Context: an optimization exercise on an open-source flow, tuned for small area. The choices shown serve that exercise and are no tape-out recipe.
At most, simulation tests tie the RTL to the original design; equivalence was not proved.
The series may have gaps, and a smaller design here may also do less where the tests do not look.
Only the layout flow was run in runs 7 to 13; the RTL was not checked for function there.

--- run.sh ---
#!/bin/bash
# synth_recipe.tcl (not shown) runs the flow's synth.tcl, then flattens the netlist and writes it again
# the make line also repeats each setting of config.mk as NAME=value (left out here)
make -C /OpenROAD-flow-scripts/flow DESIGN_CONFIG=/design/flow/config.mk WORK_HOME=/design/flow/orfs CLKGATE_MAP_FILE= SYNTH_SCRIPT=/design/flow/synth_recipe.tcl finish
--- config.mk ---
export PLATFORM = sky130hd
export DESIGN_NAME = NEO
export DESIGN_NICKNAME = NEO
export VERILOG_FILES = /design/flow/design.v
export SDC_FILE = /design/flow/constraint.sdc
export NUM_CORES = 4
export LEC_CHECK = 0
export CAP_MARGIN = 20
export CORE_MARGIN = 2
export CORE_UTILIZATION = 40
export SLEW_MARGIN = 20
export SYNTH_HIERARCHICAL = 1
--- constraint.sdc ---
create_clock -name core_clock -period 9.0 [get_ports {clk}]
set_input_delay 1.8000 -clock core_clock [delete_from_list [all_inputs] [get_ports {clk}]]
set_output_delay 1.8000 -clock core_clock [all_outputs]
set_load 0.01 [all_outputs]
--- design.v ---
module NEO (Enable, Load, clk, rst, Full, Data_out, Data_in, write_en);
  input Enable, Load, clk, Full, rst;
  input signed [15:0] Data_in;
  output signed [31:0] Data_out;
  output write_en;
  reg state;
  wire start = state & ~Full;
  assign write_en = start & Load;
  always @(posedge clk or posedge rst)
    if (rst) state <= 1'b0;
    else if (state) state <= ~Full;
    else state <= Enable;
  reg signed [15:0] PP, Prev, Current, Ahead;
  wire [31:0] psi;
  always @(posedge clk)
    if (rst) begin
      PP <= 0; Prev <= 0; Current <= 0; Ahead <= 0;
    end else if (start) begin
      PP <= Prev; Prev <= Current; Current <= Ahead; Ahead <= Data_in;
    end
  assign Data_out = psi;
  wire n0 = Current[0] ^ 1'b0;
  wire n1 = (Current[1] & ~Current[0] & ~1'b0) | (~Current[1] & Current[0] & 1'b0);
  wire n2 = ~Current[1] & (Current[0] | 1'b0);
  wire n3 = Current[2] ^ Current[1];
  wire n4 = (Current[3] & ~Current[2] & ~Current[1]) | (~Current[3] & Current[2] & Current[1]);
  wire n5 = ~Current[3] & (Current[2] | Current[1]);
  wire n6 = Current[4] ^ Current[3];
  wire n7 = (Current[5] & ~Current[4] & ~Current[3]) | (~Current[5] & Current[4] & Current[3]);
  wire n8 = ~Current[5] & (Current[4] | Current[3]);
  wire n9 = Current[6] ^ Current[5];
  wire n10 = (Current[7] & ~Current[6] & ~Current[5]) | (~Current[7] & Current[6] & Current[5]);
  wire n11 = ~Current[7] & (Current[6] | Current[5]);
  wire n12 = Current[8] ^ Current[7];
  wire n13 = (Current[9] & ~Current[8] & ~Current[7]) | (~Current[9] & Current[8] & Current[7]);
  wire n14 = ~Current[9] & (Current[8] | Current[7]);
  wire n15 = Current[10] ^ Current[9];
  wire n16 = (Current[11] & ~Current[10] & ~Current[9]) | (~Current[11] & Current[10] & Current[9]);
  wire n17 = ~Current[11] & (Current[10] | Current[9]);
  wire n18 = Current[12] ^ Current[11];
  wire n19 = (Current[13] & ~Current[12] & ~Current[11]) | (~Current[13] & Current[12] & Current[11]);
  wire n20 = ~Current[13] & (Current[12] | Current[11]);
  wire n21 = Current[14] ^ Current[13];
  wire n22 = (Current[15] & ~Current[14] & ~Current[13]) | (~Current[15] & Current[14] & Current[13]);
  wire n23 = ~Current[15] & (Current[14] | Current[13]);
  wire n24, n25;
  FA un24 (.a(Prev[6]), .b((Prev[0] & Prev[11])), .c((Prev[1] & Prev[10])), .s(n24), .co(n25));
  wire n26 = (Prev[0] & Prev[12]) ^ (Prev[1] & Prev[11]);
  wire n27 = (Prev[0] & Prev[12]) & (Prev[1] & Prev[11]);
  wire n28, n29;
  FA un28 (.a(Prev[7]), .b((Prev[0] & Prev[13])), .c((Prev[1] & Prev[12])), .s(n28), .co(n29));
  wire n30, n31;
  FA un30 (.a((Prev[2] & Prev[11])), .b((Prev[3] & Prev[10])), .c((Prev[4] & Prev[9])), .s(n30), .co(n31));
  wire n32 = (Prev[5] & Prev[8]) ^ (Prev[6] & Prev[7]);
  wire n33 = (Prev[5] & Prev[8]) & (Prev[6] & Prev[7]);
  wire n34, n35;
  FA un34 (.a((Prev[0] & Prev[14])), .b((Prev[1] & Prev[13])), .c((Prev[2] & Prev[12])), .s(n34), .co(n35));
  wire n36, n37;
  FA un36 (.a((Prev[3] & Prev[11])), .b((Prev[4] & Prev[10])), .c((Prev[5] & Prev[9])), .s(n36), .co(n37));
  wire n38 = (Prev[6] & Prev[8]) ^ (((n0 & PP[15]) | (n1 & PP[14])) ^ n2);
  wire n39 = (Prev[6] & Prev[8]) & (((n0 & PP[15]) | (n1 & PP[14])) ^ n2);
  wire n40, n41;
  FA un40 (.a(Prev[8]), .b(~(Prev[0] & Prev[15])), .c((Prev[1] & Prev[14])), .s(n40), .co(n41));
  wire n42, n43;
  FA un42 (.a((Prev[2] & Prev[13])), .b((Prev[3] & Prev[12])), .c((Prev[4] & Prev[11])), .s(n42), .co(n43));
  wire n44, n45;
  FA un44 (.a((Prev[5] & Prev[10])), .b((Prev[6] & Prev[9])), .c((Prev[7] & Prev[8])), .s(n44), .co(n45));
  wire n46 = ~(((n0 & PP[15]) | (n1 & PP[15])) ^ n2) ^ (((n3 & PP[14]) | (n4 & PP[13])) ^ n5);
  wire n47 = ~(((n0 & PP[15]) | (n1 & PP[15])) ^ n2) & (((n3 & PP[14]) | (n4 & PP[13])) ^ n5);
  wire n48, n49;
  FA un48 (.a(~(Prev[1] & Prev[15])), .b((Prev[2] & Prev[14])), .c((Prev[3] & Prev[13])), .s(n48), .co(n49));
  wire n50, n51;
  FA un50 (.a((Prev[4] & Prev[12])), .b((Prev[5] & Prev[11])), .c((Prev[6] & Prev[10])), .s(n50), .co(n51));
  wire n52 = (Prev[7] & Prev[9]) ^ (((n3 & PP[15]) | (n4 & PP[14])) ^ n5);
  wire n53 = (Prev[7] & Prev[9]) & (((n3 & PP[15]) | (n4 & PP[14])) ^ n5);
  wire n54, n55;
  FA un54 (.a(Prev[9]), .b(1'b1), .c(~(Prev[2] & Prev[15])), .s(n54), .co(n55));
  wire n56, n57;
  FA un56 (.a((Prev[3] & Prev[14])), .b((Prev[4] & Prev[13])), .c((Prev[5] & Prev[12])), .s(n56), .co(n57));
  wire n58, n59;
  FA un58 (.a((Prev[6] & Prev[11])), .b((Prev[7] & Prev[10])), .c((Prev[8] & Prev[9])), .s(n58), .co(n59));
  wire n60, n61;
  FA un60 (.a(1'b1), .b(~(Prev[3] & Prev[15])), .c((Prev[4] & Prev[14])), .s(n60), .co(n61));
  wire n62 = (Prev[5] & Prev[13]) ^ (Prev[6] & Prev[12]);
  wire n63 = (Prev[5] & Prev[13]) & (Prev[6] & Prev[12]);
  wire n64, n65;
  FA un64 (.a(Prev[10]), .b(~(Prev[4] & Prev[15])), .c((Prev[5] & Prev[14])), .s(n64), .co(n65));
  wire n66, n67;
  FA un66 (.a(Prev[4]), .b((Prev[0] & Prev[7])), .c((Prev[1] & Prev[6])), .s(n66), .co(n67));
  wire n68 = (Prev[0] & Prev[8]) ^ (Prev[1] & Prev[7]);
  wire n69 = (Prev[0] & Prev[8]) & (Prev[1] & Prev[7]);
  wire n70, n71;
  FA un70 (.a(Prev[5]), .b((Prev[0] & Prev[9])), .c((Prev[1] & Prev[8])), .s(n70), .co(n71));
  wire n72, n73;
  FA un72 (.a((Prev[2] & Prev[7])), .b((Prev[3] & Prev[6])), .c((Prev[4] & Prev[5])), .s(n72), .co(n73));
  wire n74 = n17 ^ (((n0 & PP[10]) | (n1 & PP[9])) ^ n2);
  wire n75 = n17 & (((n0 & PP[10]) | (n1 & PP[9])) ^ n2);
  wire n76, n77;
  FA un76 (.a((Prev[0] & Prev[10])), .b((Prev[1] & Prev[9])), .c((Prev[2] & Prev[8])), .s(n76), .co(n77));
  wire n78, n79;
  FA un78 (.a((Prev[3] & Prev[7])), .b((Prev[4] & Prev[6])), .c((((n0 & PP[11]) | (n1 & PP[10])) ^ n2)), .s(n78), .co(n79));
  wire n80 = (((n3 & PP[9]) | (n4 & PP[8])) ^ n5) ^ (((n6 & PP[7]) | (n7 & PP[6])) ^ n8);
  wire n81 = (((n3 & PP[9]) | (n4 & PP[8])) ^ n5) & (((n6 & PP[7]) | (n7 & PP[6])) ^ n8);
  wire n82, n83;
  FA un82 (.a((Prev[2] & Prev[9])), .b((Prev[3] & Prev[8])), .c((Prev[4] & Prev[7])), .s(n82), .co(n83));
  wire n84, n85;
  FA un84 (.a((Prev[5] & Prev[6])), .b(n20), .c((((n0 & PP[12]) | (n1 & PP[11])) ^ n2)), .s(n84), .co(n85));
  wire n86, n87;
  FA un86 (.a((((n3 & PP[10]) | (n4 & PP[9])) ^ n5)), .b((((n6 & PP[8]) | (n7 & PP[7])) ^ n8)), .c((((n9 & PP[6]) | (n10 & PP[5])) ^ n11)), .s(n86), .co(n87));
  wire n88 = (((n12 & PP[4]) | (n13 & PP[3])) ^ n14) ^ (((n15 & PP[2]) | (n16 & PP[1])) ^ n17);
  wire n89 = (((n12 & PP[4]) | (n13 & PP[3])) ^ n14) & (((n15 & PP[2]) | (n16 & PP[1])) ^ n17);
  wire n90, n91;
  FA un90 (.a((Prev[2] & Prev[10])), .b((Prev[3] & Prev[9])), .c((Prev[4] & Prev[8])), .s(n90), .co(n91));
  wire n92, n93;
  FA un92 (.a((Prev[5] & Prev[7])), .b(n26), .c((((n0 & PP[13]) | (n1 & PP[12])) ^ n2)), .s(n92), .co(n93));
  wire n94, n95;
  FA un94 (.a((((n3 & PP[11]) | (n4 & PP[10])) ^ n5)), .b((((n6 & PP[9]) | (n7 & PP[8])) ^ n8)), .c((((n9 & PP[7]) | (n10 & PP[6])) ^ n11)), .s(n94), .co(n95));
  wire n96, n97;
  FA un96 (.a((((n12 & PP[5]) | (n13 & PP[4])) ^ n14)), .b((((n15 & PP[3]) | (n16 & PP[2])) ^ n17)), .c((((n18 & PP[1]) | (n19 & PP[0])) ^ n20)), .s(n96), .co(n97));
  wire n98, n99;
  FA un98 (.a(n23), .b(n27), .c(n32), .s(n98), .co(n99));
  wire n100, n101;
  FA un100 (.a((((n0 & PP[14]) | (n1 & PP[13])) ^ n2)), .b((((n3 & PP[12]) | (n4 & PP[11])) ^ n5)), .c((((n6 & PP[10]) | (n7 & PP[9])) ^ n8)), .s(n100), .co(n101));
  wire n102, n103;
  FA un102 (.a((((n9 & PP[8]) | (n10 & PP[7])) ^ n11)), .b((((n12 & PP[6]) | (n13 & PP[5])) ^ n14)), .c((((n15 & PP[4]) | (n16 & PP[3])) ^ n17)), .s(n102), .co(n103));
  wire n104, n105;
  FA un104 (.a((((n18 & PP[2]) | (n19 & PP[1])) ^ n20)), .b((((n21 & PP[0]) | (n22 & 1'b0)) ^ n23)), .c(n28), .s(n104), .co(n105));
  wire n106, n107;
  FA un106 (.a(n33), .b((((n3 & PP[13]) | (n4 & PP[12])) ^ n5)), .c((((n6 & PP[11]) | (n7 & PP[10])) ^ n8)), .s(n106), .co(n107));
  wire n108, n109;
  FA un108 (.a((((n9 & PP[9]) | (n10 & PP[8])) ^ n11)), .b((((n12 & PP[7]) | (n13 & PP[6])) ^ n14)), .c((((n15 & PP[5]) | (n16 & PP[4])) ^ n17)), .s(n108), .co(n109));
  wire n110, n111;
  FA un110 (.a((((n18 & PP[3]) | (n19 & PP[2])) ^ n20)), .b((((n21 & PP[1]) | (n22 & PP[0])) ^ n23)), .c(n29), .s(n110), .co(n111));
  wire n112, n113;
  FA un112 (.a(n31), .b(n34), .c(n36), .s(n112), .co(n113));
  wire n114, n115;
  FA un114 (.a((((n6 & PP[12]) | (n7 & PP[11])) ^ n8)), .b((((n9 & PP[10]) | (n10 & PP[9])) ^ n11)), .c((((n12 & PP[8]) | (n13 & PP[7])) ^ n14)), .s(n114), .co(n115));
  wire n116, n117;
  FA un116 (.a((((n15 & PP[6]) | (n16 & PP[5])) ^ n17)), .b((((n18 & PP[4]) | (n19 & PP[3])) ^ n20)), .c((((n21 & PP[2]) | (n22 & PP[1])) ^ n23)), .s(n116), .co(n117));
  wire n118, n119;
  FA un118 (.a(n35), .b(n37), .c(n40), .s(n118), .co(n119));
  wire n120, n121;
  FA un120 (.a(n42), .b(n44), .c(n39), .s(n120), .co(n121));
  wire n122, n123;
  FA un122 (.a((((n6 & PP[13]) | (n7 & PP[12])) ^ n8)), .b((((n9 & PP[11]) | (n10 & PP[10])) ^ n11)), .c((((n12 & PP[9]) | (n13 & PP[8])) ^ n14)), .s(n122), .co(n123));
  wire n124, n125;
  FA un124 (.a((((n15 & PP[7]) | (n16 & PP[6])) ^ n17)), .b((((n18 & PP[5]) | (n19 & PP[4])) ^ n20)), .c((((n21 & PP[3]) | (n22 & PP[2])) ^ n23)), .s(n124), .co(n125));
  wire n126, n127;
  FA un126 (.a(n41), .b(n43), .c(n45), .s(n126), .co(n127));
  wire n128, n129;
  FA un128 (.a(n48), .b(n50), .c(n47), .s(n128), .co(n129));
  wire n130, n131;
  FA un130 (.a(~(((n3 & PP[15]) | (n4 & PP[15])) ^ n5)), .b((((n6 & PP[14]) | (n7 & PP[13])) ^ n8)), .c((((n9 & PP[12]) | (n10 & PP[11])) ^ n11)), .s(n130), .co(n131));
  wire n132, n133;
  FA un132 (.a((((n12 & PP[10]) | (n13 & PP[9])) ^ n14)), .b((((n15 & PP[8]) | (n16 & PP[7])) ^ n17)), .c((((n18 & PP[6]) | (n19 & PP[5])) ^ n20)), .s(n132), .co(n133));
  wire n134, n135;
  FA un134 (.a((((n21 & PP[4]) | (n22 & PP[3])) ^ n23)), .b(n49), .c(n51), .s(n134), .co(n135));
  wire n136, n137;
  FA un136 (.a(n54), .b(n56), .c(n58), .s(n136), .co(n137));
  wire n138, n139;
  FA un138 (.a((Prev[7] & Prev[11])), .b((Prev[8] & Prev[10])), .c(n62), .s(n138), .co(n139));
  wire n140, n141;
  FA un140 (.a((((n6 & PP[15]) | (n7 & PP[14])) ^ n8)), .b((((n9 & PP[13]) | (n10 & PP[12])) ^ n11)), .c((((n12 & PP[11]) | (n13 & PP[10])) ^ n14)), .s(n140), .co(n141));
  wire n142, n143;
  FA un142 (.a((((n15 & PP[9]) | (n16 & PP[8])) ^ n17)), .b((((n18 & PP[7]) | (n19 & PP[6])) ^ n20)), .c((((n21 & PP[5]) | (n22 & PP[4])) ^ n23)), .s(n142), .co(n143));
  wire n144, n145;
  FA un144 (.a(n55), .b(n57), .c(n59), .s(n144), .co(n145));
  wire n146, n147;
  FA un146 (.a((Prev[6] & Prev[13])), .b((Prev[7] & Prev[12])), .c((Prev[8] & Prev[11])), .s(n146), .co(n147));
  wire n148, n149;
  FA un148 (.a((Prev[9] & Prev[10])), .b(n63), .c(~(((n6 & PP[15]) | (n7 & PP[15])) ^ n8)), .s(n148), .co(n149));
  wire n150, n151;
  FA un150 (.a((((n9 & PP[14]) | (n10 & PP[13])) ^ n11)), .b((((n12 & PP[12]) | (n13 & PP[11])) ^ n14)), .c((((n15 & PP[10]) | (n16 & PP[9])) ^ n17)), .s(n150), .co(n151));
  wire n152, n153;
  FA un152 (.a((((n18 & PP[8]) | (n19 & PP[7])) ^ n20)), .b((((n21 & PP[6]) | (n22 & PP[5])) ^ n23)), .c(n61), .s(n152), .co(n153));
  wire n154, n155;
  FA un154 (.a(1'b1), .b(~(Prev[5] & Prev[15])), .c((Prev[6] & Prev[14])), .s(n154), .co(n155));
  wire n156, n157;
  FA un156 (.a((Prev[7] & Prev[13])), .b((Prev[8] & Prev[12])), .c((Prev[9] & Prev[11])), .s(n156), .co(n157));
  wire n158, n159;
  FA un158 (.a((((n9 & PP[15]) | (n10 & PP[14])) ^ n11)), .b((((n12 & PP[13]) | (n13 & PP[12])) ^ n14)), .c((((n15 & PP[11]) | (n16 & PP[10])) ^ n17)), .s(n158), .co(n159));
  wire n160 = (((n18 & PP[9]) | (n19 & PP[8])) ^ n20) ^ (((n21 & PP[7]) | (n22 & PP[6])) ^ n23);
  wire n161 = (((n18 & PP[9]) | (n19 & PP[8])) ^ n20) & (((n21 & PP[7]) | (n22 & PP[6])) ^ n23);
  wire n162, n163;
  FA un162 (.a(Prev[11]), .b(~(Prev[6] & Prev[15])), .c((Prev[7] & Prev[14])), .s(n162), .co(n163));
  wire n164, n165;
  FA un164 (.a((Prev[8] & Prev[13])), .b((Prev[9] & Prev[12])), .c((Prev[10] & Prev[11])), .s(n164), .co(n165));
  wire n166, n167;
  FA un166 (.a(~(((n9 & PP[15]) | (n10 & PP[15])) ^ n11)), .b((((n12 & PP[14]) | (n13 & PP[13])) ^ n14)), .c((((n15 & PP[12]) | (n16 & PP[11])) ^ n17)), .s(n166), .co(n167));
  wire n168, n169;
  FA un168 (.a(1'b1), .b(~(Prev[7] & Prev[15])), .c((Prev[8] & Prev[14])), .s(n168), .co(n169));
  wire n170 = (Prev[9] & Prev[13]) ^ (Prev[10] & Prev[12]);
  wire n171 = (Prev[9] & Prev[13]) & (Prev[10] & Prev[12]);
  wire n172, n173;
  FA un172 (.a(Prev[12]), .b(~(Prev[8] & Prev[15])), .c((Prev[9] & Prev[14])), .s(n172), .co(n173));
  wire n174 = Prev[2] ^ (Prev[0] & Prev[3]);
  wire n175 = Prev[2] & (Prev[0] & Prev[3]);
  wire n176, n177;
  FA un176 (.a(Prev[3]), .b((Prev[0] & Prev[5])), .c((Prev[1] & Prev[4])), .s(n176), .co(n177));
  wire n178 = (Prev[2] & Prev[3]) ^ n11;
  wire n179 = (Prev[2] & Prev[3]) & n11;
  wire n180, n181;
  FA un180 (.a((Prev[0] & Prev[6])), .b((Prev[1] & Prev[5])), .c((Prev[2] & Prev[4])), .s(n180), .co(n181));
  wire n182 = (((n0 & PP[7]) | (n1 & PP[6])) ^ n2) ^ (((n3 & PP[5]) | (n4 & PP[4])) ^ n5);
  wire n183 = (((n0 & PP[7]) | (n1 & PP[6])) ^ n2) & (((n3 & PP[5]) | (n4 & PP[4])) ^ n5);
  wire n184, n185;
  FA un184 (.a((Prev[2] & Prev[5])), .b((Prev[3] & Prev[4])), .c(n14), .s(n184), .co(n185));
  wire n186, n187;
  FA un186 (.a((((n0 & PP[8]) | (n1 & PP[7])) ^ n2)), .b((((n3 & PP[6]) | (n4 & PP[5])) ^ n5)), .c((((n6 & PP[4]) | (n7 & PP[3])) ^ n8)), .s(n186), .co(n187));
  wire n188 = (((n9 & PP[2]) | (n10 & PP[1])) ^ n11) ^ (((n12 & PP[0]) | (n13 & 1'b0)) ^ n14);
  wire n189 = (((n9 & PP[2]) | (n10 & PP[1])) ^ n11) & (((n12 & PP[0]) | (n13 & 1'b0)) ^ n14);
  wire n190, n191;
  FA un190 (.a((Prev[2] & Prev[6])), .b((Prev[3] & Prev[5])), .c(n68), .s(n190), .co(n191));
  wire n192, n193;
  FA un192 (.a((((n0 & PP[9]) | (n1 & PP[8])) ^ n2)), .b((((n3 & PP[7]) | (n4 & PP[6])) ^ n5)), .c((((n6 & PP[5]) | (n7 & PP[4])) ^ n8)), .s(n192), .co(n193));
  wire n194, n195;
  FA un194 (.a((((n9 & PP[3]) | (n10 & PP[2])) ^ n11)), .b((((n12 & PP[1]) | (n13 & PP[0])) ^ n14)), .c(n67), .s(n194), .co(n195));
  wire n196, n197;
  FA un196 (.a(n69), .b((((n3 & PP[8]) | (n4 & PP[7])) ^ n5)), .c((((n6 & PP[6]) | (n7 & PP[5])) ^ n8)), .s(n196), .co(n197));
  wire n198, n199;
  FA un198 (.a((((n9 & PP[4]) | (n10 & PP[3])) ^ n11)), .b((((n12 & PP[2]) | (n13 & PP[1])) ^ n14)), .c((((n15 & PP[0]) | (n16 & 1'b0)) ^ n17)), .s(n198), .co(n199));
  wire n200, n201;
  FA un200 (.a(n70), .b(n72), .c(n74), .s(n200), .co(n201));
  wire n202, n203;
  FA un202 (.a((((n9 & PP[5]) | (n10 & PP[4])) ^ n11)), .b((((n12 & PP[3]) | (n13 & PP[2])) ^ n14)), .c((((n15 & PP[1]) | (n16 & PP[0])) ^ n17)), .s(n202), .co(n203));
  wire n204, n205;
  FA un204 (.a(n71), .b(n73), .c(n76), .s(n204), .co(n205));
  wire n206, n207;
  FA un206 (.a(n75), .b(n80), .c(n78), .s(n206), .co(n207));
  wire n208, n209;
  FA un208 (.a((((n18 & PP[0]) | (n19 & 1'b0)) ^ n20)), .b(n77), .c(n24), .s(n208), .co(n209));
  wire n210, n211;
  FA un210 (.a(n82), .b(n81), .c(n88), .s(n210), .co(n211));
  wire n212, n213;
  FA un212 (.a(n79), .b(n84), .c(n86), .s(n212), .co(n213));
  wire n214, n215;
  FA un214 (.a(n25), .b(n83), .c(n90), .s(n214), .co(n215));
  wire n216, n217;
  FA un216 (.a(n89), .b(n85), .c(n87), .s(n216), .co(n217));
  wire n218, n219;
  FA un218 (.a(n92), .b(n94), .c(n96), .s(n218), .co(n219));
  wire n220, n221;
  FA un220 (.a(n91), .b(n30), .c(n98), .s(n220), .co(n221));
  wire n222, n223;
  FA un222 (.a(n93), .b(n95), .c(n97), .s(n222), .co(n223));
  wire n224, n225;
  FA un224 (.a(n100), .b(n102), .c(n104), .s(n224), .co(n225));
  wire n226, n227;
  FA un226 (.a(n38), .b(n99), .c(n101), .s(n226), .co(n227));
  wire n228, n229;
  FA un228 (.a(n103), .b(n106), .c(n108), .s(n228), .co(n229));
  wire n230, n231;
  FA un230 (.a(n110), .b(n105), .c(n112), .s(n230), .co(n231));
  wire n232, n233;
  FA un232 (.a(n46), .b(n107), .c(n109), .s(n232), .co(n233));
  wire n234, n235;
  FA un234 (.a(n111), .b(n114), .c(n116), .s(n234), .co(n235));
  wire n236, n237;
  FA un236 (.a(n113), .b(n118), .c(n120), .s(n236), .co(n237));
  wire n238, n239;
  FA un238 (.a(n52), .b(n115), .c(n117), .s(n238), .co(n239));
  wire n240, n241;
  FA un240 (.a(n122), .b(n124), .c(n126), .s(n240), .co(n241));
  wire n242, n243;
  FA un242 (.a(n119), .b(n121), .c(n128), .s(n242), .co(n243));
  wire n244, n245;
  FA un244 (.a(n53), .b(n123), .c(n125), .s(n244), .co(n245));
  wire n246, n247;
  FA un246 (.a(n127), .b(n130), .c(n132), .s(n246), .co(n247));
  wire n248, n249;
  FA un248 (.a(n134), .b(n136), .c(n129), .s(n248), .co(n249));
  wire n250, n251;
  FA un250 (.a(n60), .b(n138), .c(n131), .s(n250), .co(n251));
  wire n252, n253;
  FA un252 (.a(n133), .b(n135), .c(n140), .s(n252), .co(n253));
  wire n254, n255;
  FA un254 (.a(n142), .b(n144), .c(n137), .s(n254), .co(n255));
  wire n256, n257;
  FA un256 (.a(n64), .b(n146), .c(n139), .s(n256), .co(n257));
  wire n258, n259;
  FA un258 (.a(n141), .b(n143), .c(n145), .s(n258), .co(n259));
  wire n260, n261;
  FA un260 (.a(n148), .b(n150), .c(n152), .s(n260), .co(n261));
  wire n262, n263;
  FA un262 (.a(n65), .b(n147), .c(n154), .s(n262), .co(n263));
  wire n264, n265;
  FA un264 (.a(n156), .b(n160), .c(n149), .s(n264), .co(n265));
  wire n266, n267;
  FA un266 (.a(n151), .b(n153), .c(n158), .s(n266), .co(n267));
  wire n268, n269;
  FA un268 (.a((((n18 & PP[10]) | (n19 & PP[9])) ^ n20)), .b((((n21 & PP[8]) | (n22 & PP[7])) ^ n23)), .c(n155), .s(n268), .co(n269));
  wire n270, n271;
  FA un270 (.a(n157), .b(n162), .c(n164), .s(n270), .co(n271));
  wire n272, n273;
  FA un272 (.a(n161), .b(n159), .c(n166), .s(n272), .co(n273));
  wire n274, n275;
  FA un274 (.a(n170), .b((((n12 & PP[15]) | (n13 & PP[14])) ^ n14)), .c((((n15 & PP[13]) | (n16 & PP[12])) ^ n17)), .s(n274), .co(n275));
  wire n276, n277;
  FA un276 (.a((((n18 & PP[11]) | (n19 & PP[10])) ^ n20)), .b((((n21 & PP[9]) | (n22 & PP[8])) ^ n23)), .c(n163), .s(n276), .co(n277));
  wire n278, n279;
  FA un278 (.a(n165), .b(n168), .c(n167), .s(n278), .co(n279));
  wire n280, n281;
  FA un280 (.a((Prev[10] & Prev[13])), .b((Prev[11] & Prev[12])), .c(n171), .s(n280), .co(n281));
  wire n282, n283;
  FA un282 (.a(~(((n12 & PP[15]) | (n13 & PP[15])) ^ n14)), .b((((n15 & PP[14]) | (n16 & PP[13])) ^ n17)), .c((((n18 & PP[12]) | (n19 & PP[11])) ^ n20)), .s(n282), .co(n283));
  wire n284, n285;
  FA un284 (.a((((n21 & PP[10]) | (n22 & PP[9])) ^ n23)), .b(n169), .c(n172), .s(n284), .co(n285));
  wire n286, n287;
  FA un286 (.a(1'b1), .b(~(Prev[9] & Prev[15])), .c((Prev[10] & Prev[14])), .s(n286), .co(n287));
  wire n288, n289;
  FA un288 (.a((Prev[11] & Prev[13])), .b((((n15 & PP[15]) | (n16 & PP[14])) ^ n17)), .c((((n18 & PP[13]) | (n19 & PP[12])) ^ n20)), .s(n288), .co(n289));
  wire n290 = (((n21 & PP[11]) | (n22 & PP[10])) ^ n23) ^ n173;
  wire n291 = (((n21 & PP[11]) | (n22 & PP[10])) ^ n23) & n173;
  wire n292, n293;
  FA un292 (.a(Prev[13]), .b(~(Prev[10] & Prev[15])), .c((Prev[11] & Prev[14])), .s(n292), .co(n293));
  wire n294, n295;
  FA un294 (.a((Prev[12] & Prev[13])), .b(~(((n15 & PP[15]) | (n16 & PP[15])) ^ n17)), .c((((n18 & PP[14]) | (n19 & PP[13])) ^ n20)), .s(n294), .co(n295));
  wire n296 = 1'b1 ^ ~(Prev[11] & Prev[15]);
  wire n297 = 1'b1 & ~(Prev[11] & Prev[15]);
  wire n298 = Prev[1] ^ (Prev[0] & Prev[1]);
  wire n299 = Prev[1] & (Prev[0] & Prev[1]);
  wire n300, n301;
  FA un300 (.a((Prev[1] & Prev[2])), .b(n8), .c(n174), .s(n300), .co(n301));
  wire n302, n303;
  FA un302 (.a((Prev[0] & Prev[4])), .b((Prev[1] & Prev[3])), .c(n175), .s(n302), .co(n303));
  wire n304 = (((n0 & PP[5]) | (n1 & PP[4])) ^ n2) ^ (((n3 & PP[3]) | (n4 & PP[2])) ^ n5);
  wire n305 = (((n0 & PP[5]) | (n1 & PP[4])) ^ n2) & (((n3 & PP[3]) | (n4 & PP[2])) ^ n5);
  wire n306, n307;
  FA un306 (.a(n178), .b((((n0 & PP[6]) | (n1 & PP[5])) ^ n2)), .c((((n3 & PP[4]) | (n4 & PP[3])) ^ n5)), .s(n306), .co(n307));
  wire n308, n309;
  FA un308 (.a((((n6 & PP[2]) | (n7 & PP[1])) ^ n8)), .b((((n9 & PP[0]) | (n10 & 1'b0)) ^ n11)), .c(n176), .s(n308), .co(n309));
  wire n310, n311;
  FA un310 (.a(n179), .b((((n6 & PP[3]) | (n7 & PP[2])) ^ n8)), .c((((n9 & PP[1]) | (n10 & PP[0])) ^ n11)), .s(n310), .co(n311));
  wire n312, n313;
  FA un312 (.a(n177), .b(n180), .c(n182), .s(n312), .co(n313));
  wire n314, n315;
  FA un314 (.a(n181), .b(n66), .c(n184), .s(n314), .co(n315));
  wire n316, n317;
  FA un316 (.a(n183), .b(n188), .c(n186), .s(n316), .co(n317));
  wire n318, n319;
  FA un318 (.a(n185), .b(n189), .c(n190), .s(n318), .co(n319));
  wire n320, n321;
  FA un320 (.a(n187), .b(n192), .c(n194), .s(n320), .co(n321));
  wire n322, n323;
  FA un322 (.a(n191), .b(n193), .c(n195), .s(n322), .co(n323));
  wire n324, n325;
  FA un324 (.a(n196), .b(n198), .c(n200), .s(n324), .co(n325));
  wire n326, n327;
  FA un326 (.a(n197), .b(n199), .c(n202), .s(n326), .co(n327));
  wire n328, n329;
  FA un328 (.a(n204), .b(n201), .c(n206), .s(n328), .co(n329));
  wire n330, n331;
  FA un330 (.a(n203), .b(n205), .c(n208), .s(n330), .co(n331));
  wire n332, n333;
  FA un332 (.a(n210), .b(n207), .c(n212), .s(n332), .co(n333));
  wire n334, n335;
  FA un334 (.a(n209), .b(n214), .c(n211), .s(n334), .co(n335));
  wire n336, n337;
  FA un336 (.a(n213), .b(n216), .c(n218), .s(n336), .co(n337));
  wire n338, n339;
  FA un338 (.a(n215), .b(n220), .c(n217), .s(n338), .co(n339));
  wire n340, n341;
  FA un340 (.a(n219), .b(n222), .c(n224), .s(n340), .co(n341));
  wire n342, n343;
  FA un342 (.a(n221), .b(n223), .c(n226), .s(n342), .co(n343));
  wire n344, n345;
  FA un344 (.a(n228), .b(n225), .c(n230), .s(n344), .co(n345));
  wire n346, n347;
  FA un346 (.a(n227), .b(n229), .c(n232), .s(n346), .co(n347));
  wire n348, n349;
  FA un348 (.a(n234), .b(n231), .c(n236), .s(n348), .co(n349));
  wire n350, n351;
  FA un350 (.a(n233), .b(n235), .c(n238), .s(n350), .co(n351));
  wire n352, n353;
  FA un352 (.a(n240), .b(n237), .c(n242), .s(n352), .co(n353));
  wire n354, n355;
  FA un354 (.a(n239), .b(n241), .c(n244), .s(n354), .co(n355));
  wire n356, n357;
  FA un356 (.a(n246), .b(n248), .c(n243), .s(n356), .co(n357));
  wire n358, n359;
  FA un358 (.a(n245), .b(n247), .c(n250), .s(n358), .co(n359));
  wire n360, n361;
  FA un360 (.a(n252), .b(n254), .c(n249), .s(n360), .co(n361));
  wire n362, n363;
  FA un362 (.a(n256), .b(n251), .c(n253), .s(n362), .co(n363));
  wire n364, n365;
  FA un364 (.a(n255), .b(n258), .c(n260), .s(n364), .co(n365));
  wire n366, n367;
  FA un366 (.a(n262), .b(n257), .c(n259), .s(n366), .co(n367));
  wire n368, n369;
  FA un368 (.a(n261), .b(n264), .c(n266), .s(n368), .co(n369));
  wire n370, n371;
  FA un370 (.a(n268), .b(n263), .c(n270), .s(n370), .co(n371));
  wire n372, n373;
  FA un372 (.a(n265), .b(n267), .c(n272), .s(n372), .co(n373));
  wire n374, n375;
  FA un374 (.a(n269), .b(n274), .c(n276), .s(n374), .co(n375));
  wire n376, n377;
  FA un376 (.a(n271), .b(n273), .c(n278), .s(n376), .co(n377));
  wire n378, n379;
  FA un378 (.a(n280), .b(n275), .c(n277), .s(n378), .co(n379));
  wire n380, n381;
  FA un380 (.a(n282), .b(n284), .c(n279), .s(n380), .co(n381));
  wire n382, n383;
  FA un382 (.a(n286), .b(n281), .c(n290), .s(n382), .co(n383));
  wire n384, n385;
  FA un384 (.a(n283), .b(n288), .c(n285), .s(n384), .co(n385));
  wire n386, n387;
  FA un386 (.a((((n21 & PP[12]) | (n22 & PP[11])) ^ n23)), .b(n287), .c(n292), .s(n386), .co(n387));
  wire n388, n389;
  FA un388 (.a(n291), .b(n289), .c(n294), .s(n388), .co(n389));
  wire n390, n391;
  FA un390 (.a((Prev[12] & Prev[14])), .b(n296), .c((((n18 & PP[15]) | (n19 & PP[14])) ^ n20)), .s(n390), .co(n391));
  wire n392, n393;
  FA un392 (.a((((n21 & PP[13]) | (n22 & PP[12])) ^ n23)), .b(n293), .c(n295), .s(n392), .co(n393));
  wire n394, n395;
  FA un394 (.a(Prev[14]), .b(~(Prev[12] & Prev[15])), .c((Prev[13] & Prev[14])), .s(n394), .co(n395));
  wire n396, n397;
  FA un396 (.a(n297), .b(~(((n18 & PP[15]) | (n19 & PP[15])) ^ n20)), .c((((n21 & PP[14]) | (n22 & PP[13])) ^ n23)), .s(n396), .co(n397));
  wire n398 = 1'b1 ^ ~(Prev[13] & Prev[15]);
  wire n399 = 1'b1 & ~(Prev[13] & Prev[15]);
  wire n400 = n5 ^ n298;
  wire n401 = n5 & n298;
  wire n402, n403;
  FA un402 (.a((Prev[0] & Prev[2])), .b(n299), .c((((n0 & PP[3]) | (n1 & PP[2])) ^ n2)), .s(n402), .co(n403));
  wire n404, n405;
  FA un404 (.a((((n0 & PP[4]) | (n1 & PP[3])) ^ n2)), .b((((n3 & PP[2]) | (n4 & PP[1])) ^ n5)), .c((((n6 & PP[0]) | (n7 & 1'b0)) ^ n8)), .s(n404), .co(n405));
  wire n406, n407;
  FA un406 (.a((((n6 & PP[1]) | (n7 & PP[0])) ^ n8)), .b(n302), .c(n304), .s(n406), .co(n407));
  wire n408, n409;
  FA un408 (.a(n305), .b(n303), .c(n306), .s(n408), .co(n409));
  wire n410, n411;
  FA un410 (.a(n307), .b(n310), .c(n309), .s(n410), .co(n411));
  wire n412, n413;
  FA un412 (.a(n311), .b(n314), .c(n313), .s(n412), .co(n413));
  wire n414, n415;
  FA un414 (.a(n315), .b(n318), .c(n317), .s(n414), .co(n415));
  wire n416, n417;
  FA un416 (.a(n319), .b(n321), .c(n322), .s(n416), .co(n417));
  wire n418, n419;
  FA un418 (.a(n323), .b(n326), .c(n325), .s(n418), .co(n419));
  wire n420, n421;
  FA un420 (.a(n327), .b(n330), .c(n329), .s(n420), .co(n421));
  wire n422, n423;
  FA un422 (.a(n331), .b(n334), .c(n333), .s(n422), .co(n423));
  wire n424, n425;
  FA un424 (.a(n335), .b(n338), .c(n337), .s(n424), .co(n425));
  wire n426, n427;
  FA un426 (.a(n339), .b(n342), .c(n341), .s(n426), .co(n427));
  wire n428, n429;
  FA un428 (.a(n343), .b(n346), .c(n345), .s(n428), .co(n429));
  wire n430, n431;
  FA un430 (.a(n347), .b(n350), .c(n349), .s(n430), .co(n431));
  wire n432, n433;
  FA un432 (.a(n351), .b(n354), .c(n353), .s(n432), .co(n433));
  wire n434, n435;
  FA un434 (.a(n355), .b(n358), .c(n360), .s(n434), .co(n435));
  wire n436, n437;
  FA un436 (.a(n359), .b(n362), .c(n364), .s(n436), .co(n437));
  wire n438, n439;
  FA un438 (.a(n363), .b(n366), .c(n365), .s(n438), .co(n439));
  wire n440, n441;
  FA un440 (.a(n370), .b(n367), .c(n369), .s(n440), .co(n441));
  wire n442, n443;
  FA un442 (.a(n374), .b(n371), .c(n376), .s(n442), .co(n443));
  wire n444, n445;
  FA un444 (.a(n375), .b(n378), .c(n380), .s(n444), .co(n445));
  wire n446, n447;
  FA un446 (.a(n382), .b(n379), .c(n384), .s(n446), .co(n447));
  wire n448, n449;
  FA un448 (.a(n386), .b(n383), .c(n385), .s(n448), .co(n449));
  wire n450, n451;
  FA un450 (.a(n390), .b(n387), .c(n389), .s(n450), .co(n451));
  wire n452, n453;
  FA un452 (.a(n394), .b(n391), .c(n396), .s(n452), .co(n453));
  wire n454, n455;
  FA un454 (.a(n398), .b((((n21 & PP[15]) | (n22 & PP[14])) ^ n23)), .c(n395), .s(n454), .co(n455));
  wire n456, n457;
  FA un456 (.a(Prev[15]), .b(~(Prev[14] & Prev[15])), .c(n399), .s(n456), .co(n457));
  wire n458 = Prev[0] ^ n2;
  wire n459 = Prev[0] & n2;
  wire n460 = (((n0 & PP[2]) | (n1 & PP[1])) ^ n2) ^ (((n3 & PP[0]) | (n4 & 1'b0)) ^ n5);
  wire n461 = (((n0 & PP[2]) | (n1 & PP[1])) ^ n2) & (((n3 & PP[0]) | (n4 & 1'b0)) ^ n5);
  wire n462, n463;
  FA un462 (.a((((n3 & PP[1]) | (n4 & PP[0])) ^ n5)), .b(n401), .c(n402), .s(n462), .co(n463));
  wire n464, n465;
  FA un464 (.a(n300), .b(n403), .c(n404), .s(n464), .co(n465));
  wire n466, n467;
  FA un466 (.a(n301), .b(n405), .c(n406), .s(n466), .co(n467));
  wire n468, n469;
  FA un468 (.a(n308), .b(n407), .c(n408), .s(n468), .co(n469));
  wire n470, n471;
  FA un470 (.a(n312), .b(n409), .c(n410), .s(n470), .co(n471));
  wire n472, n473;
  FA un472 (.a(n411), .b(n316), .c(n412), .s(n472), .co(n473));
  wire n474, n475;
  FA un474 (.a(n320), .b(n413), .c(n414), .s(n474), .co(n475));
  wire n476, n477;
  FA un476 (.a(n324), .b(n415), .c(n416), .s(n476), .co(n477));
  wire n478, n479;
  FA un478 (.a(n417), .b(n328), .c(n418), .s(n478), .co(n479));
  wire n480, n481;
  FA un480 (.a(n332), .b(n419), .c(n420), .s(n480), .co(n481));
  wire n482, n483;
  FA un482 (.a(n336), .b(n421), .c(n422), .s(n482), .co(n483));
  wire n484, n485;
  FA un484 (.a(n340), .b(n423), .c(n424), .s(n484), .co(n485));
  wire n486, n487;
  FA un486 (.a(n344), .b(n425), .c(n426), .s(n486), .co(n487));
  wire n488, n489;
  FA un488 (.a(n348), .b(n427), .c(n428), .s(n488), .co(n489));
  wire n490, n491;
  FA un490 (.a(n352), .b(n429), .c(n430), .s(n490), .co(n491));
  wire n492, n493;
  FA un492 (.a(n356), .b(n431), .c(n432), .s(n492), .co(n493));
  wire n494, n495;
  FA un494 (.a(n357), .b(n433), .c(n434), .s(n494), .co(n495));
  wire n496, n497;
  FA un496 (.a(n361), .b(n436), .c(n435), .s(n496), .co(n497));
  wire n498, n499;
  FA un498 (.a(n368), .b(n437), .c(n438), .s(n498), .co(n499));
  wire n500, n501;
  FA un500 (.a(n372), .b(n439), .c(n440), .s(n500), .co(n501));
  wire n502, n503;
  FA un502 (.a(n373), .b(n441), .c(n442), .s(n502), .co(n503));
  wire n504, n505;
  FA un504 (.a(n377), .b(n444), .c(n443), .s(n504), .co(n505));
  wire n506, n507;
  FA un506 (.a(n381), .b(n446), .c(n445), .s(n506), .co(n507));
  wire n508, n509;
  FA un508 (.a(n388), .b(n448), .c(n447), .s(n508), .co(n509));
  wire n510, n511;
  FA un510 (.a(n392), .b(n449), .c(n450), .s(n510), .co(n511));
  wire n512, n513;
  FA un512 (.a(n393), .b(n452), .c(n451), .s(n512), .co(n513));
  wire n514, n515;
  FA un514 (.a(n397), .b(n454), .c(n453), .s(n514), .co(n515));
  wire n516, n517;
  FA un516 (.a(~(((n21 & PP[15]) | (n22 & PP[15])) ^ n23)), .b(n456), .c(n455), .s(n516), .co(n517));
  wire [31:0] fa0 = {n457, n516, n514, n512, n510, n508, n506, n504, n502, n500, n498, n496, n494, n492, n490, n488, n486, n484, n482, n480, n478, n476, n474, n472, n470, n468, n466, n464, n462, n400, (((n0 & PP[1]) | (n1 & PP[0])) ^ n2), (((n0 & PP[0]) | (n1 & 1'b0)) ^ n2)};
  wire [31:0] fa1 = {n517, n515, n513, n511, n509, n507, n505, n503, n501, n499, n497, n495, n493, n491, n489, n487, n485, n483, n481, n479, n477, n475, n473, n471, n469, n467, n465, n463, n461, n460, n459, n458};
  wire [31:0] g0 = fa0 & fa1;
  wire [31:0] p0 = fa0 ^ fa1;
  wire n518 = g0[1] | (p0[1] & g0[0]);
  wire n519 = p0[1] & p0[0];
  wire n520 = g0[3] | (p0[3] & g0[2]);
  wire n521 = p0[3] & p0[2];
  wire n522 = g0[5] | (p0[5] & g0[4]);
  wire n523 = p0[5] & p0[4];
  wire n524 = g0[7] | (p0[7] & g0[6]);
  wire n525 = p0[7] & p0[6];
  wire n526 = g0[9] | (p0[9] & g0[8]);
  wire n527 = p0[9] & p0[8];
  wire n528 = g0[11] | (p0[11] & g0[10]);
  wire n529 = p0[11] & p0[10];
  wire n530 = g0[13] | (p0[13] & g0[12]);
  wire n531 = p0[13] & p0[12];
  wire n532 = g0[15] | (p0[15] & g0[14]);
  wire n533 = p0[15] & p0[14];
  wire n534 = g0[17] | (p0[17] & g0[16]);
  wire n535 = p0[17] & p0[16];
  wire n536 = g0[19] | (p0[19] & g0[18]);
  wire n537 = p0[19] & p0[18];
  wire n538 = g0[21] | (p0[21] & g0[20]);
  wire n539 = p0[21] & p0[20];
  wire n540 = g0[23] | (p0[23] & g0[22]);
  wire n541 = p0[23] & p0[22];
  wire n542 = g0[25] | (p0[25] & g0[24]);
  wire n543 = p0[25] & p0[24];
  wire n544 = g0[27] | (p0[27] & g0[26]);
  wire n545 = p0[27] & p0[26];
  wire n546 = g0[29] | (p0[29] & g0[28]);
  wire n547 = p0[29] & p0[28];
  wire n548 = g0[31] | (p0[31] & g0[30]);
  wire n549 = p0[31] & p0[30];
  wire n550 = n520 | (n521 & n518);
  wire n551 = n521 & n519;
  wire n552 = n524 | (n525 & n522);
  wire n553 = n525 & n523;
  wire n554 = n528 | (n529 & n526);
  wire n555 = n529 & n527;
  wire n556 = n532 | (n533 & n530);
  wire n557 = n533 & n531;
  wire n558 = n536 | (n537 & n534);
  wire n559 = n537 & n535;
  wire n560 = n540 | (n541 & n538);
  wire n561 = n541 & n539;
  wire n562 = n544 | (n545 & n542);
  wire n563 = n545 & n543;
  wire n564 = n548 | (n549 & n546);
  wire n565 = n549 & n547;
  wire n566 = n552 | (n553 & n550);
  wire n567 = n553 & n551;
  wire n568 = n556 | (n557 & n554);
  wire n569 = n557 & n555;
  wire n570 = n560 | (n561 & n558);
  wire n571 = n561 & n559;
  wire n572 = n564 | (n565 & n562);
  wire n573 = n565 & n563;
  wire n574 = n568 | (n569 & n566);
  wire n575 = n569 & n567;
  wire n576 = n572 | (n573 & n570);
  wire n577 = n573 & n571;
  wire n578 = n576 | (n577 & n574);
  wire n579 = n577 & n575;
  wire n580 = n570 | (n571 & n574);
  wire n581 = n571 & n575;
  wire n582 = n554 | (n555 & n566);
  wire n583 = n555 & n567;
  wire n584 = n558 | (n559 & n574);
  wire n585 = n559 & n575;
  wire n586 = n562 | (n563 & n580);
  wire n587 = n563 & n581;
  wire n588 = n522 | (n523 & n550);
  wire n589 = n523 & n551;
  wire n590 = n526 | (n527 & n566);
  wire n591 = n527 & n567;
  wire n592 = n530 | (n531 & n582);
  wire n593 = n531 & n583;
  wire n594 = n534 | (n535 & n574);
  wire n595 = n535 & n575;
  wire n596 = n538 | (n539 & n584);
  wire n597 = n539 & n585;
  wire n598 = n542 | (n543 & n580);
  wire n599 = n543 & n581;
  wire n600 = n546 | (n547 & n586);
  wire n601 = n547 & n587;
  wire n602 = g0[2] | (p0[2] & n518);
  wire n603 = p0[2] & n519;
  wire n604 = g0[4] | (p0[4] & n550);
  wire n605 = p0[4] & n551;
  wire n606 = g0[6] | (p0[6] & n588);
  wire n607 = p0[6] & n589;
  wire n608 = g0[8] | (p0[8] & n566);
  wire n609 = p0[8] & n567;
  wire n610 = g0[10] | (p0[10] & n590);
  wire n611 = p0[10] & n591;
  wire n612 = g0[12] | (p0[12] & n582);
  wire n613 = p0[12] & n583;
  wire n614 = g0[14] | (p0[14] & n592);
  wire n615 = p0[14] & n593;
  wire n616 = g0[16] | (p0[16] & n574);
  wire n617 = p0[16] & n575;
  wire n618 = g0[18] | (p0[18] & n594);
  wire n619 = p0[18] & n595;
  wire n620 = g0[20] | (p0[20] & n584);
  wire n621 = p0[20] & n585;
  wire n622 = g0[22] | (p0[22] & n596);
  wire n623 = p0[22] & n597;
  wire n624 = g0[24] | (p0[24] & n580);
  wire n625 = p0[24] & n581;
  wire n626 = g0[26] | (p0[26] & n598);
  wire n627 = p0[26] & n599;
  wire n628 = g0[28] | (p0[28] & n586);
  wire n629 = p0[28] & n587;
  wire n630 = g0[30] | (p0[30] & n600);
  wire n631 = p0[30] & n601;
  wire n632 = p0[1] ^ g0[0];
  wire n633 = p0[2] ^ n518;
  wire n634 = p0[3] ^ n602;
  wire n635 = p0[4] ^ n550;
  wire n636 = p0[5] ^ n604;
  wire n637 = p0[6] ^ n588;
  wire n638 = p0[7] ^ n606;
  wire n639 = p0[8] ^ n566;
  wire n640 = p0[9] ^ n608;
  wire n641 = p0[10] ^ n590;
  wire n642 = p0[11] ^ n610;
  wire n643 = p0[12] ^ n582;
  wire n644 = p0[13] ^ n612;
  wire n645 = p0[14] ^ n592;
  wire n646 = p0[15] ^ n614;
  wire n647 = p0[16] ^ n574;
  wire n648 = p0[17] ^ n616;
  wire n649 = p0[18] ^ n594;
  wire n650 = p0[19] ^ n618;
  wire n651 = p0[20] ^ n584;
  wire n652 = p0[21] ^ n620;
  wire n653 = p0[22] ^ n596;
  wire n654 = p0[23] ^ n622;
  wire n655 = p0[24] ^ n580;
  wire n656 = p0[25] ^ n624;
  wire n657 = p0[26] ^ n598;
  wire n658 = p0[27] ^ n626;
  wire n659 = p0[28] ^ n586;
  wire n660 = p0[29] ^ n628;
  wire n661 = p0[30] ^ n600;
  wire n662 = p0[31] ^ n630;
  wire [31:0] fsum = {n662, n661, n660, n659, n658, n657, n656, n655, n654, n653, n652, n651, n650, n649, n648, n647, n646, n645, n644, n643, n642, n641, n640, n639, n638, n637, n636, n635, n634, n633, n632, p0[0]};
  assign psi = fsum;
endmodule
module FA (a, b, c, s, co);
  input a, b, c;
  output s, co;
  assign s = a ^ b ^ c;
  assign co = (a & b) | (a & c) | (b & c);
endmodule
Figure 1. Gate families picked out (run 1).
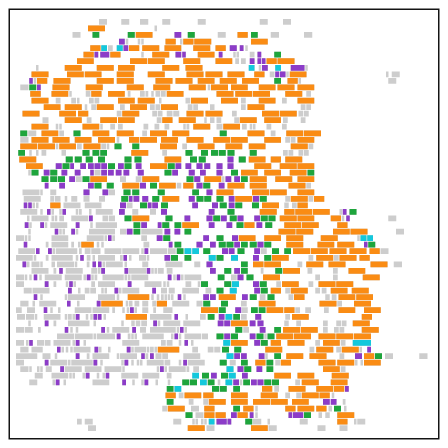
family	colour	cells	most used
adder and majority cells	orange	295	fa_1
inverting AOI/OAI gates	purple	218	a22oi_1
XOR/XNOR gates	green	152	xnor2_1
AND-OR and OR-AND gates	cyan	23	a22o_1
Post-Layout Cell Count: 1620
most common cell after layout, fill and taps aside: fa_1
fraction of area in multi-input gates: 75.56%

Figure 2. Cell area per tile (run 1).
The bar under the picture is 50 um long. 18 x 18 tiles, from dark blue (low) to red (high), 0 to 100% covered.
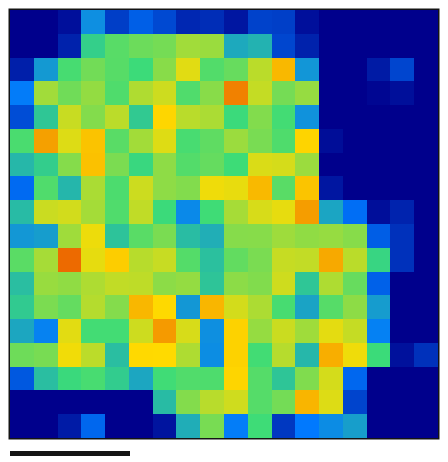
nearly empty tiles	21%
emptiest ninth of the die	upper right
tiles over 75% full	7.4%
Initial Utilization: 40.70%
Util after Layout: 44.67%
core area: 29640 sq um

Figure 3. Signal wires by layer (run 1).
The bar under the picture is 50 um long. Only two layers are drawn.
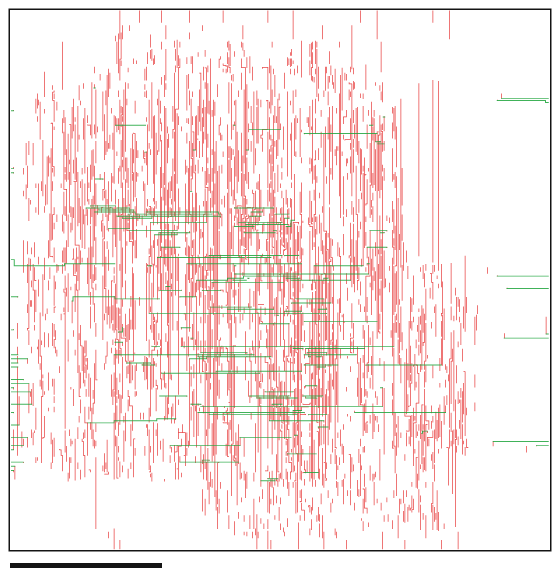
layer	colour	wire length
met2	red	15200 um
met3	green	1700 um
Total GRT Usage: 20.90%
DRT Wirelength: 31440 um
wire per inst: 19.41 um
vias: 8712

==> results.json, run 1 <==
{
  "avgViaCountPerCell": 5.378,
  "cts_sinks": 65,
  "routabilityCongestion": 0.8858,
  "buf_share_pct": 7.334,
  "signal_buffers": 112,
  "synth_compound_area_share_pct": 13.46,
  "grt_overflow": 0,
  "final_max_slew_viol_count": 0,
  "largestClassByArea": "multi-input gates",
  "final.min_clock_period_ns": 8.683,
  "max_stage_delay_ns": 0.57,
  "synth_adder_area_share_pct": 45.47,
  "crit_start": "Current[13]",
  "clock_tree_area_fraction_pct": 2.429,
  "cp_slowest_cell": "fa_1",
  "r2r.worst_path.cells": 4,
  "synth_cells": 1240,
  "diodes": 0,
  "fillers": 2860,
  "cts_root_buf": "clkbuf_16",
  "reg2reg_from": "state",
  "setup_viol": 0,
  "synthXorXnorAreaFrac_pct": 11.04,
  "wl_met3_um": 1695,
  "firstDrtPassIters": 6,
  "cts_setup_buffers": 0,
  "areaGrowthSynthToFinish_pct": 9.750,
  "finalCritPeriodShare_pct": 96.47,
  "muxShareOfSynthArea_pct": 0.08298,
  "synth_top_family_by_area": "adder cells",
  "synth_simple_gate_area_share_pct": 12.11,
  "ys_warn_count": 7,
  "clkbuf_count": 11,
  "post_cts_resized": 0,
  "relSlewSlack_pct": 50.09,
  "n_tap_cell": 390,
  "max_freq_ghz": 0.1152,
  "rr_endpoint": "PP[10]",
  "rows": 63,
  "io_pins": 54,
  "use_met1_pct": 28.43,
  "timing.final.hold_violations": 0,
  "ys_seq_area_share_pct": 10.83,
  "cpMostUsedCell": "fa_1",
  "grtUsageMet3_pct": 3.042,
  "required_ns": 7.20,
  "met2_length_um": 15180,
  "ant_nets": 0,
  "synth_edf_count": 0,
  "drc": 0,
  "multi_input_area_sq_um": 10000,
  "ff2ff_setup_slack_ns": 7.52,
  "layout-drive-gt1-share_pct": 8.049,
  "die-area_sq_um": 31560,
  "place_area_sq_um": 12850,
  "finalSetupTns_ns": 0,
  "finalInstanceArea_sq_um": 13240,
  "sh_seq_area_pct": 9.886,
  "crit_path_max_fanout": 8,
  "crit_chain": "inv_1 > ha_1 > a22oi_1 > xnor2_1 > fa_1 > fa_1 > fa_1 > fa_1 > fa_1 > ha_1 > a21oi_1 > o21ai_0 > or3_1 > a21o_1 > a21boi_2 > o21ai_1 > fa_1 > xnor2_1 > clkdlybuf4s50_1",
  "clk_pin_slew_worst_paths_ns": 0.06,
  "antenna_found_initial": 0,
  "placedCellCount": 1604,
  "die_h_um": 177.7,
  "rsz0062_at_grt": "false",
  "worst_setup_path_end_kind": "output pin",
  "holdBufCountCts": 0,
  "htreeDepth": 3,
  "cp.arrival_ns": 6.88,
  "worstSetupPathType": "register to output pin",
  "tritoncts": "done",
  "crit_family": "adder cells",
  "die_width_um": 177.7,
  "syn_avg_cell_area_sq_um": 9.728,
  "hold_class": "register to register",
  "top_usage_layer": "met2",
  "ys_types": 43,
  "netlist_area_sq_um": 12060,
  "synth_flop_cell": "dfxtp_1",
  "hold_depth": 2,
  "crit_path_end": "Data_out[31]",
  "cts_made_buffers": 9,
  "met1_length_um": 13860,
  "hold_slack_ns": 0.4481,
  "maxCapViolCount": 0,
  "drt-initial-drc-count": 745,
  "async_reset_ff_share_pct": 1.538,
  "hold_start": "Ahead[9]",
  "worst_pin_slew_ns": 0.7477,
  "met2_usage_pct": 34.85,
  "crit_cells": 19,
  "multi_input_cells": 998,
  "highest_layer": "met4",
  "synth_seq_cells": 65,
  "grt_pass1_vias": 9349,
  "status": "timing/DRC/antenna clean",
  "cp_num_buf_inv": 2,
  "startpoint_type": "register",
  "min_to": "Current[9]",
  "fin_skew_ns": 0.005814,
  "clk_latency_ns": 0.33,
  "grt_max_degree": 66,
  "n_sequential_cell": 65,
  "seqCellArea_sq_um": 1309,
  "hpwl_um": 24040,
  "cts_buffer_depth": 2,
  "nets": 1541,
  "grt_pass1_wl_um": 51050,
  "io_buffers": 53,
  "inverters": 39,
  "final_cell_mix": "fa_1, nand2_1, xnor2_1, and2_1, a22oi_1"
}
==> run 1: worst register-to-register path: stages, from the launching register on <==
cell and delay, ns:
dfrtp_1 0.37, nor2b_4 0.18, buf_4 0.54, nand2_1 0.15, a21oi_1 0.16
==> run 1: cell usage after synthesis (2+ instances only) <==
cell type	count	area [sq um]
buf_1	20	75.07
nand3_1	8	40.04
nor2_2	7	43.79
nor2b_1	3	18.77
nor2_1	4	15.01
o21ai_0	10	50.05
buf_2	15	75.07
o21ai_1	10	50.05
nor3_1	2	10.01
o21bai_1	3	22.52
clkbuf_1	69	259.0
o211ai_1	2	15.01
xnor2_1	136	1191
fa_1	239	4785
a21oi_2	2	17.52
dfxtp_1	64	1281
a22o_1	15	131.4
nand4_1	3	18.77
a21o_1	7	52.55
buf_4	38	285.3
ha_1	56	700.7
a21oi_1	77	385.4
and2_1	107	669.4
nand2_1	167	626.9
xor2_1	16	140.1
inv_1	39	146.4
a22oi_1	105	788.3
==> run 1: metrics by stage <==
stage	utilization [%]	worst slack, ns
floorplan	-	1.283
global placement	43.36	0.4964
detailed placement	43.36	0.4593
finish	44.67	0.3175
CTS	44.44	0.08281
global route	44.67	0.001146
Figure 4. Port wiring (run 1).
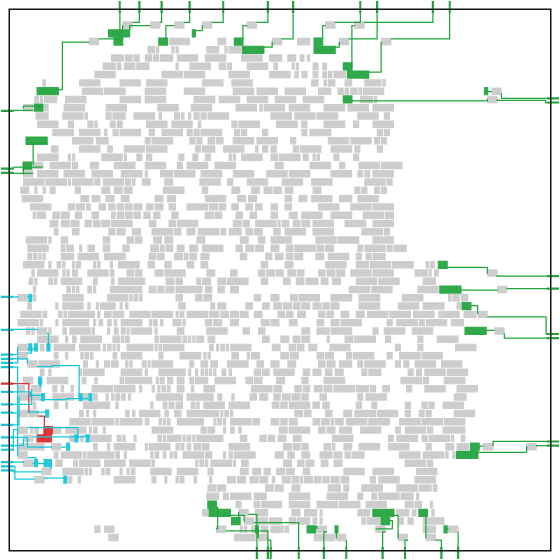

--- run 2 (diff from run 1) ---
--- a/config.mk
+++ b/config.mk
@@ -7,6 +7,6 @@
 export LEC_CHECK = 0
-export CAP_MARGIN = 20
+export CAP_MARGIN = 0
 export CORE_MARGIN = 2
 export CORE_UTILIZATION = 40
-export SLEW_MARGIN = 20
+export SLEW_MARGIN = 0
 export SYNTH_HIERARCHICAL = 1
Figure 5. Port wiring (run 2).
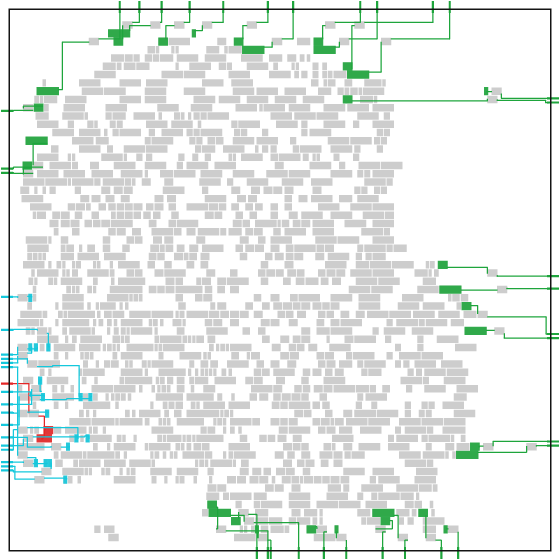
port	colour	bits	direction	edge	end cells	buffers	wire
`Full`	red	1	input	left	2	1	26.1 um
`Data_in`	cyan	16	input	left	16	16	287 um
`Data_out`	green	32	output	11 top, 10 bottom, 8 right, 3 left	32	32	665 um
Top Ports: 54
I/O Buffers: 53

==> run 2 against run 1 <==
  * Area after synthesis did not move
  * Clock skew barely moved
  * Utilization barely moved
  * Sequential share of layout area barely moved
  * Fmax barely moved
  * First-iteration DRC count did not move
  * Cell area barely moved
  * Critical path depth did not move
  * Count of clock-buffer cells in the layout did not move
==> results.json, run 2 <==
{
  "finalSetupTns_ns": 0,
  "rows": 63,
  "netlist_area_sq_um": 12060,
  "hold_slack_ns": 0.4481,
  "synthXorXnorAreaFrac_pct": 11.04,
  "cts_made_buffers": 9,
  "cts_root_buf": "clkbuf_16",
  "ys_top_cells_by_area": "fa_1, dfxtp_1, xnor2_1",
  "drc": 0,
  "grtUsageMet3_pct": 3.042,
  "ant_nets": 0,
  "place_area_sq_um": 12850,
  "rsz0062_at_grt": "false",
  "relSlewSlack_pct": 20.18,
  "firstDrtPassIters": 6,
  "die_width_um": 177.7,
  "synth_top_family_by_area": "adder cells",
  "synth_adder_area_share_pct": 45.47,
  "synth_edf_count": 0,
  "synth_commonest_cells": "fa_1, nand2_1, xnor2_1",
  "fin_skew_ns": 0.005739,
  "max_stage_delay_ns": 0.57,
  "finalCritPeriodShare_pct": 96.48,
  "wl_per_cell_um": 19.41,
  "ys_seq_area_share_pct": 10.83,
  "use_met1_pct": 28.43,
  "grt_max_degree": 66,
  "met1_length_um": 13870,
  "grt_pass1_vias": 9349,
  "worstSetupPathType": "register to output pin",
  "synth_most_common_cell": "fa_1",
  "diodes": 0,
  "synth_cells": 1240,
  "routabilityCongestion": 0.8858,
  "synth_seq_cells": 65,
  "synth_area_leader_cell": "fa_1",
  "synth_flop_cell": "dfxtp_1",
  "htreeDepth": 3,
  "met2_length_um": 15220,
  "synth_compound_area_share_pct": 13.46,
  "cts_buffer_depth": 2,
  "muxShareOfSynthArea_pct": 0.08298,
  "wl_met3_um": 1659,
  "die-area_sq_um": 31560,
  "cts_setup_buffers": 0,
  "grt_overflow": 0,
  "startpoint_type": "register",
  "hold_class": "register to register",
  "start_util_pct": 40.70,
  "final_cell_mix": "fa_1, nand2_1, xnor2_1, and2_1, a22oi_1",
  "crit_chain": "inv_1 > ha_1 > a22oi_1 > xnor2_1 > fa_1 > fa_1 > fa_1 > fa_1 > fa_1 > ha_1 > a21oi_1 > o21ai_0 > or3_1 > a21o_1 > a21boi_2 > o21ai_1 > fa_1 > xnor2_1 > clkdlybuf4s50_1",
  "crit_path_max_fanout": 8,
  "antenna_found_initial": 0,
  "ys_warn_count": 7,
  "setup_viol": 0,
  "tritoncts": "done",
  "max_freq_ghz": 0.1152,
  "yosys.area.top_type_share_pct": 39.66,
  "maxCapViolCount": 0,
  "cp_slowest_cell": "fa_1",
  "synth_simple_gate_area_share_pct": 12.11,
  "avgViaCountPerCell": 5.381,
  "final_common_cell": "fa_1",
  "status": "timing/DRC/antenna clean",
  "syn_avg_cell_area_sq_um": 9.728,
  "final_max_slew_viol_count": 0,
  "layout-drive-gt1-share_pct": 8.049,
  "core_sq_um": 29640,
  "worst_pin_slew_ns": 1.197,
  "nets": 1541,
  "drt-initial-drc-count": 745,
  "timing.final.hold_violations": 0,
  "vias": 8718,
  "required_ns": 7.20,
  "finalWorstSetupSlack_ns": 0.3172,
  "cp.arrival_ns": 6.88,
  "clk_pin_slew_worst_paths_ns": 0.06,
  "grt_pass1_wl_um": 51050,
  "routed_wl_um": 31450,
  "placedCellCount": 1604,
  "worst_setup_path_end_kind": "output pin",
  "hpwl_um": 24040,
  "cpMostUsedCell": "fa_1",
  "pre_cts_ws_ns": 0.4593,
  "finalInstanceArea_sq_um": 13240,
  "die_h_um": 177.7,
  "clk_latency_ns": 0.33,
  "cts_sinks": 65,
  "areaGrowthSynthToFinish_pct": 9.729,
  "final.min_clock_period_ns": 8.683,
  "async_reset_ff_share_pct": 1.538,
  "grt_use_total_pct": 20.90,
  "highest_layer": "met4",
  "ys_types": 43,
  "layout.cells.non_filler": 1620
}
Figure 6. Routing congestion map (run 2).
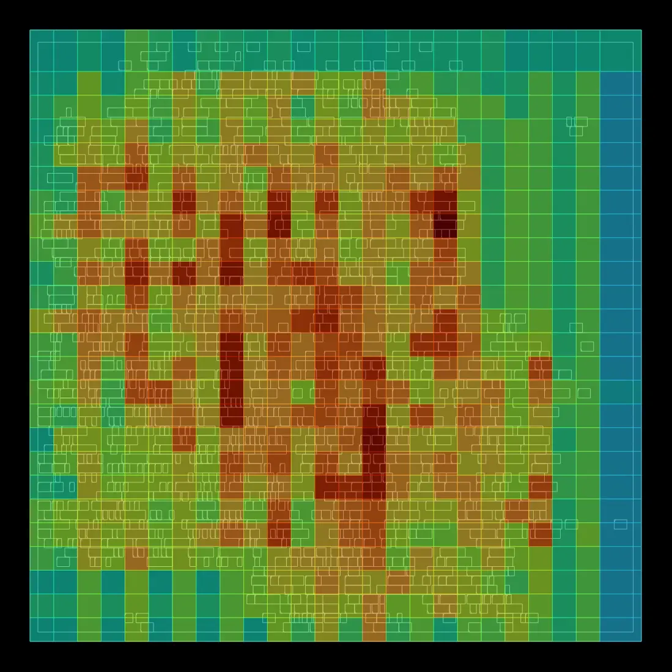
Most Used Layer, Global Route: met2
Util after Layout: 44.66%
met2 Use GR: 34.85%

==> run 2: critical path: cells and delay by family (launching register included) <==
family | cells | cell delay, ns
AOI/OAI and AO/OA | 6 | 1.15
xor gates and xnor gates | 2 | 0.33
adders and majority gates | 8 | 3.56
buffers and inverters | 2 | 0.66
DFF | 1 | 0.49
and+or+nand+nor | 1 | 0.36
==> run 2: final timing paths <==
check / start / end / slack, ns / cells after the start
hold / removal: Ahead[9] / Current[9] / 0.45 / 2
max in group asynchronous: rst / state / 7.06 / 2
setup / recovery: Current[13] / Data_out[31] / 0.32 / 19
setup reg to reg: state / PP[10] / 7.50 / 4
hold reg to reg: Ahead[9] / Current[9] / 0.45 / 2
min in group asynchronous: rst / state / 1.81 / 2
==> run 2: area by class of cell <==
cell class	instances	area, sq um
clock inverter	5	78.83
clock buffer	11	242.7
sequential	65	1309
fill	2861	16400
multi-input combinational	998	10000
timing repair buffer	112	968.4
inverter	39	146.4
tap	390	488.0
==> run 2: repair_timing <==
| action | CTS | global route |
|---|---|---|
| hold buffers | 0 | 0 |
| gates resized for setup | 0 | 13 |
| endpoints found under the hold margin | 0 | 0 |
| endpoints found under the setup margin | 0 | 6 |
Figure 7. Cell area per tile (run 2).
The bar under the picture is 50 um long. 18 x 18 tiles, from dark blue (low) to red (high), 0 to 100% covered.
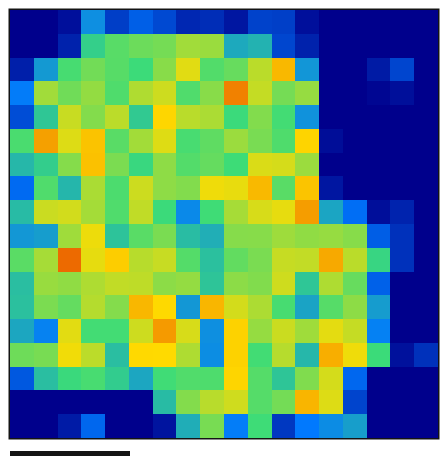

--- run 3 (diff from run 2) ---
==> flow/run.sh (new file) <==
#!/bin/bash
# Own layout flow: the standard ORFS flow, with the port buffers made
# with the smallest buffer cell instead of the default choice.
set -euo pipefail
export BUFFER_PORTS_ARGS="-buffer_cell sky130_fd_sc_hd__buf_1"
bash standard.sh synth > synth.log 2>&1
bash standard.sh finish > layout.log 2>&1
==> standard.sh (new file) <==
#!/bin/bash
# synth_recipe.tcl (not shown) runs the flow's synth.tcl, then flattens the netlist and writes it again
# the make line also repeats each setting of config.mk as NAME=value (left out here)
make -C /OpenROAD-flow-scripts/flow DESIGN_CONFIG=/design/flow/config.mk WORK_HOME=/design/flow/orfs CLKGATE_MAP_FILE= SYNTH_SCRIPT=/design/flow/synth_recipe.tcl "${@:-finish}"
--- a/config.mk
+++ b/config.mk
@@ -7,6 +7,6 @@
 export LEC_CHECK = 0
-export CAP_MARGIN = 0
+export CAP_MARGIN = 20
 export CORE_MARGIN = 2
 export CORE_UTILIZATION = 40
-export SLEW_MARGIN = 0
+export SLEW_MARGIN = 20
 export SYNTH_HIERARCHICAL = 1
removed: run.sh
Figure 8. Cell area per tile (run 3).
The bar under the picture is 50 um long. 18 x 18 tiles, from dark blue (low) to red (high), 0 to 100% covered.
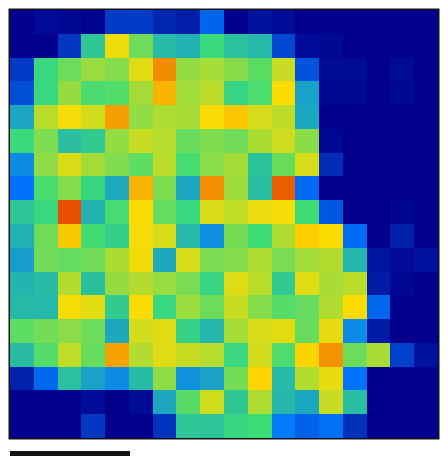
fullest tile	91%
nearly empty tiles	23%
mean over tiles	39%
tiles over 75% full	4.3%
Util after Layout: 42.93%

Figure 9. Signal wires by layer (run 3).
The bar under the picture is 50 um long. Only two layers are drawn.
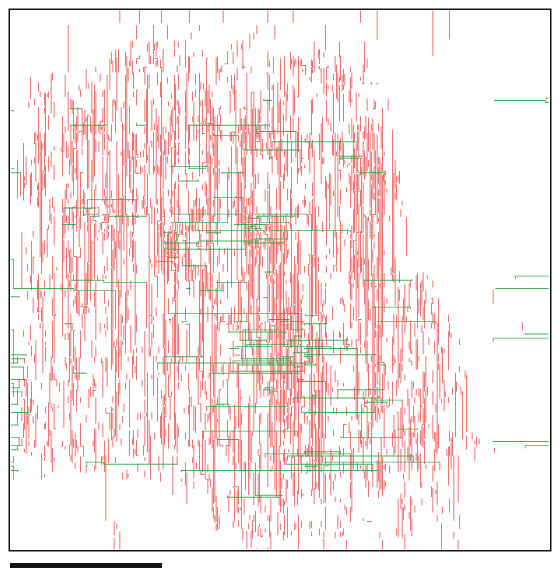
layer	colour	wire length
met3	green	1660 um
met2	red	14600 um
Total GRT Usage: 20.45%
DRT Wirelength: 30650 um
vias: 8678

==> run 3 against run 2 <==
  * Critical path type unchanged
  * Global-route usage fell by 0.45 points
  * Sequential share of layout area grew 0.38 points
  * Via count shrank 0.46%
  * Count of clock-buffer cells in the layout stayed put
  * Area after synthesis is the same
  * Fmax rose by 0.40%
  * Die area unchanged
  * Sequential cell count stayed put
  * Critical endpoint unchanged
==> results.json, run 3 <==
{
  "timing.final.hold_violations": 0,
  "pre_cts_ws_ns": 0.6059,
  "reg2reg_from": "state",
  "clk_pin_slew_worst_paths_ns": 0.05,
  "antenna_found_initial": 0,
  "grt_max_degree": 66,
  "wl_per_cell_um": 19.07,
  "ff2ff_setup_slack_ns": 7.53,
  "r2r.worst_path.cells": 4,
  "yosys.area.top_type_share_pct": 39.66,
  "core_sq_um": 29640,
  "hpwl_um": 23850,
  "setup_viol": 0,
  "max_freq_ghz": 0.1156,
  "areaGrowthSynthToFinish_pct": 5.487,
  "crit_path_end": "Data_out[31]",
  "maxCapViolCount": 0,
  "fin_skew_ns": 0.01060,
  "routabilityCongestion": 0.9199,
  "synth_commonest_cells": "fa_1, nand2_1, xnor2_1",
  "cts_setup_buffers": 0,
  "layout-drive-gt1-share_pct": 6.820,
  "nets": 1528,
  "synth_seq_cells": 65,
  "finalSetupTns_ns": 0,
  "met2_length_um": 14570,
  "ys_top_cells_by_area": "fa_1, dfxtp_1, xnor2_1",
  "ys_warn_count": 7,
  "cts_root_buf": "clkbuf_16",
  "rr_endpoint": "Ahead[1]",
  "met1_length_um": 13580,
  "status": "timing/DRC/antenna clean",
  "finalWorstSetupSlack_ns": 0.3521,
  "hold_depth": 2,
  "ys_seq_area_share_pct": 10.83,
  "startpoint_type": "register",
  "synth_flop_cell": "dfxtp_1",
  "finalCritPeriodShare_pct": 96.09,
  "wl_met3_um": 1663,
  "die_width_um": 177.7,
  "crit_family": "adder cells",
  "relSlewSlack_pct": 42.05,
  "synth_area_leader_cell": "fa_1",
  "syn_avg_cell_area_sq_um": 9.728,
  "final_cell_mix": "fa_1, nand2_1, xnor2_1, and2_1, a22oi_1",
  "cts_sinks": 65,
  "synth_cells": 1240,
  "crit_path_max_fanout": 17,
  "start_util_pct": 40.70,
  "io_pins": 54,
  "hold_start": "Ahead[14]",
  "final_max_slew_viol_count": 0,
  "max_stage_delay_ns": 0.72,
  "tritoncts": "done",
  "cts_buffer_depth": 2,
  "rows": 63,
  "cts_made_buffers": 9,
  "cpMostUsedCell": "fa_1",
  "cp_slowest_cell": "ha_1",
  "synth_edf_count": 0,
  "final_common_cell": "fa_1",
  "worst_setup_path_end_kind": "output pin",
  "crit_cells": 19,
  "required_ns": 7.20,
  "io_buffers": 53,
  "min_to": "Current[14]",
  "grt_overflow": 0,
  "grt_pass1_wl_um": 50100,
  "drt-initial-drc-count": 773,
  "netlist_area_sq_um": 12060,
  "firstDrtPassIters": 5,
  "cp.arrival_ns": 6.85,
  "rsz0062_at_grt": "false",
  "hold_slack_ns": 0.4477,
  "crit_start": "Current[5]",
  "async_reset_ff_share_pct": 1.538,
  "die_h_um": 177.7,
  "cp_num_buf_inv": 2,
  "crit_chain": "inv_1 > ha_1 > a22oi_1 > xnor2_1 > fa_1 > fa_1 > fa_1 > fa_1 > fa_1 > ha_1 > a21oi_1 > o21ai_0 > or3_1 > a21o_1 > a21boi_2 > o21ai_1 > fa_1 > xnor2_1 > buf_1",
  "avgViaCountPerCell": 5.400,
  "ant_nets": 0,
  "grt_pass1_vias": 9202,
  "worstSetupPathType": "register to output pin",
  "synth_most_common_cell": "fa_1",
  "highest_layer": "met4",
  "htreeDepth": 3,
  "grtUsageMet3_pct": 2.249,
  "top_usage_layer": "met2",
  "die-area_sq_um": 31560,
  "use_met1_pct": 28.87,
  "hold_class": "register to register",
  "clk_latency_ns": 0.33,
  "final.min_clock_period_ns": 8.648,
  "ys_types": 43,
  "met2_usage_pct": 32.91,
  "drc": 0,
  "worst_pin_slew_ns": 0.8683,
  "diodes": 0
}
run 3: cell counts after synthesis:
No cell type changed its count.
run 3: area by class of cell:
type                    count  area [sq um]
inverters                  39         146.4
clock buffers              11         242.7
fillers                  2938         16910
multi-input cells         998          9956
well taps                 390         488.0
clock inverters             5         40.04
flip-flops and latches     65          1306
repair buffers             99         545.5
run 3: timing repair:
action / in CTS / in global routing
hold buffers: 0 / 0
setup endpoints to repair: 0 / 3
gates resized for setup: 0 / 5
run 3: logic make-up after synthesis:
family                     Yosys count  share of synthesized area, %
and+or+nand+nor                    304                         12.11
xor gates and xnor gates           152                         11.04
adders and majority gates          295                         45.47
muxes                                1                       0.08298
buffers and inverters              181                         6.970
AOI/OAI and AO/OA                  241                         13.46
other                                1                       0.03109
DFF                                 65                         10.83
run 3: per-stage QoR:
step	cell area (sq um)	std cells
floorplan	12080	1244
global placement	12430	1591
detailed placement	12430	1591
CTS	12710	1607
global route	12720	1607
finish	12720	1607
run 3: Yosys stat by module, one instance, submodules excluded:
module | cell area (sq um) | times used | flip-flops and latches | cells inside
NEO | 7599 | 1 | 65 | 1017
FA | 20.02 | 223 | 0 | 1
Figure 10. Port wiring (run 3).
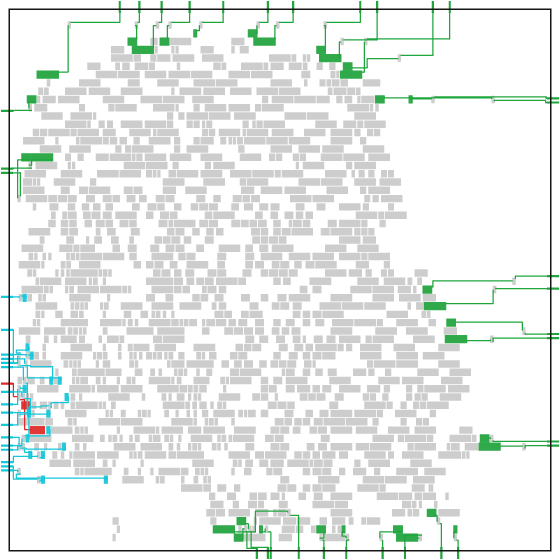

--- run 4 (diff from run 3) ---
--- a/flow/run.sh
+++ b/flow/run.sh
@@ -5,2 +5,4 @@
 export BUFFER_PORTS_ARGS="-buffer_cell sky130_fd_sc_hd__buf_1"
+export REMOVE_ABC_BUFFERS=1
+export GPL_TIMING_DRIVEN=0
 bash standard.sh synth > synth.log 2>&1
Figure 11. Port wiring (run 4).
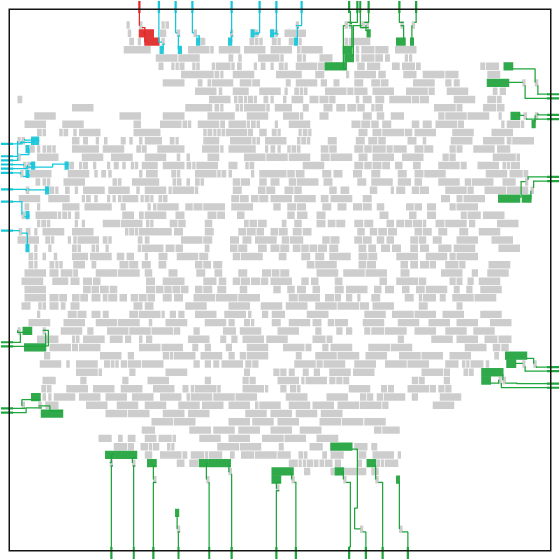
port	colour	bits	direction	edge	end cells	buffers	wire
`Full`	red	1	input	top	2	1	11.0 um
`Data_in`	cyan	16	input	9 left, 7 top	16	16	176 um
`Data_out`	green	32	output	12 bottom, 10 right, 6 top, 4 left	32	32	603 um

==> run 4 against run 3 <==
  * Largest cell class unchanged
  * Fmax decreased by 0.85%
  * Critical endpoint unchanged
  * Global-route usage shrank 1.6 points
==> results.json, run 4 <==
{
  "antenna_found_initial": 0,
  "post_cts_resized": 3,
  "status": "timing/DRC/antenna clean",
  "ant_nets": 0,
  "hold_depth": 2,
  "r2r.worst_path.cells": 4,
  "cts_made_buffers": 9,
  "highest_layer": "met4",
  "layout-drive-gt1-share_pct": 5.401,
  "yosys.area.top_type_share_pct": 39.66,
  "diodes": 0,
  "use_met1_pct": 26.62,
  "netlist_area_sq_um": 12060,
  "synth_area_leader_cell": "fa_1",
  "avgViaCountPerCell": 5.471,
  "io_pins": 54,
  "grt_use_total_pct": 18.88,
  "reg2reg_from": "state",
  "final_max_slew_viol_count": 0,
  "rows": 63,
  "hold_class": "register to register",
  "crit_chain": "inv_1 > ha_2 > nor2_4 > xnor2_1 > fa_1 > fa_1 > fa_1 > fa_1 > fa_1 > ha_1 > a21oi_1 > o21ai_0 > or3_1 > a21o_1 > a21boi_2 > o21ai_1 > fa_1 > xnor2_1 > buf_1",
  "rsz0062_at_grt": "false",
  "pre_cts_ws_ns": -0.2670,
  "ff2ff_setup_slack_ns": 7.36,
  "worstSetupPathType": "register to output pin",
  "grt_max_degree": 66,
  "finalSetupTns_ns": 0,
  "vias": 8617,
  "met2_length_um": 14470,
  "startpoint_type": "register",
  "worst_setup_path_end_kind": "output pin",
  "async_reset_ff_share_pct": 1.538,
  "die-area_sq_um": 31560,
  "holdBufCountCts": 0,
  "met1_length_um": 12330,
  "routabilityCongestion": 0.8507,
  "hold_slack_ns": 0.4452,
  "finalWorstSetupSlack_ns": 0.2783,
  "required_ns": 7.20,
  "ys_types": 43,
  "drc": 0,
  "grt_pass1_vias": 8666,
  "met2_usage_pct": 31.36,
  "ys_top_cells_by_area": "fa_1, dfxtp_1, xnor2_1",
  "hold_start": "Ahead[1]",
  "drt-initial-drc-count": 619,
  "min_to": "Current[1]",
  "nets": 1496,
  "crit_family": "adder cells",
  "cts_buffer_depth": 2,
  "wl_met3_um": 1340,
  "synth_commonest_cells": "fa_1, nand2_1, xnor2_1",
  "crit_path_max_fanout": 18,
  "tritoncts": "done",
  "synth_cells": 1240,
  "finalInstanceArea_sq_um": 12700,
  "synth_most_common_cell": "fa_1",
  "crit_path_end": "Data_out[31]",
  "fin_util_pct": 42.86,
  "finalCritPeriodShare_pct": 96.91,
  "cp.arrival_ns": 6.92,
  "die_h_um": 177.7,
  "top_usage_layer": "met2",
  "syn_avg_cell_area_sq_um": 9.728,
  "hpwl_um": 21070,
  "rr_endpoint": "PP[13]",
  "maxCapViolCount": 0,
  "fillers": 2980
}
Figure 12. Gate families picked out (run 4).
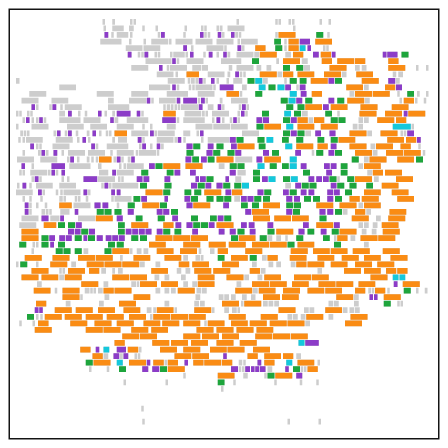
family	colour	cells	most used
AND-OR and OR-AND gates	cyan	23	a22o_1
inverting AOI/OAI gates	purple	218	a22oi_1
adder and majority cells	orange	295	fa_1
XOR/XNOR gates	green	152	xnor2_1
Post-Layout Cell Count: 1575
fraction of area in multi-input gates: 79.29%

[run 4: cell count changes in the layout (fill, tap and decap cells not counted), sizes merged]
cell	previous run	this run
buf	98	67
bufinv	0	2
clkbuf	12	10
inv	40	39
[run 4: final cells by class]
class / count / area (sq um) / share of cell area, %
multi-input combinational: 998 / 10070 / 79.29
clock buffer: 10 / 239.0 / 1.881
clock inverter: 6 / 91.34 / 0.7191
sequential: 65 / 1310 / 10.31
tap: 390 / 488.0 / 3.842
inverter: 39 / 146.4 / 1.152
timing repair buffer: 67 / 355.3 / 2.797
[run 4: cell families (layout without fill, tap and decap cells)]
logic type,after synthesis,in the layout,synth area share [%]
and+or+nand+nor,304,304,12.11
adders and majority gates,295,295,45.47
AOI/OAI and AO/OA,241,241,13.46
buffers and inverters,181,122,6.970
xor gates and xnor gates,152,152,11.04
DFF,65,65,10.83
other,1,5,0.03109
muxes,1,1,0.08298
Figure 13. Signal wires by layer (run 4).
The bar under the picture is 50 um long. Only two layers are drawn.
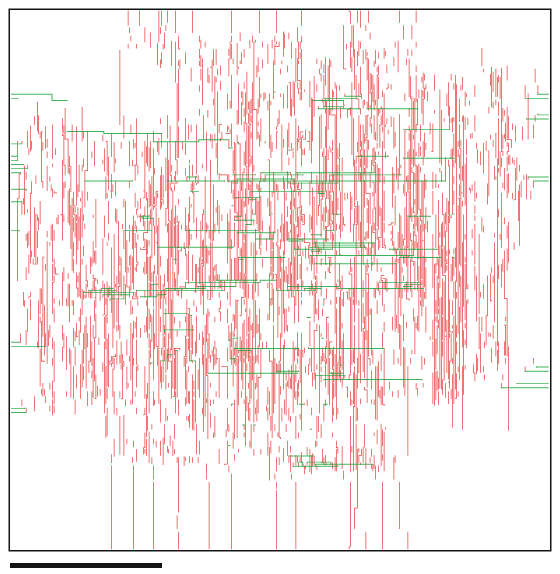

--- run 5 (diff from run 4) ---
--- a/design.v
+++ b/design.v
@@ -539,153 +539,131 @@
   FA un516 (.a(~(((n21 & PP[15]) | (n22 & PP[15])) ^ n23)), .b(n456), .c(n455), .s(n516), .co(n517));
-  wire [31:0] fa0 = {n457, n516, n514, n512, n510, n508, n506, n504, n502, n500, n498, n496, n494, n492, n490, n488, n486, n484, n482, n480, n478, n476, n474, n472, n470, n468, n466, n464, n462, n400, (((n0 & PP[1]) | (n1 & PP[0])) ^ n2), (((n0 & PP[0]) | (n1 & 1'b0)) ^ n2)};
-  wire [31:0] fa1 = {n517, n515, n513, n511, n509, n507, n505, n503, n501, n499, n497, n495, n493, n491, n489, n487, n485, n483, n481, n479, n477, n475, n473, n471, n469, n467, n465, n463, n461, n460, n459, n458};
-  wire [31:0] g0 = fa0 & fa1;
-  wire [31:0] p0 = fa0 ^ fa1;
-  wire n518 = g0[1] | (p0[1] & g0[0]);
-  wire n519 = p0[1] & p0[0];
-  wire n520 = g0[3] | (p0[3] & g0[2]);
-  wire n521 = p0[3] & p0[2];
-  wire n522 = g0[5] | (p0[5] & g0[4]);
-  wire n523 = p0[5] & p0[4];
-  wire n524 = g0[7] | (p0[7] & g0[6]);
-  wire n525 = p0[7] & p0[6];
-  wire n526 = g0[9] | (p0[9] & g0[8]);
-  wire n527 = p0[9] & p0[8];
-  wire n528 = g0[11] | (p0[11] & g0[10]);
-  wire n529 = p0[11] & p0[10];
-  wire n530 = g0[13] | (p0[13] & g0[12]);
-  wire n531 = p0[13] & p0[12];
-  wire n532 = g0[15] | (p0[15] & g0[14]);
-  wire n533 = p0[15] & p0[14];
-  wire n534 = g0[17] | (p0[17] & g0[16]);
-  wire n535 = p0[17] & p0[16];
-  wire n536 = g0[19] | (p0[19] & g0[18]);
-  wire n537 = p0[19] & p0[18];
-  wire n538 = g0[21] | (p0[21] & g0[20]);
-  wire n539 = p0[21] & p0[20];
-  wire n540 = g0[23] | (p0[23] & g0[22]);
-  wire n541 = p0[23] & p0[22];
-  wire n542 = g0[25] | (p0[25] & g0[24]);
-  wire n543 = p0[25] & p0[24];
-  wire n544 = g0[27] | (p0[27] & g0[26]);
-  wire n545 = p0[27] & p0[26];
-  wire n546 = g0[29] | (p0[29] & g0[28]);
-  wire n547 = p0[29] & p0[28];
-  wire n548 = g0[31] | (p0[31] & g0[30]);
-  wire n549 = p0[31] & p0[30];
-  wire n550 = n520 | (n521 & n518);
-  wire n551 = n521 & n519;
-  wire n552 = n524 | (n525 & n522);
-  wire n553 = n525 & n523;
-  wire n554 = n528 | (n529 & n526);
-  wire n555 = n529 & n527;
-  wire n556 = n532 | (n533 & n530);
-  wire n557 = n533 & n531;
-  wire n558 = n536 | (n537 & n534);
-  wire n559 = n537 & n535;
-  wire n560 = n540 | (n541 & n538);
-  wire n561 = n541 & n539;
-  wire n562 = n544 | (n545 & n542);
-  wire n563 = n545 & n543;
-  wire n564 = n548 | (n549 & n546);
-  wire n565 = n549 & n547;
-  wire n566 = n552 | (n553 & n550);
-  wire n567 = n553 & n551;
-  wire n568 = n556 | (n557 & n554);
-  wire n569 = n557 & n555;
-  wire n570 = n560 | (n561 & n558);
-  wire n571 = n561 & n559;
-  wire n572 = n564 | (n565 & n562);
-  wire n573 = n565 & n563;
-  wire n574 = n568 | (n569 & n566);
-  wire n575 = n569 & n567;
-  wire n576 = n572 | (n573 & n570);
-  wire n577 = n573 & n571;
-  wire n578 = n576 | (n577 & n574);
-  wire n579 = n577 & n575;
-  wire n580 = n570 | (n571 & n574);
-  wire n581 = n571 & n575;
-  wire n582 = n554 | (n555 & n566);
-  wire n583 = n555 & n567;
-  wire n584 = n558 | (n559 & n574);
-  wire n585 = n559 & n575;
-  wire n586 = n562 | (n563 & n580);
-  wire n587 = n563 & n581;
-  wire n588 = n522 | (n523 & n550);
-  wire n589 = n523 & n551;
-  wire n590 = n526 | (n527 & n566);
-  wire n591 = n527 & n567;
-  wire n592 = n530 | (n531 & n582);
-  wire n593 = n531 & n583;
-  wire n594 = n534 | (n535 & n574);
-  wire n595 = n535 & n575;
-  wire n596 = n538 | (n539 & n584);
-  wire n597 = n539 & n585;
-  wire n598 = n542 | (n543 & n580);
-  wire n599 = n543 & n581;
-  wire n600 = n546 | (n547 & n586);
-  wire n601 = n547 & n587;
-  wire n602 = g0[2] | (p0[2] & n518);
-  wire n603 = p0[2] & n519;
-  wire n604 = g0[4] | (p0[4] & n550);
-  wire n605 = p0[4] & n551;
-  wire n606 = g0[6] | (p0[6] & n588);
-  wire n607 = p0[6] & n589;
-  wire n608 = g0[8] | (p0[8] & n566);
-  wire n609 = p0[8] & n567;
-  wire n610 = g0[10] | (p0[10] & n590);
-  wire n611 = p0[10] & n591;
-  wire n612 = g0[12] | (p0[12] & n582);
-  wire n613 = p0[12] & n583;
-  wire n614 = g0[14] | (p0[14] & n592);
-  wire n615 = p0[14] & n593;
-  wire n616 = g0[16] | (p0[16] & n574);
-  wire n617 = p0[16] & n575;
-  wire n618 = g0[18] | (p0[18] & n594);
-  wire n619 = p0[18] & n595;
-  wire n620 = g0[20] | (p0[20] & n584);
-  wire n621 = p0[20] & n585;
-  wire n622 = g0[22] | (p0[22] & n596);
-  wire n623 = p0[22] & n597;
-  wire n624 = g0[24] | (p0[24] & n580);
-  wire n625 = p0[24] & n581;
-  wire n626 = g0[26] | (p0[26] & n598);
-  wire n627 = p0[26] & n599;
-  wire n628 = g0[28] | (p0[28] & n586);
-  wire n629 = p0[28] & n587;
-  wire n630 = g0[30] | (p0[30] & n600);
-  wire n631 = p0[30] & n601;
-  wire n632 = p0[1] ^ g0[0];
-  wire n633 = p0[2] ^ n518;
-  wire n634 = p0[3] ^ n602;
-  wire n635 = p0[4] ^ n550;
-  wire n636 = p0[5] ^ n604;
-  wire n637 = p0[6] ^ n588;
-  wire n638 = p0[7] ^ n606;
-  wire n639 = p0[8] ^ n566;
-  wire n640 = p0[9] ^ n608;
-  wire n641 = p0[10] ^ n590;
-  wire n642 = p0[11] ^ n610;
-  wire n643 = p0[12] ^ n582;
-  wire n644 = p0[13] ^ n612;
-  wire n645 = p0[14] ^ n592;
-  wire n646 = p0[15] ^ n614;
-  wire n647 = p0[16] ^ n574;
-  wire n648 = p0[17] ^ n616;
-  wire n649 = p0[18] ^ n594;
-  wire n650 = p0[19] ^ n618;
-  wire n651 = p0[20] ^ n584;
-  wire n652 = p0[21] ^ n620;
-  wire n653 = p0[22] ^ n596;
-  wire n654 = p0[23] ^ n622;
-  wire n655 = p0[24] ^ n580;
-  wire n656 = p0[25] ^ n624;
-  wire n657 = p0[26] ^ n598;
-  wire n658 = p0[27] ^ n626;
-  wire n659 = p0[28] ^ n586;
-  wire n660 = p0[29] ^ n628;
-  wire n661 = p0[30] ^ n600;
-  wire n662 = p0[31] ^ n630;
-  wire [31:0] fsum = {n662, n661, n660, n659, n658, n657, n656, n655, n654, n653, n652, n651, n650, n649, n648, n647, n646, n645, n644, n643, n642, n641, n640, n639, n638, n637, n636, n635, n634, n633, n632, p0[0]};
-  assign psi = fsum;
+  wire n518 = (((n0 & PP[0]) | (n1 & 1'b0)) ^ n2) ^ n458;
+  wire n519 = (((n0 & PP[0]) | (n1 & 1'b0)) ^ n2) & n458;
+  wire n520, n521;
+  FA un520 (.a((((n0 & PP[1]) | (n1 & PP[0])) ^ n2)), .b(n459), .c(n519), .s(n520), .co(n521));
+  wire n522, n523;
+  FA un522 (.a(n400), .b(n460), .c(n521), .s(n522), .co(n523));
+  wire n524, n525;
+  FA un524 (.a(n462), .b(n461), .c(n523), .s(n524), .co(n525));
+  wire n526, n527;
+  FA un526 (.a(n464), .b(n463), .c(n525), .s(n526), .co(n527));
+  wire n528, n529;
+  FA un528 (.a(n466), .b(n465), .c(n527), .s(n528), .co(n529));
+  wire n530, n531;
+  FA un530 (.a(n468), .b(n467), .c(n529), .s(n530), .co(n531));
+  wire n532, n533;
+  FA un532 (.a(n470), .b(n469), .c(n531), .s(n532), .co(n533));
+  wire [23:0] fa0 = {n457, n516, n514, n512, n510, n508, n506, n504, n502, n500, n498, n496, n494, n492, n490, n488, n486, n484, n482, n480, n478, n476, n474, n472};
+  wire [23:0] fa1 = {n517, n515, n513, n511, n509, n507, n505, n503, n501, n499, n497, n495, n493, n491, n489, n487, n485, n483, n481, n479, n477, n475, n473, n471};
+  wire [23:0] g0 = fa0 & fa1;
+  wire [23:0] p0 = fa0 ^ fa1;
+  wire n534 = g0[0] | (p0[0] & n533);
+  wire n535 = g0[1] | (p0[1] & n534);
+  wire n536 = p0[1] & p0[0];
+  wire n537 = g0[3] | (p0[3] & g0[2]);
+  wire n538 = p0[3] & p0[2];
+  wire n539 = g0[5] | (p0[5] & g0[4]);
+  wire n540 = p0[5] & p0[4];
+  wire n541 = g0[7] | (p0[7] & g0[6]);
+  wire n542 = p0[7] & p0[6];
+  wire n543 = g0[9] | (p0[9] & g0[8]);
+  wire n544 = p0[9] & p0[8];
+  wire n545 = g0[11] | (p0[11] & g0[10]);
+  wire n546 = p0[11] & p0[10];
+  wire n547 = g0[13] | (p0[13] & g0[12]);
+  wire n548 = p0[13] & p0[12];
+  wire n549 = g0[15] | (p0[15] & g0[14]);
+  wire n550 = p0[15] & p0[14];
+  wire n551 = g0[17] | (p0[17] & g0[16]);
+  wire n552 = p0[17] & p0[16];
+  wire n553 = g0[19] | (p0[19] & g0[18]);
+  wire n554 = p0[19] & p0[18];
+  wire n555 = g0[21] | (p0[21] & g0[20]);
+  wire n556 = p0[21] & p0[20];
+  wire n557 = g0[23] | (p0[23] & g0[22]);
+  wire n558 = p0[23] & p0[22];
+  wire n559 = n537 | (n538 & n535);
+  wire n560 = n538 & n536;
+  wire n561 = n541 | (n542 & n539);
+  wire n562 = n542 & n540;
+  wire n563 = n545 | (n546 & n543);
+  wire n564 = n546 & n544;
+  wire n565 = n549 | (n550 & n547);
+  wire n566 = n550 & n548;
+  wire n567 = n553 | (n554 & n551);
+  wire n568 = n554 & n552;
+  wire n569 = n557 | (n558 & n555);
+  wire n570 = n558 & n556;
+  wire n571 = n561 | (n562 & n559);
+  wire n572 = n562 & n560;
+  wire n573 = n565 | (n566 & n563);
+  wire n574 = n566 & n564;
+  wire n575 = n569 | (n570 & n567);
+  wire n576 = n570 & n568;
+  wire n577 = n573 | (n574 & n571);
+  wire n578 = n574 & n572;
+  wire n579 = n575 | (n576 & n577);
+  wire n580 = n576 & n578;
+  wire n581 = n563 | (n564 & n571);
+  wire n582 = n564 & n572;
+  wire n583 = n567 | (n568 & n577);
+  wire n584 = n568 & n578;
+  wire n585 = n539 | (n540 & n559);
+  wire n586 = n540 & n560;
+  wire n587 = n543 | (n544 & n571);
+  wire n588 = n544 & n572;
+  wire n589 = n547 | (n548 & n581);
+  wire n590 = n548 & n582;
+  wire n591 = n551 | (n552 & n577);
+  wire n592 = n552 & n578;
+  wire n593 = n555 | (n556 & n583);
+  wire n594 = n556 & n584;
+  wire n595 = g0[2] | (p0[2] & n535);
+  wire n596 = p0[2] & n536;
+  wire n597 = g0[4] | (p0[4] & n559);
+  wire n598 = p0[4] & n560;
+  wire n599 = g0[6] | (p0[6] & n585);
+  wire n600 = p0[6] & n586;
+  wire n601 = g0[8] | (p0[8] & n571);
+  wire n602 = p0[8] & n572;
+  wire n603 = g0[10] | (p0[10] & n587);
+  wire n604 = p0[10] & n588;
+  wire n605 = g0[12] | (p0[12] & n581);
+  wire n606 = p0[12] & n582;
+  wire n607 = g0[14] | (p0[14] & n589);
+  wire n608 = p0[14] & n590;
+  wire n609 = g0[16] | (p0[16] & n577);
+  wire n610 = p0[16] & n578;
+  wire n611 = g0[18] | (p0[18] & n591);
+  wire n612 = p0[18] & n592;
+  wire n613 = g0[20] | (p0[20] & n583);
+  wire n614 = p0[20] & n584;
+  wire n615 = g0[22] | (p0[22] & n593);
+  wire n616 = p0[22] & n594;
+  wire n617 = p0[0] ^ n533;
+  wire n618 = p0[1] ^ n534;
+  wire n619 = p0[2] ^ n535;
+  wire n620 = p0[3] ^ n595;
+  wire n621 = p0[4] ^ n559;
+  wire n622 = p0[5] ^ n597;
+  wire n623 = p0[6] ^ n585;
+  wire n624 = p0[7] ^ n599;
+  wire n625 = p0[8] ^ n571;
+  wire n626 = p0[9] ^ n601;
+  wire n627 = p0[10] ^ n587;
+  wire n628 = p0[11] ^ n603;
+  wire n629 = p0[12] ^ n581;
+  wire n630 = p0[13] ^ n605;
+  wire n631 = p0[14] ^ n589;
+  wire n632 = p0[15] ^ n607;
+  wire n633 = p0[16] ^ n577;
+  wire n634 = p0[17] ^ n609;
+  wire n635 = p0[18] ^ n591;
+  wire n636 = p0[19] ^ n611;
+  wire n637 = p0[20] ^ n583;
+  wire n638 = p0[21] ^ n613;
+  wire n639 = p0[22] ^ n593;
+  wire n640 = p0[23] ^ n615;
+  wire [23:0] fsum = {n640, n639, n638, n637, n636, n635, n634, n633, n632, n631, n630, n629, n628, n627, n626, n625, n624, n623, n622, n621, n620, n619, n618, n617};
+  assign psi = {fsum, n532, n530, n528, n526, n524, n522, n520, n518};
 endmodule
Figure 14. Signal wires by layer (run 5).
The bar under the picture is 50 um long. Only two layers are drawn.
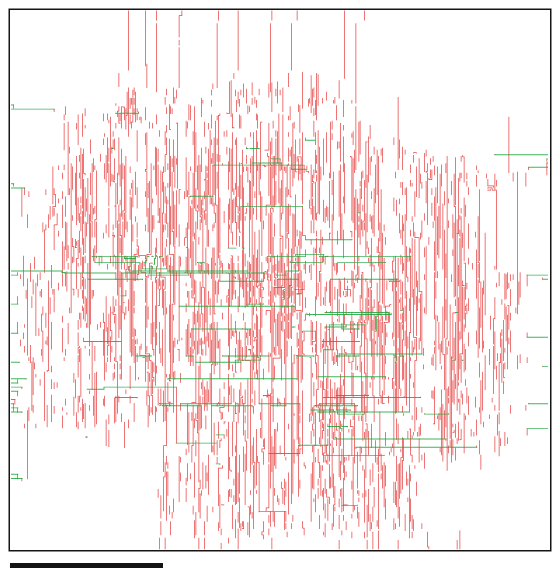
layer	colour	wire length
met2	red	14600 um
met3	green	1290 um
vias: 8443
DRT Wirelength: 28950 um
wire per inst: 18.57 um

==> run 5 against run 4 <==
  * Count of clock-buffer cells in the layout is 1 higher
  * Final cell count decreased by 1.0%
  * Die area down 0.76%
  * Via count shrank 2.0%
  * Cell area fell by 0.97%
  * Clock skew fell by 0.0016 ns
  * Sequential cell count unchanged
  * Critical endpoint unchanged
  * Largest cell class unchanged
==> results.json, run 5 <==
{
  "status": "timing/DRC/antenna clean",
  "synth_cells": 1215,
  "ff2ff_setup_slack_ns": 7.37,
  "synth_seq_cells": 65,
  "cts_root_buf": "clkbuf_16",
  "ys_types": 41,
  "cp_num_buf_inv": 2,
  "largestClassByArea": "multi-input gates",
  "synth_commonest_cells": "fa_1, nand2_1, xnor2_1",
  "startpoint_type": "register",
  "nets": 1477,
  "die-area_sq_um": 31320,
  "final_cell_mix": "fa_1, nand2_1, xnor2_1, and2_1, a22oi_1",
  "synth_area_leader_cell": "fa_1",
  "final.min_clock_period_ns": 8.577,
  "final_common_cell": "fa_1",
  "worstSetupPathType": "register to output pin",
  "synth_top_family_by_area": "adder cells",
  "antenna_found_initial": 0,
  "htreeDepth": 3,
  "async_reset_ff_share_pct": 1.538,
  "sh_seq_area_pct": 10.49,
  "layout-drive-gt1-share_pct": 6.330,
  "multi_input_area_sq_um": 9921,
  "maxCapViolCount": 0,
  "cts_setup_buffers": 6,
  "ant_nets": 0,
  "finalInstanceArea_sq_um": 12580,
  "diodes": 0,
  "muxShareOfSynthArea_pct": 0.08363,
  "netlist_area_sq_um": 11970,
  "cts_made_buffers": 9,
  "timing.final.hold_violations": 0,
  "syn_avg_cell_area_sq_um": 9.851,
  "yosys.area.top_type_share_pct": 40.64,
  "fillers": 2886,
  "cp.arrival_ns": 6.78,
  "signal_buffers": 76,
  "clkbuf_count": 11,
  "synthXorXnorAreaFrac_pct": 10.76,
  "seqCellArea_sq_um": 1320,
  "synth_most_common_cell": "fa_1",
  "hold_class": "register to register",
  "synth_adder_area_share_pct": 45.77,
  "holdBufCountCts": 0,
  "hpwl_um": 20700,
  "placedCellCount": 1522,
  "worst_setup_path_end_kind": "output pin",
  "multi_input_cells": 975,
  "ys_top_cells_by_area": "fa_1, dfxtp_1, xnor2_1",
  "finalSetupTns_ns": 0,
  "post_cts_resized": 10,
  "grt_pass1_wl_um": 47200,
  "grt_overflow": 0,
  "firstDrtPassIters": 6,
  "buf_share_pct": 3.292,
  "grt_use_total_pct": 19.18,
  "place_area_sq_um": 12020,
  "cts_buffer_depth": 2,
  "drc": 0,
  "synth_simple_gate_area_share_pct": 12.62,
  "rows": 63,
  "grt_max_degree": 66,
  "cpMostUsedCell": "fa_1",
  "max_stage_delay_ns": 0.72,
  "synth_edf_count": 0,
  "rsz0062_at_grt": "false",
  "inverters": 37,
  "n_tap_cell": 390,
  "die_h_um": 177.0,
  "hold_slack_ns": 0.4394,
  "cts_sinks": 65,
  "clk_latency_ns": 0.33,
  "drt-initial-drc-count": 542,
  "fin_skew_ns": 0.007563,
  "crit_path_max_fanout": 17,
  "setup_viol": 0,
  "tritoncts": "done",
  "routabilityCongestion": 0.8380,
  "clk_pin_slew_worst_paths_ns": 0.06,
  "final_max_slew_viol_count": 0,
  "cp_slowest_cell": "ha_1",
  "multi_input_area_share_pct": 78.86,
  "io_pins": 54,
  "finalWorstSetupSlack_ns": 0.4227,
  "io_buffers": 53,
  "required_ns": 7.20,
  "synth_compound_area_share_pct": 12.75,
  "max_freq_ghz": 0.1166,
  "clock_tree_area_fraction_pct": 2.367,
  "crit_chain": "inv_1 > ha_1 > a22oi_1 > xnor2_1 > fa_1 > fa_1 > fa_1 > fa_1 > fa_1 > ha_1 > a21oi_1 > o21a_1 > o221ai_1 > a2111oi_2 > nor3_1 > fa_1 > xnor2_1 > buf_1",
  "avgViaCountPerCell": 5.416,
  "pre_cts_ws_ns": -0.7518,
  "ys_warn_count": 7,
  "n_sequential_cell": 65,
  "synth_flop_cell": "dfxtp_1",
  "relSlewSlack_pct": 39.33,
  "finalCritPeriodShare_pct": 95.30,
  "crit_family": "adder cells",
  "layout.cells.non_filler": 1559,
  "die_width_um": 177.0,
  "grt_pass1_vias": 8782,
  "worst_pin_slew_ns": 0.9089,
  "areaGrowthSynthToFinish_pct": 5.102,
  "ys_seq_area_share_pct": 10.91
}
Figure 15. Cell area per tile (run 5).
The bar under the picture is 50 um long. 18 x 18 tiles, from dark blue (low) to red (high), 0 to 100% covered.
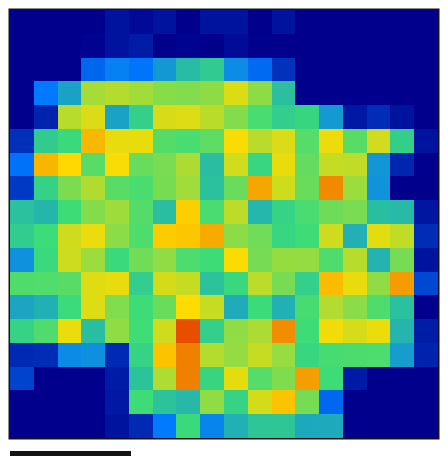
mean over tiles	39%
emptiest ninth of the die	upper right
tiles over 75% full	5.9%
nearly empty tiles	22%
fullest tile	91%
Util after Layout: 42.56%
Initial Utilization: 40.49%
core area: 29560 sq um

run 5: cell count changes in the layout (fill, tap and decap cells not counted), moves of 4 or more:
cell / previous run / this run
nor2_1: 3 / 7
dfxtp_2: 0 / 5
o21a_1: 0 / 4
a21oi_1: 77 / 73
o21ai_4: 6 / 2
o21ai_0: 10 / 14
nand2_1: 167 / 163
fa_1: 239 / 243
ha_1: 49 / 44
dfxtp_1: 63 / 57
a21o_1: 7 / 0
ha_2: 7 / 3
buf_4: 10 / 19
run 5: per-layer routing:
metal  track usage (%)  vias up  routed length, um
met5                 0        -                  0
met4             5.096        0                567
met3             1.482       37               1285
met2             33.59      266              14630
met1             25.58     4343              12470
li1                  -     3797                  -
run 5: path summary, 6_finish.rpt:
kind / start / endpoint / depth (start not counted)
max: Current[11] / Data_out[31] / 18
min: Ahead[0] / Current[0] / 2
max reg2reg: state / PP[6] / 4
min reg2reg: Ahead[0] / Current[0] / 2
max in group asynchronous: rst / state / 2
min in group asynchronous: rst / state / 2
Figure 16. Routing congestion map (run 5).
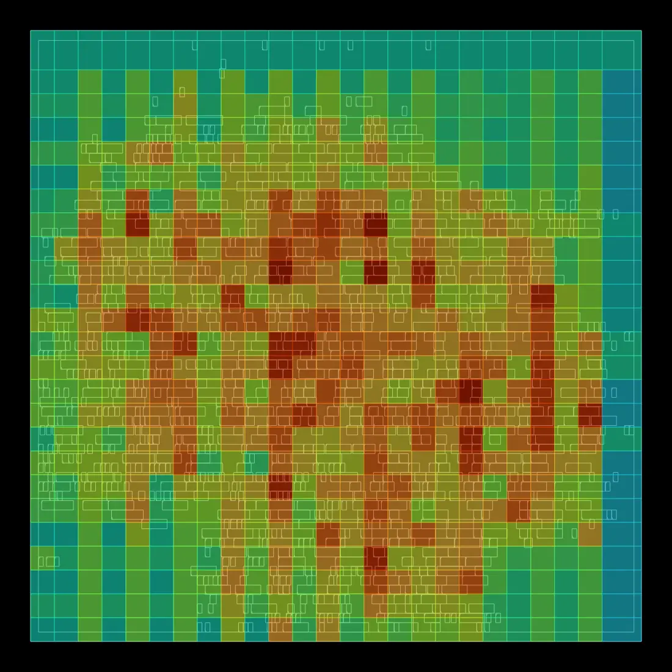

--- run 6 (diff from run 5) ---
==> flow/run.sh (replaced) <==
#!/bin/bash
# Own layout flow: the standard ORFS flow (standard.sh, unchanged
# synthesis), with these changes to the layout steps:
#  - port buffers use the smallest buffer cell (every port still gets one);
#  - ABC's buffers are removed at floorplan and global placement is not
#    timing driven (no gain-based rebuffering; timing repair still runs);
#  - clock tree built from small clock buffers, without dummy loads.
# Each step's output goes to its own log here; ORFS's own logs are under orfs/logs.
set -euo pipefail
export BUFFER_PORTS_ARGS="-buffer_cell sky130_fd_sc_hd__buf_1"
export REMOVE_ABC_BUFFERS=1
export GPL_TIMING_DRIVEN=0
export CTS_ARGS="-sink_clustering_enable -repair_clock_nets -dont_use_dummy_load -buf_list sky130_fd_sc_hd__clkbuf_4 -root_buf sky130_fd_sc_hd__clkbuf_8"
bash standard.sh synth > synth.log 2>&1
bash standard.sh finish > layout.log 2>&1
Figure 17. Routing congestion map (run 6).
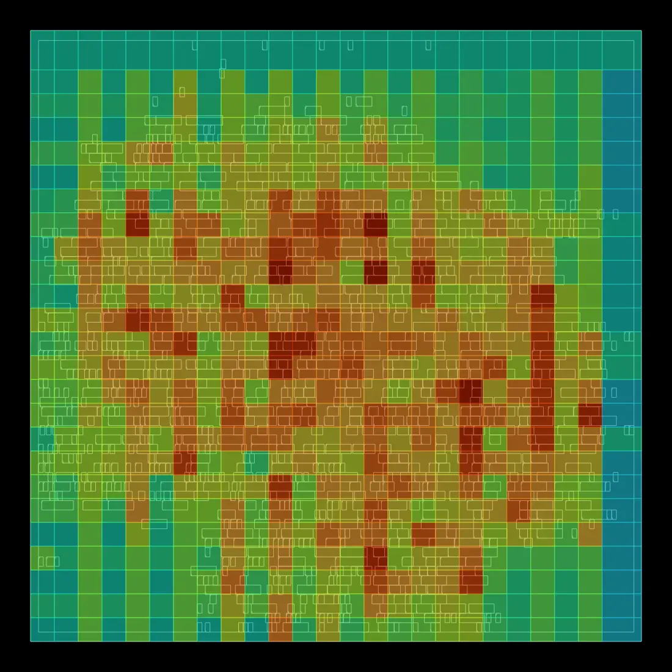
met2 Use GR: 33.48%
met3 usage: 1.804%
wire per inst: 18.52 um

Figure 18. Port wiring (run 6).
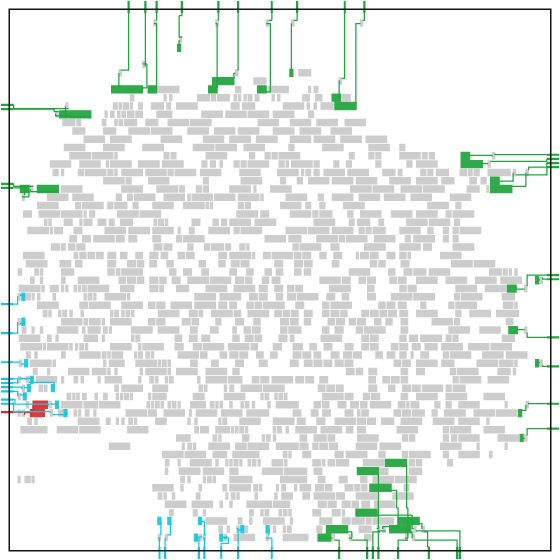
port	colour	bits	direction	edge	end cells	buffers	wire
`Full`	red	1	input	left	2	1	9.40 um
`Data_in`	cyan	16	input	9 left, 7 bottom	16	16	152 um
`Data_out`	green	32	output	10 right, 10 top, 8 bottom, 4 left	32	32	637 um

==> run 6 against run 5 <==
  * Worst hold slack got worse by 0.011 ns
  * Utilization decreased by 0.58 points
  * Routed wire length decreased by 0.66%
  * Sequential share of layout area increased by 0.14 points
  * Critical endpoint unchanged
==> results.json, run 6 <==
{
  "worstSetupPathType": "register to output pin",
  "async_reset_ff_share_pct": 1.538,
  "buf_share_pct": 3.338,
  "inverters": 37,
  "sh_seq_area_pct": 10.64,
  "fillers": 2916,
  "status": "timing/DRC/antenna clean",
  "rows": 63,
  "cts_sinks": 65,
  "startpoint_type": "register",
  "maxCapViolCount": 0,
  "netlist_area_sq_um": 11970,
  "antenna_found_initial": 0,
  "r2r.worst_path.cells": 4,
  "synth_edf_count": 0,
  "grt_use_total_pct": 19.09,
  "ff2ff_setup_slack_ns": 7.38,
  "holdBufCountCts": 0,
  "final_common_cell": "fa_1",
  "cts_root_buf": "clkbuf_8",
  "avgViaCountPerCell": 5.400,
  "finalInstanceArea_sq_um": 12410,
  "diodes": 1,
  "ys_warn_count": 7,
  "hold_slack_ns": 0.4289,
  "areaGrowthSynthToFinish_pct": 3.670,
  "multi_input_area_sq_um": 9921,
  "hold_depth": 2,
  "tritoncts": "done",
  "fin_skew_ns": 0.01705,
  "die_width_um": 177.0,
  "clock_tree_area_fraction_pct": 0.9983,
  "grt_pass1_wl_um": 47000,
  "final_cell_mix": "fa_1, nand2_1, xnor2_1, and2_1, a22oi_1",
  "syn_avg_cell_area_sq_um": 9.851,
  "nets": 1477,
  "hpwl_um": 20700,
  "die-area_sq_um": 31320,
  "grt_overflow": 0,
  "grt_pass1_vias": 8801,
  "multi_input_cells": 975,
  "final.min_clock_period_ns": 8.587,
  "synth_flop_cell": "dfxtp_1",
  "max_freq_ghz": 0.1165,
  "crit_start": "PP[2]",
  "required_ns": 7.20,
  "worst_pin_slew_ns": 0.9131,
  "hold_start": "Ahead[0]",
  "vias": 8386,
  "setup_viol": 0,
  "synth_commonest_cells": "fa_1, nand2_1, xnor2_1",
  "final_max_slew_viol_count": 0,
  "n_sequential_cell": 65,
  "finalWorstSetupSlack_ns": 0.4134,
  "rsz0062_at_grt": "false",
  "yosys.area.top_type_share_pct": 40.64,
  "ant_nets": 0,
  "die_h_um": 177.0,
  "io_pins": 54,
  "grt_max_degree": 66,
  "routabilityCongestion": 0.8380,
  "drt-initial-drc-count": 614,
  "clk_latency_ns": 0.33
}
-- run 6: layer usage --
metal	GRT usage [%]	share of wire, %	vias to the layer above
li1	-	-	3791
met1	25.34	43	4318
met2	33.48	51	249
met3	1.804	4.7	28
met4	4.752	1.7	0
met5	0	0	-
-- run 6: cell families after synthesis --
kind of cell               after synthesis  synth area share, %
DFF                                     65                10.91
other                                    1              0.03133
adders and majority gates              292                45.77
buffers and inverters                  179                7.077
AOI/OAI and AO/OA                      226                12.75
and+or+nand+nor                        304                12.62
muxes                                    1              0.08363
xor gates and xnor gates               147                10.76
-- run 6: critical path: stages, from the launching register on --
cell	delay (ns)
dfxtp_1	0.82
a22o_1	0.28
fa_1	0.43
fa_1	0.47
fa_1	0.45
fa_1	0.41
fa_1	0.39
fa_1	0.39
fa_1	0.42
inv_1	0.09
fa_1	0.18
fa_1	0.27
nor2b_4	0.07
o31ai_4	0.27
a31oi_4	0.20
a2111oi_2	0.42
nor3_1	0.16
fa_1	0.39
xnor2_1	0.16
buf_1	0.16
-- run 6: what timing repair did --
item,CTS,global route
cloned,0,0
setup buffers,6,15
resized for setup,10,13
endpoints found under the hold margin,0,0
setup endpoints to repair,19,8
pin swaps,3,1
Figure 19. Cell area per tile (run 6).
The bar under the picture is 50 um long. 18 x 18 tiles, from dark blue (low) to red (high), 0 to 100% covered.
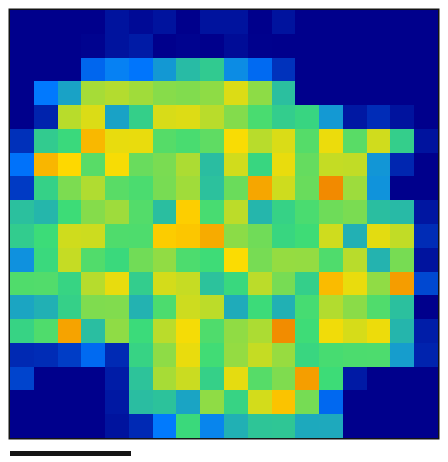

## Run 7: files that changed since run 6, shown whole
removed: flow/run.sh
removed: standard.sh
==> design.v <==
	module NEO (Enable, Load, clk, rst, Full, Data_out, Data_in, write_en);
		input Enable, Load, clk, Full, rst;
		output write_en;
		parameter Data_width = 16;		 
		wire start;
		input  signed [Data_width-1:0] Data_in;			 
		output signed [Data_width*2-1:0] Data_out;		 
		Controller M1 (Enable, Load, rst, clk, Full, start, write_en);
		Datapath	#(.Data_width(Data_width)) M0 (Data_out, Data_in, clk, rst, start);
	endmodule
	module Controller (Enable, Load, rst, clk, Full, start, write_en);
		input	Full, Enable, Load, clk, rst;
		output reg start, write_en;
		parameter Idle = 1'b0;	 
		parameter DSP	= 1'b1;	 
		reg state, next_state;
		always @ (posedge clk or posedge rst)
			if (rst)
				state <= Idle;
			else
				state <= next_state;
		always @ *
			begin
			start = 0;
			write_en =0;
			next_state = state;	 
				case (state)
				Idle: if (Enable)
						next_state = DSP;	 
						else
						next_state = Idle;	 
				DSP:	if (~Full) begin		 
						start = 1;				 
						if (Load)
						write_en = 1; end		 
						else if (Full)
						next_state = Idle;	 
				endcase
			end	
	endmodule
	module Datapath (Data_out, Data_in, clk, rst, start);
		parameter Data_width = 8;						 
		input signed [Data_width-1:0] Data_in;				 
		input clk, rst, start;							 
		output reg signed [Data_width*2-1:0] Data_out;	 
		reg signed [Data_width-1:0] 	Current, Prev, Ahead;	 
		always @ (posedge clk)
			begin
				if (rst) begin
					Data_out <= 0;		 
					Current <= 0;		 
					Prev <= 0;			 
					Ahead <= 0; end	 
			 else if (start) begin
					Prev <= Current;	 
					Current <= Ahead;	 
					Ahead <= Data_in;	 
					Data_out <= (Current * Current) - (Prev * Ahead); end	 
			end
	endmodule
==> run.sh <==
#!/bin/bash
# synth_recipe.tcl (not shown) runs the flow's synth.tcl, then flattens the netlist and writes it again
# the make line also repeats each setting of config.mk as NAME=value (left out here)
make -C /OpenROAD-flow-scripts/flow DESIGN_CONFIG=/design/flow/config.mk WORK_HOME=/design/flow/orfs CLKGATE_MAP_FILE= SYNTH_SCRIPT=/design/flow/synth_recipe.tcl finish
==> config.mk <==
export PLATFORM = sky130hd
export DESIGN_NAME = NEO
export DESIGN_NICKNAME = NEO
export VERILOG_FILES = /design/flow/design.v
export SDC_FILE = /design/flow/constraint.sdc
export NUM_CORES = 4
export LEC_CHECK = 0
export CAP_MARGIN = 20
export CORE_MARGIN = 2
export CORE_UTILIZATION = 40
export SLEW_MARGIN = 20
Figure 20. Cell area per tile (run 7).
The bar under the picture is 50 um long. 24 x 24 tiles, from dark blue (low) to red (high), 0 to 100% covered.
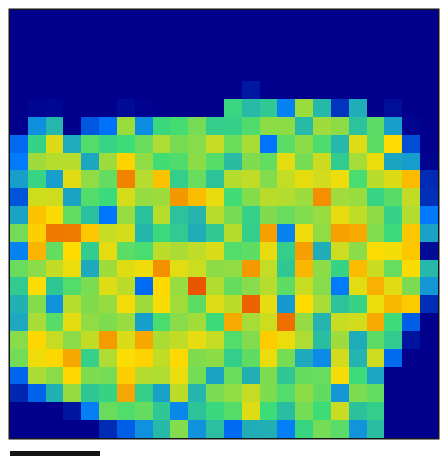
tiles over 75% full	7.6%
fullest tile	90%
emptiest ninth of the die	upper left
mean over tiles	40%
nearly empty tiles	28%
Util after Layout: 43.07%
Initial Utilization: 40.28%
core area: 54770 sq um

==> run 7 against run 6 <==
  * Still clean on timing, DRC and antenna
  * Worst hold slack better by 0.023 ns
  * Synthesized cell count rose by 98%
  * Sequential cell count grew 16
  * Utilization rose by 1.1 points
  * Die area up 82%
  * Highest routed layer unchanged
==> results.json, run 7 <==
{
  "antenna_found_initial": 0,
  "post_cts_resized": 0,
  "finalCritPeriodShare_pct": 88.50,
  "cts_root_buf": "clkbuf_16",
  "grt_overflow": 0,
  "met1_length_um": 21320,
  "ys_types": 58,
  "clk_latency_ns": 0.39,
  "reg2reg_from": "M0.Prev[15]",
  "synth_compound_area_share_pct": 4.708,
  "drt-initial-drc-count": 787,
  "netlist_area_sq_um": 22060,
  "startpoint_type": "register",
  "multi_input_area_sq_um": 17490,
  "top_register": "M0.Data_out",
  "synth_area_leader_cell": "fa_1",
  "crit_path_end": "M0.Data_out[21]",
  "grtUsageMet3_pct": 2.044,
  "tritoncts": "done",
  "synth_flop_cell": "dfxtp_1",
  "rsz0062_at_grt": "false",
  "avgViaCountPerCell": 4.940,
  "wl_per_cell_um": 17.57,
  "rr_endpoint": "M0.Data_out[21]",
  "die-area_sq_um": 57040,
  "use_met1_pct": 24.82,
  "grt_max_degree": 93,
  "crit_start": "M0.Prev[15]",
  "routabilityCongestion": 0.9201,
  "final_cell_mix": "inv_1, fa_1, nand2_1, ha_1, and2_1",
  "ys_top_cells_by_area": "fa_1, inv_1, ha_1",
  "cp_slowest_cell": "dfxtp_1",
  "min_to": "M0.Data_out[5]",
  "highest_layer": "met4",
  "finalWorstSetupSlack_ns": 1.035,
  "areaGrowthSynthToFinish_pct": 6.942,
  "relSlewSlack_pct": 30.73,
  "holdBufCountCts": 0,
  "crit_family": "adder cells",
  "worst_setup_path_end_kind": "register",
  "cts_sinks": 81,
  "worstSetupPathType": "register to register",
  "fillers": 5370,
  "hold_class": "register to register",
  "cts_setup_buffers": 0,
  "hold_depth": 2,
  "worst_pin_slew_ns": 1.039,
  "async_reset_ff_share_pct": 1.235,
  "status": "timing/DRC/antenna clean",
  "yosys.area.top_type_share_pct": 49.64,
  "ys_seq_area_share_pct": 7.373,
  "final.min_clock_period_ns": 7.965,
  "syn_avg_cell_area_sq_um": 9.157,
  "ys_warn_count": 2,
  "grt_pass1_wl_um": 90060,
  "synth_most_common_cell": "inv_1",
  "timing.final.hold_violations": 0,
  "max_stage_delay_ns": 0.68,
  "nets": 3132,
  "cp.arrival_ns": 8.19,
  "cpMostUsedCell": "fa_1",
  "hpwl_um": 44610,
  "synth_top_family_by_area": "adder cells",
  "crit_path_max_fanout": 17,
  "synth_adder_area_share_pct": 59.11,
  "ff2ff_setup_slack_ns": 1.04,
  "synthXorXnorAreaFrac_pct": 1.996,
  "io_buffers": 53,
  "grt_pass1_vias": 17090,
  "firstDrtPassIters": 5,
  "setup_viol": 0,
  "vias": 15340,
  "die_width_um": 238.8,
  "synth_commonest_cells": "inv_1, fa_1, nand2_1",
  "muxShareOfSynthArea_pct": 0.09075,
  "diodes": 0,
  "grt_use_total_pct": 20.52,
  "final_max_slew_viol_count": 0,
  "cts_made_buffers": 9,
  "required_ns": 9.23,
  "synth_cells": 2409,
  "io_pins": 54,
  "r2r.worst_path.cells": 23,
  "maxCapViolCount": 0,
  "top_usage_layer": "met2",
  "wl_met3_um": 2057,
  "place_area_sq_um": 23270,
  "clk_pin_slew_worst_paths_ns": 0.08,
  "drc": 0,
  "hold_start": "M0.Data_out[5]",
  "cts_buffer_depth": 2,
  "synth_seq_cells": 81,
  "seqCellArea_sq_um": 1627,
  "crit_cells": 23,
  "largest_reg_flops": 32,
  "routed_wl_um": 54570,
  "layout-drive-gt1-share_pct": 2.248,
  "die_h_um": 238.8,
  "cp_num_buf_inv": 6,
  "pre_cts_ws_ns": 1.024,
  "synth_simple_gate_area_share_pct": 13.31,
  "ant_nets": 0,
  "fin_skew_ns": 0.01466,
  "met2_usage_pct": 37.21,
  "finalInstanceArea_sq_um": 23590,
  "finalSetupTns_ns": 0,
  "rows": 86,
  "met2_length_um": 28930,
  "max_freq_ghz": 0.1256,
  "synth_edf_count": 0,
  "htreeDepth": 3,
  "crit_chain": "nand2_1 > inv_1 > fa_1 > inv_1 > fa_1 > inv_1 > fa_1 > inv_1 > fa_1 > fa_1 > fa_1 > fa_1 > inv_1 > fa_1 > inv_1 > ha_1 > a21o_1 > a21o_1 > a2111oi_0 > a21bo_2 > a41oi_1 > xor2_1 > o31ai_1"
}
Figure 21. Gate families picked out (run 7).
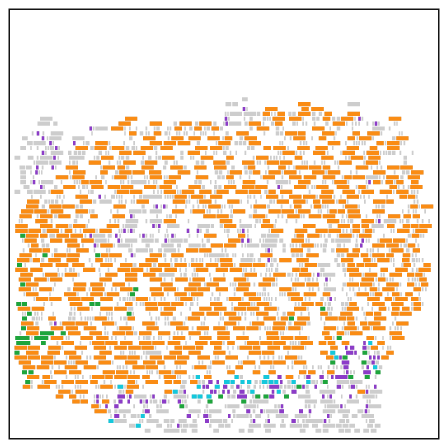
family	colour	cells	most used
AND-OR and OR-AND gates	cyan	28	a21o_1
inverting AOI/OAI gates	purple	132	a21oi_1
XOR/XNOR gates	green	44	xnor2_1
adder and majority cells	orange	714	fa_1
most common cell after layout, fill and taps aside: inv_1
fraction of area in multi-input gates: 74.14%
Post-Layout Cell Count: 3106

==> run 7: changes by cell type in the layout (fill, tap and decap cells not counted), sizes merged, moves of 16 or more <==
cell,change
ha,+118
dfxtp,+16
nand2,+173
inv,+655
a22oi,-105
xnor2,-106
buf,-54
clkdlybuf4s50,+52
fa,+304
and2,+59
==> run 7: logic make-up (layout without fill, tap and decap cells) <==
family | after synthesis | count (layout)
AO/OA/AOI/OAI | 160 | 160
XOR/XNOR | 44 | 44
adder cells (fa/ha/maj) | 714 | 714
buffers and inverters | 788 | 781
flip-flops | 81 | 81
multiplexers | 2 | 2
AND/OR/NAND/NOR | 620 | 620
==> run 7: final cells by class <==
cell class,count,share of cell area (%)
Tap cell,704,3.734
Inverter,691,10.99
Timing Repair Buffer,74,2.981
Sequential cell,81,6.895
Multi-Input combinational cell,1540,74.14
Clock buffer,10,0.9706
Clock inverter,6,0.2864
==> run 7: per-stage QoR <==
stage,hold WS [ns],cells
CTS,0.4559,3105
detailed placement,0.4468,3089
global placement,0.4392,3089
finish,0.4517,3106
floorplan,0.4396,2409
global route,0.4791,3106
Figure 22. Port wiring (run 7).
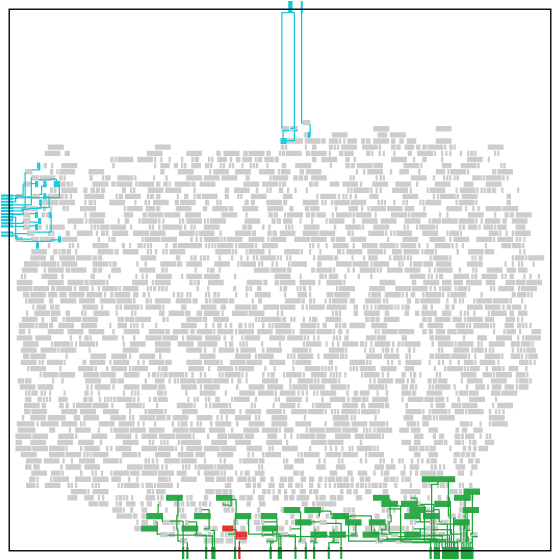

## Run 8: files that changed since run 7, shown whole
==> design.v <==
module NEO (Enable, Load, clk, rst, Full, Data_out, Data_in, write_en);
  input Enable, Load, clk, Full, rst;
  input signed [15:0] Data_in;
  output signed [31:0] Data_out;
  output write_en;
  reg state;
  wire start = state & ~Full;
  assign write_en = start & Load;
  always @(posedge clk or posedge rst)
    if (rst) state <= 1'b0;
    else if (state) state <= ~Full;
    else state <= Enable;
  reg signed [15:0] Prev, Current, Ahead;
  reg signed [31:0] Data_out;
  wire [31:0] psi;
  always @(posedge clk)
    if (rst) begin
      Data_out <= 0; Prev <= 0; Current <= 0; Ahead <= 0;
    end else if (start) begin
      Prev <= Current; Current <= Ahead; Ahead <= Data_in;
      Data_out <= psi;
    end
  wire n0 = Ahead[0] ^ 1'b0;
  wire n1 = (Ahead[1] & ~Ahead[0] & ~1'b0) | (~Ahead[1] & Ahead[0] & 1'b0);
  wire n2 = ~Ahead[1] & (Ahead[0] | 1'b0);
  wire n3 = Ahead[2] ^ Ahead[1];
  wire n4 = (Ahead[3] & ~Ahead[2] & ~Ahead[1]) | (~Ahead[3] & Ahead[2] & Ahead[1]);
  wire n5 = ~Ahead[3] & (Ahead[2] | Ahead[1]);
  wire n6 = Ahead[4] ^ Ahead[3];
  wire n7 = (Ahead[5] & ~Ahead[4] & ~Ahead[3]) | (~Ahead[5] & Ahead[4] & Ahead[3]);
  wire n8 = ~Ahead[5] & (Ahead[4] | Ahead[3]);
  wire n9 = Ahead[6] ^ Ahead[5];
  wire n10 = (Ahead[7] & ~Ahead[6] & ~Ahead[5]) | (~Ahead[7] & Ahead[6] & Ahead[5]);
  wire n11 = ~Ahead[7] & (Ahead[6] | Ahead[5]);
  wire n12 = Ahead[8] ^ Ahead[7];
  wire n13 = (Ahead[9] & ~Ahead[8] & ~Ahead[7]) | (~Ahead[9] & Ahead[8] & Ahead[7]);
  wire n14 = ~Ahead[9] & (Ahead[8] | Ahead[7]);
  wire n15 = Ahead[10] ^ Ahead[9];
  wire n16 = (Ahead[11] & ~Ahead[10] & ~Ahead[9]) | (~Ahead[11] & Ahead[10] & Ahead[9]);
  wire n17 = ~Ahead[11] & (Ahead[10] | Ahead[9]);
  wire n18 = Ahead[12] ^ Ahead[11];
  wire n19 = (Ahead[13] & ~Ahead[12] & ~Ahead[11]) | (~Ahead[13] & Ahead[12] & Ahead[11]);
  wire n20 = ~Ahead[13] & (Ahead[12] | Ahead[11]);
  wire n21 = Ahead[14] ^ Ahead[13];
  wire n22 = (Ahead[15] & ~Ahead[14] & ~Ahead[13]) | (~Ahead[15] & Ahead[14] & Ahead[13]);
  wire n23 = ~Ahead[15] & (Ahead[14] | Ahead[13]);
  wire n24 = Current[0] ^ n2 ^ (((n0 & Prev[0]) | (n1 & 1'b0)) ^ n2);
  wire n25 = (Current[0] & n2) | (Current[0] & (((n0 & Prev[0]) | (n1 & 1'b0)) ^ n2)) | (n2 & (((n0 & Prev[0]) | (n1 & 1'b0)) ^ n2));
  wire n26 = Current[1] ^ (Current[0]&Current[1]) ^ n5;
  wire n27 = (Current[1] & (Current[0]&Current[1])) | (Current[1] & n5) | ((Current[0]&Current[1]) & n5);
  wire n28 = (((n0 & Prev[2]) | (n1 & Prev[1])) ^ n2) ^ (((n3 & Prev[0]) | (n4 & 1'b0)) ^ n5) ^ n26;
  wire n29 = ((((n0 & Prev[2]) | (n1 & Prev[1])) ^ n2) & (((n3 & Prev[0]) | (n4 & 1'b0)) ^ n5)) | ((((n0 & Prev[2]) | (n1 & Prev[1])) ^ n2) & n26) | ((((n3 & Prev[0]) | (n4 & 1'b0)) ^ n5) & n26);
  wire n30 = (Current[0]&Current[2]) ^ (((n0 & Prev[3]) | (n1 & Prev[2])) ^ n2) ^ (((n3 & Prev[1]) | (n4 & Prev[0])) ^ n5);
  wire n31 = ((Current[0]&Current[2]) & (((n0 & Prev[3]) | (n1 & Prev[2])) ^ n2)) | ((Current[0]&Current[2]) & (((n3 & Prev[1]) | (n4 & Prev[0])) ^ n5)) | ((((n0 & Prev[3]) | (n1 & Prev[2])) ^ n2) & (((n3 & Prev[1]) | (n4 & Prev[0])) ^ n5));
  wire n32 = n27 ^ n30 ^ n29;
  wire n33 = (n27 & n30) | (n27 & n29) | (n30 & n29);
  wire n34 = Current[2] ^ (Current[0]&Current[3]) ^ (Current[1]&Current[2]);
  wire n35 = (Current[2] & (Current[0]&Current[3])) | (Current[2] & (Current[1]&Current[2])) | ((Current[0]&Current[3]) & (Current[1]&Current[2]));
  wire n36 = n8 ^ (((n0 & Prev[4]) | (n1 & Prev[3])) ^ n2) ^ (((n3 & Prev[2]) | (n4 & Prev[1])) ^ n5);
  wire n37 = (n8 & (((n0 & Prev[4]) | (n1 & Prev[3])) ^ n2)) | (n8 & (((n3 & Prev[2]) | (n4 & Prev[1])) ^ n5)) | ((((n0 & Prev[4]) | (n1 & Prev[3])) ^ n2) & (((n3 & Prev[2]) | (n4 & Prev[1])) ^ n5));
  wire n38 = (((n6 & Prev[0]) | (n7 & 1'b0)) ^ n8) ^ n34 ^ n31;
  wire n39 = ((((n6 & Prev[0]) | (n7 & 1'b0)) ^ n8) & n34) | ((((n6 & Prev[0]) | (n7 & 1'b0)) ^ n8) & n31) | (n34 & n31);
  wire n40 = n36 ^ n38 ^ n33;
  wire n41 = (n36 & n38) | (n36 & n33) | (n38 & n33);
  wire n42 = (Current[0]&Current[4]) ^ (Current[1]&Current[3]) ^ n35;
  wire n43 = ((Current[0]&Current[4]) & (Current[1]&Current[3])) | ((Current[0]&Current[4]) & n35) | ((Current[1]&Current[3]) & n35);
  wire n44 = (((n0 & Prev[5]) | (n1 & Prev[4])) ^ n2) ^ (((n3 & Prev[3]) | (n4 & Prev[2])) ^ n5) ^ (((n6 & Prev[1]) | (n7 & Prev[0])) ^ n8);
  wire n45 = ((((n0 & Prev[5]) | (n1 & Prev[4])) ^ n2) & (((n3 & Prev[3]) | (n4 & Prev[2])) ^ n5)) | ((((n0 & Prev[5]) | (n1 & Prev[4])) ^ n2) & (((n6 & Prev[1]) | (n7 & Prev[0])) ^ n8)) | ((((n3 & Prev[3]) | (n4 & Prev[2])) ^ n5) & (((n6 & Prev[1]) | (n7 & Prev[0])) ^ n8));
  wire n46 = n37 ^ n42 ^ n44;
  wire n47 = (n37 & n42) | (n37 & n44) | (n42 & n44);
  wire n48 = n39 ^ n46 ^ n41;
  wire n49 = (n39 & n46) | (n39 & n41) | (n46 & n41);
  wire n50 = Current[3] ^ (Current[0]&Current[5]) ^ (Current[1]&Current[4]);
  wire n51 = (Current[3] & (Current[0]&Current[5])) | (Current[3] & (Current[1]&Current[4])) | ((Current[0]&Current[5]) & (Current[1]&Current[4]));
  wire n52 = (Current[2]&Current[3]) ^ n11 ^ (((n0 & Prev[6]) | (n1 & Prev[5])) ^ n2);
  wire n53 = ((Current[2]&Current[3]) & n11) | ((Current[2]&Current[3]) & (((n0 & Prev[6]) | (n1 & Prev[5])) ^ n2)) | (n11 & (((n0 & Prev[6]) | (n1 & Prev[5])) ^ n2));
  wire n54 = (((n3 & Prev[4]) | (n4 & Prev[3])) ^ n5) ^ (((n6 & Prev[2]) | (n7 & Prev[1])) ^ n8) ^ (((n9 & Prev[0]) | (n10 & 1'b0)) ^ n11);
  wire n55 = ((((n3 & Prev[4]) | (n4 & Prev[3])) ^ n5) & (((n6 & Prev[2]) | (n7 & Prev[1])) ^ n8)) | ((((n3 & Prev[4]) | (n4 & Prev[3])) ^ n5) & (((n9 & Prev[0]) | (n10 & 1'b0)) ^ n11)) | ((((n6 & Prev[2]) | (n7 & Prev[1])) ^ n8) & (((n9 & Prev[0]) | (n10 & 1'b0)) ^ n11));
  wire n56 = n50 ^ n43 ^ n45;
  wire n57 = (n50 & n43) | (n50 & n45) | (n43 & n45);
  wire n58 = n52 ^ n54 ^ n56;
  wire n59 = (n52 & n54) | (n52 & n56) | (n54 & n56);
  wire n60 = n47 ^ n58 ^ n49;
  wire n61 = (n47 & n58) | (n47 & n49) | (n58 & n49);
  wire n62 = (Current[0]&Current[6]) ^ (Current[1]&Current[5]) ^ (Current[2]&Current[4]);
  wire n63 = ((Current[0]&Current[6]) & (Current[1]&Current[5])) | ((Current[0]&Current[6]) & (Current[2]&Current[4])) | ((Current[1]&Current[5]) & (Current[2]&Current[4]));
  wire n64 = n51 ^ (((n0 & Prev[7]) | (n1 & Prev[6])) ^ n2) ^ (((n3 & Prev[5]) | (n4 & Prev[4])) ^ n5);
  wire n65 = (n51 & (((n0 & Prev[7]) | (n1 & Prev[6])) ^ n2)) | (n51 & (((n3 & Prev[5]) | (n4 & Prev[4])) ^ n5)) | ((((n0 & Prev[7]) | (n1 & Prev[6])) ^ n2) & (((n3 & Prev[5]) | (n4 & Prev[4])) ^ n5));
  wire n66 = (((n6 & Prev[3]) | (n7 & Prev[2])) ^ n8) ^ (((n9 & Prev[1]) | (n10 & Prev[0])) ^ n11) ^ n62;
  wire n67 = ((((n6 & Prev[3]) | (n7 & Prev[2])) ^ n8) & (((n9 & Prev[1]) | (n10 & Prev[0])) ^ n11)) | ((((n6 & Prev[3]) | (n7 & Prev[2])) ^ n8) & n62) | ((((n9 & Prev[1]) | (n10 & Prev[0])) ^ n11) & n62);
  wire n68 = n53 ^ n55 ^ n64;
  wire n69 = (n53 & n55) | (n53 & n64) | (n55 & n64);
  wire n70 = n66 ^ n57 ^ n68;
  wire n71 = (n66 & n57) | (n66 & n68) | (n57 & n68);
  wire n72 = n59 ^ n70 ^ n61;
  wire n73 = (n59 & n70) | (n59 & n61) | (n70 & n61);
  wire n74 = Current[4] ^ (Current[0]&Current[7]) ^ (Current[1]&Current[6]);
  wire n75 = (Current[4] & (Current[0]&Current[7])) | (Current[4] & (Current[1]&Current[6])) | ((Current[0]&Current[7]) & (Current[1]&Current[6]));
  wire n76 = (Current[2]&Current[5]) ^ (Current[3]&Current[4]) ^ n14;
  wire n77 = ((Current[2]&Current[5]) & (Current[3]&Current[4])) | ((Current[2]&Current[5]) & n14) | ((Current[3]&Current[4]) & n14);
  wire n78 = n63 ^ (((n0 & Prev[8]) | (n1 & Prev[7])) ^ n2) ^ (((n3 & Prev[6]) | (n4 & Prev[5])) ^ n5);
  wire n79 = (n63 & (((n0 & Prev[8]) | (n1 & Prev[7])) ^ n2)) | (n63 & (((n3 & Prev[6]) | (n4 & Prev[5])) ^ n5)) | ((((n0 & Prev[8]) | (n1 & Prev[7])) ^ n2) & (((n3 & Prev[6]) | (n4 & Prev[5])) ^ n5));
  wire n80 = (((n6 & Prev[4]) | (n7 & Prev[3])) ^ n8) ^ (((n9 & Prev[2]) | (n10 & Prev[1])) ^ n11) ^ (((n12 & Prev[0]) | (n13 & 1'b0)) ^ n14);
  wire n81 = ((((n6 & Prev[4]) | (n7 & Prev[3])) ^ n8) & (((n9 & Prev[2]) | (n10 & Prev[1])) ^ n11)) | ((((n6 & Prev[4]) | (n7 & Prev[3])) ^ n8) & (((n12 & Prev[0]) | (n13 & 1'b0)) ^ n14)) | ((((n9 & Prev[2]) | (n10 & Prev[1])) ^ n11) & (((n12 & Prev[0]) | (n13 & 1'b0)) ^ n14));
  wire n82 = n74 ^ n76 ^ n65;
  wire n83 = (n74 & n76) | (n74 & n65) | (n76 & n65);
  wire n84 = n67 ^ n78 ^ n80;
  wire n85 = (n67 & n78) | (n67 & n80) | (n78 & n80);
  wire n86 = n82 ^ n69 ^ n84;
  wire n87 = (n82 & n69) | (n82 & n84) | (n69 & n84);
  wire n88 = n71 ^ n86 ^ n73;
  wire n89 = (n71 & n86) | (n71 & n73) | (n86 & n73);
  wire n90 = (Current[0]&Current[8]) ^ (Current[1]&Current[7]) ^ (Current[2]&Current[6]);
  wire n91 = ((Current[0]&Current[8]) & (Current[1]&Current[7])) | ((Current[0]&Current[8]) & (Current[2]&Current[6])) | ((Current[1]&Current[7]) & (Current[2]&Current[6]));
  wire n92 = (Current[3]&Current[5]) ^ n75 ^ (((n0 & Prev[9]) | (n1 & Prev[8])) ^ n2);
  wire n93 = ((Current[3]&Current[5]) & n75) | ((Current[3]&Current[5]) & (((n0 & Prev[9]) | (n1 & Prev[8])) ^ n2)) | (n75 & (((n0 & Prev[9]) | (n1 & Prev[8])) ^ n2));
  wire n94 = (((n3 & Prev[7]) | (n4 & Prev[6])) ^ n5) ^ (((n6 & Prev[5]) | (n7 & Prev[4])) ^ n8) ^ (((n9 & Prev[3]) | (n10 & Prev[2])) ^ n11);
  wire n95 = ((((n3 & Prev[7]) | (n4 & Prev[6])) ^ n5) & (((n6 & Prev[5]) | (n7 & Prev[4])) ^ n8)) | ((((n3 & Prev[7]) | (n4 & Prev[6])) ^ n5) & (((n9 & Prev[3]) | (n10 & Prev[2])) ^ n11)) | ((((n6 & Prev[5]) | (n7 & Prev[4])) ^ n8) & (((n9 & Prev[3]) | (n10 & Prev[2])) ^ n11));
  wire n96 = (((n12 & Prev[1]) | (n13 & Prev[0])) ^ n14) ^ n90 ^ n77;
  wire n97 = ((((n12 & Prev[1]) | (n13 & Prev[0])) ^ n14) & n90) | ((((n12 & Prev[1]) | (n13 & Prev[0])) ^ n14) & n77) | (n90 & n77);
  wire n98 = n79 ^ n81 ^ n92;
  wire n99 = (n79 & n81) | (n79 & n92) | (n81 & n92);
  wire n100 = n94 ^ n96 ^ n83;
  wire n101 = (n94 & n96) | (n94 & n83) | (n96 & n83);
  wire n102 = n85 ^ n98 ^ n100;
  wire n103 = (n85 & n98) | (n85 & n100) | (n98 & n100);
  wire n104 = n87 ^ n102 ^ n89;
  wire n105 = (n87 & n102) | (n87 & n89) | (n102 & n89);
  wire n106 = Current[5] ^ (Current[0]&Current[9]) ^ (Current[1]&Current[8]);
  wire n107 = (Current[5] & (Current[0]&Current[9])) | (Current[5] & (Current[1]&Current[8])) | ((Current[0]&Current[9]) & (Current[1]&Current[8]));
  wire n108 = (Current[2]&Current[7]) ^ (Current[3]&Current[6]) ^ (Current[4]&Current[5]);
  wire n109 = ((Current[2]&Current[7]) & (Current[3]&Current[6])) | ((Current[2]&Current[7]) & (Current[4]&Current[5])) | ((Current[3]&Current[6]) & (Current[4]&Current[5]));
  wire n110 = n17 ^ n91 ^ (((n0 & Prev[10]) | (n1 & Prev[9])) ^ n2);
  wire n111 = (n17 & n91) | (n17 & (((n0 & Prev[10]) | (n1 & Prev[9])) ^ n2)) | (n91 & (((n0 & Prev[10]) | (n1 & Prev[9])) ^ n2));
  wire n112 = (((n3 & Prev[8]) | (n4 & Prev[7])) ^ n5) ^ (((n6 & Prev[6]) | (n7 & Prev[5])) ^ n8) ^ (((n9 & Prev[4]) | (n10 & Prev[3])) ^ n11);
  wire n113 = ((((n3 & Prev[8]) | (n4 & Prev[7])) ^ n5) & (((n6 & Prev[6]) | (n7 & Prev[5])) ^ n8)) | ((((n3 & Prev[8]) | (n4 & Prev[7])) ^ n5) & (((n9 & Prev[4]) | (n10 & Prev[3])) ^ n11)) | ((((n6 & Prev[6]) | (n7 & Prev[5])) ^ n8) & (((n9 & Prev[4]) | (n10 & Prev[3])) ^ n11));
  wire n114 = (((n12 & Prev[2]) | (n13 & Prev[1])) ^ n14) ^ (((n15 & Prev[0]) | (n16 & 1'b0)) ^ n17) ^ n106;
  wire n115 = ((((n12 & Prev[2]) | (n13 & Prev[1])) ^ n14) & (((n15 & Prev[0]) | (n16 & 1'b0)) ^ n17)) | ((((n12 & Prev[2]) | (n13 & Prev[1])) ^ n14) & n106) | ((((n15 & Prev[0]) | (n16 & 1'b0)) ^ n17) & n106);
  wire n116 = n108 ^ n93 ^ n95;
  wire n117 = (n108 & n93) | (n108 & n95) | (n93 & n95);
  wire n118 = n110 ^ n112 ^ n114;
  wire n119 = (n110 & n112) | (n110 & n114) | (n112 & n114);
  wire n120 = n97 ^ n116 ^ n99;
  wire n121 = (n97 & n116) | (n97 & n99) | (n116 & n99);
  wire n122 = n118 ^ n101 ^ n120;
  wire n123 = (n118 & n101) | (n118 & n120) | (n101 & n120);
  wire n124 = n103 ^ n122 ^ n105;
  wire n125 = (n103 & n122) | (n103 & n105) | (n122 & n105);
  wire n126 = (Current[0]&Current[10]) ^ (Current[1]&Current[9]) ^ (Current[2]&Current[8]);
  wire n127 = ((Current[0]&Current[10]) & (Current[1]&Current[9])) | ((Current[0]&Current[10]) & (Current[2]&Current[8])) | ((Current[1]&Current[9]) & (Current[2]&Current[8]));
  wire n128 = (Current[3]&Current[7]) ^ (Current[4]&Current[6]) ^ n107;
  wire n129 = ((Current[3]&Current[7]) & (Current[4]&Current[6])) | ((Current[3]&Current[7]) & n107) | ((Current[4]&Current[6]) & n107);
  wire n130 = n109 ^ (((n0 & Prev[11]) | (n1 & Prev[10])) ^ n2) ^ (((n3 & Prev[9]) | (n4 & Prev[8])) ^ n5);
  wire n131 = (n109 & (((n0 & Prev[11]) | (n1 & Prev[10])) ^ n2)) | (n109 & (((n3 & Prev[9]) | (n4 & Prev[8])) ^ n5)) | ((((n0 & Prev[11]) | (n1 & Prev[10])) ^ n2) & (((n3 & Prev[9]) | (n4 & Prev[8])) ^ n5));
  wire n132 = (((n6 & Prev[7]) | (n7 & Prev[6])) ^ n8) ^ (((n9 & Prev[5]) | (n10 & Prev[4])) ^ n11) ^ (((n12 & Prev[3]) | (n13 & Prev[2])) ^ n14);
  wire n133 = ((((n6 & Prev[7]) | (n7 & Prev[6])) ^ n8) & (((n9 & Prev[5]) | (n10 & Prev[4])) ^ n11)) | ((((n6 & Prev[7]) | (n7 & Prev[6])) ^ n8) & (((n12 & Prev[3]) | (n13 & Prev[2])) ^ n14)) | ((((n9 & Prev[5]) | (n10 & Prev[4])) ^ n11) & (((n12 & Prev[3]) | (n13 & Prev[2])) ^ n14));
  wire n134 = (((n15 & Prev[1]) | (n16 & Prev[0])) ^ n17) ^ n126 ^ n111;
  wire n135 = ((((n15 & Prev[1]) | (n16 & Prev[0])) ^ n17) & n126) | ((((n15 & Prev[1]) | (n16 & Prev[0])) ^ n17) & n111) | (n126 & n111);
  wire n136 = n113 ^ n115 ^ n128;
  wire n137 = (n113 & n115) | (n113 & n128) | (n115 & n128);
  wire n138 = n130 ^ n132 ^ n117;
  wire n139 = (n130 & n132) | (n130 & n117) | (n132 & n117);
  wire n140 = n134 ^ n136 ^ n119;
  wire n141 = (n134 & n136) | (n134 & n119) | (n136 & n119);
  wire n142 = n138 ^ n121 ^ n140;
  wire n143 = (n138 & n121) | (n138 & n140) | (n121 & n140);
  wire n144 = n123 ^ n142 ^ n125;
  wire n145 = (n123 & n142) | (n123 & n125) | (n142 & n125);
  wire n146 = Current[6] ^ (Current[0]&Current[11]) ^ (Current[1]&Current[10]);
  wire n147 = (Current[6] & (Current[0]&Current[11])) | (Current[6] & (Current[1]&Current[10])) | ((Current[0]&Current[11]) & (Current[1]&Current[10]));
  wire n148 = (Current[2]&Current[9]) ^ (Current[3]&Current[8]) ^ (Current[4]&Current[7]);
  wire n149 = ((Current[2]&Current[9]) & (Current[3]&Current[8])) | ((Current[2]&Current[9]) & (Current[4]&Current[7])) | ((Current[3]&Current[8]) & (Current[4]&Current[7]));
  wire n150 = (Current[5]&Current[6]) ^ n20 ^ n127;
  wire n151 = ((Current[5]&Current[6]) & n20) | ((Current[5]&Current[6]) & n127) | (n20 & n127);
  wire n152 = (((n0 & Prev[12]) | (n1 & Prev[11])) ^ n2) ^ (((n3 & Prev[10]) | (n4 & Prev[9])) ^ n5) ^ (((n6 & Prev[8]) | (n7 & Prev[7])) ^ n8);
  wire n153 = ((((n0 & Prev[12]) | (n1 & Prev[11])) ^ n2) & (((n3 & Prev[10]) | (n4 & Prev[9])) ^ n5)) | ((((n0 & Prev[12]) | (n1 & Prev[11])) ^ n2) & (((n6 & Prev[8]) | (n7 & Prev[7])) ^ n8)) | ((((n3 & Prev[10]) | (n4 & Prev[9])) ^ n5) & (((n6 & Prev[8]) | (n7 & Prev[7])) ^ n8));
  wire n154 = (((n9 & Prev[6]) | (n10 & Prev[5])) ^ n11) ^ (((n12 & Prev[4]) | (n13 & Prev[3])) ^ n14) ^ (((n15 & Prev[2]) | (n16 & Prev[1])) ^ n17);
  wire n155 = ((((n9 & Prev[6]) | (n10 & Prev[5])) ^ n11) & (((n12 & Prev[4]) | (n13 & Prev[3])) ^ n14)) | ((((n9 & Prev[6]) | (n10 & Prev[5])) ^ n11) & (((n15 & Prev[2]) | (n16 & Prev[1])) ^ n17)) | ((((n12 & Prev[4]) | (n13 & Prev[3])) ^ n14) & (((n15 & Prev[2]) | (n16 & Prev[1])) ^ n17));
  wire n156 = (((n18 & Prev[0]) | (n19 & 1'b0)) ^ n20) ^ n146 ^ n148;
  wire n157 = ((((n18 & Prev[0]) | (n19 & 1'b0)) ^ n20) & n146) | ((((n18 & Prev[0]) | (n19 & 1'b0)) ^ n20) & n148) | (n146 & n148);
  wire n158 = n129 ^ n131 ^ n133;
  wire n159 = (n129 & n131) | (n129 & n133) | (n131 & n133);
  wire n160 = n150 ^ n152 ^ n154;
  wire n161 = (n150 & n152) | (n150 & n154) | (n152 & n154);
  wire n162 = n156 ^ n135 ^ n137;
  wire n163 = (n156 & n135) | (n156 & n137) | (n135 & n137);
  wire n164 = n158 ^ n160 ^ n139;
  wire n165 = (n158 & n160) | (n158 & n139) | (n160 & n139);
  wire n166 = n162 ^ n141 ^ n164;
  wire n167 = (n162 & n141) | (n162 & n164) | (n141 & n164);
  wire n168 = n143 ^ n166 ^ n145;
  wire n169 = (n143 & n166) | (n143 & n145) | (n166 & n145);
  wire n170 = (Current[0]&Current[12]) ^ (Current[1]&Current[11]) ^ (Current[2]&Current[10]);
  wire n171 = ((Current[0]&Current[12]) & (Current[1]&Current[11])) | ((Current[0]&Current[12]) & (Current[2]&Current[10])) | ((Current[1]&Current[11]) & (Current[2]&Current[10]));
  wire n172 = (Current[3]&Current[9]) ^ (Current[4]&Current[8]) ^ (Current[5]&Current[7]);
  wire n173 = ((Current[3]&Current[9]) & (Current[4]&Current[8])) | ((Current[3]&Current[9]) & (Current[5]&Current[7])) | ((Current[4]&Current[8]) & (Current[5]&Current[7]));
  wire n174 = n147 ^ n149 ^ (((n0 & Prev[13]) | (n1 & Prev[12])) ^ n2);
  wire n175 = (n147 & n149) | (n147 & (((n0 & Prev[13]) | (n1 & Prev[12])) ^ n2)) | (n149 & (((n0 & Prev[13]) | (n1 & Prev[12])) ^ n2));
  wire n176 = (((n3 & Prev[11]) | (n4 & Prev[10])) ^ n5) ^ (((n6 & Prev[9]) | (n7 & Prev[8])) ^ n8) ^ (((n9 & Prev[7]) | (n10 & Prev[6])) ^ n11);
  wire n177 = ((((n3 & Prev[11]) | (n4 & Prev[10])) ^ n5) & (((n6 & Prev[9]) | (n7 & Prev[8])) ^ n8)) | ((((n3 & Prev[11]) | (n4 & Prev[10])) ^ n5) & (((n9 & Prev[7]) | (n10 & Prev[6])) ^ n11)) | ((((n6 & Prev[9]) | (n7 & Prev[8])) ^ n8) & (((n9 & Prev[7]) | (n10 & Prev[6])) ^ n11));
  wire n178 = (((n12 & Prev[5]) | (n13 & Prev[4])) ^ n14) ^ (((n15 & Prev[3]) | (n16 & Prev[2])) ^ n17) ^ (((n18 & Prev[1]) | (n19 & Prev[0])) ^ n20);
  wire n179 = ((((n12 & Prev[5]) | (n13 & Prev[4])) ^ n14) & (((n15 & Prev[3]) | (n16 & Prev[2])) ^ n17)) | ((((n12 & Prev[5]) | (n13 & Prev[4])) ^ n14) & (((n18 & Prev[1]) | (n19 & Prev[0])) ^ n20)) | ((((n15 & Prev[3]) | (n16 & Prev[2])) ^ n17) & (((n18 & Prev[1]) | (n19 & Prev[0])) ^ n20));
  wire n180 = n170 ^ n172 ^ n151;
  wire n181 = (n170 & n172) | (n170 & n151) | (n172 & n151);
  wire n182 = n153 ^ n155 ^ n157;
  wire n183 = (n153 & n155) | (n153 & n157) | (n155 & n157);
  wire n184 = n174 ^ n176 ^ n178;
  wire n185 = (n174 & n176) | (n174 & n178) | (n176 & n178);
  wire n186 = n159 ^ n180 ^ n182;
  wire n187 = (n159 & n180) | (n159 & n182) | (n180 & n182);
  wire n188 = n161 ^ n184 ^ n163;
  wire n189 = (n161 & n184) | (n161 & n163) | (n184 & n163);
  wire n190 = n186 ^ n165 ^ n188;
  wire n191 = (n186 & n165) | (n186 & n188) | (n165 & n188);
  wire n192 = n167 ^ n190 ^ n169;
  wire n193 = (n167 & n190) | (n167 & n169) | (n190 & n169);
  wire n194 = Current[7] ^ (Current[0]&Current[13]) ^ (Current[1]&Current[12]);
  wire n195 = (Current[7] & (Current[0]&Current[13])) | (Current[7] & (Current[1]&Current[12])) | ((Current[0]&Current[13]) & (Current[1]&Current[12]));
  wire n196 = (Current[2]&Current[11]) ^ (Current[3]&Current[10]) ^ (Current[4]&Current[9]);
  wire n197 = ((Current[2]&Current[11]) & (Current[3]&Current[10])) | ((Current[2]&Current[11]) & (Current[4]&Current[9])) | ((Current[3]&Current[10]) & (Current[4]&Current[9]));
  wire n198 = (Current[5]&Current[8]) ^ (Current[6]&Current[7]) ^ n23;
  wire n199 = ((Current[5]&Current[8]) & (Current[6]&Current[7])) | ((Current[5]&Current[8]) & n23) | ((Current[6]&Current[7]) & n23);
  wire n200 = n171 ^ n173 ^ (((n0 & Prev[14]) | (n1 & Prev[13])) ^ n2);
  wire n201 = (n171 & n173) | (n171 & (((n0 & Prev[14]) | (n1 & Prev[13])) ^ n2)) | (n173 & (((n0 & Prev[14]) | (n1 & Prev[13])) ^ n2));
  wire n202 = (((n3 & Prev[12]) | (n4 & Prev[11])) ^ n5) ^ (((n6 & Prev[10]) | (n7 & Prev[9])) ^ n8) ^ (((n9 & Prev[8]) | (n10 & Prev[7])) ^ n11);
  wire n203 = ((((n3 & Prev[12]) | (n4 & Prev[11])) ^ n5) & (((n6 & Prev[10]) | (n7 & Prev[9])) ^ n8)) | ((((n3 & Prev[12]) | (n4 & Prev[11])) ^ n5) & (((n9 & Prev[8]) | (n10 & Prev[7])) ^ n11)) | ((((n6 & Prev[10]) | (n7 & Prev[9])) ^ n8) & (((n9 & Prev[8]) | (n10 & Prev[7])) ^ n11));
  wire n204 = (((n12 & Prev[6]) | (n13 & Prev[5])) ^ n14) ^ (((n15 & Prev[4]) | (n16 & Prev[3])) ^ n17) ^ (((n18 & Prev[2]) | (n19 & Prev[1])) ^ n20);
  wire n205 = ((((n12 & Prev[6]) | (n13 & Prev[5])) ^ n14) & (((n15 & Prev[4]) | (n16 & Prev[3])) ^ n17)) | ((((n12 & Prev[6]) | (n13 & Prev[5])) ^ n14) & (((n18 & Prev[2]) | (n19 & Prev[1])) ^ n20)) | ((((n15 & Prev[4]) | (n16 & Prev[3])) ^ n17) & (((n18 & Prev[2]) | (n19 & Prev[1])) ^ n20));
  wire n206 = (((n21 & Prev[0]) | (n22 & 1'b0)) ^ n23) ^ n194 ^ n196;
  wire n207 = ((((n21 & Prev[0]) | (n22 & 1'b0)) ^ n23) & n194) | ((((n21 & Prev[0]) | (n22 & 1'b0)) ^ n23) & n196) | (n194 & n196);
  wire n208 = n198 ^ n175 ^ n177;
  wire n209 = (n198 & n175) | (n198 & n177) | (n175 & n177);
  wire n210 = n179 ^ n200 ^ n202;
  wire n211 = (n179 & n200) | (n179 & n202) | (n200 & n202);
  wire n212 = n204 ^ n206 ^ n181;
  wire n213 = (n204 & n206) | (n204 & n181) | (n206 & n181);
  wire n214 = n183 ^ n208 ^ n185;
  wire n215 = (n183 & n208) | (n183 & n185) | (n208 & n185);
  wire n216 = n210 ^ n212 ^ n187;
  wire n217 = (n210 & n212) | (n210 & n187) | (n212 & n187);
  wire n218 = n214 ^ n189 ^ n216;
  wire n219 = (n214 & n189) | (n214 & n216) | (n189 & n216);
  wire n220 = n191 ^ n218 ^ n193;
  wire n221 = (n191 & n218) | (n191 & n193) | (n218 & n193);
  wire n222 = (Current[0]&Current[14]) ^ (Current[1]&Current[13]) ^ (Current[2]&Current[12]);
  wire n223 = ((Current[0]&Current[14]) & (Current[1]&Current[13])) | ((Current[0]&Current[14]) & (Current[2]&Current[12])) | ((Current[1]&Current[13]) & (Current[2]&Current[12]));
  wire n224 = (Current[3]&Current[11]) ^ (Current[4]&Current[10]) ^ (Current[5]&Current[9]);
  wire n225 = ((Current[3]&Current[11]) & (Current[4]&Current[10])) | ((Current[3]&Current[11]) & (Current[5]&Current[9])) | ((Current[4]&Current[10]) & (Current[5]&Current[9]));
  wire n226 = (Current[6]&Current[8]) ^ n195 ^ n197;
  wire n227 = ((Current[6]&Current[8]) & n195) | ((Current[6]&Current[8]) & n197) | (n195 & n197);
  wire n228 = (((n0 & Prev[15]) | (n1 & Prev[14])) ^ n2) ^ (((n3 & Prev[13]) | (n4 & Prev[12])) ^ n5) ^ (((n6 & Prev[11]) | (n7 & Prev[10])) ^ n8);
  wire n229 = ((((n0 & Prev[15]) | (n1 & Prev[14])) ^ n2) & (((n3 & Prev[13]) | (n4 & Prev[12])) ^ n5)) | ((((n0 & Prev[15]) | (n1 & Prev[14])) ^ n2) & (((n6 & Prev[11]) | (n7 & Prev[10])) ^ n8)) | ((((n3 & Prev[13]) | (n4 & Prev[12])) ^ n5) & (((n6 & Prev[11]) | (n7 & Prev[10])) ^ n8));
  wire n230 = (((n9 & Prev[9]) | (n10 & Prev[8])) ^ n11) ^ (((n12 & Prev[7]) | (n13 & Prev[6])) ^ n14) ^ (((n15 & Prev[5]) | (n16 & Prev[4])) ^ n17);
  wire n231 = ((((n9 & Prev[9]) | (n10 & Prev[8])) ^ n11) & (((n12 & Prev[7]) | (n13 & Prev[6])) ^ n14)) | ((((n9 & Prev[9]) | (n10 & Prev[8])) ^ n11) & (((n15 & Prev[5]) | (n16 & Prev[4])) ^ n17)) | ((((n12 & Prev[7]) | (n13 & Prev[6])) ^ n14) & (((n15 & Prev[5]) | (n16 & Prev[4])) ^ n17));
  wire n232 = (((n18 & Prev[3]) | (n19 & Prev[2])) ^ n20) ^ (((n21 & Prev[1]) | (n22 & Prev[0])) ^ n23) ^ n222;
  wire n233 = ((((n18 & Prev[3]) | (n19 & Prev[2])) ^ n20) & (((n21 & Prev[1]) | (n22 & Prev[0])) ^ n23)) | ((((n18 & Prev[3]) | (n19 & Prev[2])) ^ n20) & n222) | ((((n21 & Prev[1]) | (n22 & Prev[0])) ^ n23) & n222);
  wire n234 = n224 ^ n199 ^ n201;
  wire n235 = (n224 & n199) | (n224 & n201) | (n199 & n201);
  wire n236 = n203 ^ n205 ^ n207;
  wire n237 = (n203 & n205) | (n203 & n207) | (n205 & n207);
  wire n238 = n226 ^ n228 ^ n230;
  wire n239 = (n226 & n228) | (n226 & n230) | (n228 & n230);
  wire n240 = n232 ^ n209 ^ n234;
  wire n241 = (n232 & n209) | (n232 & n234) | (n209 & n234);
  wire n242 = n236 ^ n211 ^ n238;
  wire n243 = (n236 & n211) | (n236 & n238) | (n211 & n238);
  wire n244 = n213 ^ n215 ^ n240;
  wire n245 = (n213 & n215) | (n213 & n240) | (n215 & n240);
  wire n246 = n242 ^ n217 ^ n244;
  wire n247 = (n242 & n217) | (n242 & n244) | (n217 & n244);
  wire n248 = n219 ^ n246 ^ n221;
  wire n249 = (n219 & n246) | (n219 & n221) | (n246 & n221);
  wire n250 = Current[8] ^ ~(Current[0]&Current[15]) ^ (Current[1]&Current[14]);
  wire n251 = (Current[8] & ~(Current[0]&Current[15])) | (Current[8] & (Current[1]&Current[14])) | (~(Current[0]&Current[15]) & (Current[1]&Current[14]));
  wire n252 = (Current[2]&Current[13]) ^ (Current[3]&Current[12]) ^ (Current[4]&Current[11]);
  wire n253 = ((Current[2]&Current[13]) & (Current[3]&Current[12])) | ((Current[2]&Current[13]) & (Current[4]&Current[11])) | ((Current[3]&Current[12]) & (Current[4]&Current[11]));
  wire n254 = (Current[5]&Current[10]) ^ (Current[6]&Current[9]) ^ (Current[7]&Current[8]);
  wire n255 = ((Current[5]&Current[10]) & (Current[6]&Current[9])) | ((Current[5]&Current[10]) & (Current[7]&Current[8])) | ((Current[6]&Current[9]) & (Current[7]&Current[8]));
  wire n256 = n223 ^ n225 ^ ~(((n0 & Prev[15]) | (n1 & Prev[15])) ^ n2);
  wire n257 = (n223 & n225) | (n223 & ~(((n0 & Prev[15]) | (n1 & Prev[15])) ^ n2)) | (n225 & ~(((n0 & Prev[15]) | (n1 & Prev[15])) ^ n2));
  wire n258 = (((n3 & Prev[14]) | (n4 & Prev[13])) ^ n5) ^ (((n6 & Prev[12]) | (n7 & Prev[11])) ^ n8) ^ (((n9 & Prev[10]) | (n10 & Prev[9])) ^ n11);
  wire n259 = ((((n3 & Prev[14]) | (n4 & Prev[13])) ^ n5) & (((n6 & Prev[12]) | (n7 & Prev[11])) ^ n8)) | ((((n3 & Prev[14]) | (n4 & Prev[13])) ^ n5) & (((n9 & Prev[10]) | (n10 & Prev[9])) ^ n11)) | ((((n6 & Prev[12]) | (n7 & Prev[11])) ^ n8) & (((n9 & Prev[10]) | (n10 & Prev[9])) ^ n11));
  wire n260 = (((n12 & Prev[8]) | (n13 & Prev[7])) ^ n14) ^ (((n15 & Prev[6]) | (n16 & Prev[5])) ^ n17) ^ (((n18 & Prev[4]) | (n19 & Prev[3])) ^ n20);
  wire n261 = ((((n12 & Prev[8]) | (n13 & Prev[7])) ^ n14) & (((n15 & Prev[6]) | (n16 & Prev[5])) ^ n17)) | ((((n12 & Prev[8]) | (n13 & Prev[7])) ^ n14) & (((n18 & Prev[4]) | (n19 & Prev[3])) ^ n20)) | ((((n15 & Prev[6]) | (n16 & Prev[5])) ^ n17) & (((n18 & Prev[4]) | (n19 & Prev[3])) ^ n20));
  wire n262 = (((n21 & Prev[2]) | (n22 & Prev[1])) ^ n23) ^ n250 ^ n252;
  wire n263 = ((((n21 & Prev[2]) | (n22 & Prev[1])) ^ n23) & n250) | ((((n21 & Prev[2]) | (n22 & Prev[1])) ^ n23) & n252) | (n250 & n252);
  wire n264 = n254 ^ n227 ^ n229;
  wire n265 = (n254 & n227) | (n254 & n229) | (n227 & n229);
  wire n266 = n231 ^ n233 ^ n256;
  wire n267 = (n231 & n233) | (n231 & n256) | (n233 & n256);
  wire n268 = n258 ^ n260 ^ n262;
  wire n269 = (n258 & n260) | (n258 & n262) | (n260 & n262);
  wire n270 = n235 ^ n237 ^ n264;
  wire n271 = (n235 & n237) | (n235 & n264) | (n237 & n264);
  wire n272 = n239 ^ n266 ^ n268;
  wire n273 = (n239 & n266) | (n239 & n268) | (n266 & n268);
  wire n274 = n241 ^ n243 ^ n270;
  wire n275 = (n241 & n243) | (n241 & n270) | (n243 & n270);
  wire n276 = n272 ^ n245 ^ n274;
  wire n277 = (n272 & n245) | (n272 & n274) | (n245 & n274);
  wire n278 = n247 ^ n276 ^ n249;
  wire n279 = (n247 & n276) | (n247 & n249) | (n276 & n249);
  wire n280 = ~(Current[1]&Current[15]) ^ (Current[2]&Current[14]) ^ (Current[3]&Current[13]);
  wire n281 = (~(Current[1]&Current[15]) & (Current[2]&Current[14])) | (~(Current[1]&Current[15]) & (Current[3]&Current[13])) | ((Current[2]&Current[14]) & (Current[3]&Current[13]));
  wire n282 = (Current[4]&Current[12]) ^ (Current[5]&Current[11]) ^ (Current[6]&Current[10]);
  wire n283 = ((Current[4]&Current[12]) & (Current[5]&Current[11])) | ((Current[4]&Current[12]) & (Current[6]&Current[10])) | ((Current[5]&Current[11]) & (Current[6]&Current[10]));
  wire n284 = (Current[7]&Current[9]) ^ n251 ^ n253;
  wire n285 = ((Current[7]&Current[9]) & n251) | ((Current[7]&Current[9]) & n253) | (n251 & n253);
  wire n286 = n255 ^ (((n3 & Prev[15]) | (n4 & Prev[14])) ^ n5) ^ (((n6 & Prev[13]) | (n7 & Prev[12])) ^ n8);
  wire n287 = (n255 & (((n3 & Prev[15]) | (n4 & Prev[14])) ^ n5)) | (n255 & (((n6 & Prev[13]) | (n7 & Prev[12])) ^ n8)) | ((((n3 & Prev[15]) | (n4 & Prev[14])) ^ n5) & (((n6 & Prev[13]) | (n7 & Prev[12])) ^ n8));
  wire n288 = (((n9 & Prev[11]) | (n10 & Prev[10])) ^ n11) ^ (((n12 & Prev[9]) | (n13 & Prev[8])) ^ n14) ^ (((n15 & Prev[7]) | (n16 & Prev[6])) ^ n17);
  wire n289 = ((((n9 & Prev[11]) | (n10 & Prev[10])) ^ n11) & (((n12 & Prev[9]) | (n13 & Prev[8])) ^ n14)) | ((((n9 & Prev[11]) | (n10 & Prev[10])) ^ n11) & (((n15 & Prev[7]) | (n16 & Prev[6])) ^ n17)) | ((((n12 & Prev[9]) | (n13 & Prev[8])) ^ n14) & (((n15 & Prev[7]) | (n16 & Prev[6])) ^ n17));
  wire n290 = (((n18 & Prev[5]) | (n19 & Prev[4])) ^ n20) ^ (((n21 & Prev[3]) | (n22 & Prev[2])) ^ n23) ^ n280;
  wire n291 = ((((n18 & Prev[5]) | (n19 & Prev[4])) ^ n20) & (((n21 & Prev[3]) | (n22 & Prev[2])) ^ n23)) | ((((n18 & Prev[5]) | (n19 & Prev[4])) ^ n20) & n280) | ((((n21 & Prev[3]) | (n22 & Prev[2])) ^ n23) & n280);
  wire n292 = n282 ^ n257 ^ n259;
  wire n293 = (n282 & n257) | (n282 & n259) | (n257 & n259);
  wire n294 = n261 ^ n263 ^ n284;
  wire n295 = (n261 & n263) | (n261 & n284) | (n263 & n284);
  wire n296 = n286 ^ n288 ^ n290;
  wire n297 = (n286 & n288) | (n286 & n290) | (n288 & n290);
  wire n298 = n265 ^ n292 ^ n294;
  wire n299 = (n265 & n292) | (n265 & n294) | (n292 & n294);
  wire n300 = n267 ^ n269 ^ n296;
  wire n301 = (n267 & n269) | (n267 & n296) | (n269 & n296);
  wire n302 = n271 ^ n273 ^ n298;
  wire n303 = (n271 & n273) | (n271 & n298) | (n273 & n298);
  wire n304 = n300 ^ n275 ^ n302;
  wire n305 = (n300 & n275) | (n300 & n302) | (n275 & n302);
  wire n306 = n277 ^ n304 ^ n279;
  wire n307 = (n277 & n304) | (n277 & n279) | (n304 & n279);
  wire n308 = Current[9] ^ 1'b1 ^ ~(Current[2]&Current[15]);
  wire n309 = (Current[9] & 1'b1) | (Current[9] & ~(Current[2]&Current[15])) | (1'b1 & ~(Current[2]&Current[15]));
  wire n310 = (Current[3]&Current[14]) ^ (Current[4]&Current[13]) ^ (Current[5]&Current[12]);
  wire n311 = ((Current[3]&Current[14]) & (Current[4]&Current[13])) | ((Current[3]&Current[14]) & (Current[5]&Current[12])) | ((Current[4]&Current[13]) & (Current[5]&Current[12]));
  wire n312 = (Current[6]&Current[11]) ^ (Current[7]&Current[10]) ^ (Current[8]&Current[9]);
  wire n313 = ((Current[6]&Current[11]) & (Current[7]&Current[10])) | ((Current[6]&Current[11]) & (Current[8]&Current[9])) | ((Current[7]&Current[10]) & (Current[8]&Current[9]));
  wire n314 = n281 ^ n283 ^ ~(((n3 & Prev[15]) | (n4 & Prev[15])) ^ n5);
  wire n315 = (n281 & n283) | (n281 & ~(((n3 & Prev[15]) | (n4 & Prev[15])) ^ n5)) | (n283 & ~(((n3 & Prev[15]) | (n4 & Prev[15])) ^ n5));
  wire n316 = (((n6 & Prev[14]) | (n7 & Prev[13])) ^ n8) ^ (((n9 & Prev[12]) | (n10 & Prev[11])) ^ n11) ^ (((n12 & Prev[10]) | (n13 & Prev[9])) ^ n14);
  wire n317 = ((((n6 & Prev[14]) | (n7 & Prev[13])) ^ n8) & (((n9 & Prev[12]) | (n10 & Prev[11])) ^ n11)) | ((((n6 & Prev[14]) | (n7 & Prev[13])) ^ n8) & (((n12 & Prev[10]) | (n13 & Prev[9])) ^ n14)) | ((((n9 & Prev[12]) | (n10 & Prev[11])) ^ n11) & (((n12 & Prev[10]) | (n13 & Prev[9])) ^ n14));
  wire n318 = (((n15 & Prev[8]) | (n16 & Prev[7])) ^ n17) ^ (((n18 & Prev[6]) | (n19 & Prev[5])) ^ n20) ^ (((n21 & Prev[4]) | (n22 & Prev[3])) ^ n23);
  wire n319 = ((((n15 & Prev[8]) | (n16 & Prev[7])) ^ n17) & (((n18 & Prev[6]) | (n19 & Prev[5])) ^ n20)) | ((((n15 & Prev[8]) | (n16 & Prev[7])) ^ n17) & (((n21 & Prev[4]) | (n22 & Prev[3])) ^ n23)) | ((((n18 & Prev[6]) | (n19 & Prev[5])) ^ n20) & (((n21 & Prev[4]) | (n22 & Prev[3])) ^ n23));
  wire n320 = n308 ^ n310 ^ n312;
  wire n321 = (n308 & n310) | (n308 & n312) | (n310 & n312);
  wire n322 = n285 ^ n287 ^ n289;
  wire n323 = (n285 & n287) | (n285 & n289) | (n287 & n289);
  wire n324 = n291 ^ n314 ^ n316;
  wire n325 = (n291 & n314) | (n291 & n316) | (n314 & n316);
  wire n326 = n318 ^ n320 ^ n293;
  wire n327 = (n318 & n320) | (n318 & n293) | (n320 & n293);
  wire n328 = n295 ^ n322 ^ n297;
  wire n329 = (n295 & n322) | (n295 & n297) | (n322 & n297);
  wire n330 = n324 ^ n326 ^ n299;
  wire n331 = (n324 & n326) | (n324 & n299) | (n326 & n299);
  wire n332 = n301 ^ n328 ^ n303;
  wire n333 = (n301 & n328) | (n301 & n303) | (n328 & n303);
  wire n334 = n330 ^ n305 ^ n332;
  wire n335 = (n330 & n305) | (n330 & n332) | (n305 & n332);
  wire n336 = 1'b1 ^ ~(Current[3]&Current[15]) ^ (Current[4]&Current[14]);
  wire n337 = (1'b1 & ~(Current[3]&Current[15])) | (1'b1 & (Current[4]&Current[14])) | (~(Current[3]&Current[15]) & (Current[4]&Current[14]));
  wire n338 = (Current[5]&Current[13]) ^ (Current[6]&Current[12]) ^ (Current[7]&Current[11]);
  wire n339 = ((Current[5]&Current[13]) & (Current[6]&Current[12])) | ((Current[5]&Current[13]) & (Current[7]&Current[11])) | ((Current[6]&Current[12]) & (Current[7]&Current[11]));
  wire n340 = (Current[8]&Current[10]) ^ n309 ^ n311;
  wire n341 = ((Current[8]&Current[10]) & n309) | ((Current[8]&Current[10]) & n311) | (n309 & n311);
  wire n342 = n313 ^ (((n6 & Prev[15]) | (n7 & Prev[14])) ^ n8) ^ (((n9 & Prev[13]) | (n10 & Prev[12])) ^ n11);
  wire n343 = (n313 & (((n6 & Prev[15]) | (n7 & Prev[14])) ^ n8)) | (n313 & (((n9 & Prev[13]) | (n10 & Prev[12])) ^ n11)) | ((((n6 & Prev[15]) | (n7 & Prev[14])) ^ n8) & (((n9 & Prev[13]) | (n10 & Prev[12])) ^ n11));
  wire n344 = (((n12 & Prev[11]) | (n13 & Prev[10])) ^ n14) ^ (((n15 & Prev[9]) | (n16 & Prev[8])) ^ n17) ^ (((n18 & Prev[7]) | (n19 & Prev[6])) ^ n20);
  wire n345 = ((((n12 & Prev[11]) | (n13 & Prev[10])) ^ n14) & (((n15 & Prev[9]) | (n16 & Prev[8])) ^ n17)) | ((((n12 & Prev[11]) | (n13 & Prev[10])) ^ n14) & (((n18 & Prev[7]) | (n19 & Prev[6])) ^ n20)) | ((((n15 & Prev[9]) | (n16 & Prev[8])) ^ n17) & (((n18 & Prev[7]) | (n19 & Prev[6])) ^ n20));
  wire n346 = (((n21 & Prev[5]) | (n22 & Prev[4])) ^ n23) ^ n336 ^ n338;
  wire n347 = ((((n21 & Prev[5]) | (n22 & Prev[4])) ^ n23) & n336) | ((((n21 & Prev[5]) | (n22 & Prev[4])) ^ n23) & n338) | (n336 & n338);
  wire n348 = n315 ^ n317 ^ n319;
  wire n349 = (n315 & n317) | (n315 & n319) | (n317 & n319);
  wire n350 = n321 ^ n340 ^ n342;
  wire n351 = (n321 & n340) | (n321 & n342) | (n340 & n342);
  wire n352 = n344 ^ n346 ^ n323;
  wire n353 = (n344 & n346) | (n344 & n323) | (n346 & n323);
  wire n354 = n348 ^ n325 ^ n350;
  wire n355 = (n348 & n325) | (n348 & n350) | (n325 & n350);
  wire n356 = n327 ^ n352 ^ n329;
  wire n357 = (n327 & n352) | (n327 & n329) | (n352 & n329);
  wire n358 = n354 ^ n331 ^ n356;
  wire n359 = (n354 & n331) | (n354 & n356) | (n331 & n356);
  wire n360 = n333 ^ n358 ^ n335;
  wire n361 = (n333 & n358) | (n333 & n335) | (n358 & n335);
  wire n362 = Current[10] ^ ~(Current[4]&Current[15]) ^ (Current[5]&Current[14]);
  wire n363 = (Current[10] & ~(Current[4]&Current[15])) | (Current[10] & (Current[5]&Current[14])) | (~(Current[4]&Current[15]) & (Current[5]&Current[14]));
  wire n364 = (Current[6]&Current[13]) ^ (Current[7]&Current[12]) ^ (Current[8]&Current[11]);
  wire n365 = ((Current[6]&Current[13]) & (Current[7]&Current[12])) | ((Current[6]&Current[13]) & (Current[8]&Current[11])) | ((Current[7]&Current[12]) & (Current[8]&Current[11]));
  wire n366 = (Current[9]&Current[10]) ^ n337 ^ n339;
  wire n367 = ((Current[9]&Current[10]) & n337) | ((Current[9]&Current[10]) & n339) | (n337 & n339);
  wire n368 = ~(((n6 & Prev[15]) | (n7 & Prev[15])) ^ n8) ^ (((n9 & Prev[14]) | (n10 & Prev[13])) ^ n11) ^ (((n12 & Prev[12]) | (n13 & Prev[11])) ^ n14);
  wire n369 = (~(((n6 & Prev[15]) | (n7 & Prev[15])) ^ n8) & (((n9 & Prev[14]) | (n10 & Prev[13])) ^ n11)) | (~(((n6 & Prev[15]) | (n7 & Prev[15])) ^ n8) & (((n12 & Prev[12]) | (n13 & Prev[11])) ^ n14)) | ((((n9 & Prev[14]) | (n10 & Prev[13])) ^ n11) & (((n12 & Prev[12]) | (n13 & Prev[11])) ^ n14));
  wire n370 = (((n15 & Prev[10]) | (n16 & Prev[9])) ^ n17) ^ (((n18 & Prev[8]) | (n19 & Prev[7])) ^ n20) ^ (((n21 & Prev[6]) | (n22 & Prev[5])) ^ n23);
  wire n371 = ((((n15 & Prev[10]) | (n16 & Prev[9])) ^ n17) & (((n18 & Prev[8]) | (n19 & Prev[7])) ^ n20)) | ((((n15 & Prev[10]) | (n16 & Prev[9])) ^ n17) & (((n21 & Prev[6]) | (n22 & Prev[5])) ^ n23)) | ((((n18 & Prev[8]) | (n19 & Prev[7])) ^ n20) & (((n21 & Prev[6]) | (n22 & Prev[5])) ^ n23));
  wire n372 = n362 ^ n364 ^ n341;
  wire n373 = (n362 & n364) | (n362 & n341) | (n364 & n341);
  wire n374 = n343 ^ n345 ^ n347;
  wire n375 = (n343 & n345) | (n343 & n347) | (n345 & n347);
  wire n376 = n366 ^ n368 ^ n370;
  wire n377 = (n366 & n368) | (n366 & n370) | (n368 & n370);
  wire n378 = n349 ^ n372 ^ n374;
  wire n379 = (n349 & n372) | (n349 & n374) | (n372 & n374);
  wire n380 = n351 ^ n376 ^ n353;
  wire n381 = (n351 & n376) | (n351 & n353) | (n376 & n353);
  wire n382 = n355 ^ n378 ^ n357;
  wire n383 = (n355 & n378) | (n355 & n357) | (n378 & n357);
  wire n384 = n380 ^ n359 ^ n382;
  wire n385 = (n380 & n359) | (n380 & n382) | (n359 & n382);
  wire n386 = 1'b1 ^ ~(Current[5]&Current[15]) ^ (Current[6]&Current[14]);
  wire n387 = (1'b1 & ~(Current[5]&Current[15])) | (1'b1 & (Current[6]&Current[14])) | (~(Current[5]&Current[15]) & (Current[6]&Current[14]));
  wire n388 = (Current[7]&Current[13]) ^ (Current[8]&Current[12]) ^ (Current[9]&Current[11]);
  wire n389 = ((Current[7]&Current[13]) & (Current[8]&Current[12])) | ((Current[7]&Current[13]) & (Current[9]&Current[11])) | ((Current[8]&Current[12]) & (Current[9]&Current[11]));
  wire n390 = n363 ^ n365 ^ (((n9 & Prev[15]) | (n10 & Prev[14])) ^ n11);
  wire n391 = (n363 & n365) | (n363 & (((n9 & Prev[15]) | (n10 & Prev[14])) ^ n11)) | (n365 & (((n9 & Prev[15]) | (n10 & Prev[14])) ^ n11));
  wire n392 = (((n12 & Prev[13]) | (n13 & Prev[12])) ^ n14) ^ (((n15 & Prev[11]) | (n16 & Prev[10])) ^ n17) ^ (((n18 & Prev[9]) | (n19 & Prev[8])) ^ n20);
  wire n393 = ((((n12 & Prev[13]) | (n13 & Prev[12])) ^ n14) & (((n15 & Prev[11]) | (n16 & Prev[10])) ^ n17)) | ((((n12 & Prev[13]) | (n13 & Prev[12])) ^ n14) & (((n18 & Prev[9]) | (n19 & Prev[8])) ^ n20)) | ((((n15 & Prev[11]) | (n16 & Prev[10])) ^ n17) & (((n18 & Prev[9]) | (n19 & Prev[8])) ^ n20));
  wire n394 = (((n21 & Prev[7]) | (n22 & Prev[6])) ^ n23) ^ n386 ^ n388;
  wire n395 = ((((n21 & Prev[7]) | (n22 & Prev[6])) ^ n23) & n386) | ((((n21 & Prev[7]) | (n22 & Prev[6])) ^ n23) & n388) | (n386 & n388);
  wire n396 = n367 ^ n369 ^ n371;
  wire n397 = (n367 & n369) | (n367 & n371) | (n369 & n371);
  wire n398 = n390 ^ n392 ^ n394;
  wire n399 = (n390 & n392) | (n390 & n394) | (n392 & n394);
  wire n400 = n373 ^ n375 ^ n396;
  wire n401 = (n373 & n375) | (n373 & n396) | (n375 & n396);
  wire n402 = n377 ^ n398 ^ n379;
  wire n403 = (n377 & n398) | (n377 & n379) | (n398 & n379);
  wire n404 = n400 ^ n381 ^ n402;
  wire n405 = (n400 & n381) | (n400 & n402) | (n381 & n402);
  wire n406 = n383 ^ n404 ^ n385;
  wire n407 = (n383 & n404) | (n383 & n385) | (n404 & n385);
  wire n408 = Current[11] ^ ~(Current[6]&Current[15]) ^ (Current[7]&Current[14]);
  wire n409 = (Current[11] & ~(Current[6]&Current[15])) | (Current[11] & (Current[7]&Current[14])) | (~(Current[6]&Current[15]) & (Current[7]&Current[14]));
  wire n410 = (Current[8]&Current[13]) ^ (Current[9]&Current[12]) ^ (Current[10]&Current[11]);
  wire n411 = ((Current[8]&Current[13]) & (Current[9]&Current[12])) | ((Current[8]&Current[13]) & (Current[10]&Current[11])) | ((Current[9]&Current[12]) & (Current[10]&Current[11]));
  wire n412 = n387 ^ n389 ^ ~(((n9 & Prev[15]) | (n10 & Prev[15])) ^ n11);
  wire n413 = (n387 & n389) | (n387 & ~(((n9 & Prev[15]) | (n10 & Prev[15])) ^ n11)) | (n389 & ~(((n9 & Prev[15]) | (n10 & Prev[15])) ^ n11));
  wire n414 = (((n12 & Prev[14]) | (n13 & Prev[13])) ^ n14) ^ (((n15 & Prev[12]) | (n16 & Prev[11])) ^ n17) ^ (((n18 & Prev[10]) | (n19 & Prev[9])) ^ n20);
  wire n415 = ((((n12 & Prev[14]) | (n13 & Prev[13])) ^ n14) & (((n15 & Prev[12]) | (n16 & Prev[11])) ^ n17)) | ((((n12 & Prev[14]) | (n13 & Prev[13])) ^ n14) & (((n18 & Prev[10]) | (n19 & Prev[9])) ^ n20)) | ((((n15 & Prev[12]) | (n16 & Prev[11])) ^ n17) & (((n18 & Prev[10]) | (n19 & Prev[9])) ^ n20));
  wire n416 = (((n21 & Prev[8]) | (n22 & Prev[7])) ^ n23) ^ n408 ^ n410;
  wire n417 = ((((n21 & Prev[8]) | (n22 & Prev[7])) ^ n23) & n408) | ((((n21 & Prev[8]) | (n22 & Prev[7])) ^ n23) & n410) | (n408 & n410);
  wire n418 = n391 ^ n393 ^ n395;
  wire n419 = (n391 & n393) | (n391 & n395) | (n393 & n395);
  wire n420 = n412 ^ n414 ^ n416;
  wire n421 = (n412 & n414) | (n412 & n416) | (n414 & n416);
  wire n422 = n397 ^ n418 ^ n399;
  wire n423 = (n397 & n418) | (n397 & n399) | (n418 & n399);
  wire n424 = n420 ^ n401 ^ n422;
  wire n425 = (n420 & n401) | (n420 & n422) | (n401 & n422);
  wire n426 = n403 ^ n424 ^ n405;
  wire n427 = (n403 & n424) | (n403 & n405) | (n424 & n405);
  wire n428 = 1'b1 ^ ~(Current[7]&Current[15]) ^ (Current[8]&Current[14]);
  wire n429 = (1'b1 & ~(Current[7]&Current[15])) | (1'b1 & (Current[8]&Current[14])) | (~(Current[7]&Current[15]) & (Current[8]&Current[14]));
  wire n430 = (Current[9]&Current[13]) ^ (Current[10]&Current[12]) ^ n409;
  wire n431 = ((Current[9]&Current[13]) & (Current[10]&Current[12])) | ((Current[9]&Current[13]) & n409) | ((Current[10]&Current[12]) & n409);
  wire n432 = n411 ^ (((n12 & Prev[15]) | (n13 & Prev[14])) ^ n14) ^ (((n15 & Prev[13]) | (n16 & Prev[12])) ^ n17);
  wire n433 = (n411 & (((n12 & Prev[15]) | (n13 & Prev[14])) ^ n14)) | (n411 & (((n15 & Prev[13]) | (n16 & Prev[12])) ^ n17)) | ((((n12 & Prev[15]) | (n13 & Prev[14])) ^ n14) & (((n15 & Prev[13]) | (n16 & Prev[12])) ^ n17));
  wire n434 = (((n18 & Prev[11]) | (n19 & Prev[10])) ^ n20) ^ (((n21 & Prev[9]) | (n22 & Prev[8])) ^ n23) ^ n428;
  wire n435 = ((((n18 & Prev[11]) | (n19 & Prev[10])) ^ n20) & (((n21 & Prev[9]) | (n22 & Prev[8])) ^ n23)) | ((((n18 & Prev[11]) | (n19 & Prev[10])) ^ n20) & n428) | ((((n21 & Prev[9]) | (n22 & Prev[8])) ^ n23) & n428);
  wire n436 = n413 ^ n415 ^ n417;
  wire n437 = (n413 & n415) | (n413 & n417) | (n415 & n417);
  wire n438 = n430 ^ n432 ^ n434;
  wire n439 = (n430 & n432) | (n430 & n434) | (n432 & n434);
  wire n440 = n419 ^ n436 ^ n421;
  wire n441 = (n419 & n436) | (n419 & n421) | (n436 & n421);
  wire n442 = n438 ^ n423 ^ n440;
  wire n443 = (n438 & n423) | (n438 & n440) | (n423 & n440);
  wire n444 = n425 ^ n442 ^ n427;
  wire n445 = (n425 & n442) | (n425 & n427) | (n442 & n427);
  wire n446 = Current[12] ^ ~(Current[8]&Current[15]) ^ (Current[9]&Current[14]);
  wire n447 = (Current[12] & ~(Current[8]&Current[15])) | (Current[12] & (Current[9]&Current[14])) | (~(Current[8]&Current[15]) & (Current[9]&Current[14]));
  wire n448 = (Current[10]&Current[13]) ^ (Current[11]&Current[12]) ^ n429;
  wire n449 = ((Current[10]&Current[13]) & (Current[11]&Current[12])) | ((Current[10]&Current[13]) & n429) | ((Current[11]&Current[12]) & n429);
  wire n450 = ~(((n12 & Prev[15]) | (n13 & Prev[15])) ^ n14) ^ (((n15 & Prev[14]) | (n16 & Prev[13])) ^ n17) ^ (((n18 & Prev[12]) | (n19 & Prev[11])) ^ n20);
  wire n451 = (~(((n12 & Prev[15]) | (n13 & Prev[15])) ^ n14) & (((n15 & Prev[14]) | (n16 & Prev[13])) ^ n17)) | (~(((n12 & Prev[15]) | (n13 & Prev[15])) ^ n14) & (((n18 & Prev[12]) | (n19 & Prev[11])) ^ n20)) | ((((n15 & Prev[14]) | (n16 & Prev[13])) ^ n17) & (((n18 & Prev[12]) | (n19 & Prev[11])) ^ n20));
  wire n452 = (((n21 & Prev[10]) | (n22 & Prev[9])) ^ n23) ^ n446 ^ n431;
  wire n453 = ((((n21 & Prev[10]) | (n22 & Prev[9])) ^ n23) & n446) | ((((n21 & Prev[10]) | (n22 & Prev[9])) ^ n23) & n431) | (n446 & n431);
  wire n454 = n433 ^ n435 ^ n448;
  wire n455 = (n433 & n435) | (n433 & n448) | (n435 & n448);
  wire n456 = n450 ^ n437 ^ n452;
  wire n457 = (n450 & n437) | (n450 & n452) | (n437 & n452);
  wire n458 = n454 ^ n439 ^ n441;
  wire n459 = (n454 & n439) | (n454 & n441) | (n439 & n441);
  wire n460 = n456 ^ n443 ^ n458;
  wire n461 = (n456 & n443) | (n456 & n458) | (n443 & n458);
  wire n462 = 1'b1 ^ ~(Current[9]&Current[15]) ^ (Current[10]&Current[14]);
  wire n463 = (1'b1 & ~(Current[9]&Current[15])) | (1'b1 & (Current[10]&Current[14])) | (~(Current[9]&Current[15]) & (Current[10]&Current[14]));
  wire n464 = (Current[11]&Current[13]) ^ n447 ^ (((n15 & Prev[15]) | (n16 & Prev[14])) ^ n17);
  wire n465 = ((Current[11]&Current[13]) & n447) | ((Current[11]&Current[13]) & (((n15 & Prev[15]) | (n16 & Prev[14])) ^ n17)) | (n447 & (((n15 & Prev[15]) | (n16 & Prev[14])) ^ n17));
  wire n466 = (((n18 & Prev[13]) | (n19 & Prev[12])) ^ n20) ^ (((n21 & Prev[11]) | (n22 & Prev[10])) ^ n23) ^ n462;
  wire n467 = ((((n18 & Prev[13]) | (n19 & Prev[12])) ^ n20) & (((n21 & Prev[11]) | (n22 & Prev[10])) ^ n23)) | ((((n18 & Prev[13]) | (n19 & Prev[12])) ^ n20) & n462) | ((((n21 & Prev[11]) | (n22 & Prev[10])) ^ n23) & n462);
  wire n468 = n449 ^ n451 ^ n464;
  wire n469 = (n449 & n451) | (n449 & n464) | (n451 & n464);
  wire n470 = n466 ^ n453 ^ n455;
  wire n471 = (n466 & n453) | (n466 & n455) | (n453 & n455);
  wire n472 = n468 ^ n457 ^ n470;
  wire n473 = (n468 & n457) | (n468 & n470) | (n457 & n470);
  wire n474 = n459 ^ n472 ^ n461;
  wire n475 = (n459 & n472) | (n459 & n461) | (n472 & n461);
  wire n476 = Current[13] ^ ~(Current[10]&Current[15]) ^ (Current[11]&Current[14]);
  wire n477 = (Current[13] & ~(Current[10]&Current[15])) | (Current[13] & (Current[11]&Current[14])) | (~(Current[10]&Current[15]) & (Current[11]&Current[14]));
  wire n478 = (Current[12]&Current[13]) ^ n463 ^ ~(((n15 & Prev[15]) | (n16 & Prev[15])) ^ n17);
  wire n479 = ((Current[12]&Current[13]) & n463) | ((Current[12]&Current[13]) & ~(((n15 & Prev[15]) | (n16 & Prev[15])) ^ n17)) | (n463 & ~(((n15 & Prev[15]) | (n16 & Prev[15])) ^ n17));
  wire n480 = (((n18 & Prev[14]) | (n19 & Prev[13])) ^ n20) ^ (((n21 & Prev[12]) | (n22 & Prev[11])) ^ n23) ^ n476;
  wire n481 = ((((n18 & Prev[14]) | (n19 & Prev[13])) ^ n20) & (((n21 & Prev[12]) | (n22 & Prev[11])) ^ n23)) | ((((n18 & Prev[14]) | (n19 & Prev[13])) ^ n20) & n476) | ((((n21 & Prev[12]) | (n22 & Prev[11])) ^ n23) & n476);
  wire n482 = n465 ^ n467 ^ n478;
  wire n483 = (n465 & n467) | (n465 & n478) | (n467 & n478);
  wire n484 = n480 ^ n469 ^ n482;
  wire n485 = (n480 & n469) | (n480 & n482) | (n469 & n482);
  wire n486 = n471 ^ n484 ^ n473;
  wire n487 = (n471 & n484) | (n471 & n473) | (n484 & n473);
  wire n488 = 1'b1 ^ ~(Current[11]&Current[15]) ^ (Current[12]&Current[14]);
  wire n489 = (1'b1 & ~(Current[11]&Current[15])) | (1'b1 & (Current[12]&Current[14])) | (~(Current[11]&Current[15]) & (Current[12]&Current[14]));
  wire n490 = n477 ^ (((n18 & Prev[15]) | (n19 & Prev[14])) ^ n20) ^ (((n21 & Prev[13]) | (n22 & Prev[12])) ^ n23);
  wire n491 = (n477 & (((n18 & Prev[15]) | (n19 & Prev[14])) ^ n20)) | (n477 & (((n21 & Prev[13]) | (n22 & Prev[12])) ^ n23)) | ((((n18 & Prev[15]) | (n19 & Prev[14])) ^ n20) & (((n21 & Prev[13]) | (n22 & Prev[12])) ^ n23));
  wire n492 = n488 ^ n479 ^ n481;
  wire n493 = (n488 & n479) | (n488 & n481) | (n479 & n481);
  wire n494 = n490 ^ n492 ^ n483;
  wire n495 = (n490 & n492) | (n490 & n483) | (n492 & n483);
  wire n496 = n485 ^ n494 ^ n487;
  wire n497 = (n485 & n494) | (n485 & n487) | (n494 & n487);
  wire n498 = Current[14] ^ ~(Current[12]&Current[15]) ^ (Current[13]&Current[14]);
  wire n499 = (Current[14] & ~(Current[12]&Current[15])) | (Current[14] & (Current[13]&Current[14])) | (~(Current[12]&Current[15]) & (Current[13]&Current[14]));
  wire n500 = n489 ^ ~(((n18 & Prev[15]) | (n19 & Prev[15])) ^ n20) ^ (((n21 & Prev[14]) | (n22 & Prev[13])) ^ n23);
  wire n501 = (n489 & ~(((n18 & Prev[15]) | (n19 & Prev[15])) ^ n20)) | (n489 & (((n21 & Prev[14]) | (n22 & Prev[13])) ^ n23)) | (~(((n18 & Prev[15]) | (n19 & Prev[15])) ^ n20) & (((n21 & Prev[14]) | (n22 & Prev[13])) ^ n23));
  wire n502 = n498 ^ n491 ^ n500;
  wire n503 = (n498 & n491) | (n498 & n500) | (n491 & n500);
  wire n504 = n493 ^ n502 ^ n495;
  wire n505 = (n493 & n502) | (n493 & n495) | (n502 & n495);
  wire n506 = 1'b1 ^ ~(Current[13]&Current[15]) ^ n499;
  wire n507 = (1'b1 & ~(Current[13]&Current[15])) | (1'b1 & n499) | (~(Current[13]&Current[15]) & n499);
  wire n508 = (((n21 & Prev[15]) | (n22 & Prev[14])) ^ n23) ^ n501 ^ n506;
  wire n509 = ((((n21 & Prev[15]) | (n22 & Prev[14])) ^ n23) & n501) | ((((n21 & Prev[15]) | (n22 & Prev[14])) ^ n23) & n506) | (n501 & n506);
  wire n510 = n508 ^ n503 ^ n505;
  wire n511 = (n508 & n503) | (n508 & n505) | (n503 & n505);
  wire n512 = Current[15] ^ ~(Current[14]&Current[15]) ^ ~(((n21 & Prev[15]) | (n22 & Prev[15])) ^ n23);
  wire n513 = (Current[15] & ~(Current[14]&Current[15])) | (Current[15] & ~(((n21 & Prev[15]) | (n22 & Prev[15])) ^ n23)) | (~(Current[14]&Current[15]) & ~(((n21 & Prev[15]) | (n22 & Prev[15])) ^ n23));
  wire n514 = n507 ^ n512 ^ n509;
  wire n515 = (n507 & n512) | (n507 & n509) | (n512 & n509);
  wire n516 = (((n0 & Prev[1]) | (n1 & Prev[0])) ^ n2) ^ n25;
  wire n517 = (((n0 & Prev[1]) | (n1 & Prev[0])) ^ n2) & n25;
  wire n518 = n28 ^ n517;
  wire n519 = n28 & n517;
  wire n520 = n519 ^ n32;
  wire n521 = n519 & n32;
  wire n522 = n521 ^ n40;
  wire n523 = n521 & n40;
  wire n524 = n523 ^ n48;
  wire n525 = n523 & n48;
  wire n526 = n525 ^ n60;
  wire n527 = n525 & n60;
  wire n528 = n527 ^ n72;
  wire n529 = n527 & n72;
  wire n530 = n529 ^ n88;
  wire n531 = n529 & n88;
  wire n532 = n531 ^ n104;
  wire n533 = n531 & n104;
  wire n534 = n533 ^ n124;
  wire n535 = n533 & n124;
  wire n536 = n535 ^ n144;
  wire n537 = n535 & n144;
  wire n538 = n537 ^ n168;
  wire n539 = n537 & n168;
  wire n540 = n539 ^ n192;
  wire n541 = n539 & n192;
  wire n542 = n541 ^ n220;
  wire n543 = n541 & n220;
  wire n544 = n543 ^ n248;
  wire n545 = n543 & n248;
  wire n546 = n545 ^ n278;
  wire n547 = n545 & n278;
  wire n548 = n547 ^ n306;
  wire n549 = n547 & n306;
  wire n550 = n334 ^ n307 ^ n549;
  wire n551 = (n334 & n307) | (n334 & n549) | (n307 & n549);
  wire n552 = n360 ^ n551;
  wire n553 = n360 & n551;
  wire n554 = n384 ^ n361 ^ n553;
  wire n555 = (n384 & n361) | (n384 & n553) | (n361 & n553);
  wire n556 = n406 ^ n555;
  wire n557 = n406 & n555;
  wire n558 = n426 ^ n407 ^ n557;
  wire n559 = (n426 & n407) | (n426 & n557) | (n407 & n557);
  wire n560 = n444 ^ n559;
  wire n561 = n444 & n559;
  wire n562 = n460 ^ n445 ^ n561;
  wire n563 = (n460 & n445) | (n460 & n561) | (n445 & n561);
  wire n564 = n474 ^ n563;
  wire n565 = n474 & n563;
  wire n566 = n486 ^ n475 ^ n565;
  wire n567 = (n486 & n475) | (n486 & n565) | (n475 & n565);
  wire n568 = n496 ^ n567;
  wire n569 = n496 & n567;
  wire n570 = n504 ^ n497 ^ n569;
  wire n571 = (n504 & n497) | (n504 & n569) | (n497 & n569);
  wire n572 = n510 ^ n571;
  wire n573 = n510 & n571;
  wire n574 = n514 ^ n511 ^ n573;
  wire n575 = (n514 & n511) | (n514 & n573) | (n511 & n573);
  wire n576 = n513 ^ n515 ^ n575;
  assign psi = {n576, n574, n572, n570, n568, n566, n564, n562, n560, n558, n556, n554, n552, n550, n548, n546, n544, n542, n540, n538, n536, n534, n532, n530, n528, n526, n524, n522, n520, n518, n516, n24};
endmodule
Figure 23. Port wiring (run 8).
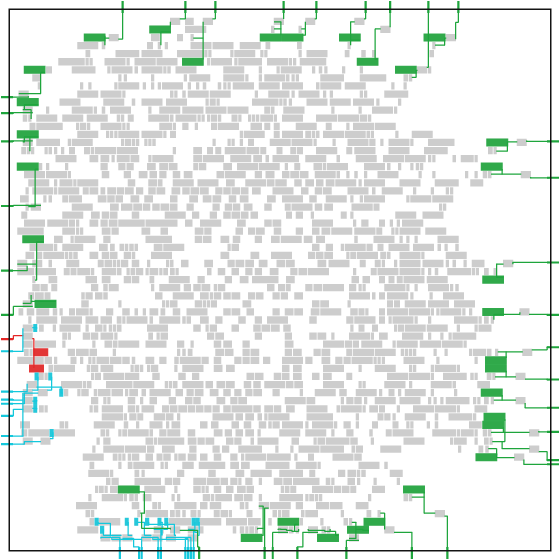
port	colour	bits	direction	edge	end cells	buffers	wire
`Full`	red	1	input	left	2	1	15.4 um
`Data_in`	cyan	16	input	9 bottom, 7 left	16	16	259 um
`Data_out`	green	32	output	10 right, 9 top, 7 bottom, 6 left	32	32	663 um

==> run 8 against run 7 <==
  * The layout now fails its checks (setup timing)
  * Setup slack worse by 3.7 ns
  * Sequential share of layout area up 4.1 points
  * Count of clock-buffer cells in the layout unchanged
==> results.json, run 8 <==
{
  "finalWorstSetupSlack_ns": -2.645,
  "antenna_found_initial": 0,
  "core_sq_um": 31390,
  "cpMostUsedCell": "fa_2",
  "worst_pin_slew_ns": 0.9944,
  "holdBufCountCts": 0,
  "post_cts_resized": 6,
  "n_tap_cell": 402,
  "diodes": 0,
  "worstSetupPathType": "register to register",
  "status": "complete, but fails checks",
  "maxCapViolCount": 0,
  "max_stage_delay_ns": 0.51,
  "placedCellCount": 1913,
  "cp_slowest_cell": "fa_1",
  "ys_warn_count": 1,
  "inverters": 267,
  "hold_class": "register to register",
  "fin_skew_ns": 0.01752,
  "synth_area_leader_cell": "fa_1",
  "die-area_sq_um": 33120,
  "final.min_clock_period_ns": 11.65,
  "finalSetupTns_ns": -11.75,
  "multi_input_cells": 966,
  "syn_avg_cell_area_sq_um": 8.850,
  "async_reset_ff_share_pct": 1.235,
  "top_register": "Data_out",
  "setup_viol": 10,
  "drt-initial-drc-count": 705,
  "largest_reg_flops": 32,
  "met2_usage_pct": 35.47,
  "cts_buffer_depth": 2,
  "fillers": 3053,
  "startpoint_type": "register",
  "firstDrtPassIters": 6,
  "die_width_um": 182,
  "final_common_cell": "inv_1",
  "violations": "setup timing",
  "final_max_slew_viol_count": 0,
  "relSlewSlack_pct": 33.71,
  "grt_pass1_vias": 10300,
  "rsz0062_at_grt": "true",
  "worst_setup_path_end_kind": "register",
  "layout-drive-gt1-share_pct": 15.51,
  "cts_sinks": 81,
  "finalInstanceArea_sq_um": 14870,
  "avgViaCountPerCell": 5.051,
  "multi_input_area_sq_um": 9779,
  "routed_wl_um": 35040,
  "synth_edf_count": 0,
  "seqCellArea_sq_um": 1630,
  "clock_tree_area_fraction_pct": 2.146,
  "ys_seq_area_share_pct": 12.83,
  "met1_length_um": 16190,
  "crit_path_max_fanout": 4,
  "grt_use_total_pct": 22.61,
  "rows": 65,
  "yosys.area.top_type_share_pct": 38.07,
  "wl_met3_um": 2360,
  "ant_nets": 0,
  "cts_setup_buffers": 1,
  "n_sequential_cell": 81,
  "clk_latency_ns": 0.38,
  "hold_slack_ns": 0.4552,
  "top_usage_layer": "met2",
  "die_h_um": 182,
  "synth_seq_cells": 81,
  "required_ns": 9.30,
  "highest_layer": "met4",
  "pre_cts_ws_ns": -2.750,
  "drc": 0,
  "clkbuf_count": 10,
  "synth_cells": 1432,
  "clk_pin_slew_worst_paths_ns": 0.07,
  "nets": 1824,
  "signal_buffers": 198,
  "use_met1_pct": 32.12,
  "timing.final.hold_violations": 0,
  "grt_pass1_wl_um": 57440,
  "routabilityCongestion": 0.9309
}
Figure 24. Gate families picked out (run 8).
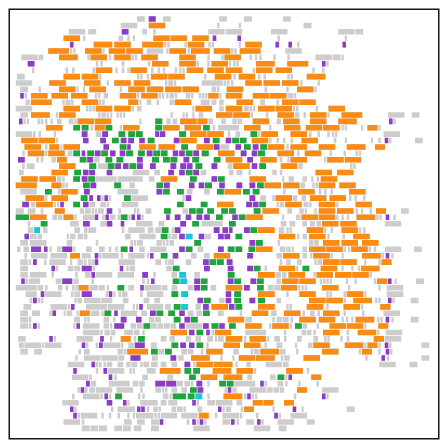
family	colour	cells	most used
AND-OR and OR-AND gates	cyan	7	a22o_1
adder and majority cells	orange	280	fa_1
inverting AOI/OAI gates	purple	215	a22oi_1
XOR/XNOR gates	green	138	xnor2_1
fraction of area in multi-input gates: 65.79%
Post-Layout Cell Count: 1930

-- run 8: cell types whose count changed in the layout (fill, tap and decap cells not counted), moves of 23 or more --
cell | before | now
a22oi_1 | 0 | 112
and2_1 | 166 | 71
buf_4 | 20 | 144
fa_1 | 547 | 218
fa_2 | 0 | 23
ha_1 | 167 | 30
inv_1 | 691 | 260
nand2_1 | 336 | 210
xnor2_1 | 28 | 94
xor2_1 | 12 | 42
-- run 8: worst max-delay path: cells and delay by family, from the launching register on --
kind,cells,cell delay (ns)
simple gates,1,0.45
fa+ha+maj,31,9.98
buf+inv,2,0.11
xor+xnor,2,0.26
compound gates,3,0.44
flops,1,0.36
-- run 8: cell families after synthesis --
logic type / share of synthesized area [%]
and+or+nand+nor: 12.02
adders and majority gates: 41.92
xor gates and xnor gates: 9.537
buffers and inverters: 11.95
AOI/OAI and AO/OA: 11.75
DFF: 12.83
-- run 8: worst paths after layout --
path	slack (ns)	end	start	cells after the start
max	-2.65	Data_out[31]	Ahead[1]	39
min	0.46	Data_out[18]	Data_out[18]	2
max reg2reg	-2.65	Data_out[31]	Ahead[1]	39
min reg2reg	0.46	Data_out[18]	Data_out[18]	2
max in group asynchronous	7.07	state	rst	3
min in group asynchronous	1.79	state	rst	3
Figure 25. Cell area per tile (run 8).
The bar under the picture is 50 um long. 18 x 18 tiles, from dark blue (low) to red (high), 0 to 100% covered.
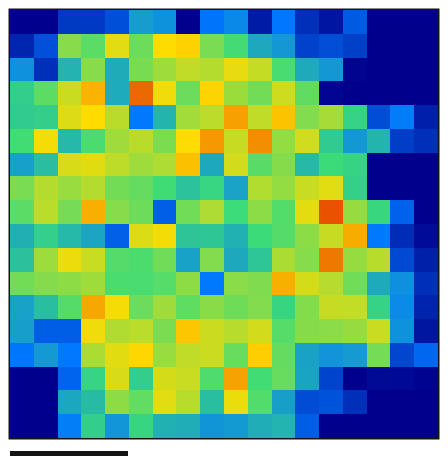

==> run 9: too many edits to list; what changed since run 8 <==
design.v: 601 -> 600 lines; modules unchanged: 0
  NEO: edited, 601 -> 600 lines
Figure 26. Cell area per tile (run 9).
The bar under the picture is 50 um long. 18 x 18 tiles, from dark blue (low) to red (high), 0 to 100% covered.
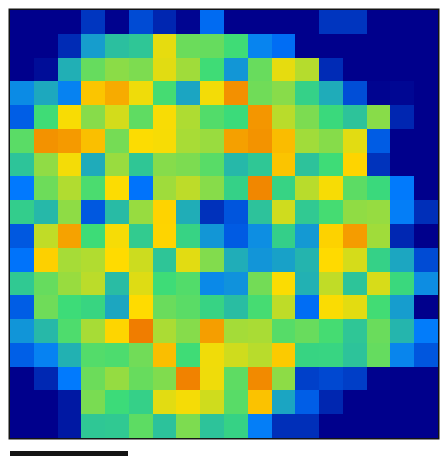
nearly empty tiles	16%
mean over tiles	42%
emptiest ninth of the die	upper right
densest ninth of the die	bottom centre
fullest tile	86%
Initial Utilization: 40.89%
core area: 30750 sq um
Util after Layout: 46.52%

==> run 9 against run 8 <==
  * The layout still fails its checks (setup timing)
  * Count of clock-buffer cells in the layout stayed put
  * Register-to-register slack better by 10 ns
  * First-iteration DRC count is 4.1% lower
  * Critical path depth is 1 lower
  * Utilization is 0.84 points lower
  * Fmax is 12% lower
  * Synthesized cell count is 2.9% lower
  * Sequential share of layout area is 1.8 points lower
  * Area after synthesis is 0.79% lower
  * Non-clock buffer count is 7 higher
  * Critical path type is now register to output pin
  * Largest cell class unchanged
==> results.json, run 9 <==
{
  "cts_root_buf": "clkbuf_16",
  "muxShareOfSynthArea_pct": 0,
  "ant_nets": 0,
  "die_width_um": 181.3,
  "netlist_area_sq_um": 12570,
  "htreeDepth": 3,
  "tritoncts": "done",
  "grt_use_total_pct": 21.59,
  "setup_viol": 16,
  "hold_start": "Ahead[1]",
  "rsz0062_at_grt": "true",
  "layout-drive-gt1-share_pct": 17.31,
  "crit_path_end": "Data_out[31]",
  "synth_simple_gate_area_share_pct": 10.42,
  "crit_path_max_fanout": 4,
  "violations": "setup timing",
  "diodes": 0,
  "fin_skew_ns": 0.005373,
  "rows": 64,
  "clk_pin_slew_worst_paths_ns": 0.05,
  "wl_per_cell_um": 17.95,
  "die-area_sq_um": 32870,
  "status": "complete, but fails checks",
  "fillers": 2998,
  "placedCellCount": 1847,
  "cts_buffer_depth": 2,
  "ys_top_cells_by_area": "fa_1, dfxtp_1, inv_1",
  "final.min_clock_period_ns": 13.20,
  "cp.arrival_ns": 11.40,
  "crit_start": "Current[1]",
  "maxCapViolCount": 0,
  "nets": 1764,
  "die_h_um": 181.3,
  "synth_cells": 1390,
  "grt_pass1_vias": 10040,
  "synth_flop_cell": "dfxtp_1",
  "finalWorstSetupSlack_ns": -4.197,
  "worst_pin_slew_ns": 0.6666,
  "relSlewSlack_pct": 55.56,
  "synth_edf_count": 0,
  "firstDrtPassIters": 5,
  "max_freq_ghz": 0.07577,
  "synth_commonest_cells": "inv_1, fa_1, nand2_1",
  "finalSetupTns_ns": -36.15,
  "routabilityCongestion": 0.9044,
  "cts_setup_buffers": 0,
  "finalCritPeriodShare_pct": 146.6,
  "hpwl_um": 26900,
  "cpMostUsedCell": "fa_2",
  "startpoint_type": "register",
  "avgViaCountPerCell": 4.996,
  "pre_cts_ws_ns": -4.399,
  "ys_seq_area_share_pct": 10.39,
  "async_reset_ff_share_pct": 1.538,
  "hold_class": "register to register",
  "max_stage_delay_ns": 0.50,
  "ys_types": 38,
  "yosys.area.top_type_share_pct": 38.37,
  "worstSetupPathType": "register to output pin",
  "io_pins": 54,
  "hold_slack_ns": 0.4476,
  "post_cts_resized": 92,
  "synthXorXnorAreaFrac_pct": 9.752,
  "synth_most_common_cell": "inv_1",
  "drc": 0,
  "vias": 9307,
  "grt_pass1_wl_um": 55090,
  "final_cell_mix": "inv_1, fa_1, nand2_1, buf_4, a22oi_1",
  "timing.final.hold_violations": 0,
  "io_buffers": 53,
  "place_area_sq_um": 13940,
  "seqCellArea_sq_um": 1313,
  "syn_avg_cell_area_sq_um": 9.046,
  "synth_compound_area_share_pct": 11.55,
  "worst_setup_path_end_kind": "output pin",
  "grt_overflow": 0,
  "synth_top_family_by_area": "adder cells",
  "required_ns": 7.20,
  "cts_made_buffers": 9,
  "drt-initial-drc-count": 676,
  "r2r.worst_path.cells": 4
}
Figure 27. Gate families picked out (run 9).
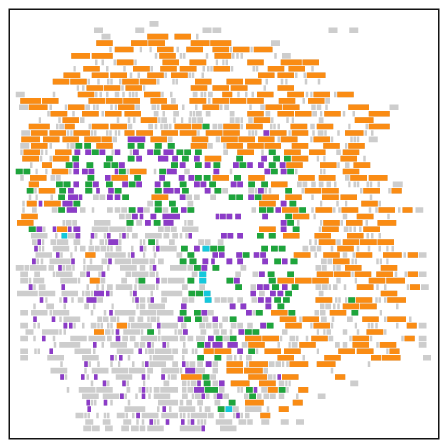
family	colour	cells	most used
AND-OR and OR-AND gates	cyan	7	a22o_1
XOR/XNOR gates	green	140	xnor2_1
adder and majority cells	orange	280	fa_1
inverting AOI/OAI gates	purple	201	a22oi_1
fraction of area in multi-input gates: 66.61%
Post-Layout Cell Count: 1863

[run 9: changes by cell type after synthesis, moves of 8 or more]
cell and delta:
clkbuf_8 +21, a22oi_2 +8, a22oi_1 -10, nand2_1 -31
clkbuf_1 -19, a21oi_1 -14, dfxtp_1 -16, buf_4 +29
[run 9: final cells by class]
class | instances | share of cell area, %
clock buffer | 10 | 1.671
clock inverter | 5 | 0.2274
inverter | 268 | 7.059
multi-input combinational | 914 | 66.61
sequential | 65 | 9.176
tap | 396 | 3.464
timing repair buffer | 205 | 11.79
[run 9: worst max-delay path: cells and delay by family (launching register included)]
family                     cells  cell delay, ns
buffers and inverters          3            0.24
DFF                            1            0.37
xor gates and xnor gates       3            0.40
AOI/OAI and AO/OA              1            0.19
adders and majority gates     31            9.87
[run 9: routing by layer]
layer | share of wire (%) | routed length [um] | GRT usage, % | up-vias
met5 | 0 | 0 | 0 | -
met4 | 1.7 | 552 | 4.325 | 0
met3 | 6.7 | 2257 | 3.931 | 29
met2 | 47 | 15590 | 35.48 | 282
met1 | 45 | 15050 | 29.92 | 4698
li1 | - | - | - | 4298
Figure 28. Port wiring (run 9).
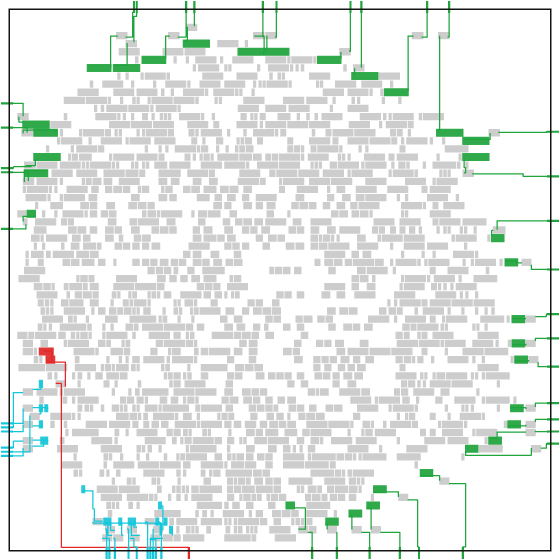

## Run 10: large edit since run 9, in outline
design.v: 600 -> 691 lines; modules unchanged: 0
  NEO: edited, 600 -> 691 lines
Figure 29. Port wiring (run 10).
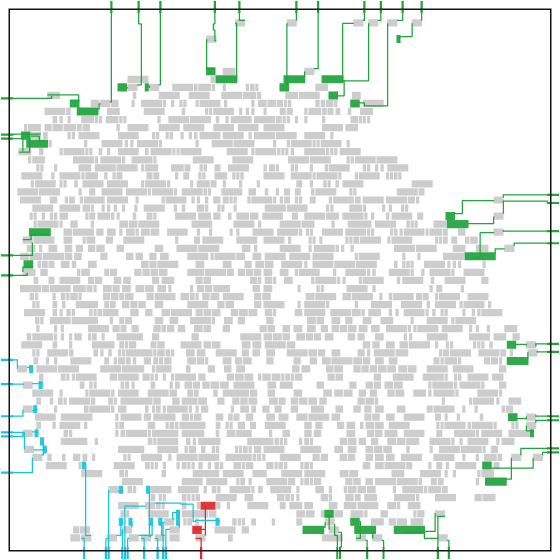
port	colour	bits	direction	edge	end cells	buffers	wire
`Data_in`	cyan	16	input	10 bottom, 6 left	16	16	250 um
`Full`	red	1	input	bottom	2	1	18.9 um
`Data_out`	green	32	output	11 top, 10 right, 6 bottom, 5 left	32	32	674 um

==> run 10 against run 9 <==
  * Now clean on timing, DRC and antenna
  * First-iteration DRC count increased by 8.3%
  * Setup slack improved by 4.5 ns
  * Routed wire length decreased by 2.7%
  * Final cell count increased by 2.3%
  * Global-route usage decreased by 0.84 points
  * Critical path depth decreased by 18
  * Cell area decreased by 0.84%
  * Critical path type unchanged
==> results.json, run 10 <==
{
  "startpoint_type": "register",
  "ant_nets": 0,
  "grt_pass1_wl_um": 54300,
  "synth_simple_gate_area_share_pct": 10.17,
  "grt_pass1_vias": 10150,
  "io_pins": 54,
  "setup_viol": 0,
  "cts_sinks": 65,
  "reg2reg_from": "state",
  "die-area_sq_um": 33320,
  "worst_setup_path_end_kind": "output pin",
  "finalWorstSetupSlack_ns": 0.3118,
  "grt_max_degree": 66,
  "finalInstanceArea_sq_um": 14180,
  "synth_edf_count": 0,
  "hold_class": "register to register",
  "maxCapViolCount": 0,
  "finalCritPeriodShare_pct": 96.54,
  "areaGrowthSynthToFinish_pct": 11.22,
  "synth_adder_area_share_pct": 42.50,
  "die_width_um": 182.6,
  "relSlewSlack_pct": 54.08,
  "async_reset_ff_share_pct": 1.538,
  "final_cell_mix": "inv_1, fa_1, nand2_1, a22oi_1, xnor2_1",
  "multi_input_cells": 996,
  "synth_top_family_by_area": "adder cells",
  "clk_latency_ns": 0.33,
  "n_sequential_cell": 65,
  "synthXorXnorAreaFrac_pct": 10.51,
  "yosys.area.top_type_share_pct": 36.42,
  "pre_cts_ws_ns": 0.2486,
  "status": "timing/DRC/antenna clean",
  "ys_seq_area_share_pct": 10.24,
  "ys_top_cells_by_area": "fa_1, dfxtp_1, inv_1",
  "drc": 0,
  "final.min_clock_period_ns": 8.688,
  "buf_share_pct": 8.266,
  "fin_skew_ns": 0.005079,
  "final_max_slew_viol_count": 0,
  "layout.cells.non_filler": 1906,
  "netlist_area_sq_um": 12750,
  "cp_num_buf_inv": 5,
  "clk_pin_slew_worst_paths_ns": 0.06,
  "required_ns": 7.20,
  "cp_slowest_cell": "fa_1",
  "signal_buffers": 136,
  "worst_pin_slew_ns": 0.6889,
  "antenna_found_initial": 0,
  "holdBufCountCts": 0,
  "cts_buffer_depth": 2,
  "synth_compound_area_share_pct": 12.70,
  "hold_slack_ns": 0.4481,
  "max_freq_ghz": 0.1151,
  "synth_area_leader_cell": "fa_1",
  "r2r.worst_path.cells": 4,
  "n_tap_cell": 402,
  "cts_root_buf": "clkbuf_16",
  "crit_path_end": "Data_out[26]",
  "synth_seq_cells": 65,
  "start_util_pct": 40.52,
  "cts_made_buffers": 9,
  "cpMostUsedCell": "fa_1",
  "cp.arrival_ns": 6.89,
  "grt_overflow": 0,
  "worstSetupPathType": "register to output pin",
  "finalSetupTns_ns": 0,
  "multi_input_area_sq_um": 9769,
  "ys_warn_count": 1,
  "ff2ff_setup_slack_ns": 7.40,
  "diodes": 0,
  "die_h_um": 182.6,
  "sh_seq_area_pct": 9.263,
  "crit_cells": 20,
  "avgViaCountPerCell": 5.098,
  "placedCellCount": 1884,
  "clkbuf_count": 10,
  "largestClassByArea": "multi-input gates",
  "rr_endpoint": "Prev[2]",
  "multi_input_area_share_pct": 68.88,
  "hpwl_um": 26330,
  "crit_path_max_fanout": 7,
  "tritoncts": "done",
  "core_sq_um": 31470,
  "routabilityCongestion": 0.9144,
  "synth_cells": 1494,
  "final_common_cell": "inv_1",
  "place_area_sq_um": 13700,
  "seqCellArea_sq_um": 1314,
  "timing.final.hold_violations": 0,
  "synth_commonest_cells": "inv_1, fa_1, nand2_1",
  "clock_tree_area_fraction_pct": 2.320,
  "firstDrtPassIters": 6,
  "fillers": 3085,
  "crit_start": "Current[11]",
  "nets": 1814,
  "drt-initial-drc-count": 732,
  "syn_avg_cell_area_sq_um": 8.536,
  "crit_chain": "inv_1 > ha_2 > nor2_2 > clkinvlp_4 > buf_12 > xnor2_2 > fa_1 > fa_1 > fa_1 > fa_1 > inv_1 > fa_1 > ha_1 > a21oi_1 > o22ai_1 > or2_2 > o31a_1 > a31o_1 > fa_1 > clkdlybuf4s50_1",
  "max_stage_delay_ns": 0.58,
  "muxShareOfSynthArea_pct": 0.07849,
  "io_buffers": 53,
  "synth_flop_cell": "dfxtp_1",
  "crit_family": "adder cells",
  "rows": 65,
  "ys_types": 44,
  "layout-drive-gt1-share_pct": 8.976,
  "inverters": 291,
  "fin_util_pct": 45.06,
  "htreeDepth": 3,
  "synth_most_common_cell": "inv_1"
}
Figure 30. Signal wires by layer (run 10).
The bar under the picture is 50 um long. Only two layers are drawn.
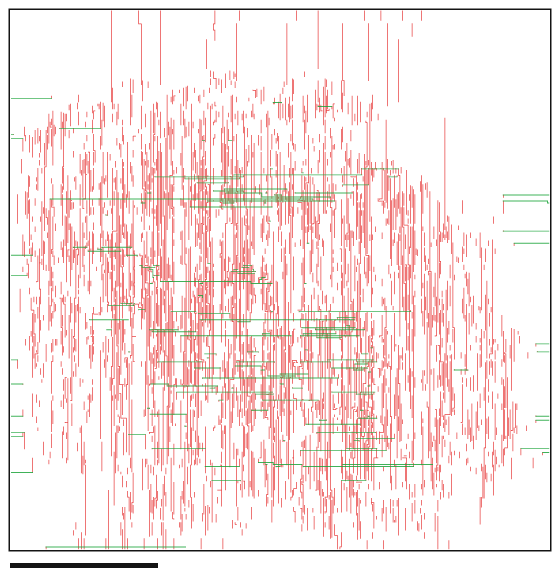
layer	colour	wire length
met3	green	1540 um
met2	red	16300 um
Total GRT Usage: 20.74%
vias: 9717
DRT Wirelength: 32540 um
wire per inst: 17.07 um

==> run 10: changes by cell type after synthesis, moves of 17 or more <==
cell / delta
and2_1: -32
ha_1: +23
nand2_1: +22
clkbuf_8: -21
clkbuf_1: +35
xor2_1: +17
nor2_1: +20
inv_1: +24
==> run 10: routing by layer <==
metal | global-route usage [%] | vias to the layer above | routed length (um)
li1 | - | 4534 | -
met1 | 27.06 | 4861 | 13630
met2 | 36.41 | 271 | 16330
met3 | 2.255 | 51 | 1538
met4 | 6.000 | 0 | 1039
met5 | 0 | - | 0
==> run 10: worst min-delay path by stage <==
| stage | start | endpoint | slack [ns] | cells after the start |
|---|---|---|---|---|
| 4_1_cts | Ahead[7] | Ahead[7] | 0.45 | 2 |
| 3_3_place_gp | Ahead[0] | Current[0] | 0.44 | 2 |
| 5_1_grt | Ahead[14] | Current[14] | 0.46 | 2 |
| 6_report | Ahead[14] | Current[14] | 0.45 | 2 |
| 2_1_floorplan | Ahead[14] | Current[14] | 0.43 | 2 |
| 3_5_place_dp | Ahead[7] | Ahead[7] | 0.45 | 2 |
==> run 10: timing repair <==
item,4_1_cts,5_1_grt
endpoints found under the setup margin,1,13
gates resized for setup,6,22
setup buffers,2,4
pin swaps,0,5
Figure 31. Gate families picked out (run 10).
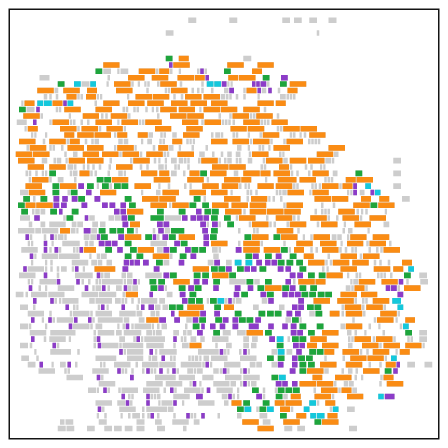

## Run 11: large edit since run 10, in outline
design.v: 691 -> 811 lines; modules unchanged: 0
  NEO: edited, 691 -> 805 lines
  FA: new, 6 lines
==> module FA as of run 11 <==
module FA (a, b, c, s, co);
  input a, b, c;
  output s, co;
  assign s = a ^ b ^ c;
  assign co = (a & b) | (a & c) | (b & c);
endmodule
==> flow/run.sh (new file) <==
#!/bin/bash
# Own layout flow: the standard ORFS flow (standard.sh, unchanged
# synthesis), with these changes to the layout steps:
#  - port buffers use the smallest buffer cell (every port still gets one);
#  - ABC's buffers are removed at floorplan and global placement is not
#    timing driven (no gain-based rebuffering; timing repair still runs);
#  - clock tree built from small clock buffers, without dummy loads.
# Each step's output goes to its own log here; ORFS's own logs are under orfs/logs.
set -euo pipefail
export BUFFER_PORTS_ARGS="-buffer_cell sky130_fd_sc_hd__buf_1"
export REMOVE_ABC_BUFFERS=1
export GPL_TIMING_DRIVEN=0
export CTS_ARGS="-sink_clustering_enable -repair_clock_nets -dont_use_dummy_load -buf_list sky130_fd_sc_hd__clkbuf_4 -root_buf sky130_fd_sc_hd__clkbuf_8 -sink_clustering_size 30 -sink_clustering_max_diameter 200"
bash standard.sh synth > synth.log 2>&1
bash standard.sh finish > layout.log 2>&1
==> standard.sh (new file) <==
#!/bin/bash
# synth_recipe.tcl (not shown) runs the flow's synth.tcl, then flattens the netlist and writes it again
# the make line also repeats each setting of config.mk as NAME=value (left out here)
make -C /OpenROAD-flow-scripts/flow DESIGN_CONFIG=/design/flow/config.mk WORK_HOME=/design/flow/orfs CLKGATE_MAP_FILE= SYNTH_SCRIPT=/design/flow/synth_recipe.tcl "${@:-finish}"
--- a/config.mk
+++ b/config.mk
@@ -10,2 +10,3 @@
 export CORE_UTILIZATION = 40
 export SLEW_MARGIN = 20
+export SYNTH_HIERARCHICAL = 1
removed: run.sh
Figure 32. Gate families picked out (run 11).
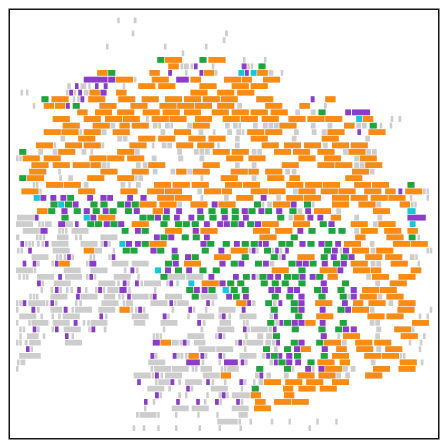
family	colour	cells	most used
XOR/XNOR gates	green	140	xnor2_1
inverting AOI/OAI gates	purple	222	a22oi_1
adder and majority cells	orange	292	fa_1
AND-OR and OR-AND gates	cyan	12	o21a_1
most common cell after layout, fill and taps aside: fa_1
Post-Layout Cell Count: 1543

==> run 11 against run 10 <==
  * Still clean
  * Critical path depth is the same
  * Critical endpoint is now Data_out[31]
  * Highest routed layer unchanged
  * Area after synthesis down 6.1%
  * Largest cell class unchanged
  * Cell area is 14% lower
  * Sequential share of layout area up 1.5 points
  * Critical path type unchanged
  * Utilization decreased by 3.8 points
==> results.json, run 11 <==
{
  "status": "timing/DRC/antenna clean",
  "cts_sinks": 65,
  "diodes": 0,
  "required_ns": 7.20,
  "worst_pin_slew_ns": 0.9345,
  "met2_usage_pct": 32.78,
  "grt_pass1_wl_um": 46180,
  "yosys.area.top_type_share_pct": 40.64,
  "min_to": "Current[13]",
  "cp.arrival_ns": 6.81,
  "synth_edf_count": 0,
  "die_width_um": 177.0,
  "muxShareOfSynthArea_pct": 0,
  "io_buffers": 53,
  "start_util_pct": 40.50,
  "drc": 0,
  "fin_util_pct": 41.27,
  "timing.final.hold_violations": 0,
  "synth_most_common_cell": "fa_1",
  "cts_root_buf": "clkbuf_8",
  "startpoint_type": "register",
  "highest_layer": "met4",
  "place_area_sq_um": 11990,
  "top_usage_layer": "met2",
  "fin_skew_ns": 0.02125,
  "synth_top_family_by_area": "adder cells",
  "met2_length_um": 13950,
  "final_cell_mix": "fa_1, nand2_1, xnor2_1, a22oi_1, and2_1",
  "routabilityCongestion": 0.8748,
  "drt-initial-drc-count": 578,
  "grt_max_degree": 66,
  "synth_area_leader_cell": "fa_1",
  "hold_class": "register to register",
  "syn_avg_cell_area_sq_um": 9.852,
  "synth_cells": 1215,
  "avgViaCountPerCell": 5.284,
  "ff2ff_setup_slack_ns": 7.34,
  "final.min_clock_period_ns": 8.610,
  "grtUsageMet3_pct": 1.826,
  "finalInstanceArea_sq_um": 12200,
  "clk_pin_slew_worst_paths_ns": 0.08,
  "worstSetupPathType": "register to output pin",
  "synth_seq_cells": 65,
  "ys_warn_count": 7,
  "cts_made_buffers": 9,
  "hold_slack_ns": 0.4391,
  "async_reset_ff_share_pct": 1.538,
  "io_pins": 54,
  "crit_path_max_fanout": 19,
  "areaGrowthSynthToFinish_pct": 1.902,
  "synth_compound_area_share_pct": 13.21,
  "cp_slowest_cell": "dfxtp_1",
  "maxCapViolCount": 0,
  "layout-drive-gt1-share_pct": 3.382,
  "grt_overflow": 0,
  "use_met1_pct": 25.09,
  "synth_flop_cell": "dfxtp_1",
  "die-area_sq_um": 31330,
  "crit_cells": 20
}
Figure 33. Signal wires by layer (run 11).
The bar under the picture is 50 um long. Only two layers are drawn.
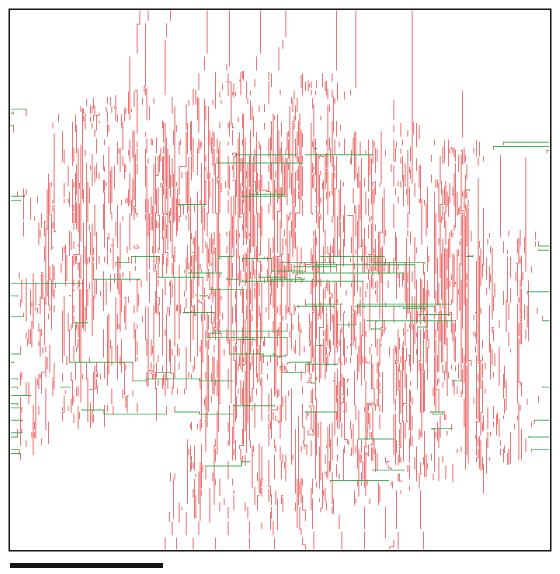
layer	colour	wire length
met3	green	1020 um
met2	red	14000 um
wire per inst: 17.62 um
vias: 8153
DRT Wirelength: 27190 um
Total GRT Usage: 18.60%

run 11: cell count changes after synthesis, moves of 14 or more:
cell | previous run | this run
and2_1 | 39 | 106
a21oi_1 | 73 | 87
xor2_1 | 60 | 21
clkbuf_1 | 88 | 40
nand2_1 | 207 | 164
inv_1 | 289 | 31
buf_2 | 11 | 33
xnor2_1 | 93 | 119
run 11: area by class of cell:
cell class,instances,area [sq um]
clock buffer,9,123.9
fill,2958,17360
inverter,31,120.1
multi-input combinational,990,9888
sequential,65,1311
tap,390,488.0
timing repair buffer,58,266.5
run 11: tightest hold or removal path, cell delays in order (launching register included):
cell and delay [ns]:
dfxtp_1 0.31, nand2_1 0.05, a21oi_1 0.05
run 11: repair_timing:
item,CTS,global route
pin swaps,0,0
buffers inserted,0,3
setup endpoints to repair,18,7
gates resized for setup,5,7
run 11: modules after synthesis, one instance, submodules excluded:
module,copies in the design,cells inside
FA,230,1
NEO,1,985
--- run 12 (diff from run 11) ---
--- a/flow/run.sh
+++ b/flow/run.sh
@@ -12,3 +12,3 @@
 export GPL_TIMING_DRIVEN=0
-export CTS_ARGS="-sink_clustering_enable -repair_clock_nets -dont_use_dummy_load -buf_list sky130_fd_sc_hd__clkbuf_4 -root_buf sky130_fd_sc_hd__clkbuf_8 -sink_clustering_size 30 -sink_clustering_max_diameter 200"
+export CTS_ARGS="-sink_clustering_enable -repair_clock_nets -dont_use_dummy_load -buf_list sky130_fd_sc_hd__clkbuf_4 -root_buf sky130_fd_sc_hd__clkbuf_8"
 bash standard.sh synth > synth.log 2>&1
Figure 34. Port wiring (run 12).
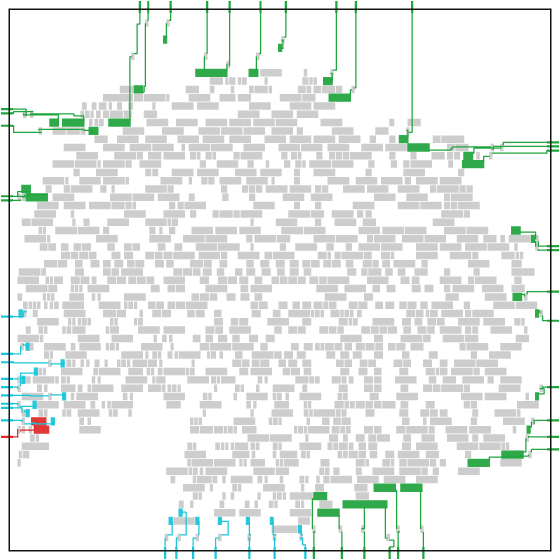
port	colour	bits	direction	edge	end cells	buffers	wire
`Data_in`	cyan	16	input	9 left, 7 bottom	16	16	170 um
`Data_out`	green	32	output	11 right, 10 top, 6 bottom, 5 left	32	32	609 um
`Full`	red	1	input	left	2	1	12.3 um

Figure 35. Cell area per tile (run 12).
The bar under the picture is 50 um long. 18 x 18 tiles, from dark blue (low) to red (high), 0 to 100% covered.
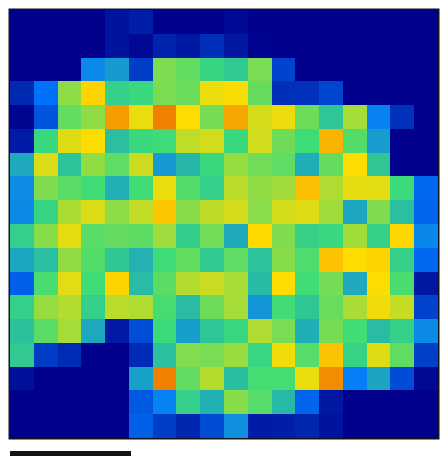
fullest tile	86%
emptiest ninth of the die	upper right
nearly empty tiles	22%
tiles over 75% full	4.6%
densest ninth of the die	centre
mean over tiles	37%
Util after Layout: 41.27%
Initial Utilization: 40.50%
core area: 29560 sq um

==> run 12 against run 11 <==
  * Area after synthesis stayed put
  * Via count unchanged
  * Setup slack stayed put
  * Global-route usage unchanged
  * Count of clock-buffer cells in the layout did not move
  * Critical path depth did not move
==> results.json, run 12 <==
{
  "grtUsageMet3_pct": 1.826,
  "relSlewSlack_pct": 37.61,
  "cts_buffer_depth": 2,
  "met2_usage_pct": 32.78,
  "die_width_um": 177.0,
  "final_max_slew_viol_count": 0,
  "finalSetupTns_ns": 0,
  "status": "timing/DRC/antenna clean",
  "synth_seq_cells": 65,
  "async_reset_ff_share_pct": 1.538,
  "cp_slowest_cell": "dfxtp_1",
  "highest_layer": "met4",
  "synth_flop_cell": "dfxtp_1",
  "vias": 8153,
  "routabilityCongestion": 0.8748,
  "fin_skew_ns": 0.02125,
  "drc": 0,
  "pre_cts_ws_ns": -0.4286,
  "finalCritPeriodShare_pct": 95.67,
  "cp_num_buf_inv": 2,
  "yosys.area.top_type_share_pct": 40.64,
  "diodes": 0,
  "clk_latency_ns": 0.35,
  "holdBufCountCts": 0,
  "startpoint_type": "register",
  "crit_path_max_fanout": 19,
  "syn_avg_cell_area_sq_um": 9.852,
  "final_cell_mix": "fa_1, nand2_1, xnor2_1, a22oi_1, and2_1",
  "wl_met3_um": 1019,
  "crit_family": "adder cells",
  "max_stage_delay_ns": 0.78,
  "met2_length_um": 13950,
  "met1_length_um": 11860,
  "die_h_um": 177.0,
  "grt_overflow": 0,
  "place_area_sq_um": 11990,
  "ys_seq_area_share_pct": 10.91,
  "use_met1_pct": 25.09,
  "setup_viol": 0,
  "placedCellCount": 1531,
  "final.min_clock_period_ns": 8.610,
  "cts_sinks": 65,
  "synth_cells": 1215,
  "ys_top_cells_by_area": "fa_1, dfxtp_1, xnor2_1",
  "worst_pin_slew_ns": 0.9345,
  "fillers": 2958,
  "timing.final.hold_violations": 0,
  "wl_per_cell_um": 17.62,
  "grt_max_degree": 66,
  "hpwl_um": 20880,
  "grt_use_total_pct": 18.60,
  "reg2reg_from": "state",
  "io_pins": 54,
  "synth_area_leader_cell": "fa_1",
  "clk_pin_slew_worst_paths_ns": 0.08,
  "synth_edf_count": 0,
  "grt_pass1_wl_um": 46180,
  "firstDrtPassIters": 5,
  "avgViaCountPerCell": 5.284,
  "netlist_area_sq_um": 11970,
  "final_common_cell": "fa_1",
  "rsz0062_at_grt": "false",
  "maxCapViolCount": 0,
  "cts_root_buf": "clkbuf_8",
  "grt_pass1_vias": 8710,
  "layout.cells.non_filler": 1543,
  "routed_wl_um": 27190,
  "top_usage_layer": "met2",
  "cpMostUsedCell": "fa_1",
  "crit_start": "Prev[0]",
  "max_freq_ghz": 0.1161,
  "htreeDepth": 3,
  "cts_made_buffers": 9,
  "nets": 1468,
  "synth_most_common_cell": "fa_1",
  "io_buffers": 53,
  "required_ns": 7.20,
  "ys_types": 38,
  "worstSetupPathType": "register to output pin",
  "synth_commonest_cells": "fa_1, nand2_1, xnor2_1",
  "layout-drive-gt1-share_pct": 3.382,
  "post_cts_resized": 5,
  "hold_start": "Ahead[13]",
  "areaGrowthSynthToFinish_pct": 1.902,
  "hold_class": "register to register",
  "finalInstanceArea_sq_um": 12200,
  "finalWorstSetupSlack_ns": 0.3899,
  "worst_setup_path_end_kind": "output pin",
  "cp.arrival_ns": 6.81,
  "antenna_found_initial": 0,
  "die-area_sq_um": 31330,
  "ys_warn_count": 7,
  "ant_nets": 0,
  "rows": 63,
  "tritoncts": "done",
  "cts_setup_buffers": 0,
  "crit_chain": "ha_1 > ha_1 > fa_1 > fa_1 > fa_1 > fa_1 > fa_1 > fa_1 > fa_1 > inv_1 > fa_1 > fa_1 > nor2b_1 > o31ai_4 > a31oi_4 > a2111oi_4 > nor3_1 > fa_1 > xnor2_1 > buf_1",
  "hold_slack_ns": 0.4391,
  "drt-initial-drc-count": 578
}
run 12: cell families after synthesis:
logic type / share of synthesized area [%]
and+or+nand+nor: 12.72
other: 0.03133
buffers and inverters: 7.118
AOI/OAI and AO/OA: 13.21
DFF: 10.91
adders and majority gates: 45.76
xor gates and xnor gates: 10.24
run 12: per-module statistics from Yosys (local to each module, per instance):
module,times used,cells,area (sq um),flip-flops and latches
NEO,1,985,7366,65
FA,230,1,20.02,0
run 12: worst paths after layout:
path / end / slack [ns] / cells past startpoint
setup / recovery: Data_out[31] / 0.39 / 20
hold / removal: Current[13] / 0.44 / 2
setup reg to reg: PP[6] / 7.34 / 4
hold reg to reg: Current[13] / 0.44 / 2
max in group asynchronous: state / 7.37 / 2
min in group asynchronous: state / 1.52 / 2
run 12: area by class of cell:
| cell class | instances | area [sq um] | area share (%) |
|---|---|---|---|
| sequential | 65 | 1311 | 10.75 |
| multi-input combinational | 990 | 9888 | 81.07 |
| inverter | 31 | 120.1 | 0.9847 |
| timing repair buffer | 58 | 266.5 | 2.185 |
| tap | 390 | 488.0 | 4.000 |
| clock buffer | 9 | 123.9 | 1.015 |
Figure 36. Routing congestion map (run 12).
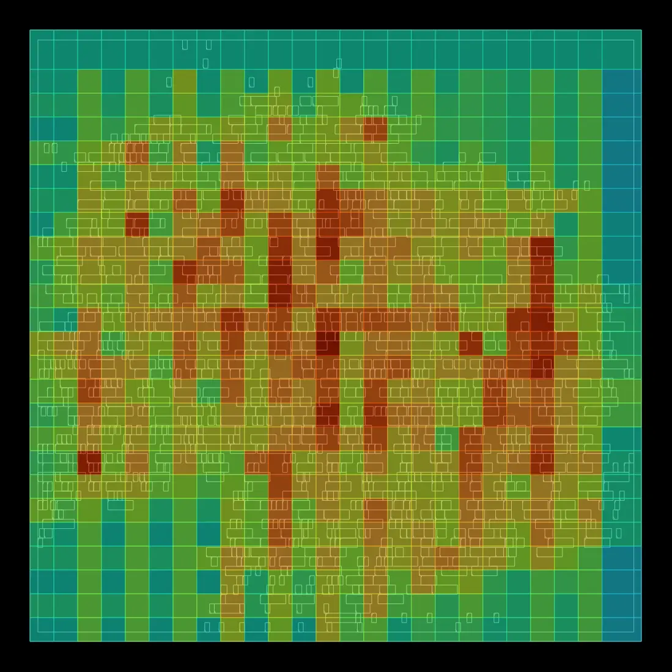

==> run 13: too many edits to list; what changed since run 12 <==
design.v: 811 -> 788 lines; modules unchanged: 1
  NEO: edited, 805 -> 782 lines
Figure 37. Routing congestion map (run 13).
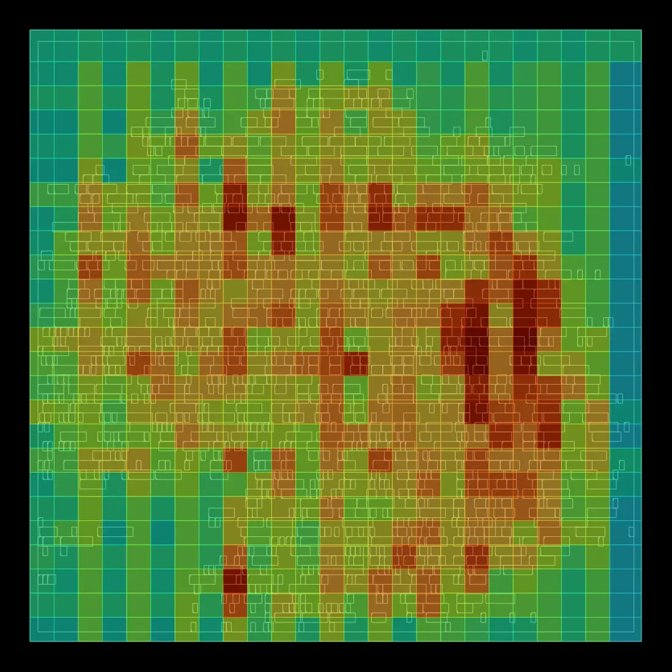
Util after Layout: 42.71%
Total GRT Usage: 19.17%
wire per inst: 17.79 um
met1 GRT Util: 25.40%

Figure 38. Port wiring (run 13).
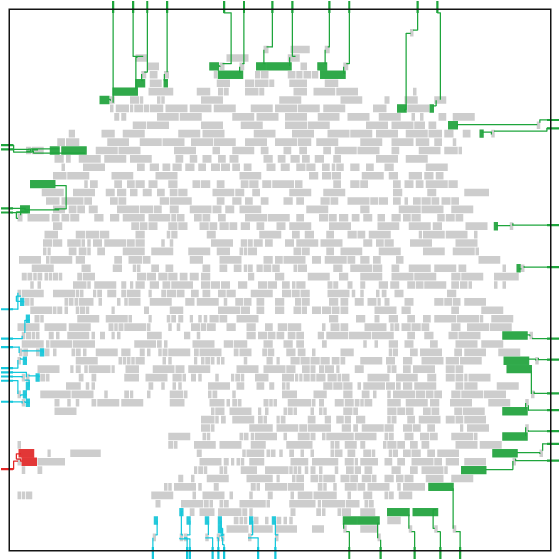
port	colour	bits	direction	edge	end cells	buffers	wire
`Full`	red	1	input	left	2	1	10.2 um
`Data_in`	cyan	16	input	8 bottom, 8 left	16	16	156 um
`Data_out`	green	32	output	12 top, 11 right, 5 bottom, 4 left	32	32	596 um

==> run 13 against run 12 <==
  * Now fails the layout checks on setup timing
  * Sequential cell count is the same
  * Critical path depth grew 8
  * Final cell count grew 2.6%
  * Setup slack lost 0.59 ns
  * Via count grew 4.4%
  * Critical endpoint is now Data_out[26]
==> results.json, run 13 <==
{
  "die_width_um": 174.6,
  "syn_avg_cell_area_sq_um": 9.445,
  "ys_warn_count": 7,
  "vias": 8515,
  "worst_setup_path_end_kind": "output pin",
  "worst_pin_slew_ns": 0.9909,
  "fillers": 2906,
  "finalWorstSetupSlack_ns": -0.2032,
  "n_tap_cell": 384,
  "clk_latency_ns": 0.35,
  "setup_viol": 12,
  "antenna_found_initial": 0,
  "timing.final.hold_violations": 0,
  "grt_pass1_vias": 8729,
  "start_util_pct": 40.58,
  "tritoncts": "done",
  "cts_made_buffers": 9,
  "inverters": 55,
  "cp_slowest_cell": "fa_2",
  "htreeDepth": 3,
  "grt_overflow": 0,
  "final_cell_mix": "fa_1, xnor2_1, nand2_1, a22oi_1, a21oi_1",
  "rr_endpoint": "Current[4]",
  "hold_start": "Ahead[0]",
  "die_h_um": 174.6,
  "synth_cells": 1233,
  "multi_input_cells": 986,
  "clk_pin_slew_worst_paths_ns": 0.07,
  "cts_root_buf": "clkbuf_8",
  "fin_skew_ns": 0.01717,
  "layout.cells.non_filler": 1583,
  "ys_top_cells_by_area": "fa_1, xnor2_1, dfxtp_1",
  "crit_cells": 28,
  "io_pins": 54,
  "rows": 62,
  "status": "complete, but fails checks",
  "hold_class": "register to register",
  "worstSetupPathType": "register to output pin",
  "drc": 0,
  "io_buffers": 53,
  "firstDrtPassIters": 5,
  "crit_path_max_fanout": 3,
  "crit_family": "adder cells",
  "hpwl_um": 22290,
  "async_reset_ff_share_pct": 1.538,
  "final_common_cell": "fa_1",
  "synth_edf_count": 0,
  "clkbuf_count": 9,
  "max_stage_delay_ns": 0.54,
  "ant_nets": 0,
  "routed_wl_um": 28170,
  "finalSetupTns_ns": -1.673,
  "largestClassByArea": "multi-input gates",
  "violations": "setup timing"
}
==> run 13: through the flow <==
stage | instance area, sq um | hold slack [ns] | util (%)
final | 12260 | 0.4430 | 42.71
after global routing | 12260 | 0.4784 | 42.71
after CTS | 12100 | 0.4457 | 42.15
after detailed placement | 11620 | 0.4442 | 40.50
after global placement | 11530 | 0.4393 | 40.18
after floorplan | 10850 | 0.4260 | -
==> run 13: routing by layer <==
metal | vias to the layer above | routed length [um] | GRT usage, %
li1 | 4004 | - | -
met1 | 4233 | 12340 | 25.40
met2 | 231 | 13880 | 33.28
met3 | 47 | 1279 | 2.198
met4 | 0 | 665 | 5.278
met5 | - | 0 | 0
==> run 13: worst max-delay path by stage <==
stage,from,end,slack [ns]
after global placement,Current[1],Data_out[31],-1.72
after CTS,Prev[1],Data_out[28],-0.30
final,Prev[1],Data_out[26],-0.20
after detailed placement,Current[1],Data_out[31],-1.76
after floorplan,Current[1],Data_out[21],-0.40
after global routing,Prev[1],Data_out[26],-0.52
Figure 39. Signal wires by layer (run 13).
The bar under the picture is 50 um long. Only two layers are drawn.
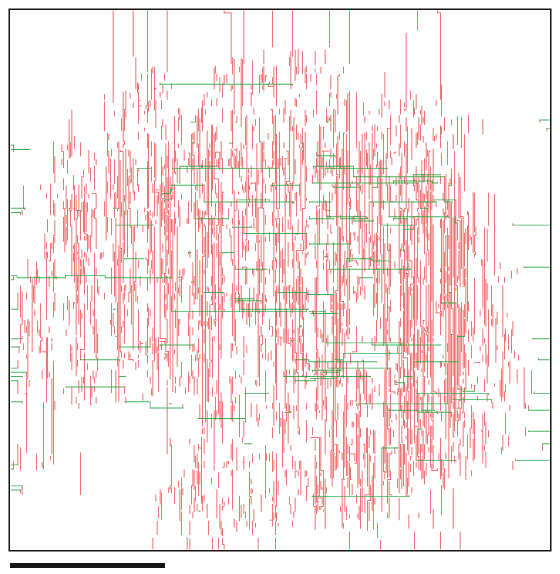

--- run 14 (diff from run 13) ---
--- a/design.v
+++ b/design.v
@@ -680,35 +680,35 @@
   FA un657 (.a(n595), .b(n594), .c(n656), .s(n657), .co(n658));
-  wire n659, n660;
-  FA un659 (.a(n597), .b(n596), .c(n658), .s(n659), .co(n660));
-  wire n661, n662;
-  FA un661 (.a(n599), .b(n598), .c(n660), .s(n661), .co(n662));
-  wire n663, n664;
-  FA un663 (.a(n601), .b(n600), .c(n662), .s(n663), .co(n664));
-  wire n665, n666;
-  FA un665 (.a(n603), .b(n602), .c(n664), .s(n665), .co(n666));
-  wire [19:0] fa0 = {1'b1, n641, n639, n637, n635, n633, n631, n629, n627, n625, n623, n621, n619, n617, n615, n613, n611, n609, n607, n605};
-  wire [19:0] fa1 = {n642, n640, n638, n636, n634, n632, n630, n628, n626, n624, n622, n620, n618, n616, n614, n612, n610, n608, n606, n604};
-  wire [19:0] g0 = fa0 & fa1;
-  wire [19:0] p0 = fa0 ^ fa1;
-  wire n667 = g0[0] | (p0[0] & n666);
-  wire n668 = g0[1] | (p0[1] & n667);
-  wire n669 = p0[1] & p0[0];
-  wire n670 = g0[3] | (p0[3] & g0[2]);
-  wire n671 = p0[3] & p0[2];
-  wire n672 = g0[5] | (p0[5] & g0[4]);
-  wire n673 = p0[5] & p0[4];
-  wire n674 = g0[7] | (p0[7] & g0[6]);
-  wire n675 = p0[7] & p0[6];
-  wire n676 = g0[9] | (p0[9] & g0[8]);
-  wire n677 = p0[9] & p0[8];
-  wire n678 = g0[11] | (p0[11] & g0[10]);
-  wire n679 = p0[11] & p0[10];
-  wire n680 = g0[13] | (p0[13] & g0[12]);
-  wire n681 = p0[13] & p0[12];
-  wire n682 = g0[15] | (p0[15] & g0[14]);
-  wire n683 = p0[15] & p0[14];
-  wire n684 = g0[17] | (p0[17] & g0[16]);
-  wire n685 = p0[17] & p0[16];
-  wire n686 = g0[19] | (p0[19] & g0[18]);
-  wire n687 = p0[19] & p0[18];
+  wire [23:0] fa0 = {1'b1, n641, n639, n637, n635, n633, n631, n629, n627, n625, n623, n621, n619, n617, n615, n613, n611, n609, n607, n605, n603, n601, n599, n597};
+  wire [23:0] fa1 = {n642, n640, n638, n636, n634, n632, n630, n628, n626, n624, n622, n620, n618, n616, n614, n612, n610, n608, n606, n604, n602, n600, n598, n596};
+  wire [23:0] g0 = fa0 & fa1;
+  wire [23:0] p0 = fa0 ^ fa1;
+  wire n659 = g0[0] | (p0[0] & n658);
+  wire n660 = g0[1] | (p0[1] & n659);
+  wire n661 = p0[1] & p0[0];
+  wire n662 = g0[3] | (p0[3] & g0[2]);
+  wire n663 = p0[3] & p0[2];
+  wire n664 = g0[5] | (p0[5] & g0[4]);
+  wire n665 = p0[5] & p0[4];
+  wire n666 = g0[7] | (p0[7] & g0[6]);
+  wire n667 = p0[7] & p0[6];
+  wire n668 = g0[9] | (p0[9] & g0[8]);
+  wire n669 = p0[9] & p0[8];
+  wire n670 = g0[11] | (p0[11] & g0[10]);
+  wire n671 = p0[11] & p0[10];
+  wire n672 = g0[13] | (p0[13] & g0[12]);
+  wire n673 = p0[13] & p0[12];
+  wire n674 = g0[15] | (p0[15] & g0[14]);
+  wire n675 = p0[15] & p0[14];
+  wire n676 = g0[17] | (p0[17] & g0[16]);
+  wire n677 = p0[17] & p0[16];
+  wire n678 = g0[19] | (p0[19] & g0[18]);
+  wire n679 = p0[19] & p0[18];
+  wire n680 = g0[21] | (p0[21] & g0[20]);
+  wire n681 = p0[21] & p0[20];
+  wire n682 = g0[23] | (p0[23] & g0[22]);
+  wire n683 = p0[23] & p0[22];
+  wire n684 = n662 | (n663 & n660);
+  wire n685 = n663 & n661;
+  wire n686 = n666 | (n667 & n664);
+  wire n687 = n667 & n665;
   wire n688 = n670 | (n671 & n668);
@@ -727,56 +727,68 @@
   wire n701 = n695 & n693;
-  wire n702 = n700 | (n701 & n698);
-  wire n703 = n701 & n699;
-  wire n704 = n692 | (n693 & n698);
-  wire n705 = n693 & n699;
-  wire n706 = n696 | (n697 & n702);
-  wire n707 = n697 & n703;
-  wire n708 = n672 | (n673 & n688);
-  wire n709 = n673 & n689;
-  wire n710 = n676 | (n677 & n698);
-  wire n711 = n677 & n699;
-  wire n712 = n680 | (n681 & n704);
-  wire n713 = n681 & n705;
-  wire n714 = n684 | (n685 & n702);
-  wire n715 = n685 & n703;
-  wire n716 = g0[2] | (p0[2] & n668);
-  wire n717 = p0[2] & n669;
-  wire n718 = g0[4] | (p0[4] & n688);
-  wire n719 = p0[4] & n689;
-  wire n720 = g0[6] | (p0[6] & n708);
-  wire n721 = p0[6] & n709;
-  wire n722 = g0[8] | (p0[8] & n698);
-  wire n723 = p0[8] & n699;
-  wire n724 = g0[10] | (p0[10] & n710);
-  wire n725 = p0[10] & n711;
-  wire n726 = g0[12] | (p0[12] & n704);
-  wire n727 = p0[12] & n705;
-  wire n728 = g0[14] | (p0[14] & n712);
-  wire n729 = p0[14] & n713;
-  wire n730 = g0[16] | (p0[16] & n702);
-  wire n731 = p0[16] & n703;
-  wire n732 = g0[18] | (p0[18] & n714);
-  wire n733 = p0[18] & n715;
-  wire n734 = p0[0] ^ n666;
-  wire n735 = p0[1] ^ n667;
-  wire n736 = p0[2] ^ n668;
-  wire n737 = p0[3] ^ n716;
-  wire n738 = p0[4] ^ n688;
-  wire n739 = p0[5] ^ n718;
-  wire n740 = p0[6] ^ n708;
-  wire n741 = p0[7] ^ n720;
-  wire n742 = p0[8] ^ n698;
-  wire n743 = p0[9] ^ n722;
-  wire n744 = p0[10] ^ n710;
-  wire n745 = p0[11] ^ n724;
-  wire n746 = p0[12] ^ n704;
-  wire n747 = p0[13] ^ n726;
-  wire n748 = p0[14] ^ n712;
-  wire n749 = p0[15] ^ n728;
-  wire n750 = p0[16] ^ n702;
-  wire n751 = p0[17] ^ n730;
-  wire n752 = p0[18] ^ n714;
-  wire n753 = p0[19] ^ n732;
-  wire [19:0] fsum = {n753, n752, n751, n750, n749, n748, n747, n746, n745, n744, n743, n742, n741, n740, n739, n738, n737, n736, n735, n734};
-  assign psi = {fsum, n665, n663, n661, n659, n657, n655, n653, n651, n649, n647, n645, n643};
+  wire n702 = n698 | (n699 & n696);
+  wire n703 = n699 & n697;
+  wire n704 = n700 | (n701 & n702);
+  wire n705 = n701 & n703;
+  wire n706 = n688 | (n689 & n696);
+  wire n707 = n689 & n697;
+  wire n708 = n692 | (n693 & n702);
+  wire n709 = n693 & n703;
+  wire n710 = n664 | (n665 & n684);
+  wire n711 = n665 & n685;
+  wire n712 = n668 | (n669 & n696);
+  wire n713 = n669 & n697;
+  wire n714 = n672 | (n673 & n706);
+  wire n715 = n673 & n707;
+  wire n716 = n676 | (n677 & n702);
+  wire n717 = n677 & n703;
+  wire n718 = n680 | (n681 & n708);
+  wire n719 = n681 & n709;
+  wire n720 = g0[2] | (p0[2] & n660);
+  wire n721 = p0[2] & n661;
+  wire n722 = g0[4] | (p0[4] & n684);
+  wire n723 = p0[4] & n685;
+  wire n724 = g0[6] | (p0[6] & n710);
+  wire n725 = p0[6] & n711;
+  wire n726 = g0[8] | (p0[8] & n696);
+  wire n727 = p0[8] & n697;
+  wire n728 = g0[10] | (p0[10] & n712);
+  wire n729 = p0[10] & n713;
+  wire n730 = g0[12] | (p0[12] & n706);
+  wire n731 = p0[12] & n707;
+  wire n732 = g0[14] | (p0[14] & n714);
+  wire n733 = p0[14] & n715;
+  wire n734 = g0[16] | (p0[16] & n702);
+  wire n735 = p0[16] & n703;
+  wire n736 = g0[18] | (p0[18] & n716);
+  wire n737 = p0[18] & n717;
+  wire n738 = g0[20] | (p0[20] & n708);
+  wire n739 = p0[20] & n709;
+  wire n740 = g0[22] | (p0[22] & n718);
+  wire n741 = p0[22] & n719;
+  wire n742 = p0[0] ^ n658;
+  wire n743 = p0[1] ^ n659;
+  wire n744 = p0[2] ^ n660;
+  wire n745 = p0[3] ^ n720;
+  wire n746 = p0[4] ^ n684;
+  wire n747 = p0[5] ^ n722;
+  wire n748 = p0[6] ^ n710;
+  wire n749 = p0[7] ^ n724;
+  wire n750 = p0[8] ^ n696;
+  wire n751 = p0[9] ^ n726;
+  wire n752 = p0[10] ^ n712;
+  wire n753 = p0[11] ^ n728;
+  wire n754 = p0[12] ^ n706;
+  wire n755 = p0[13] ^ n730;
+  wire n756 = p0[14] ^ n714;
+  wire n757 = p0[15] ^ n732;
+  wire n758 = p0[16] ^ n702;
+  wire n759 = p0[17] ^ n734;
+  wire n760 = p0[18] ^ n716;
+  wire n761 = p0[19] ^ n736;
+  wire n762 = p0[20] ^ n708;
+  wire n763 = p0[21] ^ n738;
+  wire n764 = p0[22] ^ n718;
+  wire n765 = p0[23] ^ n740;
+  wire [23:0] fsum = {n765, n764, n763, n762, n761, n760, n759, n758, n757, n756, n755, n754, n753, n752, n751, n750, n749, n748, n747, n746, n745, n744, n743, n742};
+  assign psi = {fsum, n657, n655, n653, n651, n649, n647, n645, n643};
 endmodule
--- a/flow/run.sh
+++ b/flow/run.sh
@@ -12,3 +12,3 @@
 export GPL_TIMING_DRIVEN=0
-export CTS_ARGS="-sink_clustering_enable -repair_clock_nets -dont_use_dummy_load -buf_list sky130_fd_sc_hd__clkbuf_4 -root_buf sky130_fd_sc_hd__clkbuf_8"
+export CTS_ARGS="-sink_clustering_enable -repair_clock_nets -dont_use_dummy_load -buf_list sky130_fd_sc_hd__clkbuf_2 -root_buf sky130_fd_sc_hd__clkbuf_4"
 bash standard.sh synth > synth.log 2>&1
Figure 40. Signal wires by layer (run 14).
The bar under the picture is 50 um long. Only two layers are drawn.
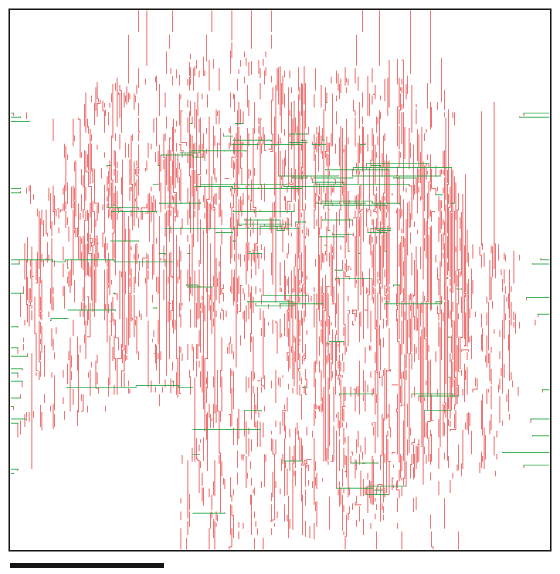
layer	colour	wire length
met2	red	13900 um
met3	green	1130 um
Total GRT Usage: 19.30%
vias: 8552
wire per inst: 18.01 um

Figure 41. Gate families picked out (run 14).
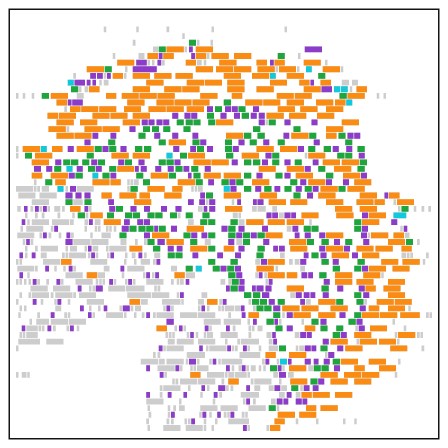
family	colour	cells	most used
adder and majority cells	orange	251	fa_1
AND-OR and OR-AND gates	cyan	15	o21a_1
XOR/XNOR gates	green	180	xnor2_1
inverting AOI/OAI gates	purple	307	a22oi_1
Post-Layout Cell Count: 1588
fraction of area in multi-input gates: 79.37%

==> run 14 against run 13 <==
  * Now clean on timing, DRC and antenna
  * Synthesized cell count grew 1.8%
  * Global-route usage grew 0.12 points
  * Final cell count grew 0.32%
  * Clock skew grew 0.013 ns
  * Count of clock-buffer cells in the layout is the same
  * Register-to-register slack lost 0.06 ns
==> results.json, run 14 <==
{
  "ys_seq_area_share_pct": 11.14,
  "final_max_slew_viol_count": 0,
  "synth_simple_gate_area_share_pct": 8.620,
  "synth_edf_count": 0,
  "max_stage_delay_ns": 0.58,
  "netlist_area_sq_um": 11730,
  "cts_sinks": 65,
  "muxShareOfSynthArea_pct": 0.08534,
  "grt_overflow": 0,
  "cp.arrival_ns": 6.82,
  "post_cts_resized": 12,
  "start_util_pct": 40.75,
  "cts_setup_buffers": 5,
  "rows": 62,
  "antenna_found_initial": 0,
  "max_freq_ghz": 0.1160,
  "routed_wl_um": 28590,
  "startpoint_type": "register",
  "tritoncts": "done",
  "firstDrtPassIters": 5,
  "hold_slack_ns": 0.4342,
  "areaGrowthSynthToFinish_pct": 2.838,
  "ys_types": 50,
  "place_area_sq_um": 11760,
  "reg2reg_from": "state",
  "async_reset_ff_share_pct": 1.538,
  "synth_compound_area_share_pct": 18.53,
  "synth_adder_area_share_pct": 39.51,
  "finalInstanceArea_sq_um": 12060,
  "synthXorXnorAreaFrac_pct": 13.44,
  "fin_util_pct": 41.91,
  "crit_path_max_fanout": 9,
  "status": "timing/DRC/antenna clean",
  "routabilityCongestion": 0.9208,
  "hold_class": "register to register",
  "die_h_um": 175.2,
  "worst_pin_slew_ns": 0.9649,
  "drt-initial-drc-count": 552,
  "grt_max_degree": 66,
  "placedCellCount": 1566,
  "final.min_clock_period_ns": 8.621,
  "setup_viol": 0,
  "grt_pass1_wl_um": 46950,
  "synth_top_family_by_area": "adder cells",
  "synth_area_leader_cell": "fa_1",
  "final_common_cell": "fa_1",
  "required_ns": 7.20,
  "grt_pass1_vias": 8779,
  "cts_made_buffers": 9,
  "r2r.worst_path.cells": 5,
  "synth_flop_cell": "dfxtp_1",
  "die_width_um": 175.2,
  "diodes": 0,
  "clk_pin_slew_worst_paths_ns": 0.10,
  "clk_latency_ns": 0.42,
  "synth_commonest_cells": "fa_1, xnor2_1, nand2_1",
  "finalCritPeriodShare_pct": 95.79,
  "fillers": 2833,
  "min_to": "Current[1]",
  "fin_skew_ns": 0.03042,
  "worstSetupPathType": "register to output pin",
  "hold_depth": 2,
  "holdBufCountCts": 0,
  "avgViaCountPerCell": 5.385,
  "io_pins": 54,
  "hpwl_um": 22870,
  "ant_nets": 0,
  "htreeDepth": 3,
  "crit_start": "Prev[3]",
  "synth_cells": 1255,
  "layout-drive-gt1-share_pct": 6.645,
  "finalWorstSetupSlack_ns": 0.3790,
  "ys_warn_count": 7,
  "cts_buffer_depth": 2,
  "worst_setup_path_end_kind": "output pin",
  "io_buffers": 53,
  "hold_start": "Ahead[1]",
  "pre_cts_ws_ns": 0.09210,
  "synth_most_common_cell": "fa_1",
  "crit_chain": "inv_2 > ha_1 > or2_1 > clkinv_2 > xnor2_1 > a22oi_1 > fa_1 > fa_1 > fa_1 > fa_1 > inv_1 > fa_1 > fa_2 > nand2b_1 > a21o_4 > a211oi_4 > a211oi_2 > buf_4 > o211ai_2 > fa_1 > buf_1",
  "drc": 0,
  "ys_top_cells_by_area": "fa_1, xnor2_1, dfxtp_1",
  "synth_seq_cells": 65,
  "core_sq_um": 28780,
  "cp_slowest_cell": "dfxtp_1",
  "relSlewSlack_pct": 35.66,
  "cpMostUsedCell": "fa_1",
  "yosys.area.top_type_share_pct": 33.97,
  "maxCapViolCount": 0,
  "cp_num_buf_inv": 5,
  "final_cell_mix": "fa_1, xnor2_1, nand2_1, a22oi_1, a21oi_1",
  "timing.final.hold_violations": 0,
  "syn_avg_cell_area_sq_um": 9.346,
  "cts_root_buf": "clkbuf_4",
  "crit_path_end": "Data_out[30]",
  "die-area_sq_um": 30710,
  "crit_cells": 21,
  "ff2ff_setup_slack_ns": 7.43,
  "crit_family": "adder cells",
  "rr_endpoint": "Prev[0]",
  "finalSetupTns_ns": 0,
  "nets": 1478
}
-- run 14: cell types whose count changed after synthesis, moves of 10 or more --
cell and change:
a211oi_1 +15, nor2_1 -15, a31oi_1 +14, xor2_1 -14
a21oi_1 -13, nor2b_1 +13, buf_1 +12, buf_2 -11
buf_6 -10, inv_1 +10
-- run 14: final cells by class --
cell class,instances,area [sq um],share of cell area (%)
clock buffer,9,67.56,0.5602
inverter,62,251.5,2.085
multi-input combinational,998,9573,79.37
sequential,65,1324,10.98
tap,384,480.5,3.983
timing repair buffer,69,360.3,2.988
timing repair inverter,1,5.005,0.04149
-- run 14: cell families after synthesis --
| logic type | count (synthesis) |
|---|---|
| and+or+nand+nor | 235 |
| buffers and inverters | 200 |
| adders and majority gates | 251 |
| xor gates and xnor gates | 180 |
| other | 1 |
| DFF | 65 |
| muxes | 1 |
| AOI/OAI and AO/OA | 322 |
-- run 14: layer usage --
layer / share of wire [%] / track usage [%] / up-vias / wire [um]
li1: - / - / 4104 / -
met3: 4.0 / 2.176 / 45 / 1132
met1: 45 / 26.02 / 4183 / 12840
met4: 2.6 / 5.556 / 0 / 736
met5: 0 / 0 / - / 0
met2: 49 / 32.73 / 220 / 13890
Figure 42. Routing congestion map (run 14).
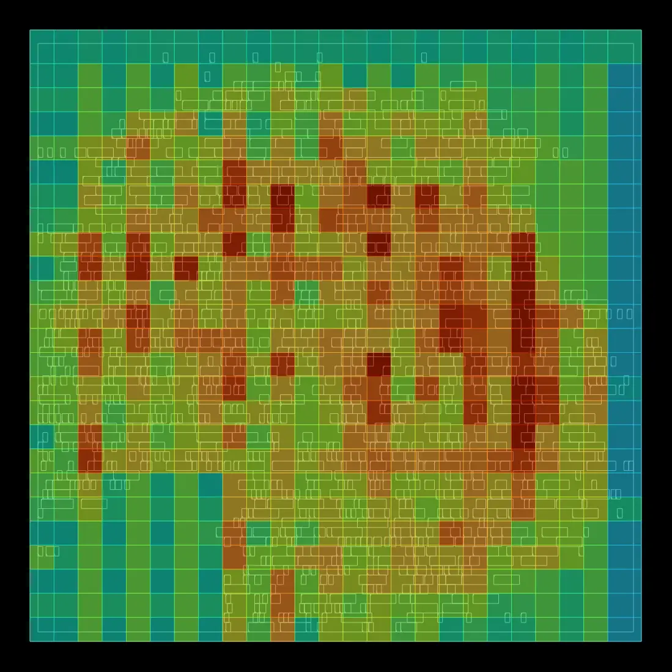

--- run 15 (diff from run 14) ---
--- a/flow/run.sh
+++ b/flow/run.sh
@@ -12,3 +12,4 @@
 export GPL_TIMING_DRIVEN=0
-export CTS_ARGS="-sink_clustering_enable -repair_clock_nets -dont_use_dummy_load -buf_list sky130_fd_sc_hd__clkbuf_2 -root_buf sky130_fd_sc_hd__clkbuf_4"
+export RECOVER_POWER=100
+export CTS_ARGS="-sink_clustering_enable -repair_clock_nets -dont_use_dummy_load -buf_list sky130_fd_sc_hd__clkbuf_4 -root_buf sky130_fd_sc_hd__clkbuf_8"
 bash standard.sh synth > synth.log 2>&1
Figure 43. Routing congestion map (run 15).
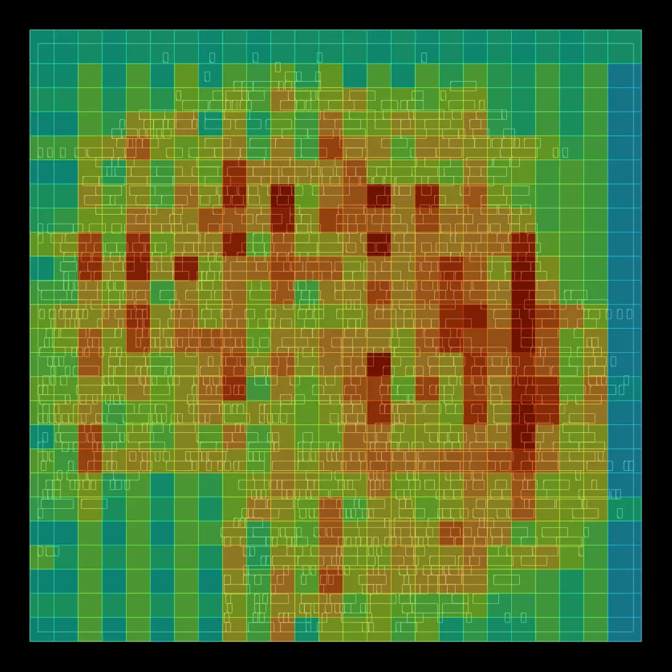
wire per inst: 18.05 um
met2 Use GR: 32.53%

Figure 44. Port wiring (run 15).
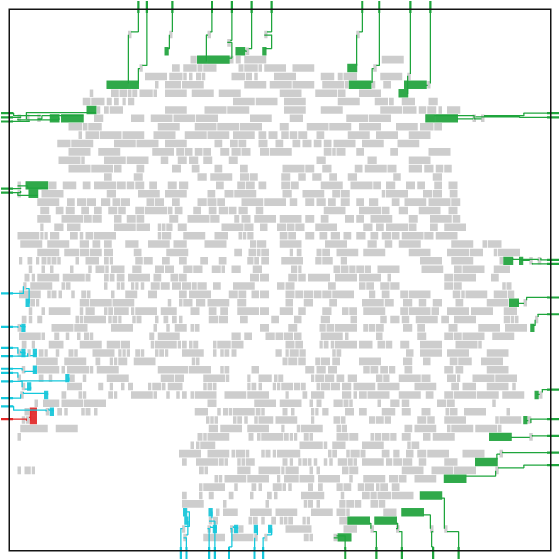
port	colour	bits	direction	edge	end cells	buffers	wire
`Full`	red	1	input	left	2	1	10.1 um
`Data_in`	cyan	16	input	9 left, 7 bottom	16	16	164 um
`Data_out`	green	32	output	11 right, 11 top, 5 bottom, 5 left	32	32	549 um

==> run 15 against run 14 <==
  * Now fails the layout checks on capacitance limit, slew limit
  * Global-route usage down 0.15 points
  * Non-clock buffer count down 8
  * Critical path depth unchanged
  * First-iteration DRC count down 7.2%
  * Via count down 0.30%
  * Area after synthesis unchanged
  * Setup slack worse by 0.074 ns
  * Die area unchanged
==> results.json, run 15 <==
{
  "synth_adder_area_share_pct": 39.51,
  "met2_length_um": 13820,
  "highest_layer": "met4",
  "start_util_pct": 40.75,
  "grt_max_degree": 66,
  "r2r.worst_path.cells": 2,
  "use_met1_pct": 25.86,
  "synth_top_family_by_area": "adder cells",
  "ys_warn_count": 7,
  "tritoncts": "done",
  "rows": 62,
  "cts_made_buffers": 9,
  "final_common_cell": "fa_1",
  "violations": "capacitance limit, slew limit",
  "crit_path_max_fanout": 9,
  "clk_latency_ns": 0.35,
  "finalWorstSetupSlack_ns": 0.3049,
  "max_freq_ghz": 0.1150,
  "core_sq_um": 28780,
  "netlist_area_sq_um": 11730,
  "final_cell_mix": "fa_1, xnor2_1, nand2_1, a22oi_1, a21oi_1",
  "setup_viol": 0,
  "pre_cts_ws_ns": 0.09210,
  "ff2ff_setup_slack_ns": 6.48,
  "synth_flop_cell": "dfxtp_1",
  "yosys.area.top_type_share_pct": 33.97,
  "startpoint_type": "register",
  "fin_skew_ns": 0.01840,
  "diodes": 0,
  "async_reset_ff_share_pct": 1.538,
  "routed_wl_um": 28520,
  "cts_sinks": 65,
  "maxCapViolCount": 1,
  "seqCellArea_sq_um": 1314,
  "final_max_slew_viol_count": 66,
  "layout.cells.non_filler": 1580,
  "worst_setup_path_end_kind": "output pin",
  "htreeDepth": 3,
  "firstDrtPassIters": 5,
  "layout-drive-gt1-share_pct": 5.017,
  "drt-initial-drc-count": 512,
  "clk_pin_slew_worst_paths_ns": 0.06,
  "ys_seq_area_share_pct": 11.14,
  "muxShareOfSynthArea_pct": 0.08534,
  "rsz0062_at_grt": "false",
  "crit_start": "Prev[5]",
  "routabilityCongestion": 0.9208,
  "finalSetupTns_ns": 0,
  "io_buffers": 53,
  "min_to": "Current[1]",
  "drc": 0,
  "syn_avg_cell_area_sq_um": 9.346,
  "hold_slack_ns": 0.4414,
  "worst_pin_slew_ns": 2.377,
  "fillers": 2830,
  "synth_cells": 1255,
  "wl_met3_um": 1047,
  "placedCellCount": 1566,
  "grt_pass1_wl_um": 46610,
  "place_area_sq_um": 11760,
  "antenna_found_initial": 0,
  "hold_start": "Ahead[1]",
  "worstSetupPathType": "register to output pin",
  "ys_types": 50,
  "ant_nets": 0,
  "grt_overflow": 0,
  "timing.final.hold_violations": 0,
  "finalInstanceArea_sq_um": 11990,
  "nets": 1470,
  "die_h_um": 175.2,
  "synth_simple_gate_area_share_pct": 8.620,
  "synth_edf_count": 0,
  "finalCritPeriodShare_pct": 96.61,
  "final.min_clock_period_ns": 8.695,
  "status": "complete, but fails checks",
  "multi_input_area_sq_um": 9535,
  "synth_most_common_cell": "fa_1",
  "synth_area_leader_cell": "fa_1",
  "rr_endpoint": "state",
  "synthXorXnorAreaFrac_pct": 13.44,
  "synth_seq_cells": 65,
  "required_ns": 7.20,
  "fin_util_pct": 41.67,
  "grt_use_total_pct": 19.15,
  "top_usage_layer": "met2",
  "hold_class": "register to register",
  "die_width_um": 175.2,
  "hpwl_um": 22870,
  "met1_length_um": 12920,
  "cts_buffer_depth": 2
}
## run 15: cell types whose count changed in the layout (fill, tap and decap cells not counted), sizes merged
cell and change:
clkbuf +2, clkinvlp -2, buf -10, clkinv +2
## run 15: repair_timing
item,in CTS,in global routing
resized for setup,6,18
pin swaps,1,1
gates cloned,0,1
setup endpoints to repair,7,12
setup buffers,1,3
## run 15: critical path, cell delays in order, from the launching register on
cell	delay [ns]
dfxtp_1	0.56
clkinvlp_4	0.29
ha_1	0.29
nor2_4	0.21
inv_1	0.15
and3_1	0.20
a21oi_1	0.24
fa_1	0.46
fa_1	0.44
fa_1	0.49
fa_1	0.49
inv_1	0.05
fa_1	0.40
fa_1	0.42
nand2b_1	0.20
a21o_4	0.24
a211oi_4	0.35
a211oi_2	0.12
buf_4	0.16
o211ai_2	0.20
fa_1	0.44
buf_1	0.14
## run 15: cell type report
type | count | area share, %
well taps | 384 | 4.006
repair buffers | 61 | 2.462
repair inverters | 1 | 0.04173
multi-input cells | 998 | 79.51
inverters | 62 | 1.993
clock buffers | 9 | 1.033
flip-flops and latches | 65 | 10.95
## run 15: Yosys stat by module, one instance, submodules excluded
module  cell area (sq um)  times used
FA                  20.02         186
NEO                  8005           1

-- afterwards: timing with drivers on the ports --
The flow's constraints put no driver on any port. The routed layouts listed below were extracted and timed again, unchanged, in two steps. Step 1 (the two cells are an assumption about what drives the block):
set clk [get_ports {clk}]
set_driving_cell -lib_cell sky130_fd_sc_hd__clkbuf_16 $clk
set_driving_cell -lib_cell sky130_fd_sc_hd__buf_2 [delete_from_list [all_inputs] $clk]
Step 2 moves the port delays by t, midway between the first and last clock arrival at a register: inputs arrive t later, outputs are due t later. That takes back most of the time a late clock gives input paths. Slacks: ideal / step 1 / step 2; pairs: ideal / step 1.
run | shift t [ns] | setup slack, ns | latest minus earliest clock arrival (ns)
run 1 | 0.357 | 0.317 / 0.283 / 0.640 | 0.006 / 0.007
run 2 | 0.357 | 0.317 / 0.283 / 0.640 | 0.006 / 0.007
run 3 | 0.354 | 0.352 / 0.322 / 0.676 | 0.010 / 0.011
run 4 | 0.352 | 0.278 / 0.246 / 0.598 | 0.012 / 0.012
run 5 | 0.360 | 0.423 / 0.386 / 0.746 | 0.008 / 0.008
run 6 | 0.353 | 0.413 / 0.381 / 0.734 | 0.024 / 0.024
run 7 | 0.431 | 1.035 / 1.035 / 1.035 | 0.015 / 0.015
run 8 | 0.420 | -2.645 / -2.645 / -2.645 | 0.018 / 0.018
run 9 | 0.367 | -4.197 / -4.235 / -3.868 | 0.007 / 0.007
run 10 | 0.359 | 0.312 / 0.277 / 0.636 | 0.007 / 0.008
run 11 | 0.372 | 0.390 / 0.356 / 0.728 | 0.022 / 0.022
run 12 | 0.372 | 0.390 / 0.356 / 0.728 | 0.022 / 0.022
run 13 | 0.372 | -0.203 / -0.238 / 0.135 | 0.023 / 0.023
run 14 | 0.442 | 0.379 / 0.346 / 0.788 | 0.032 / 0.032
run 15 | 0.377 | 0.305 / 0.271 / 0.647 | 0.021 / 0.021
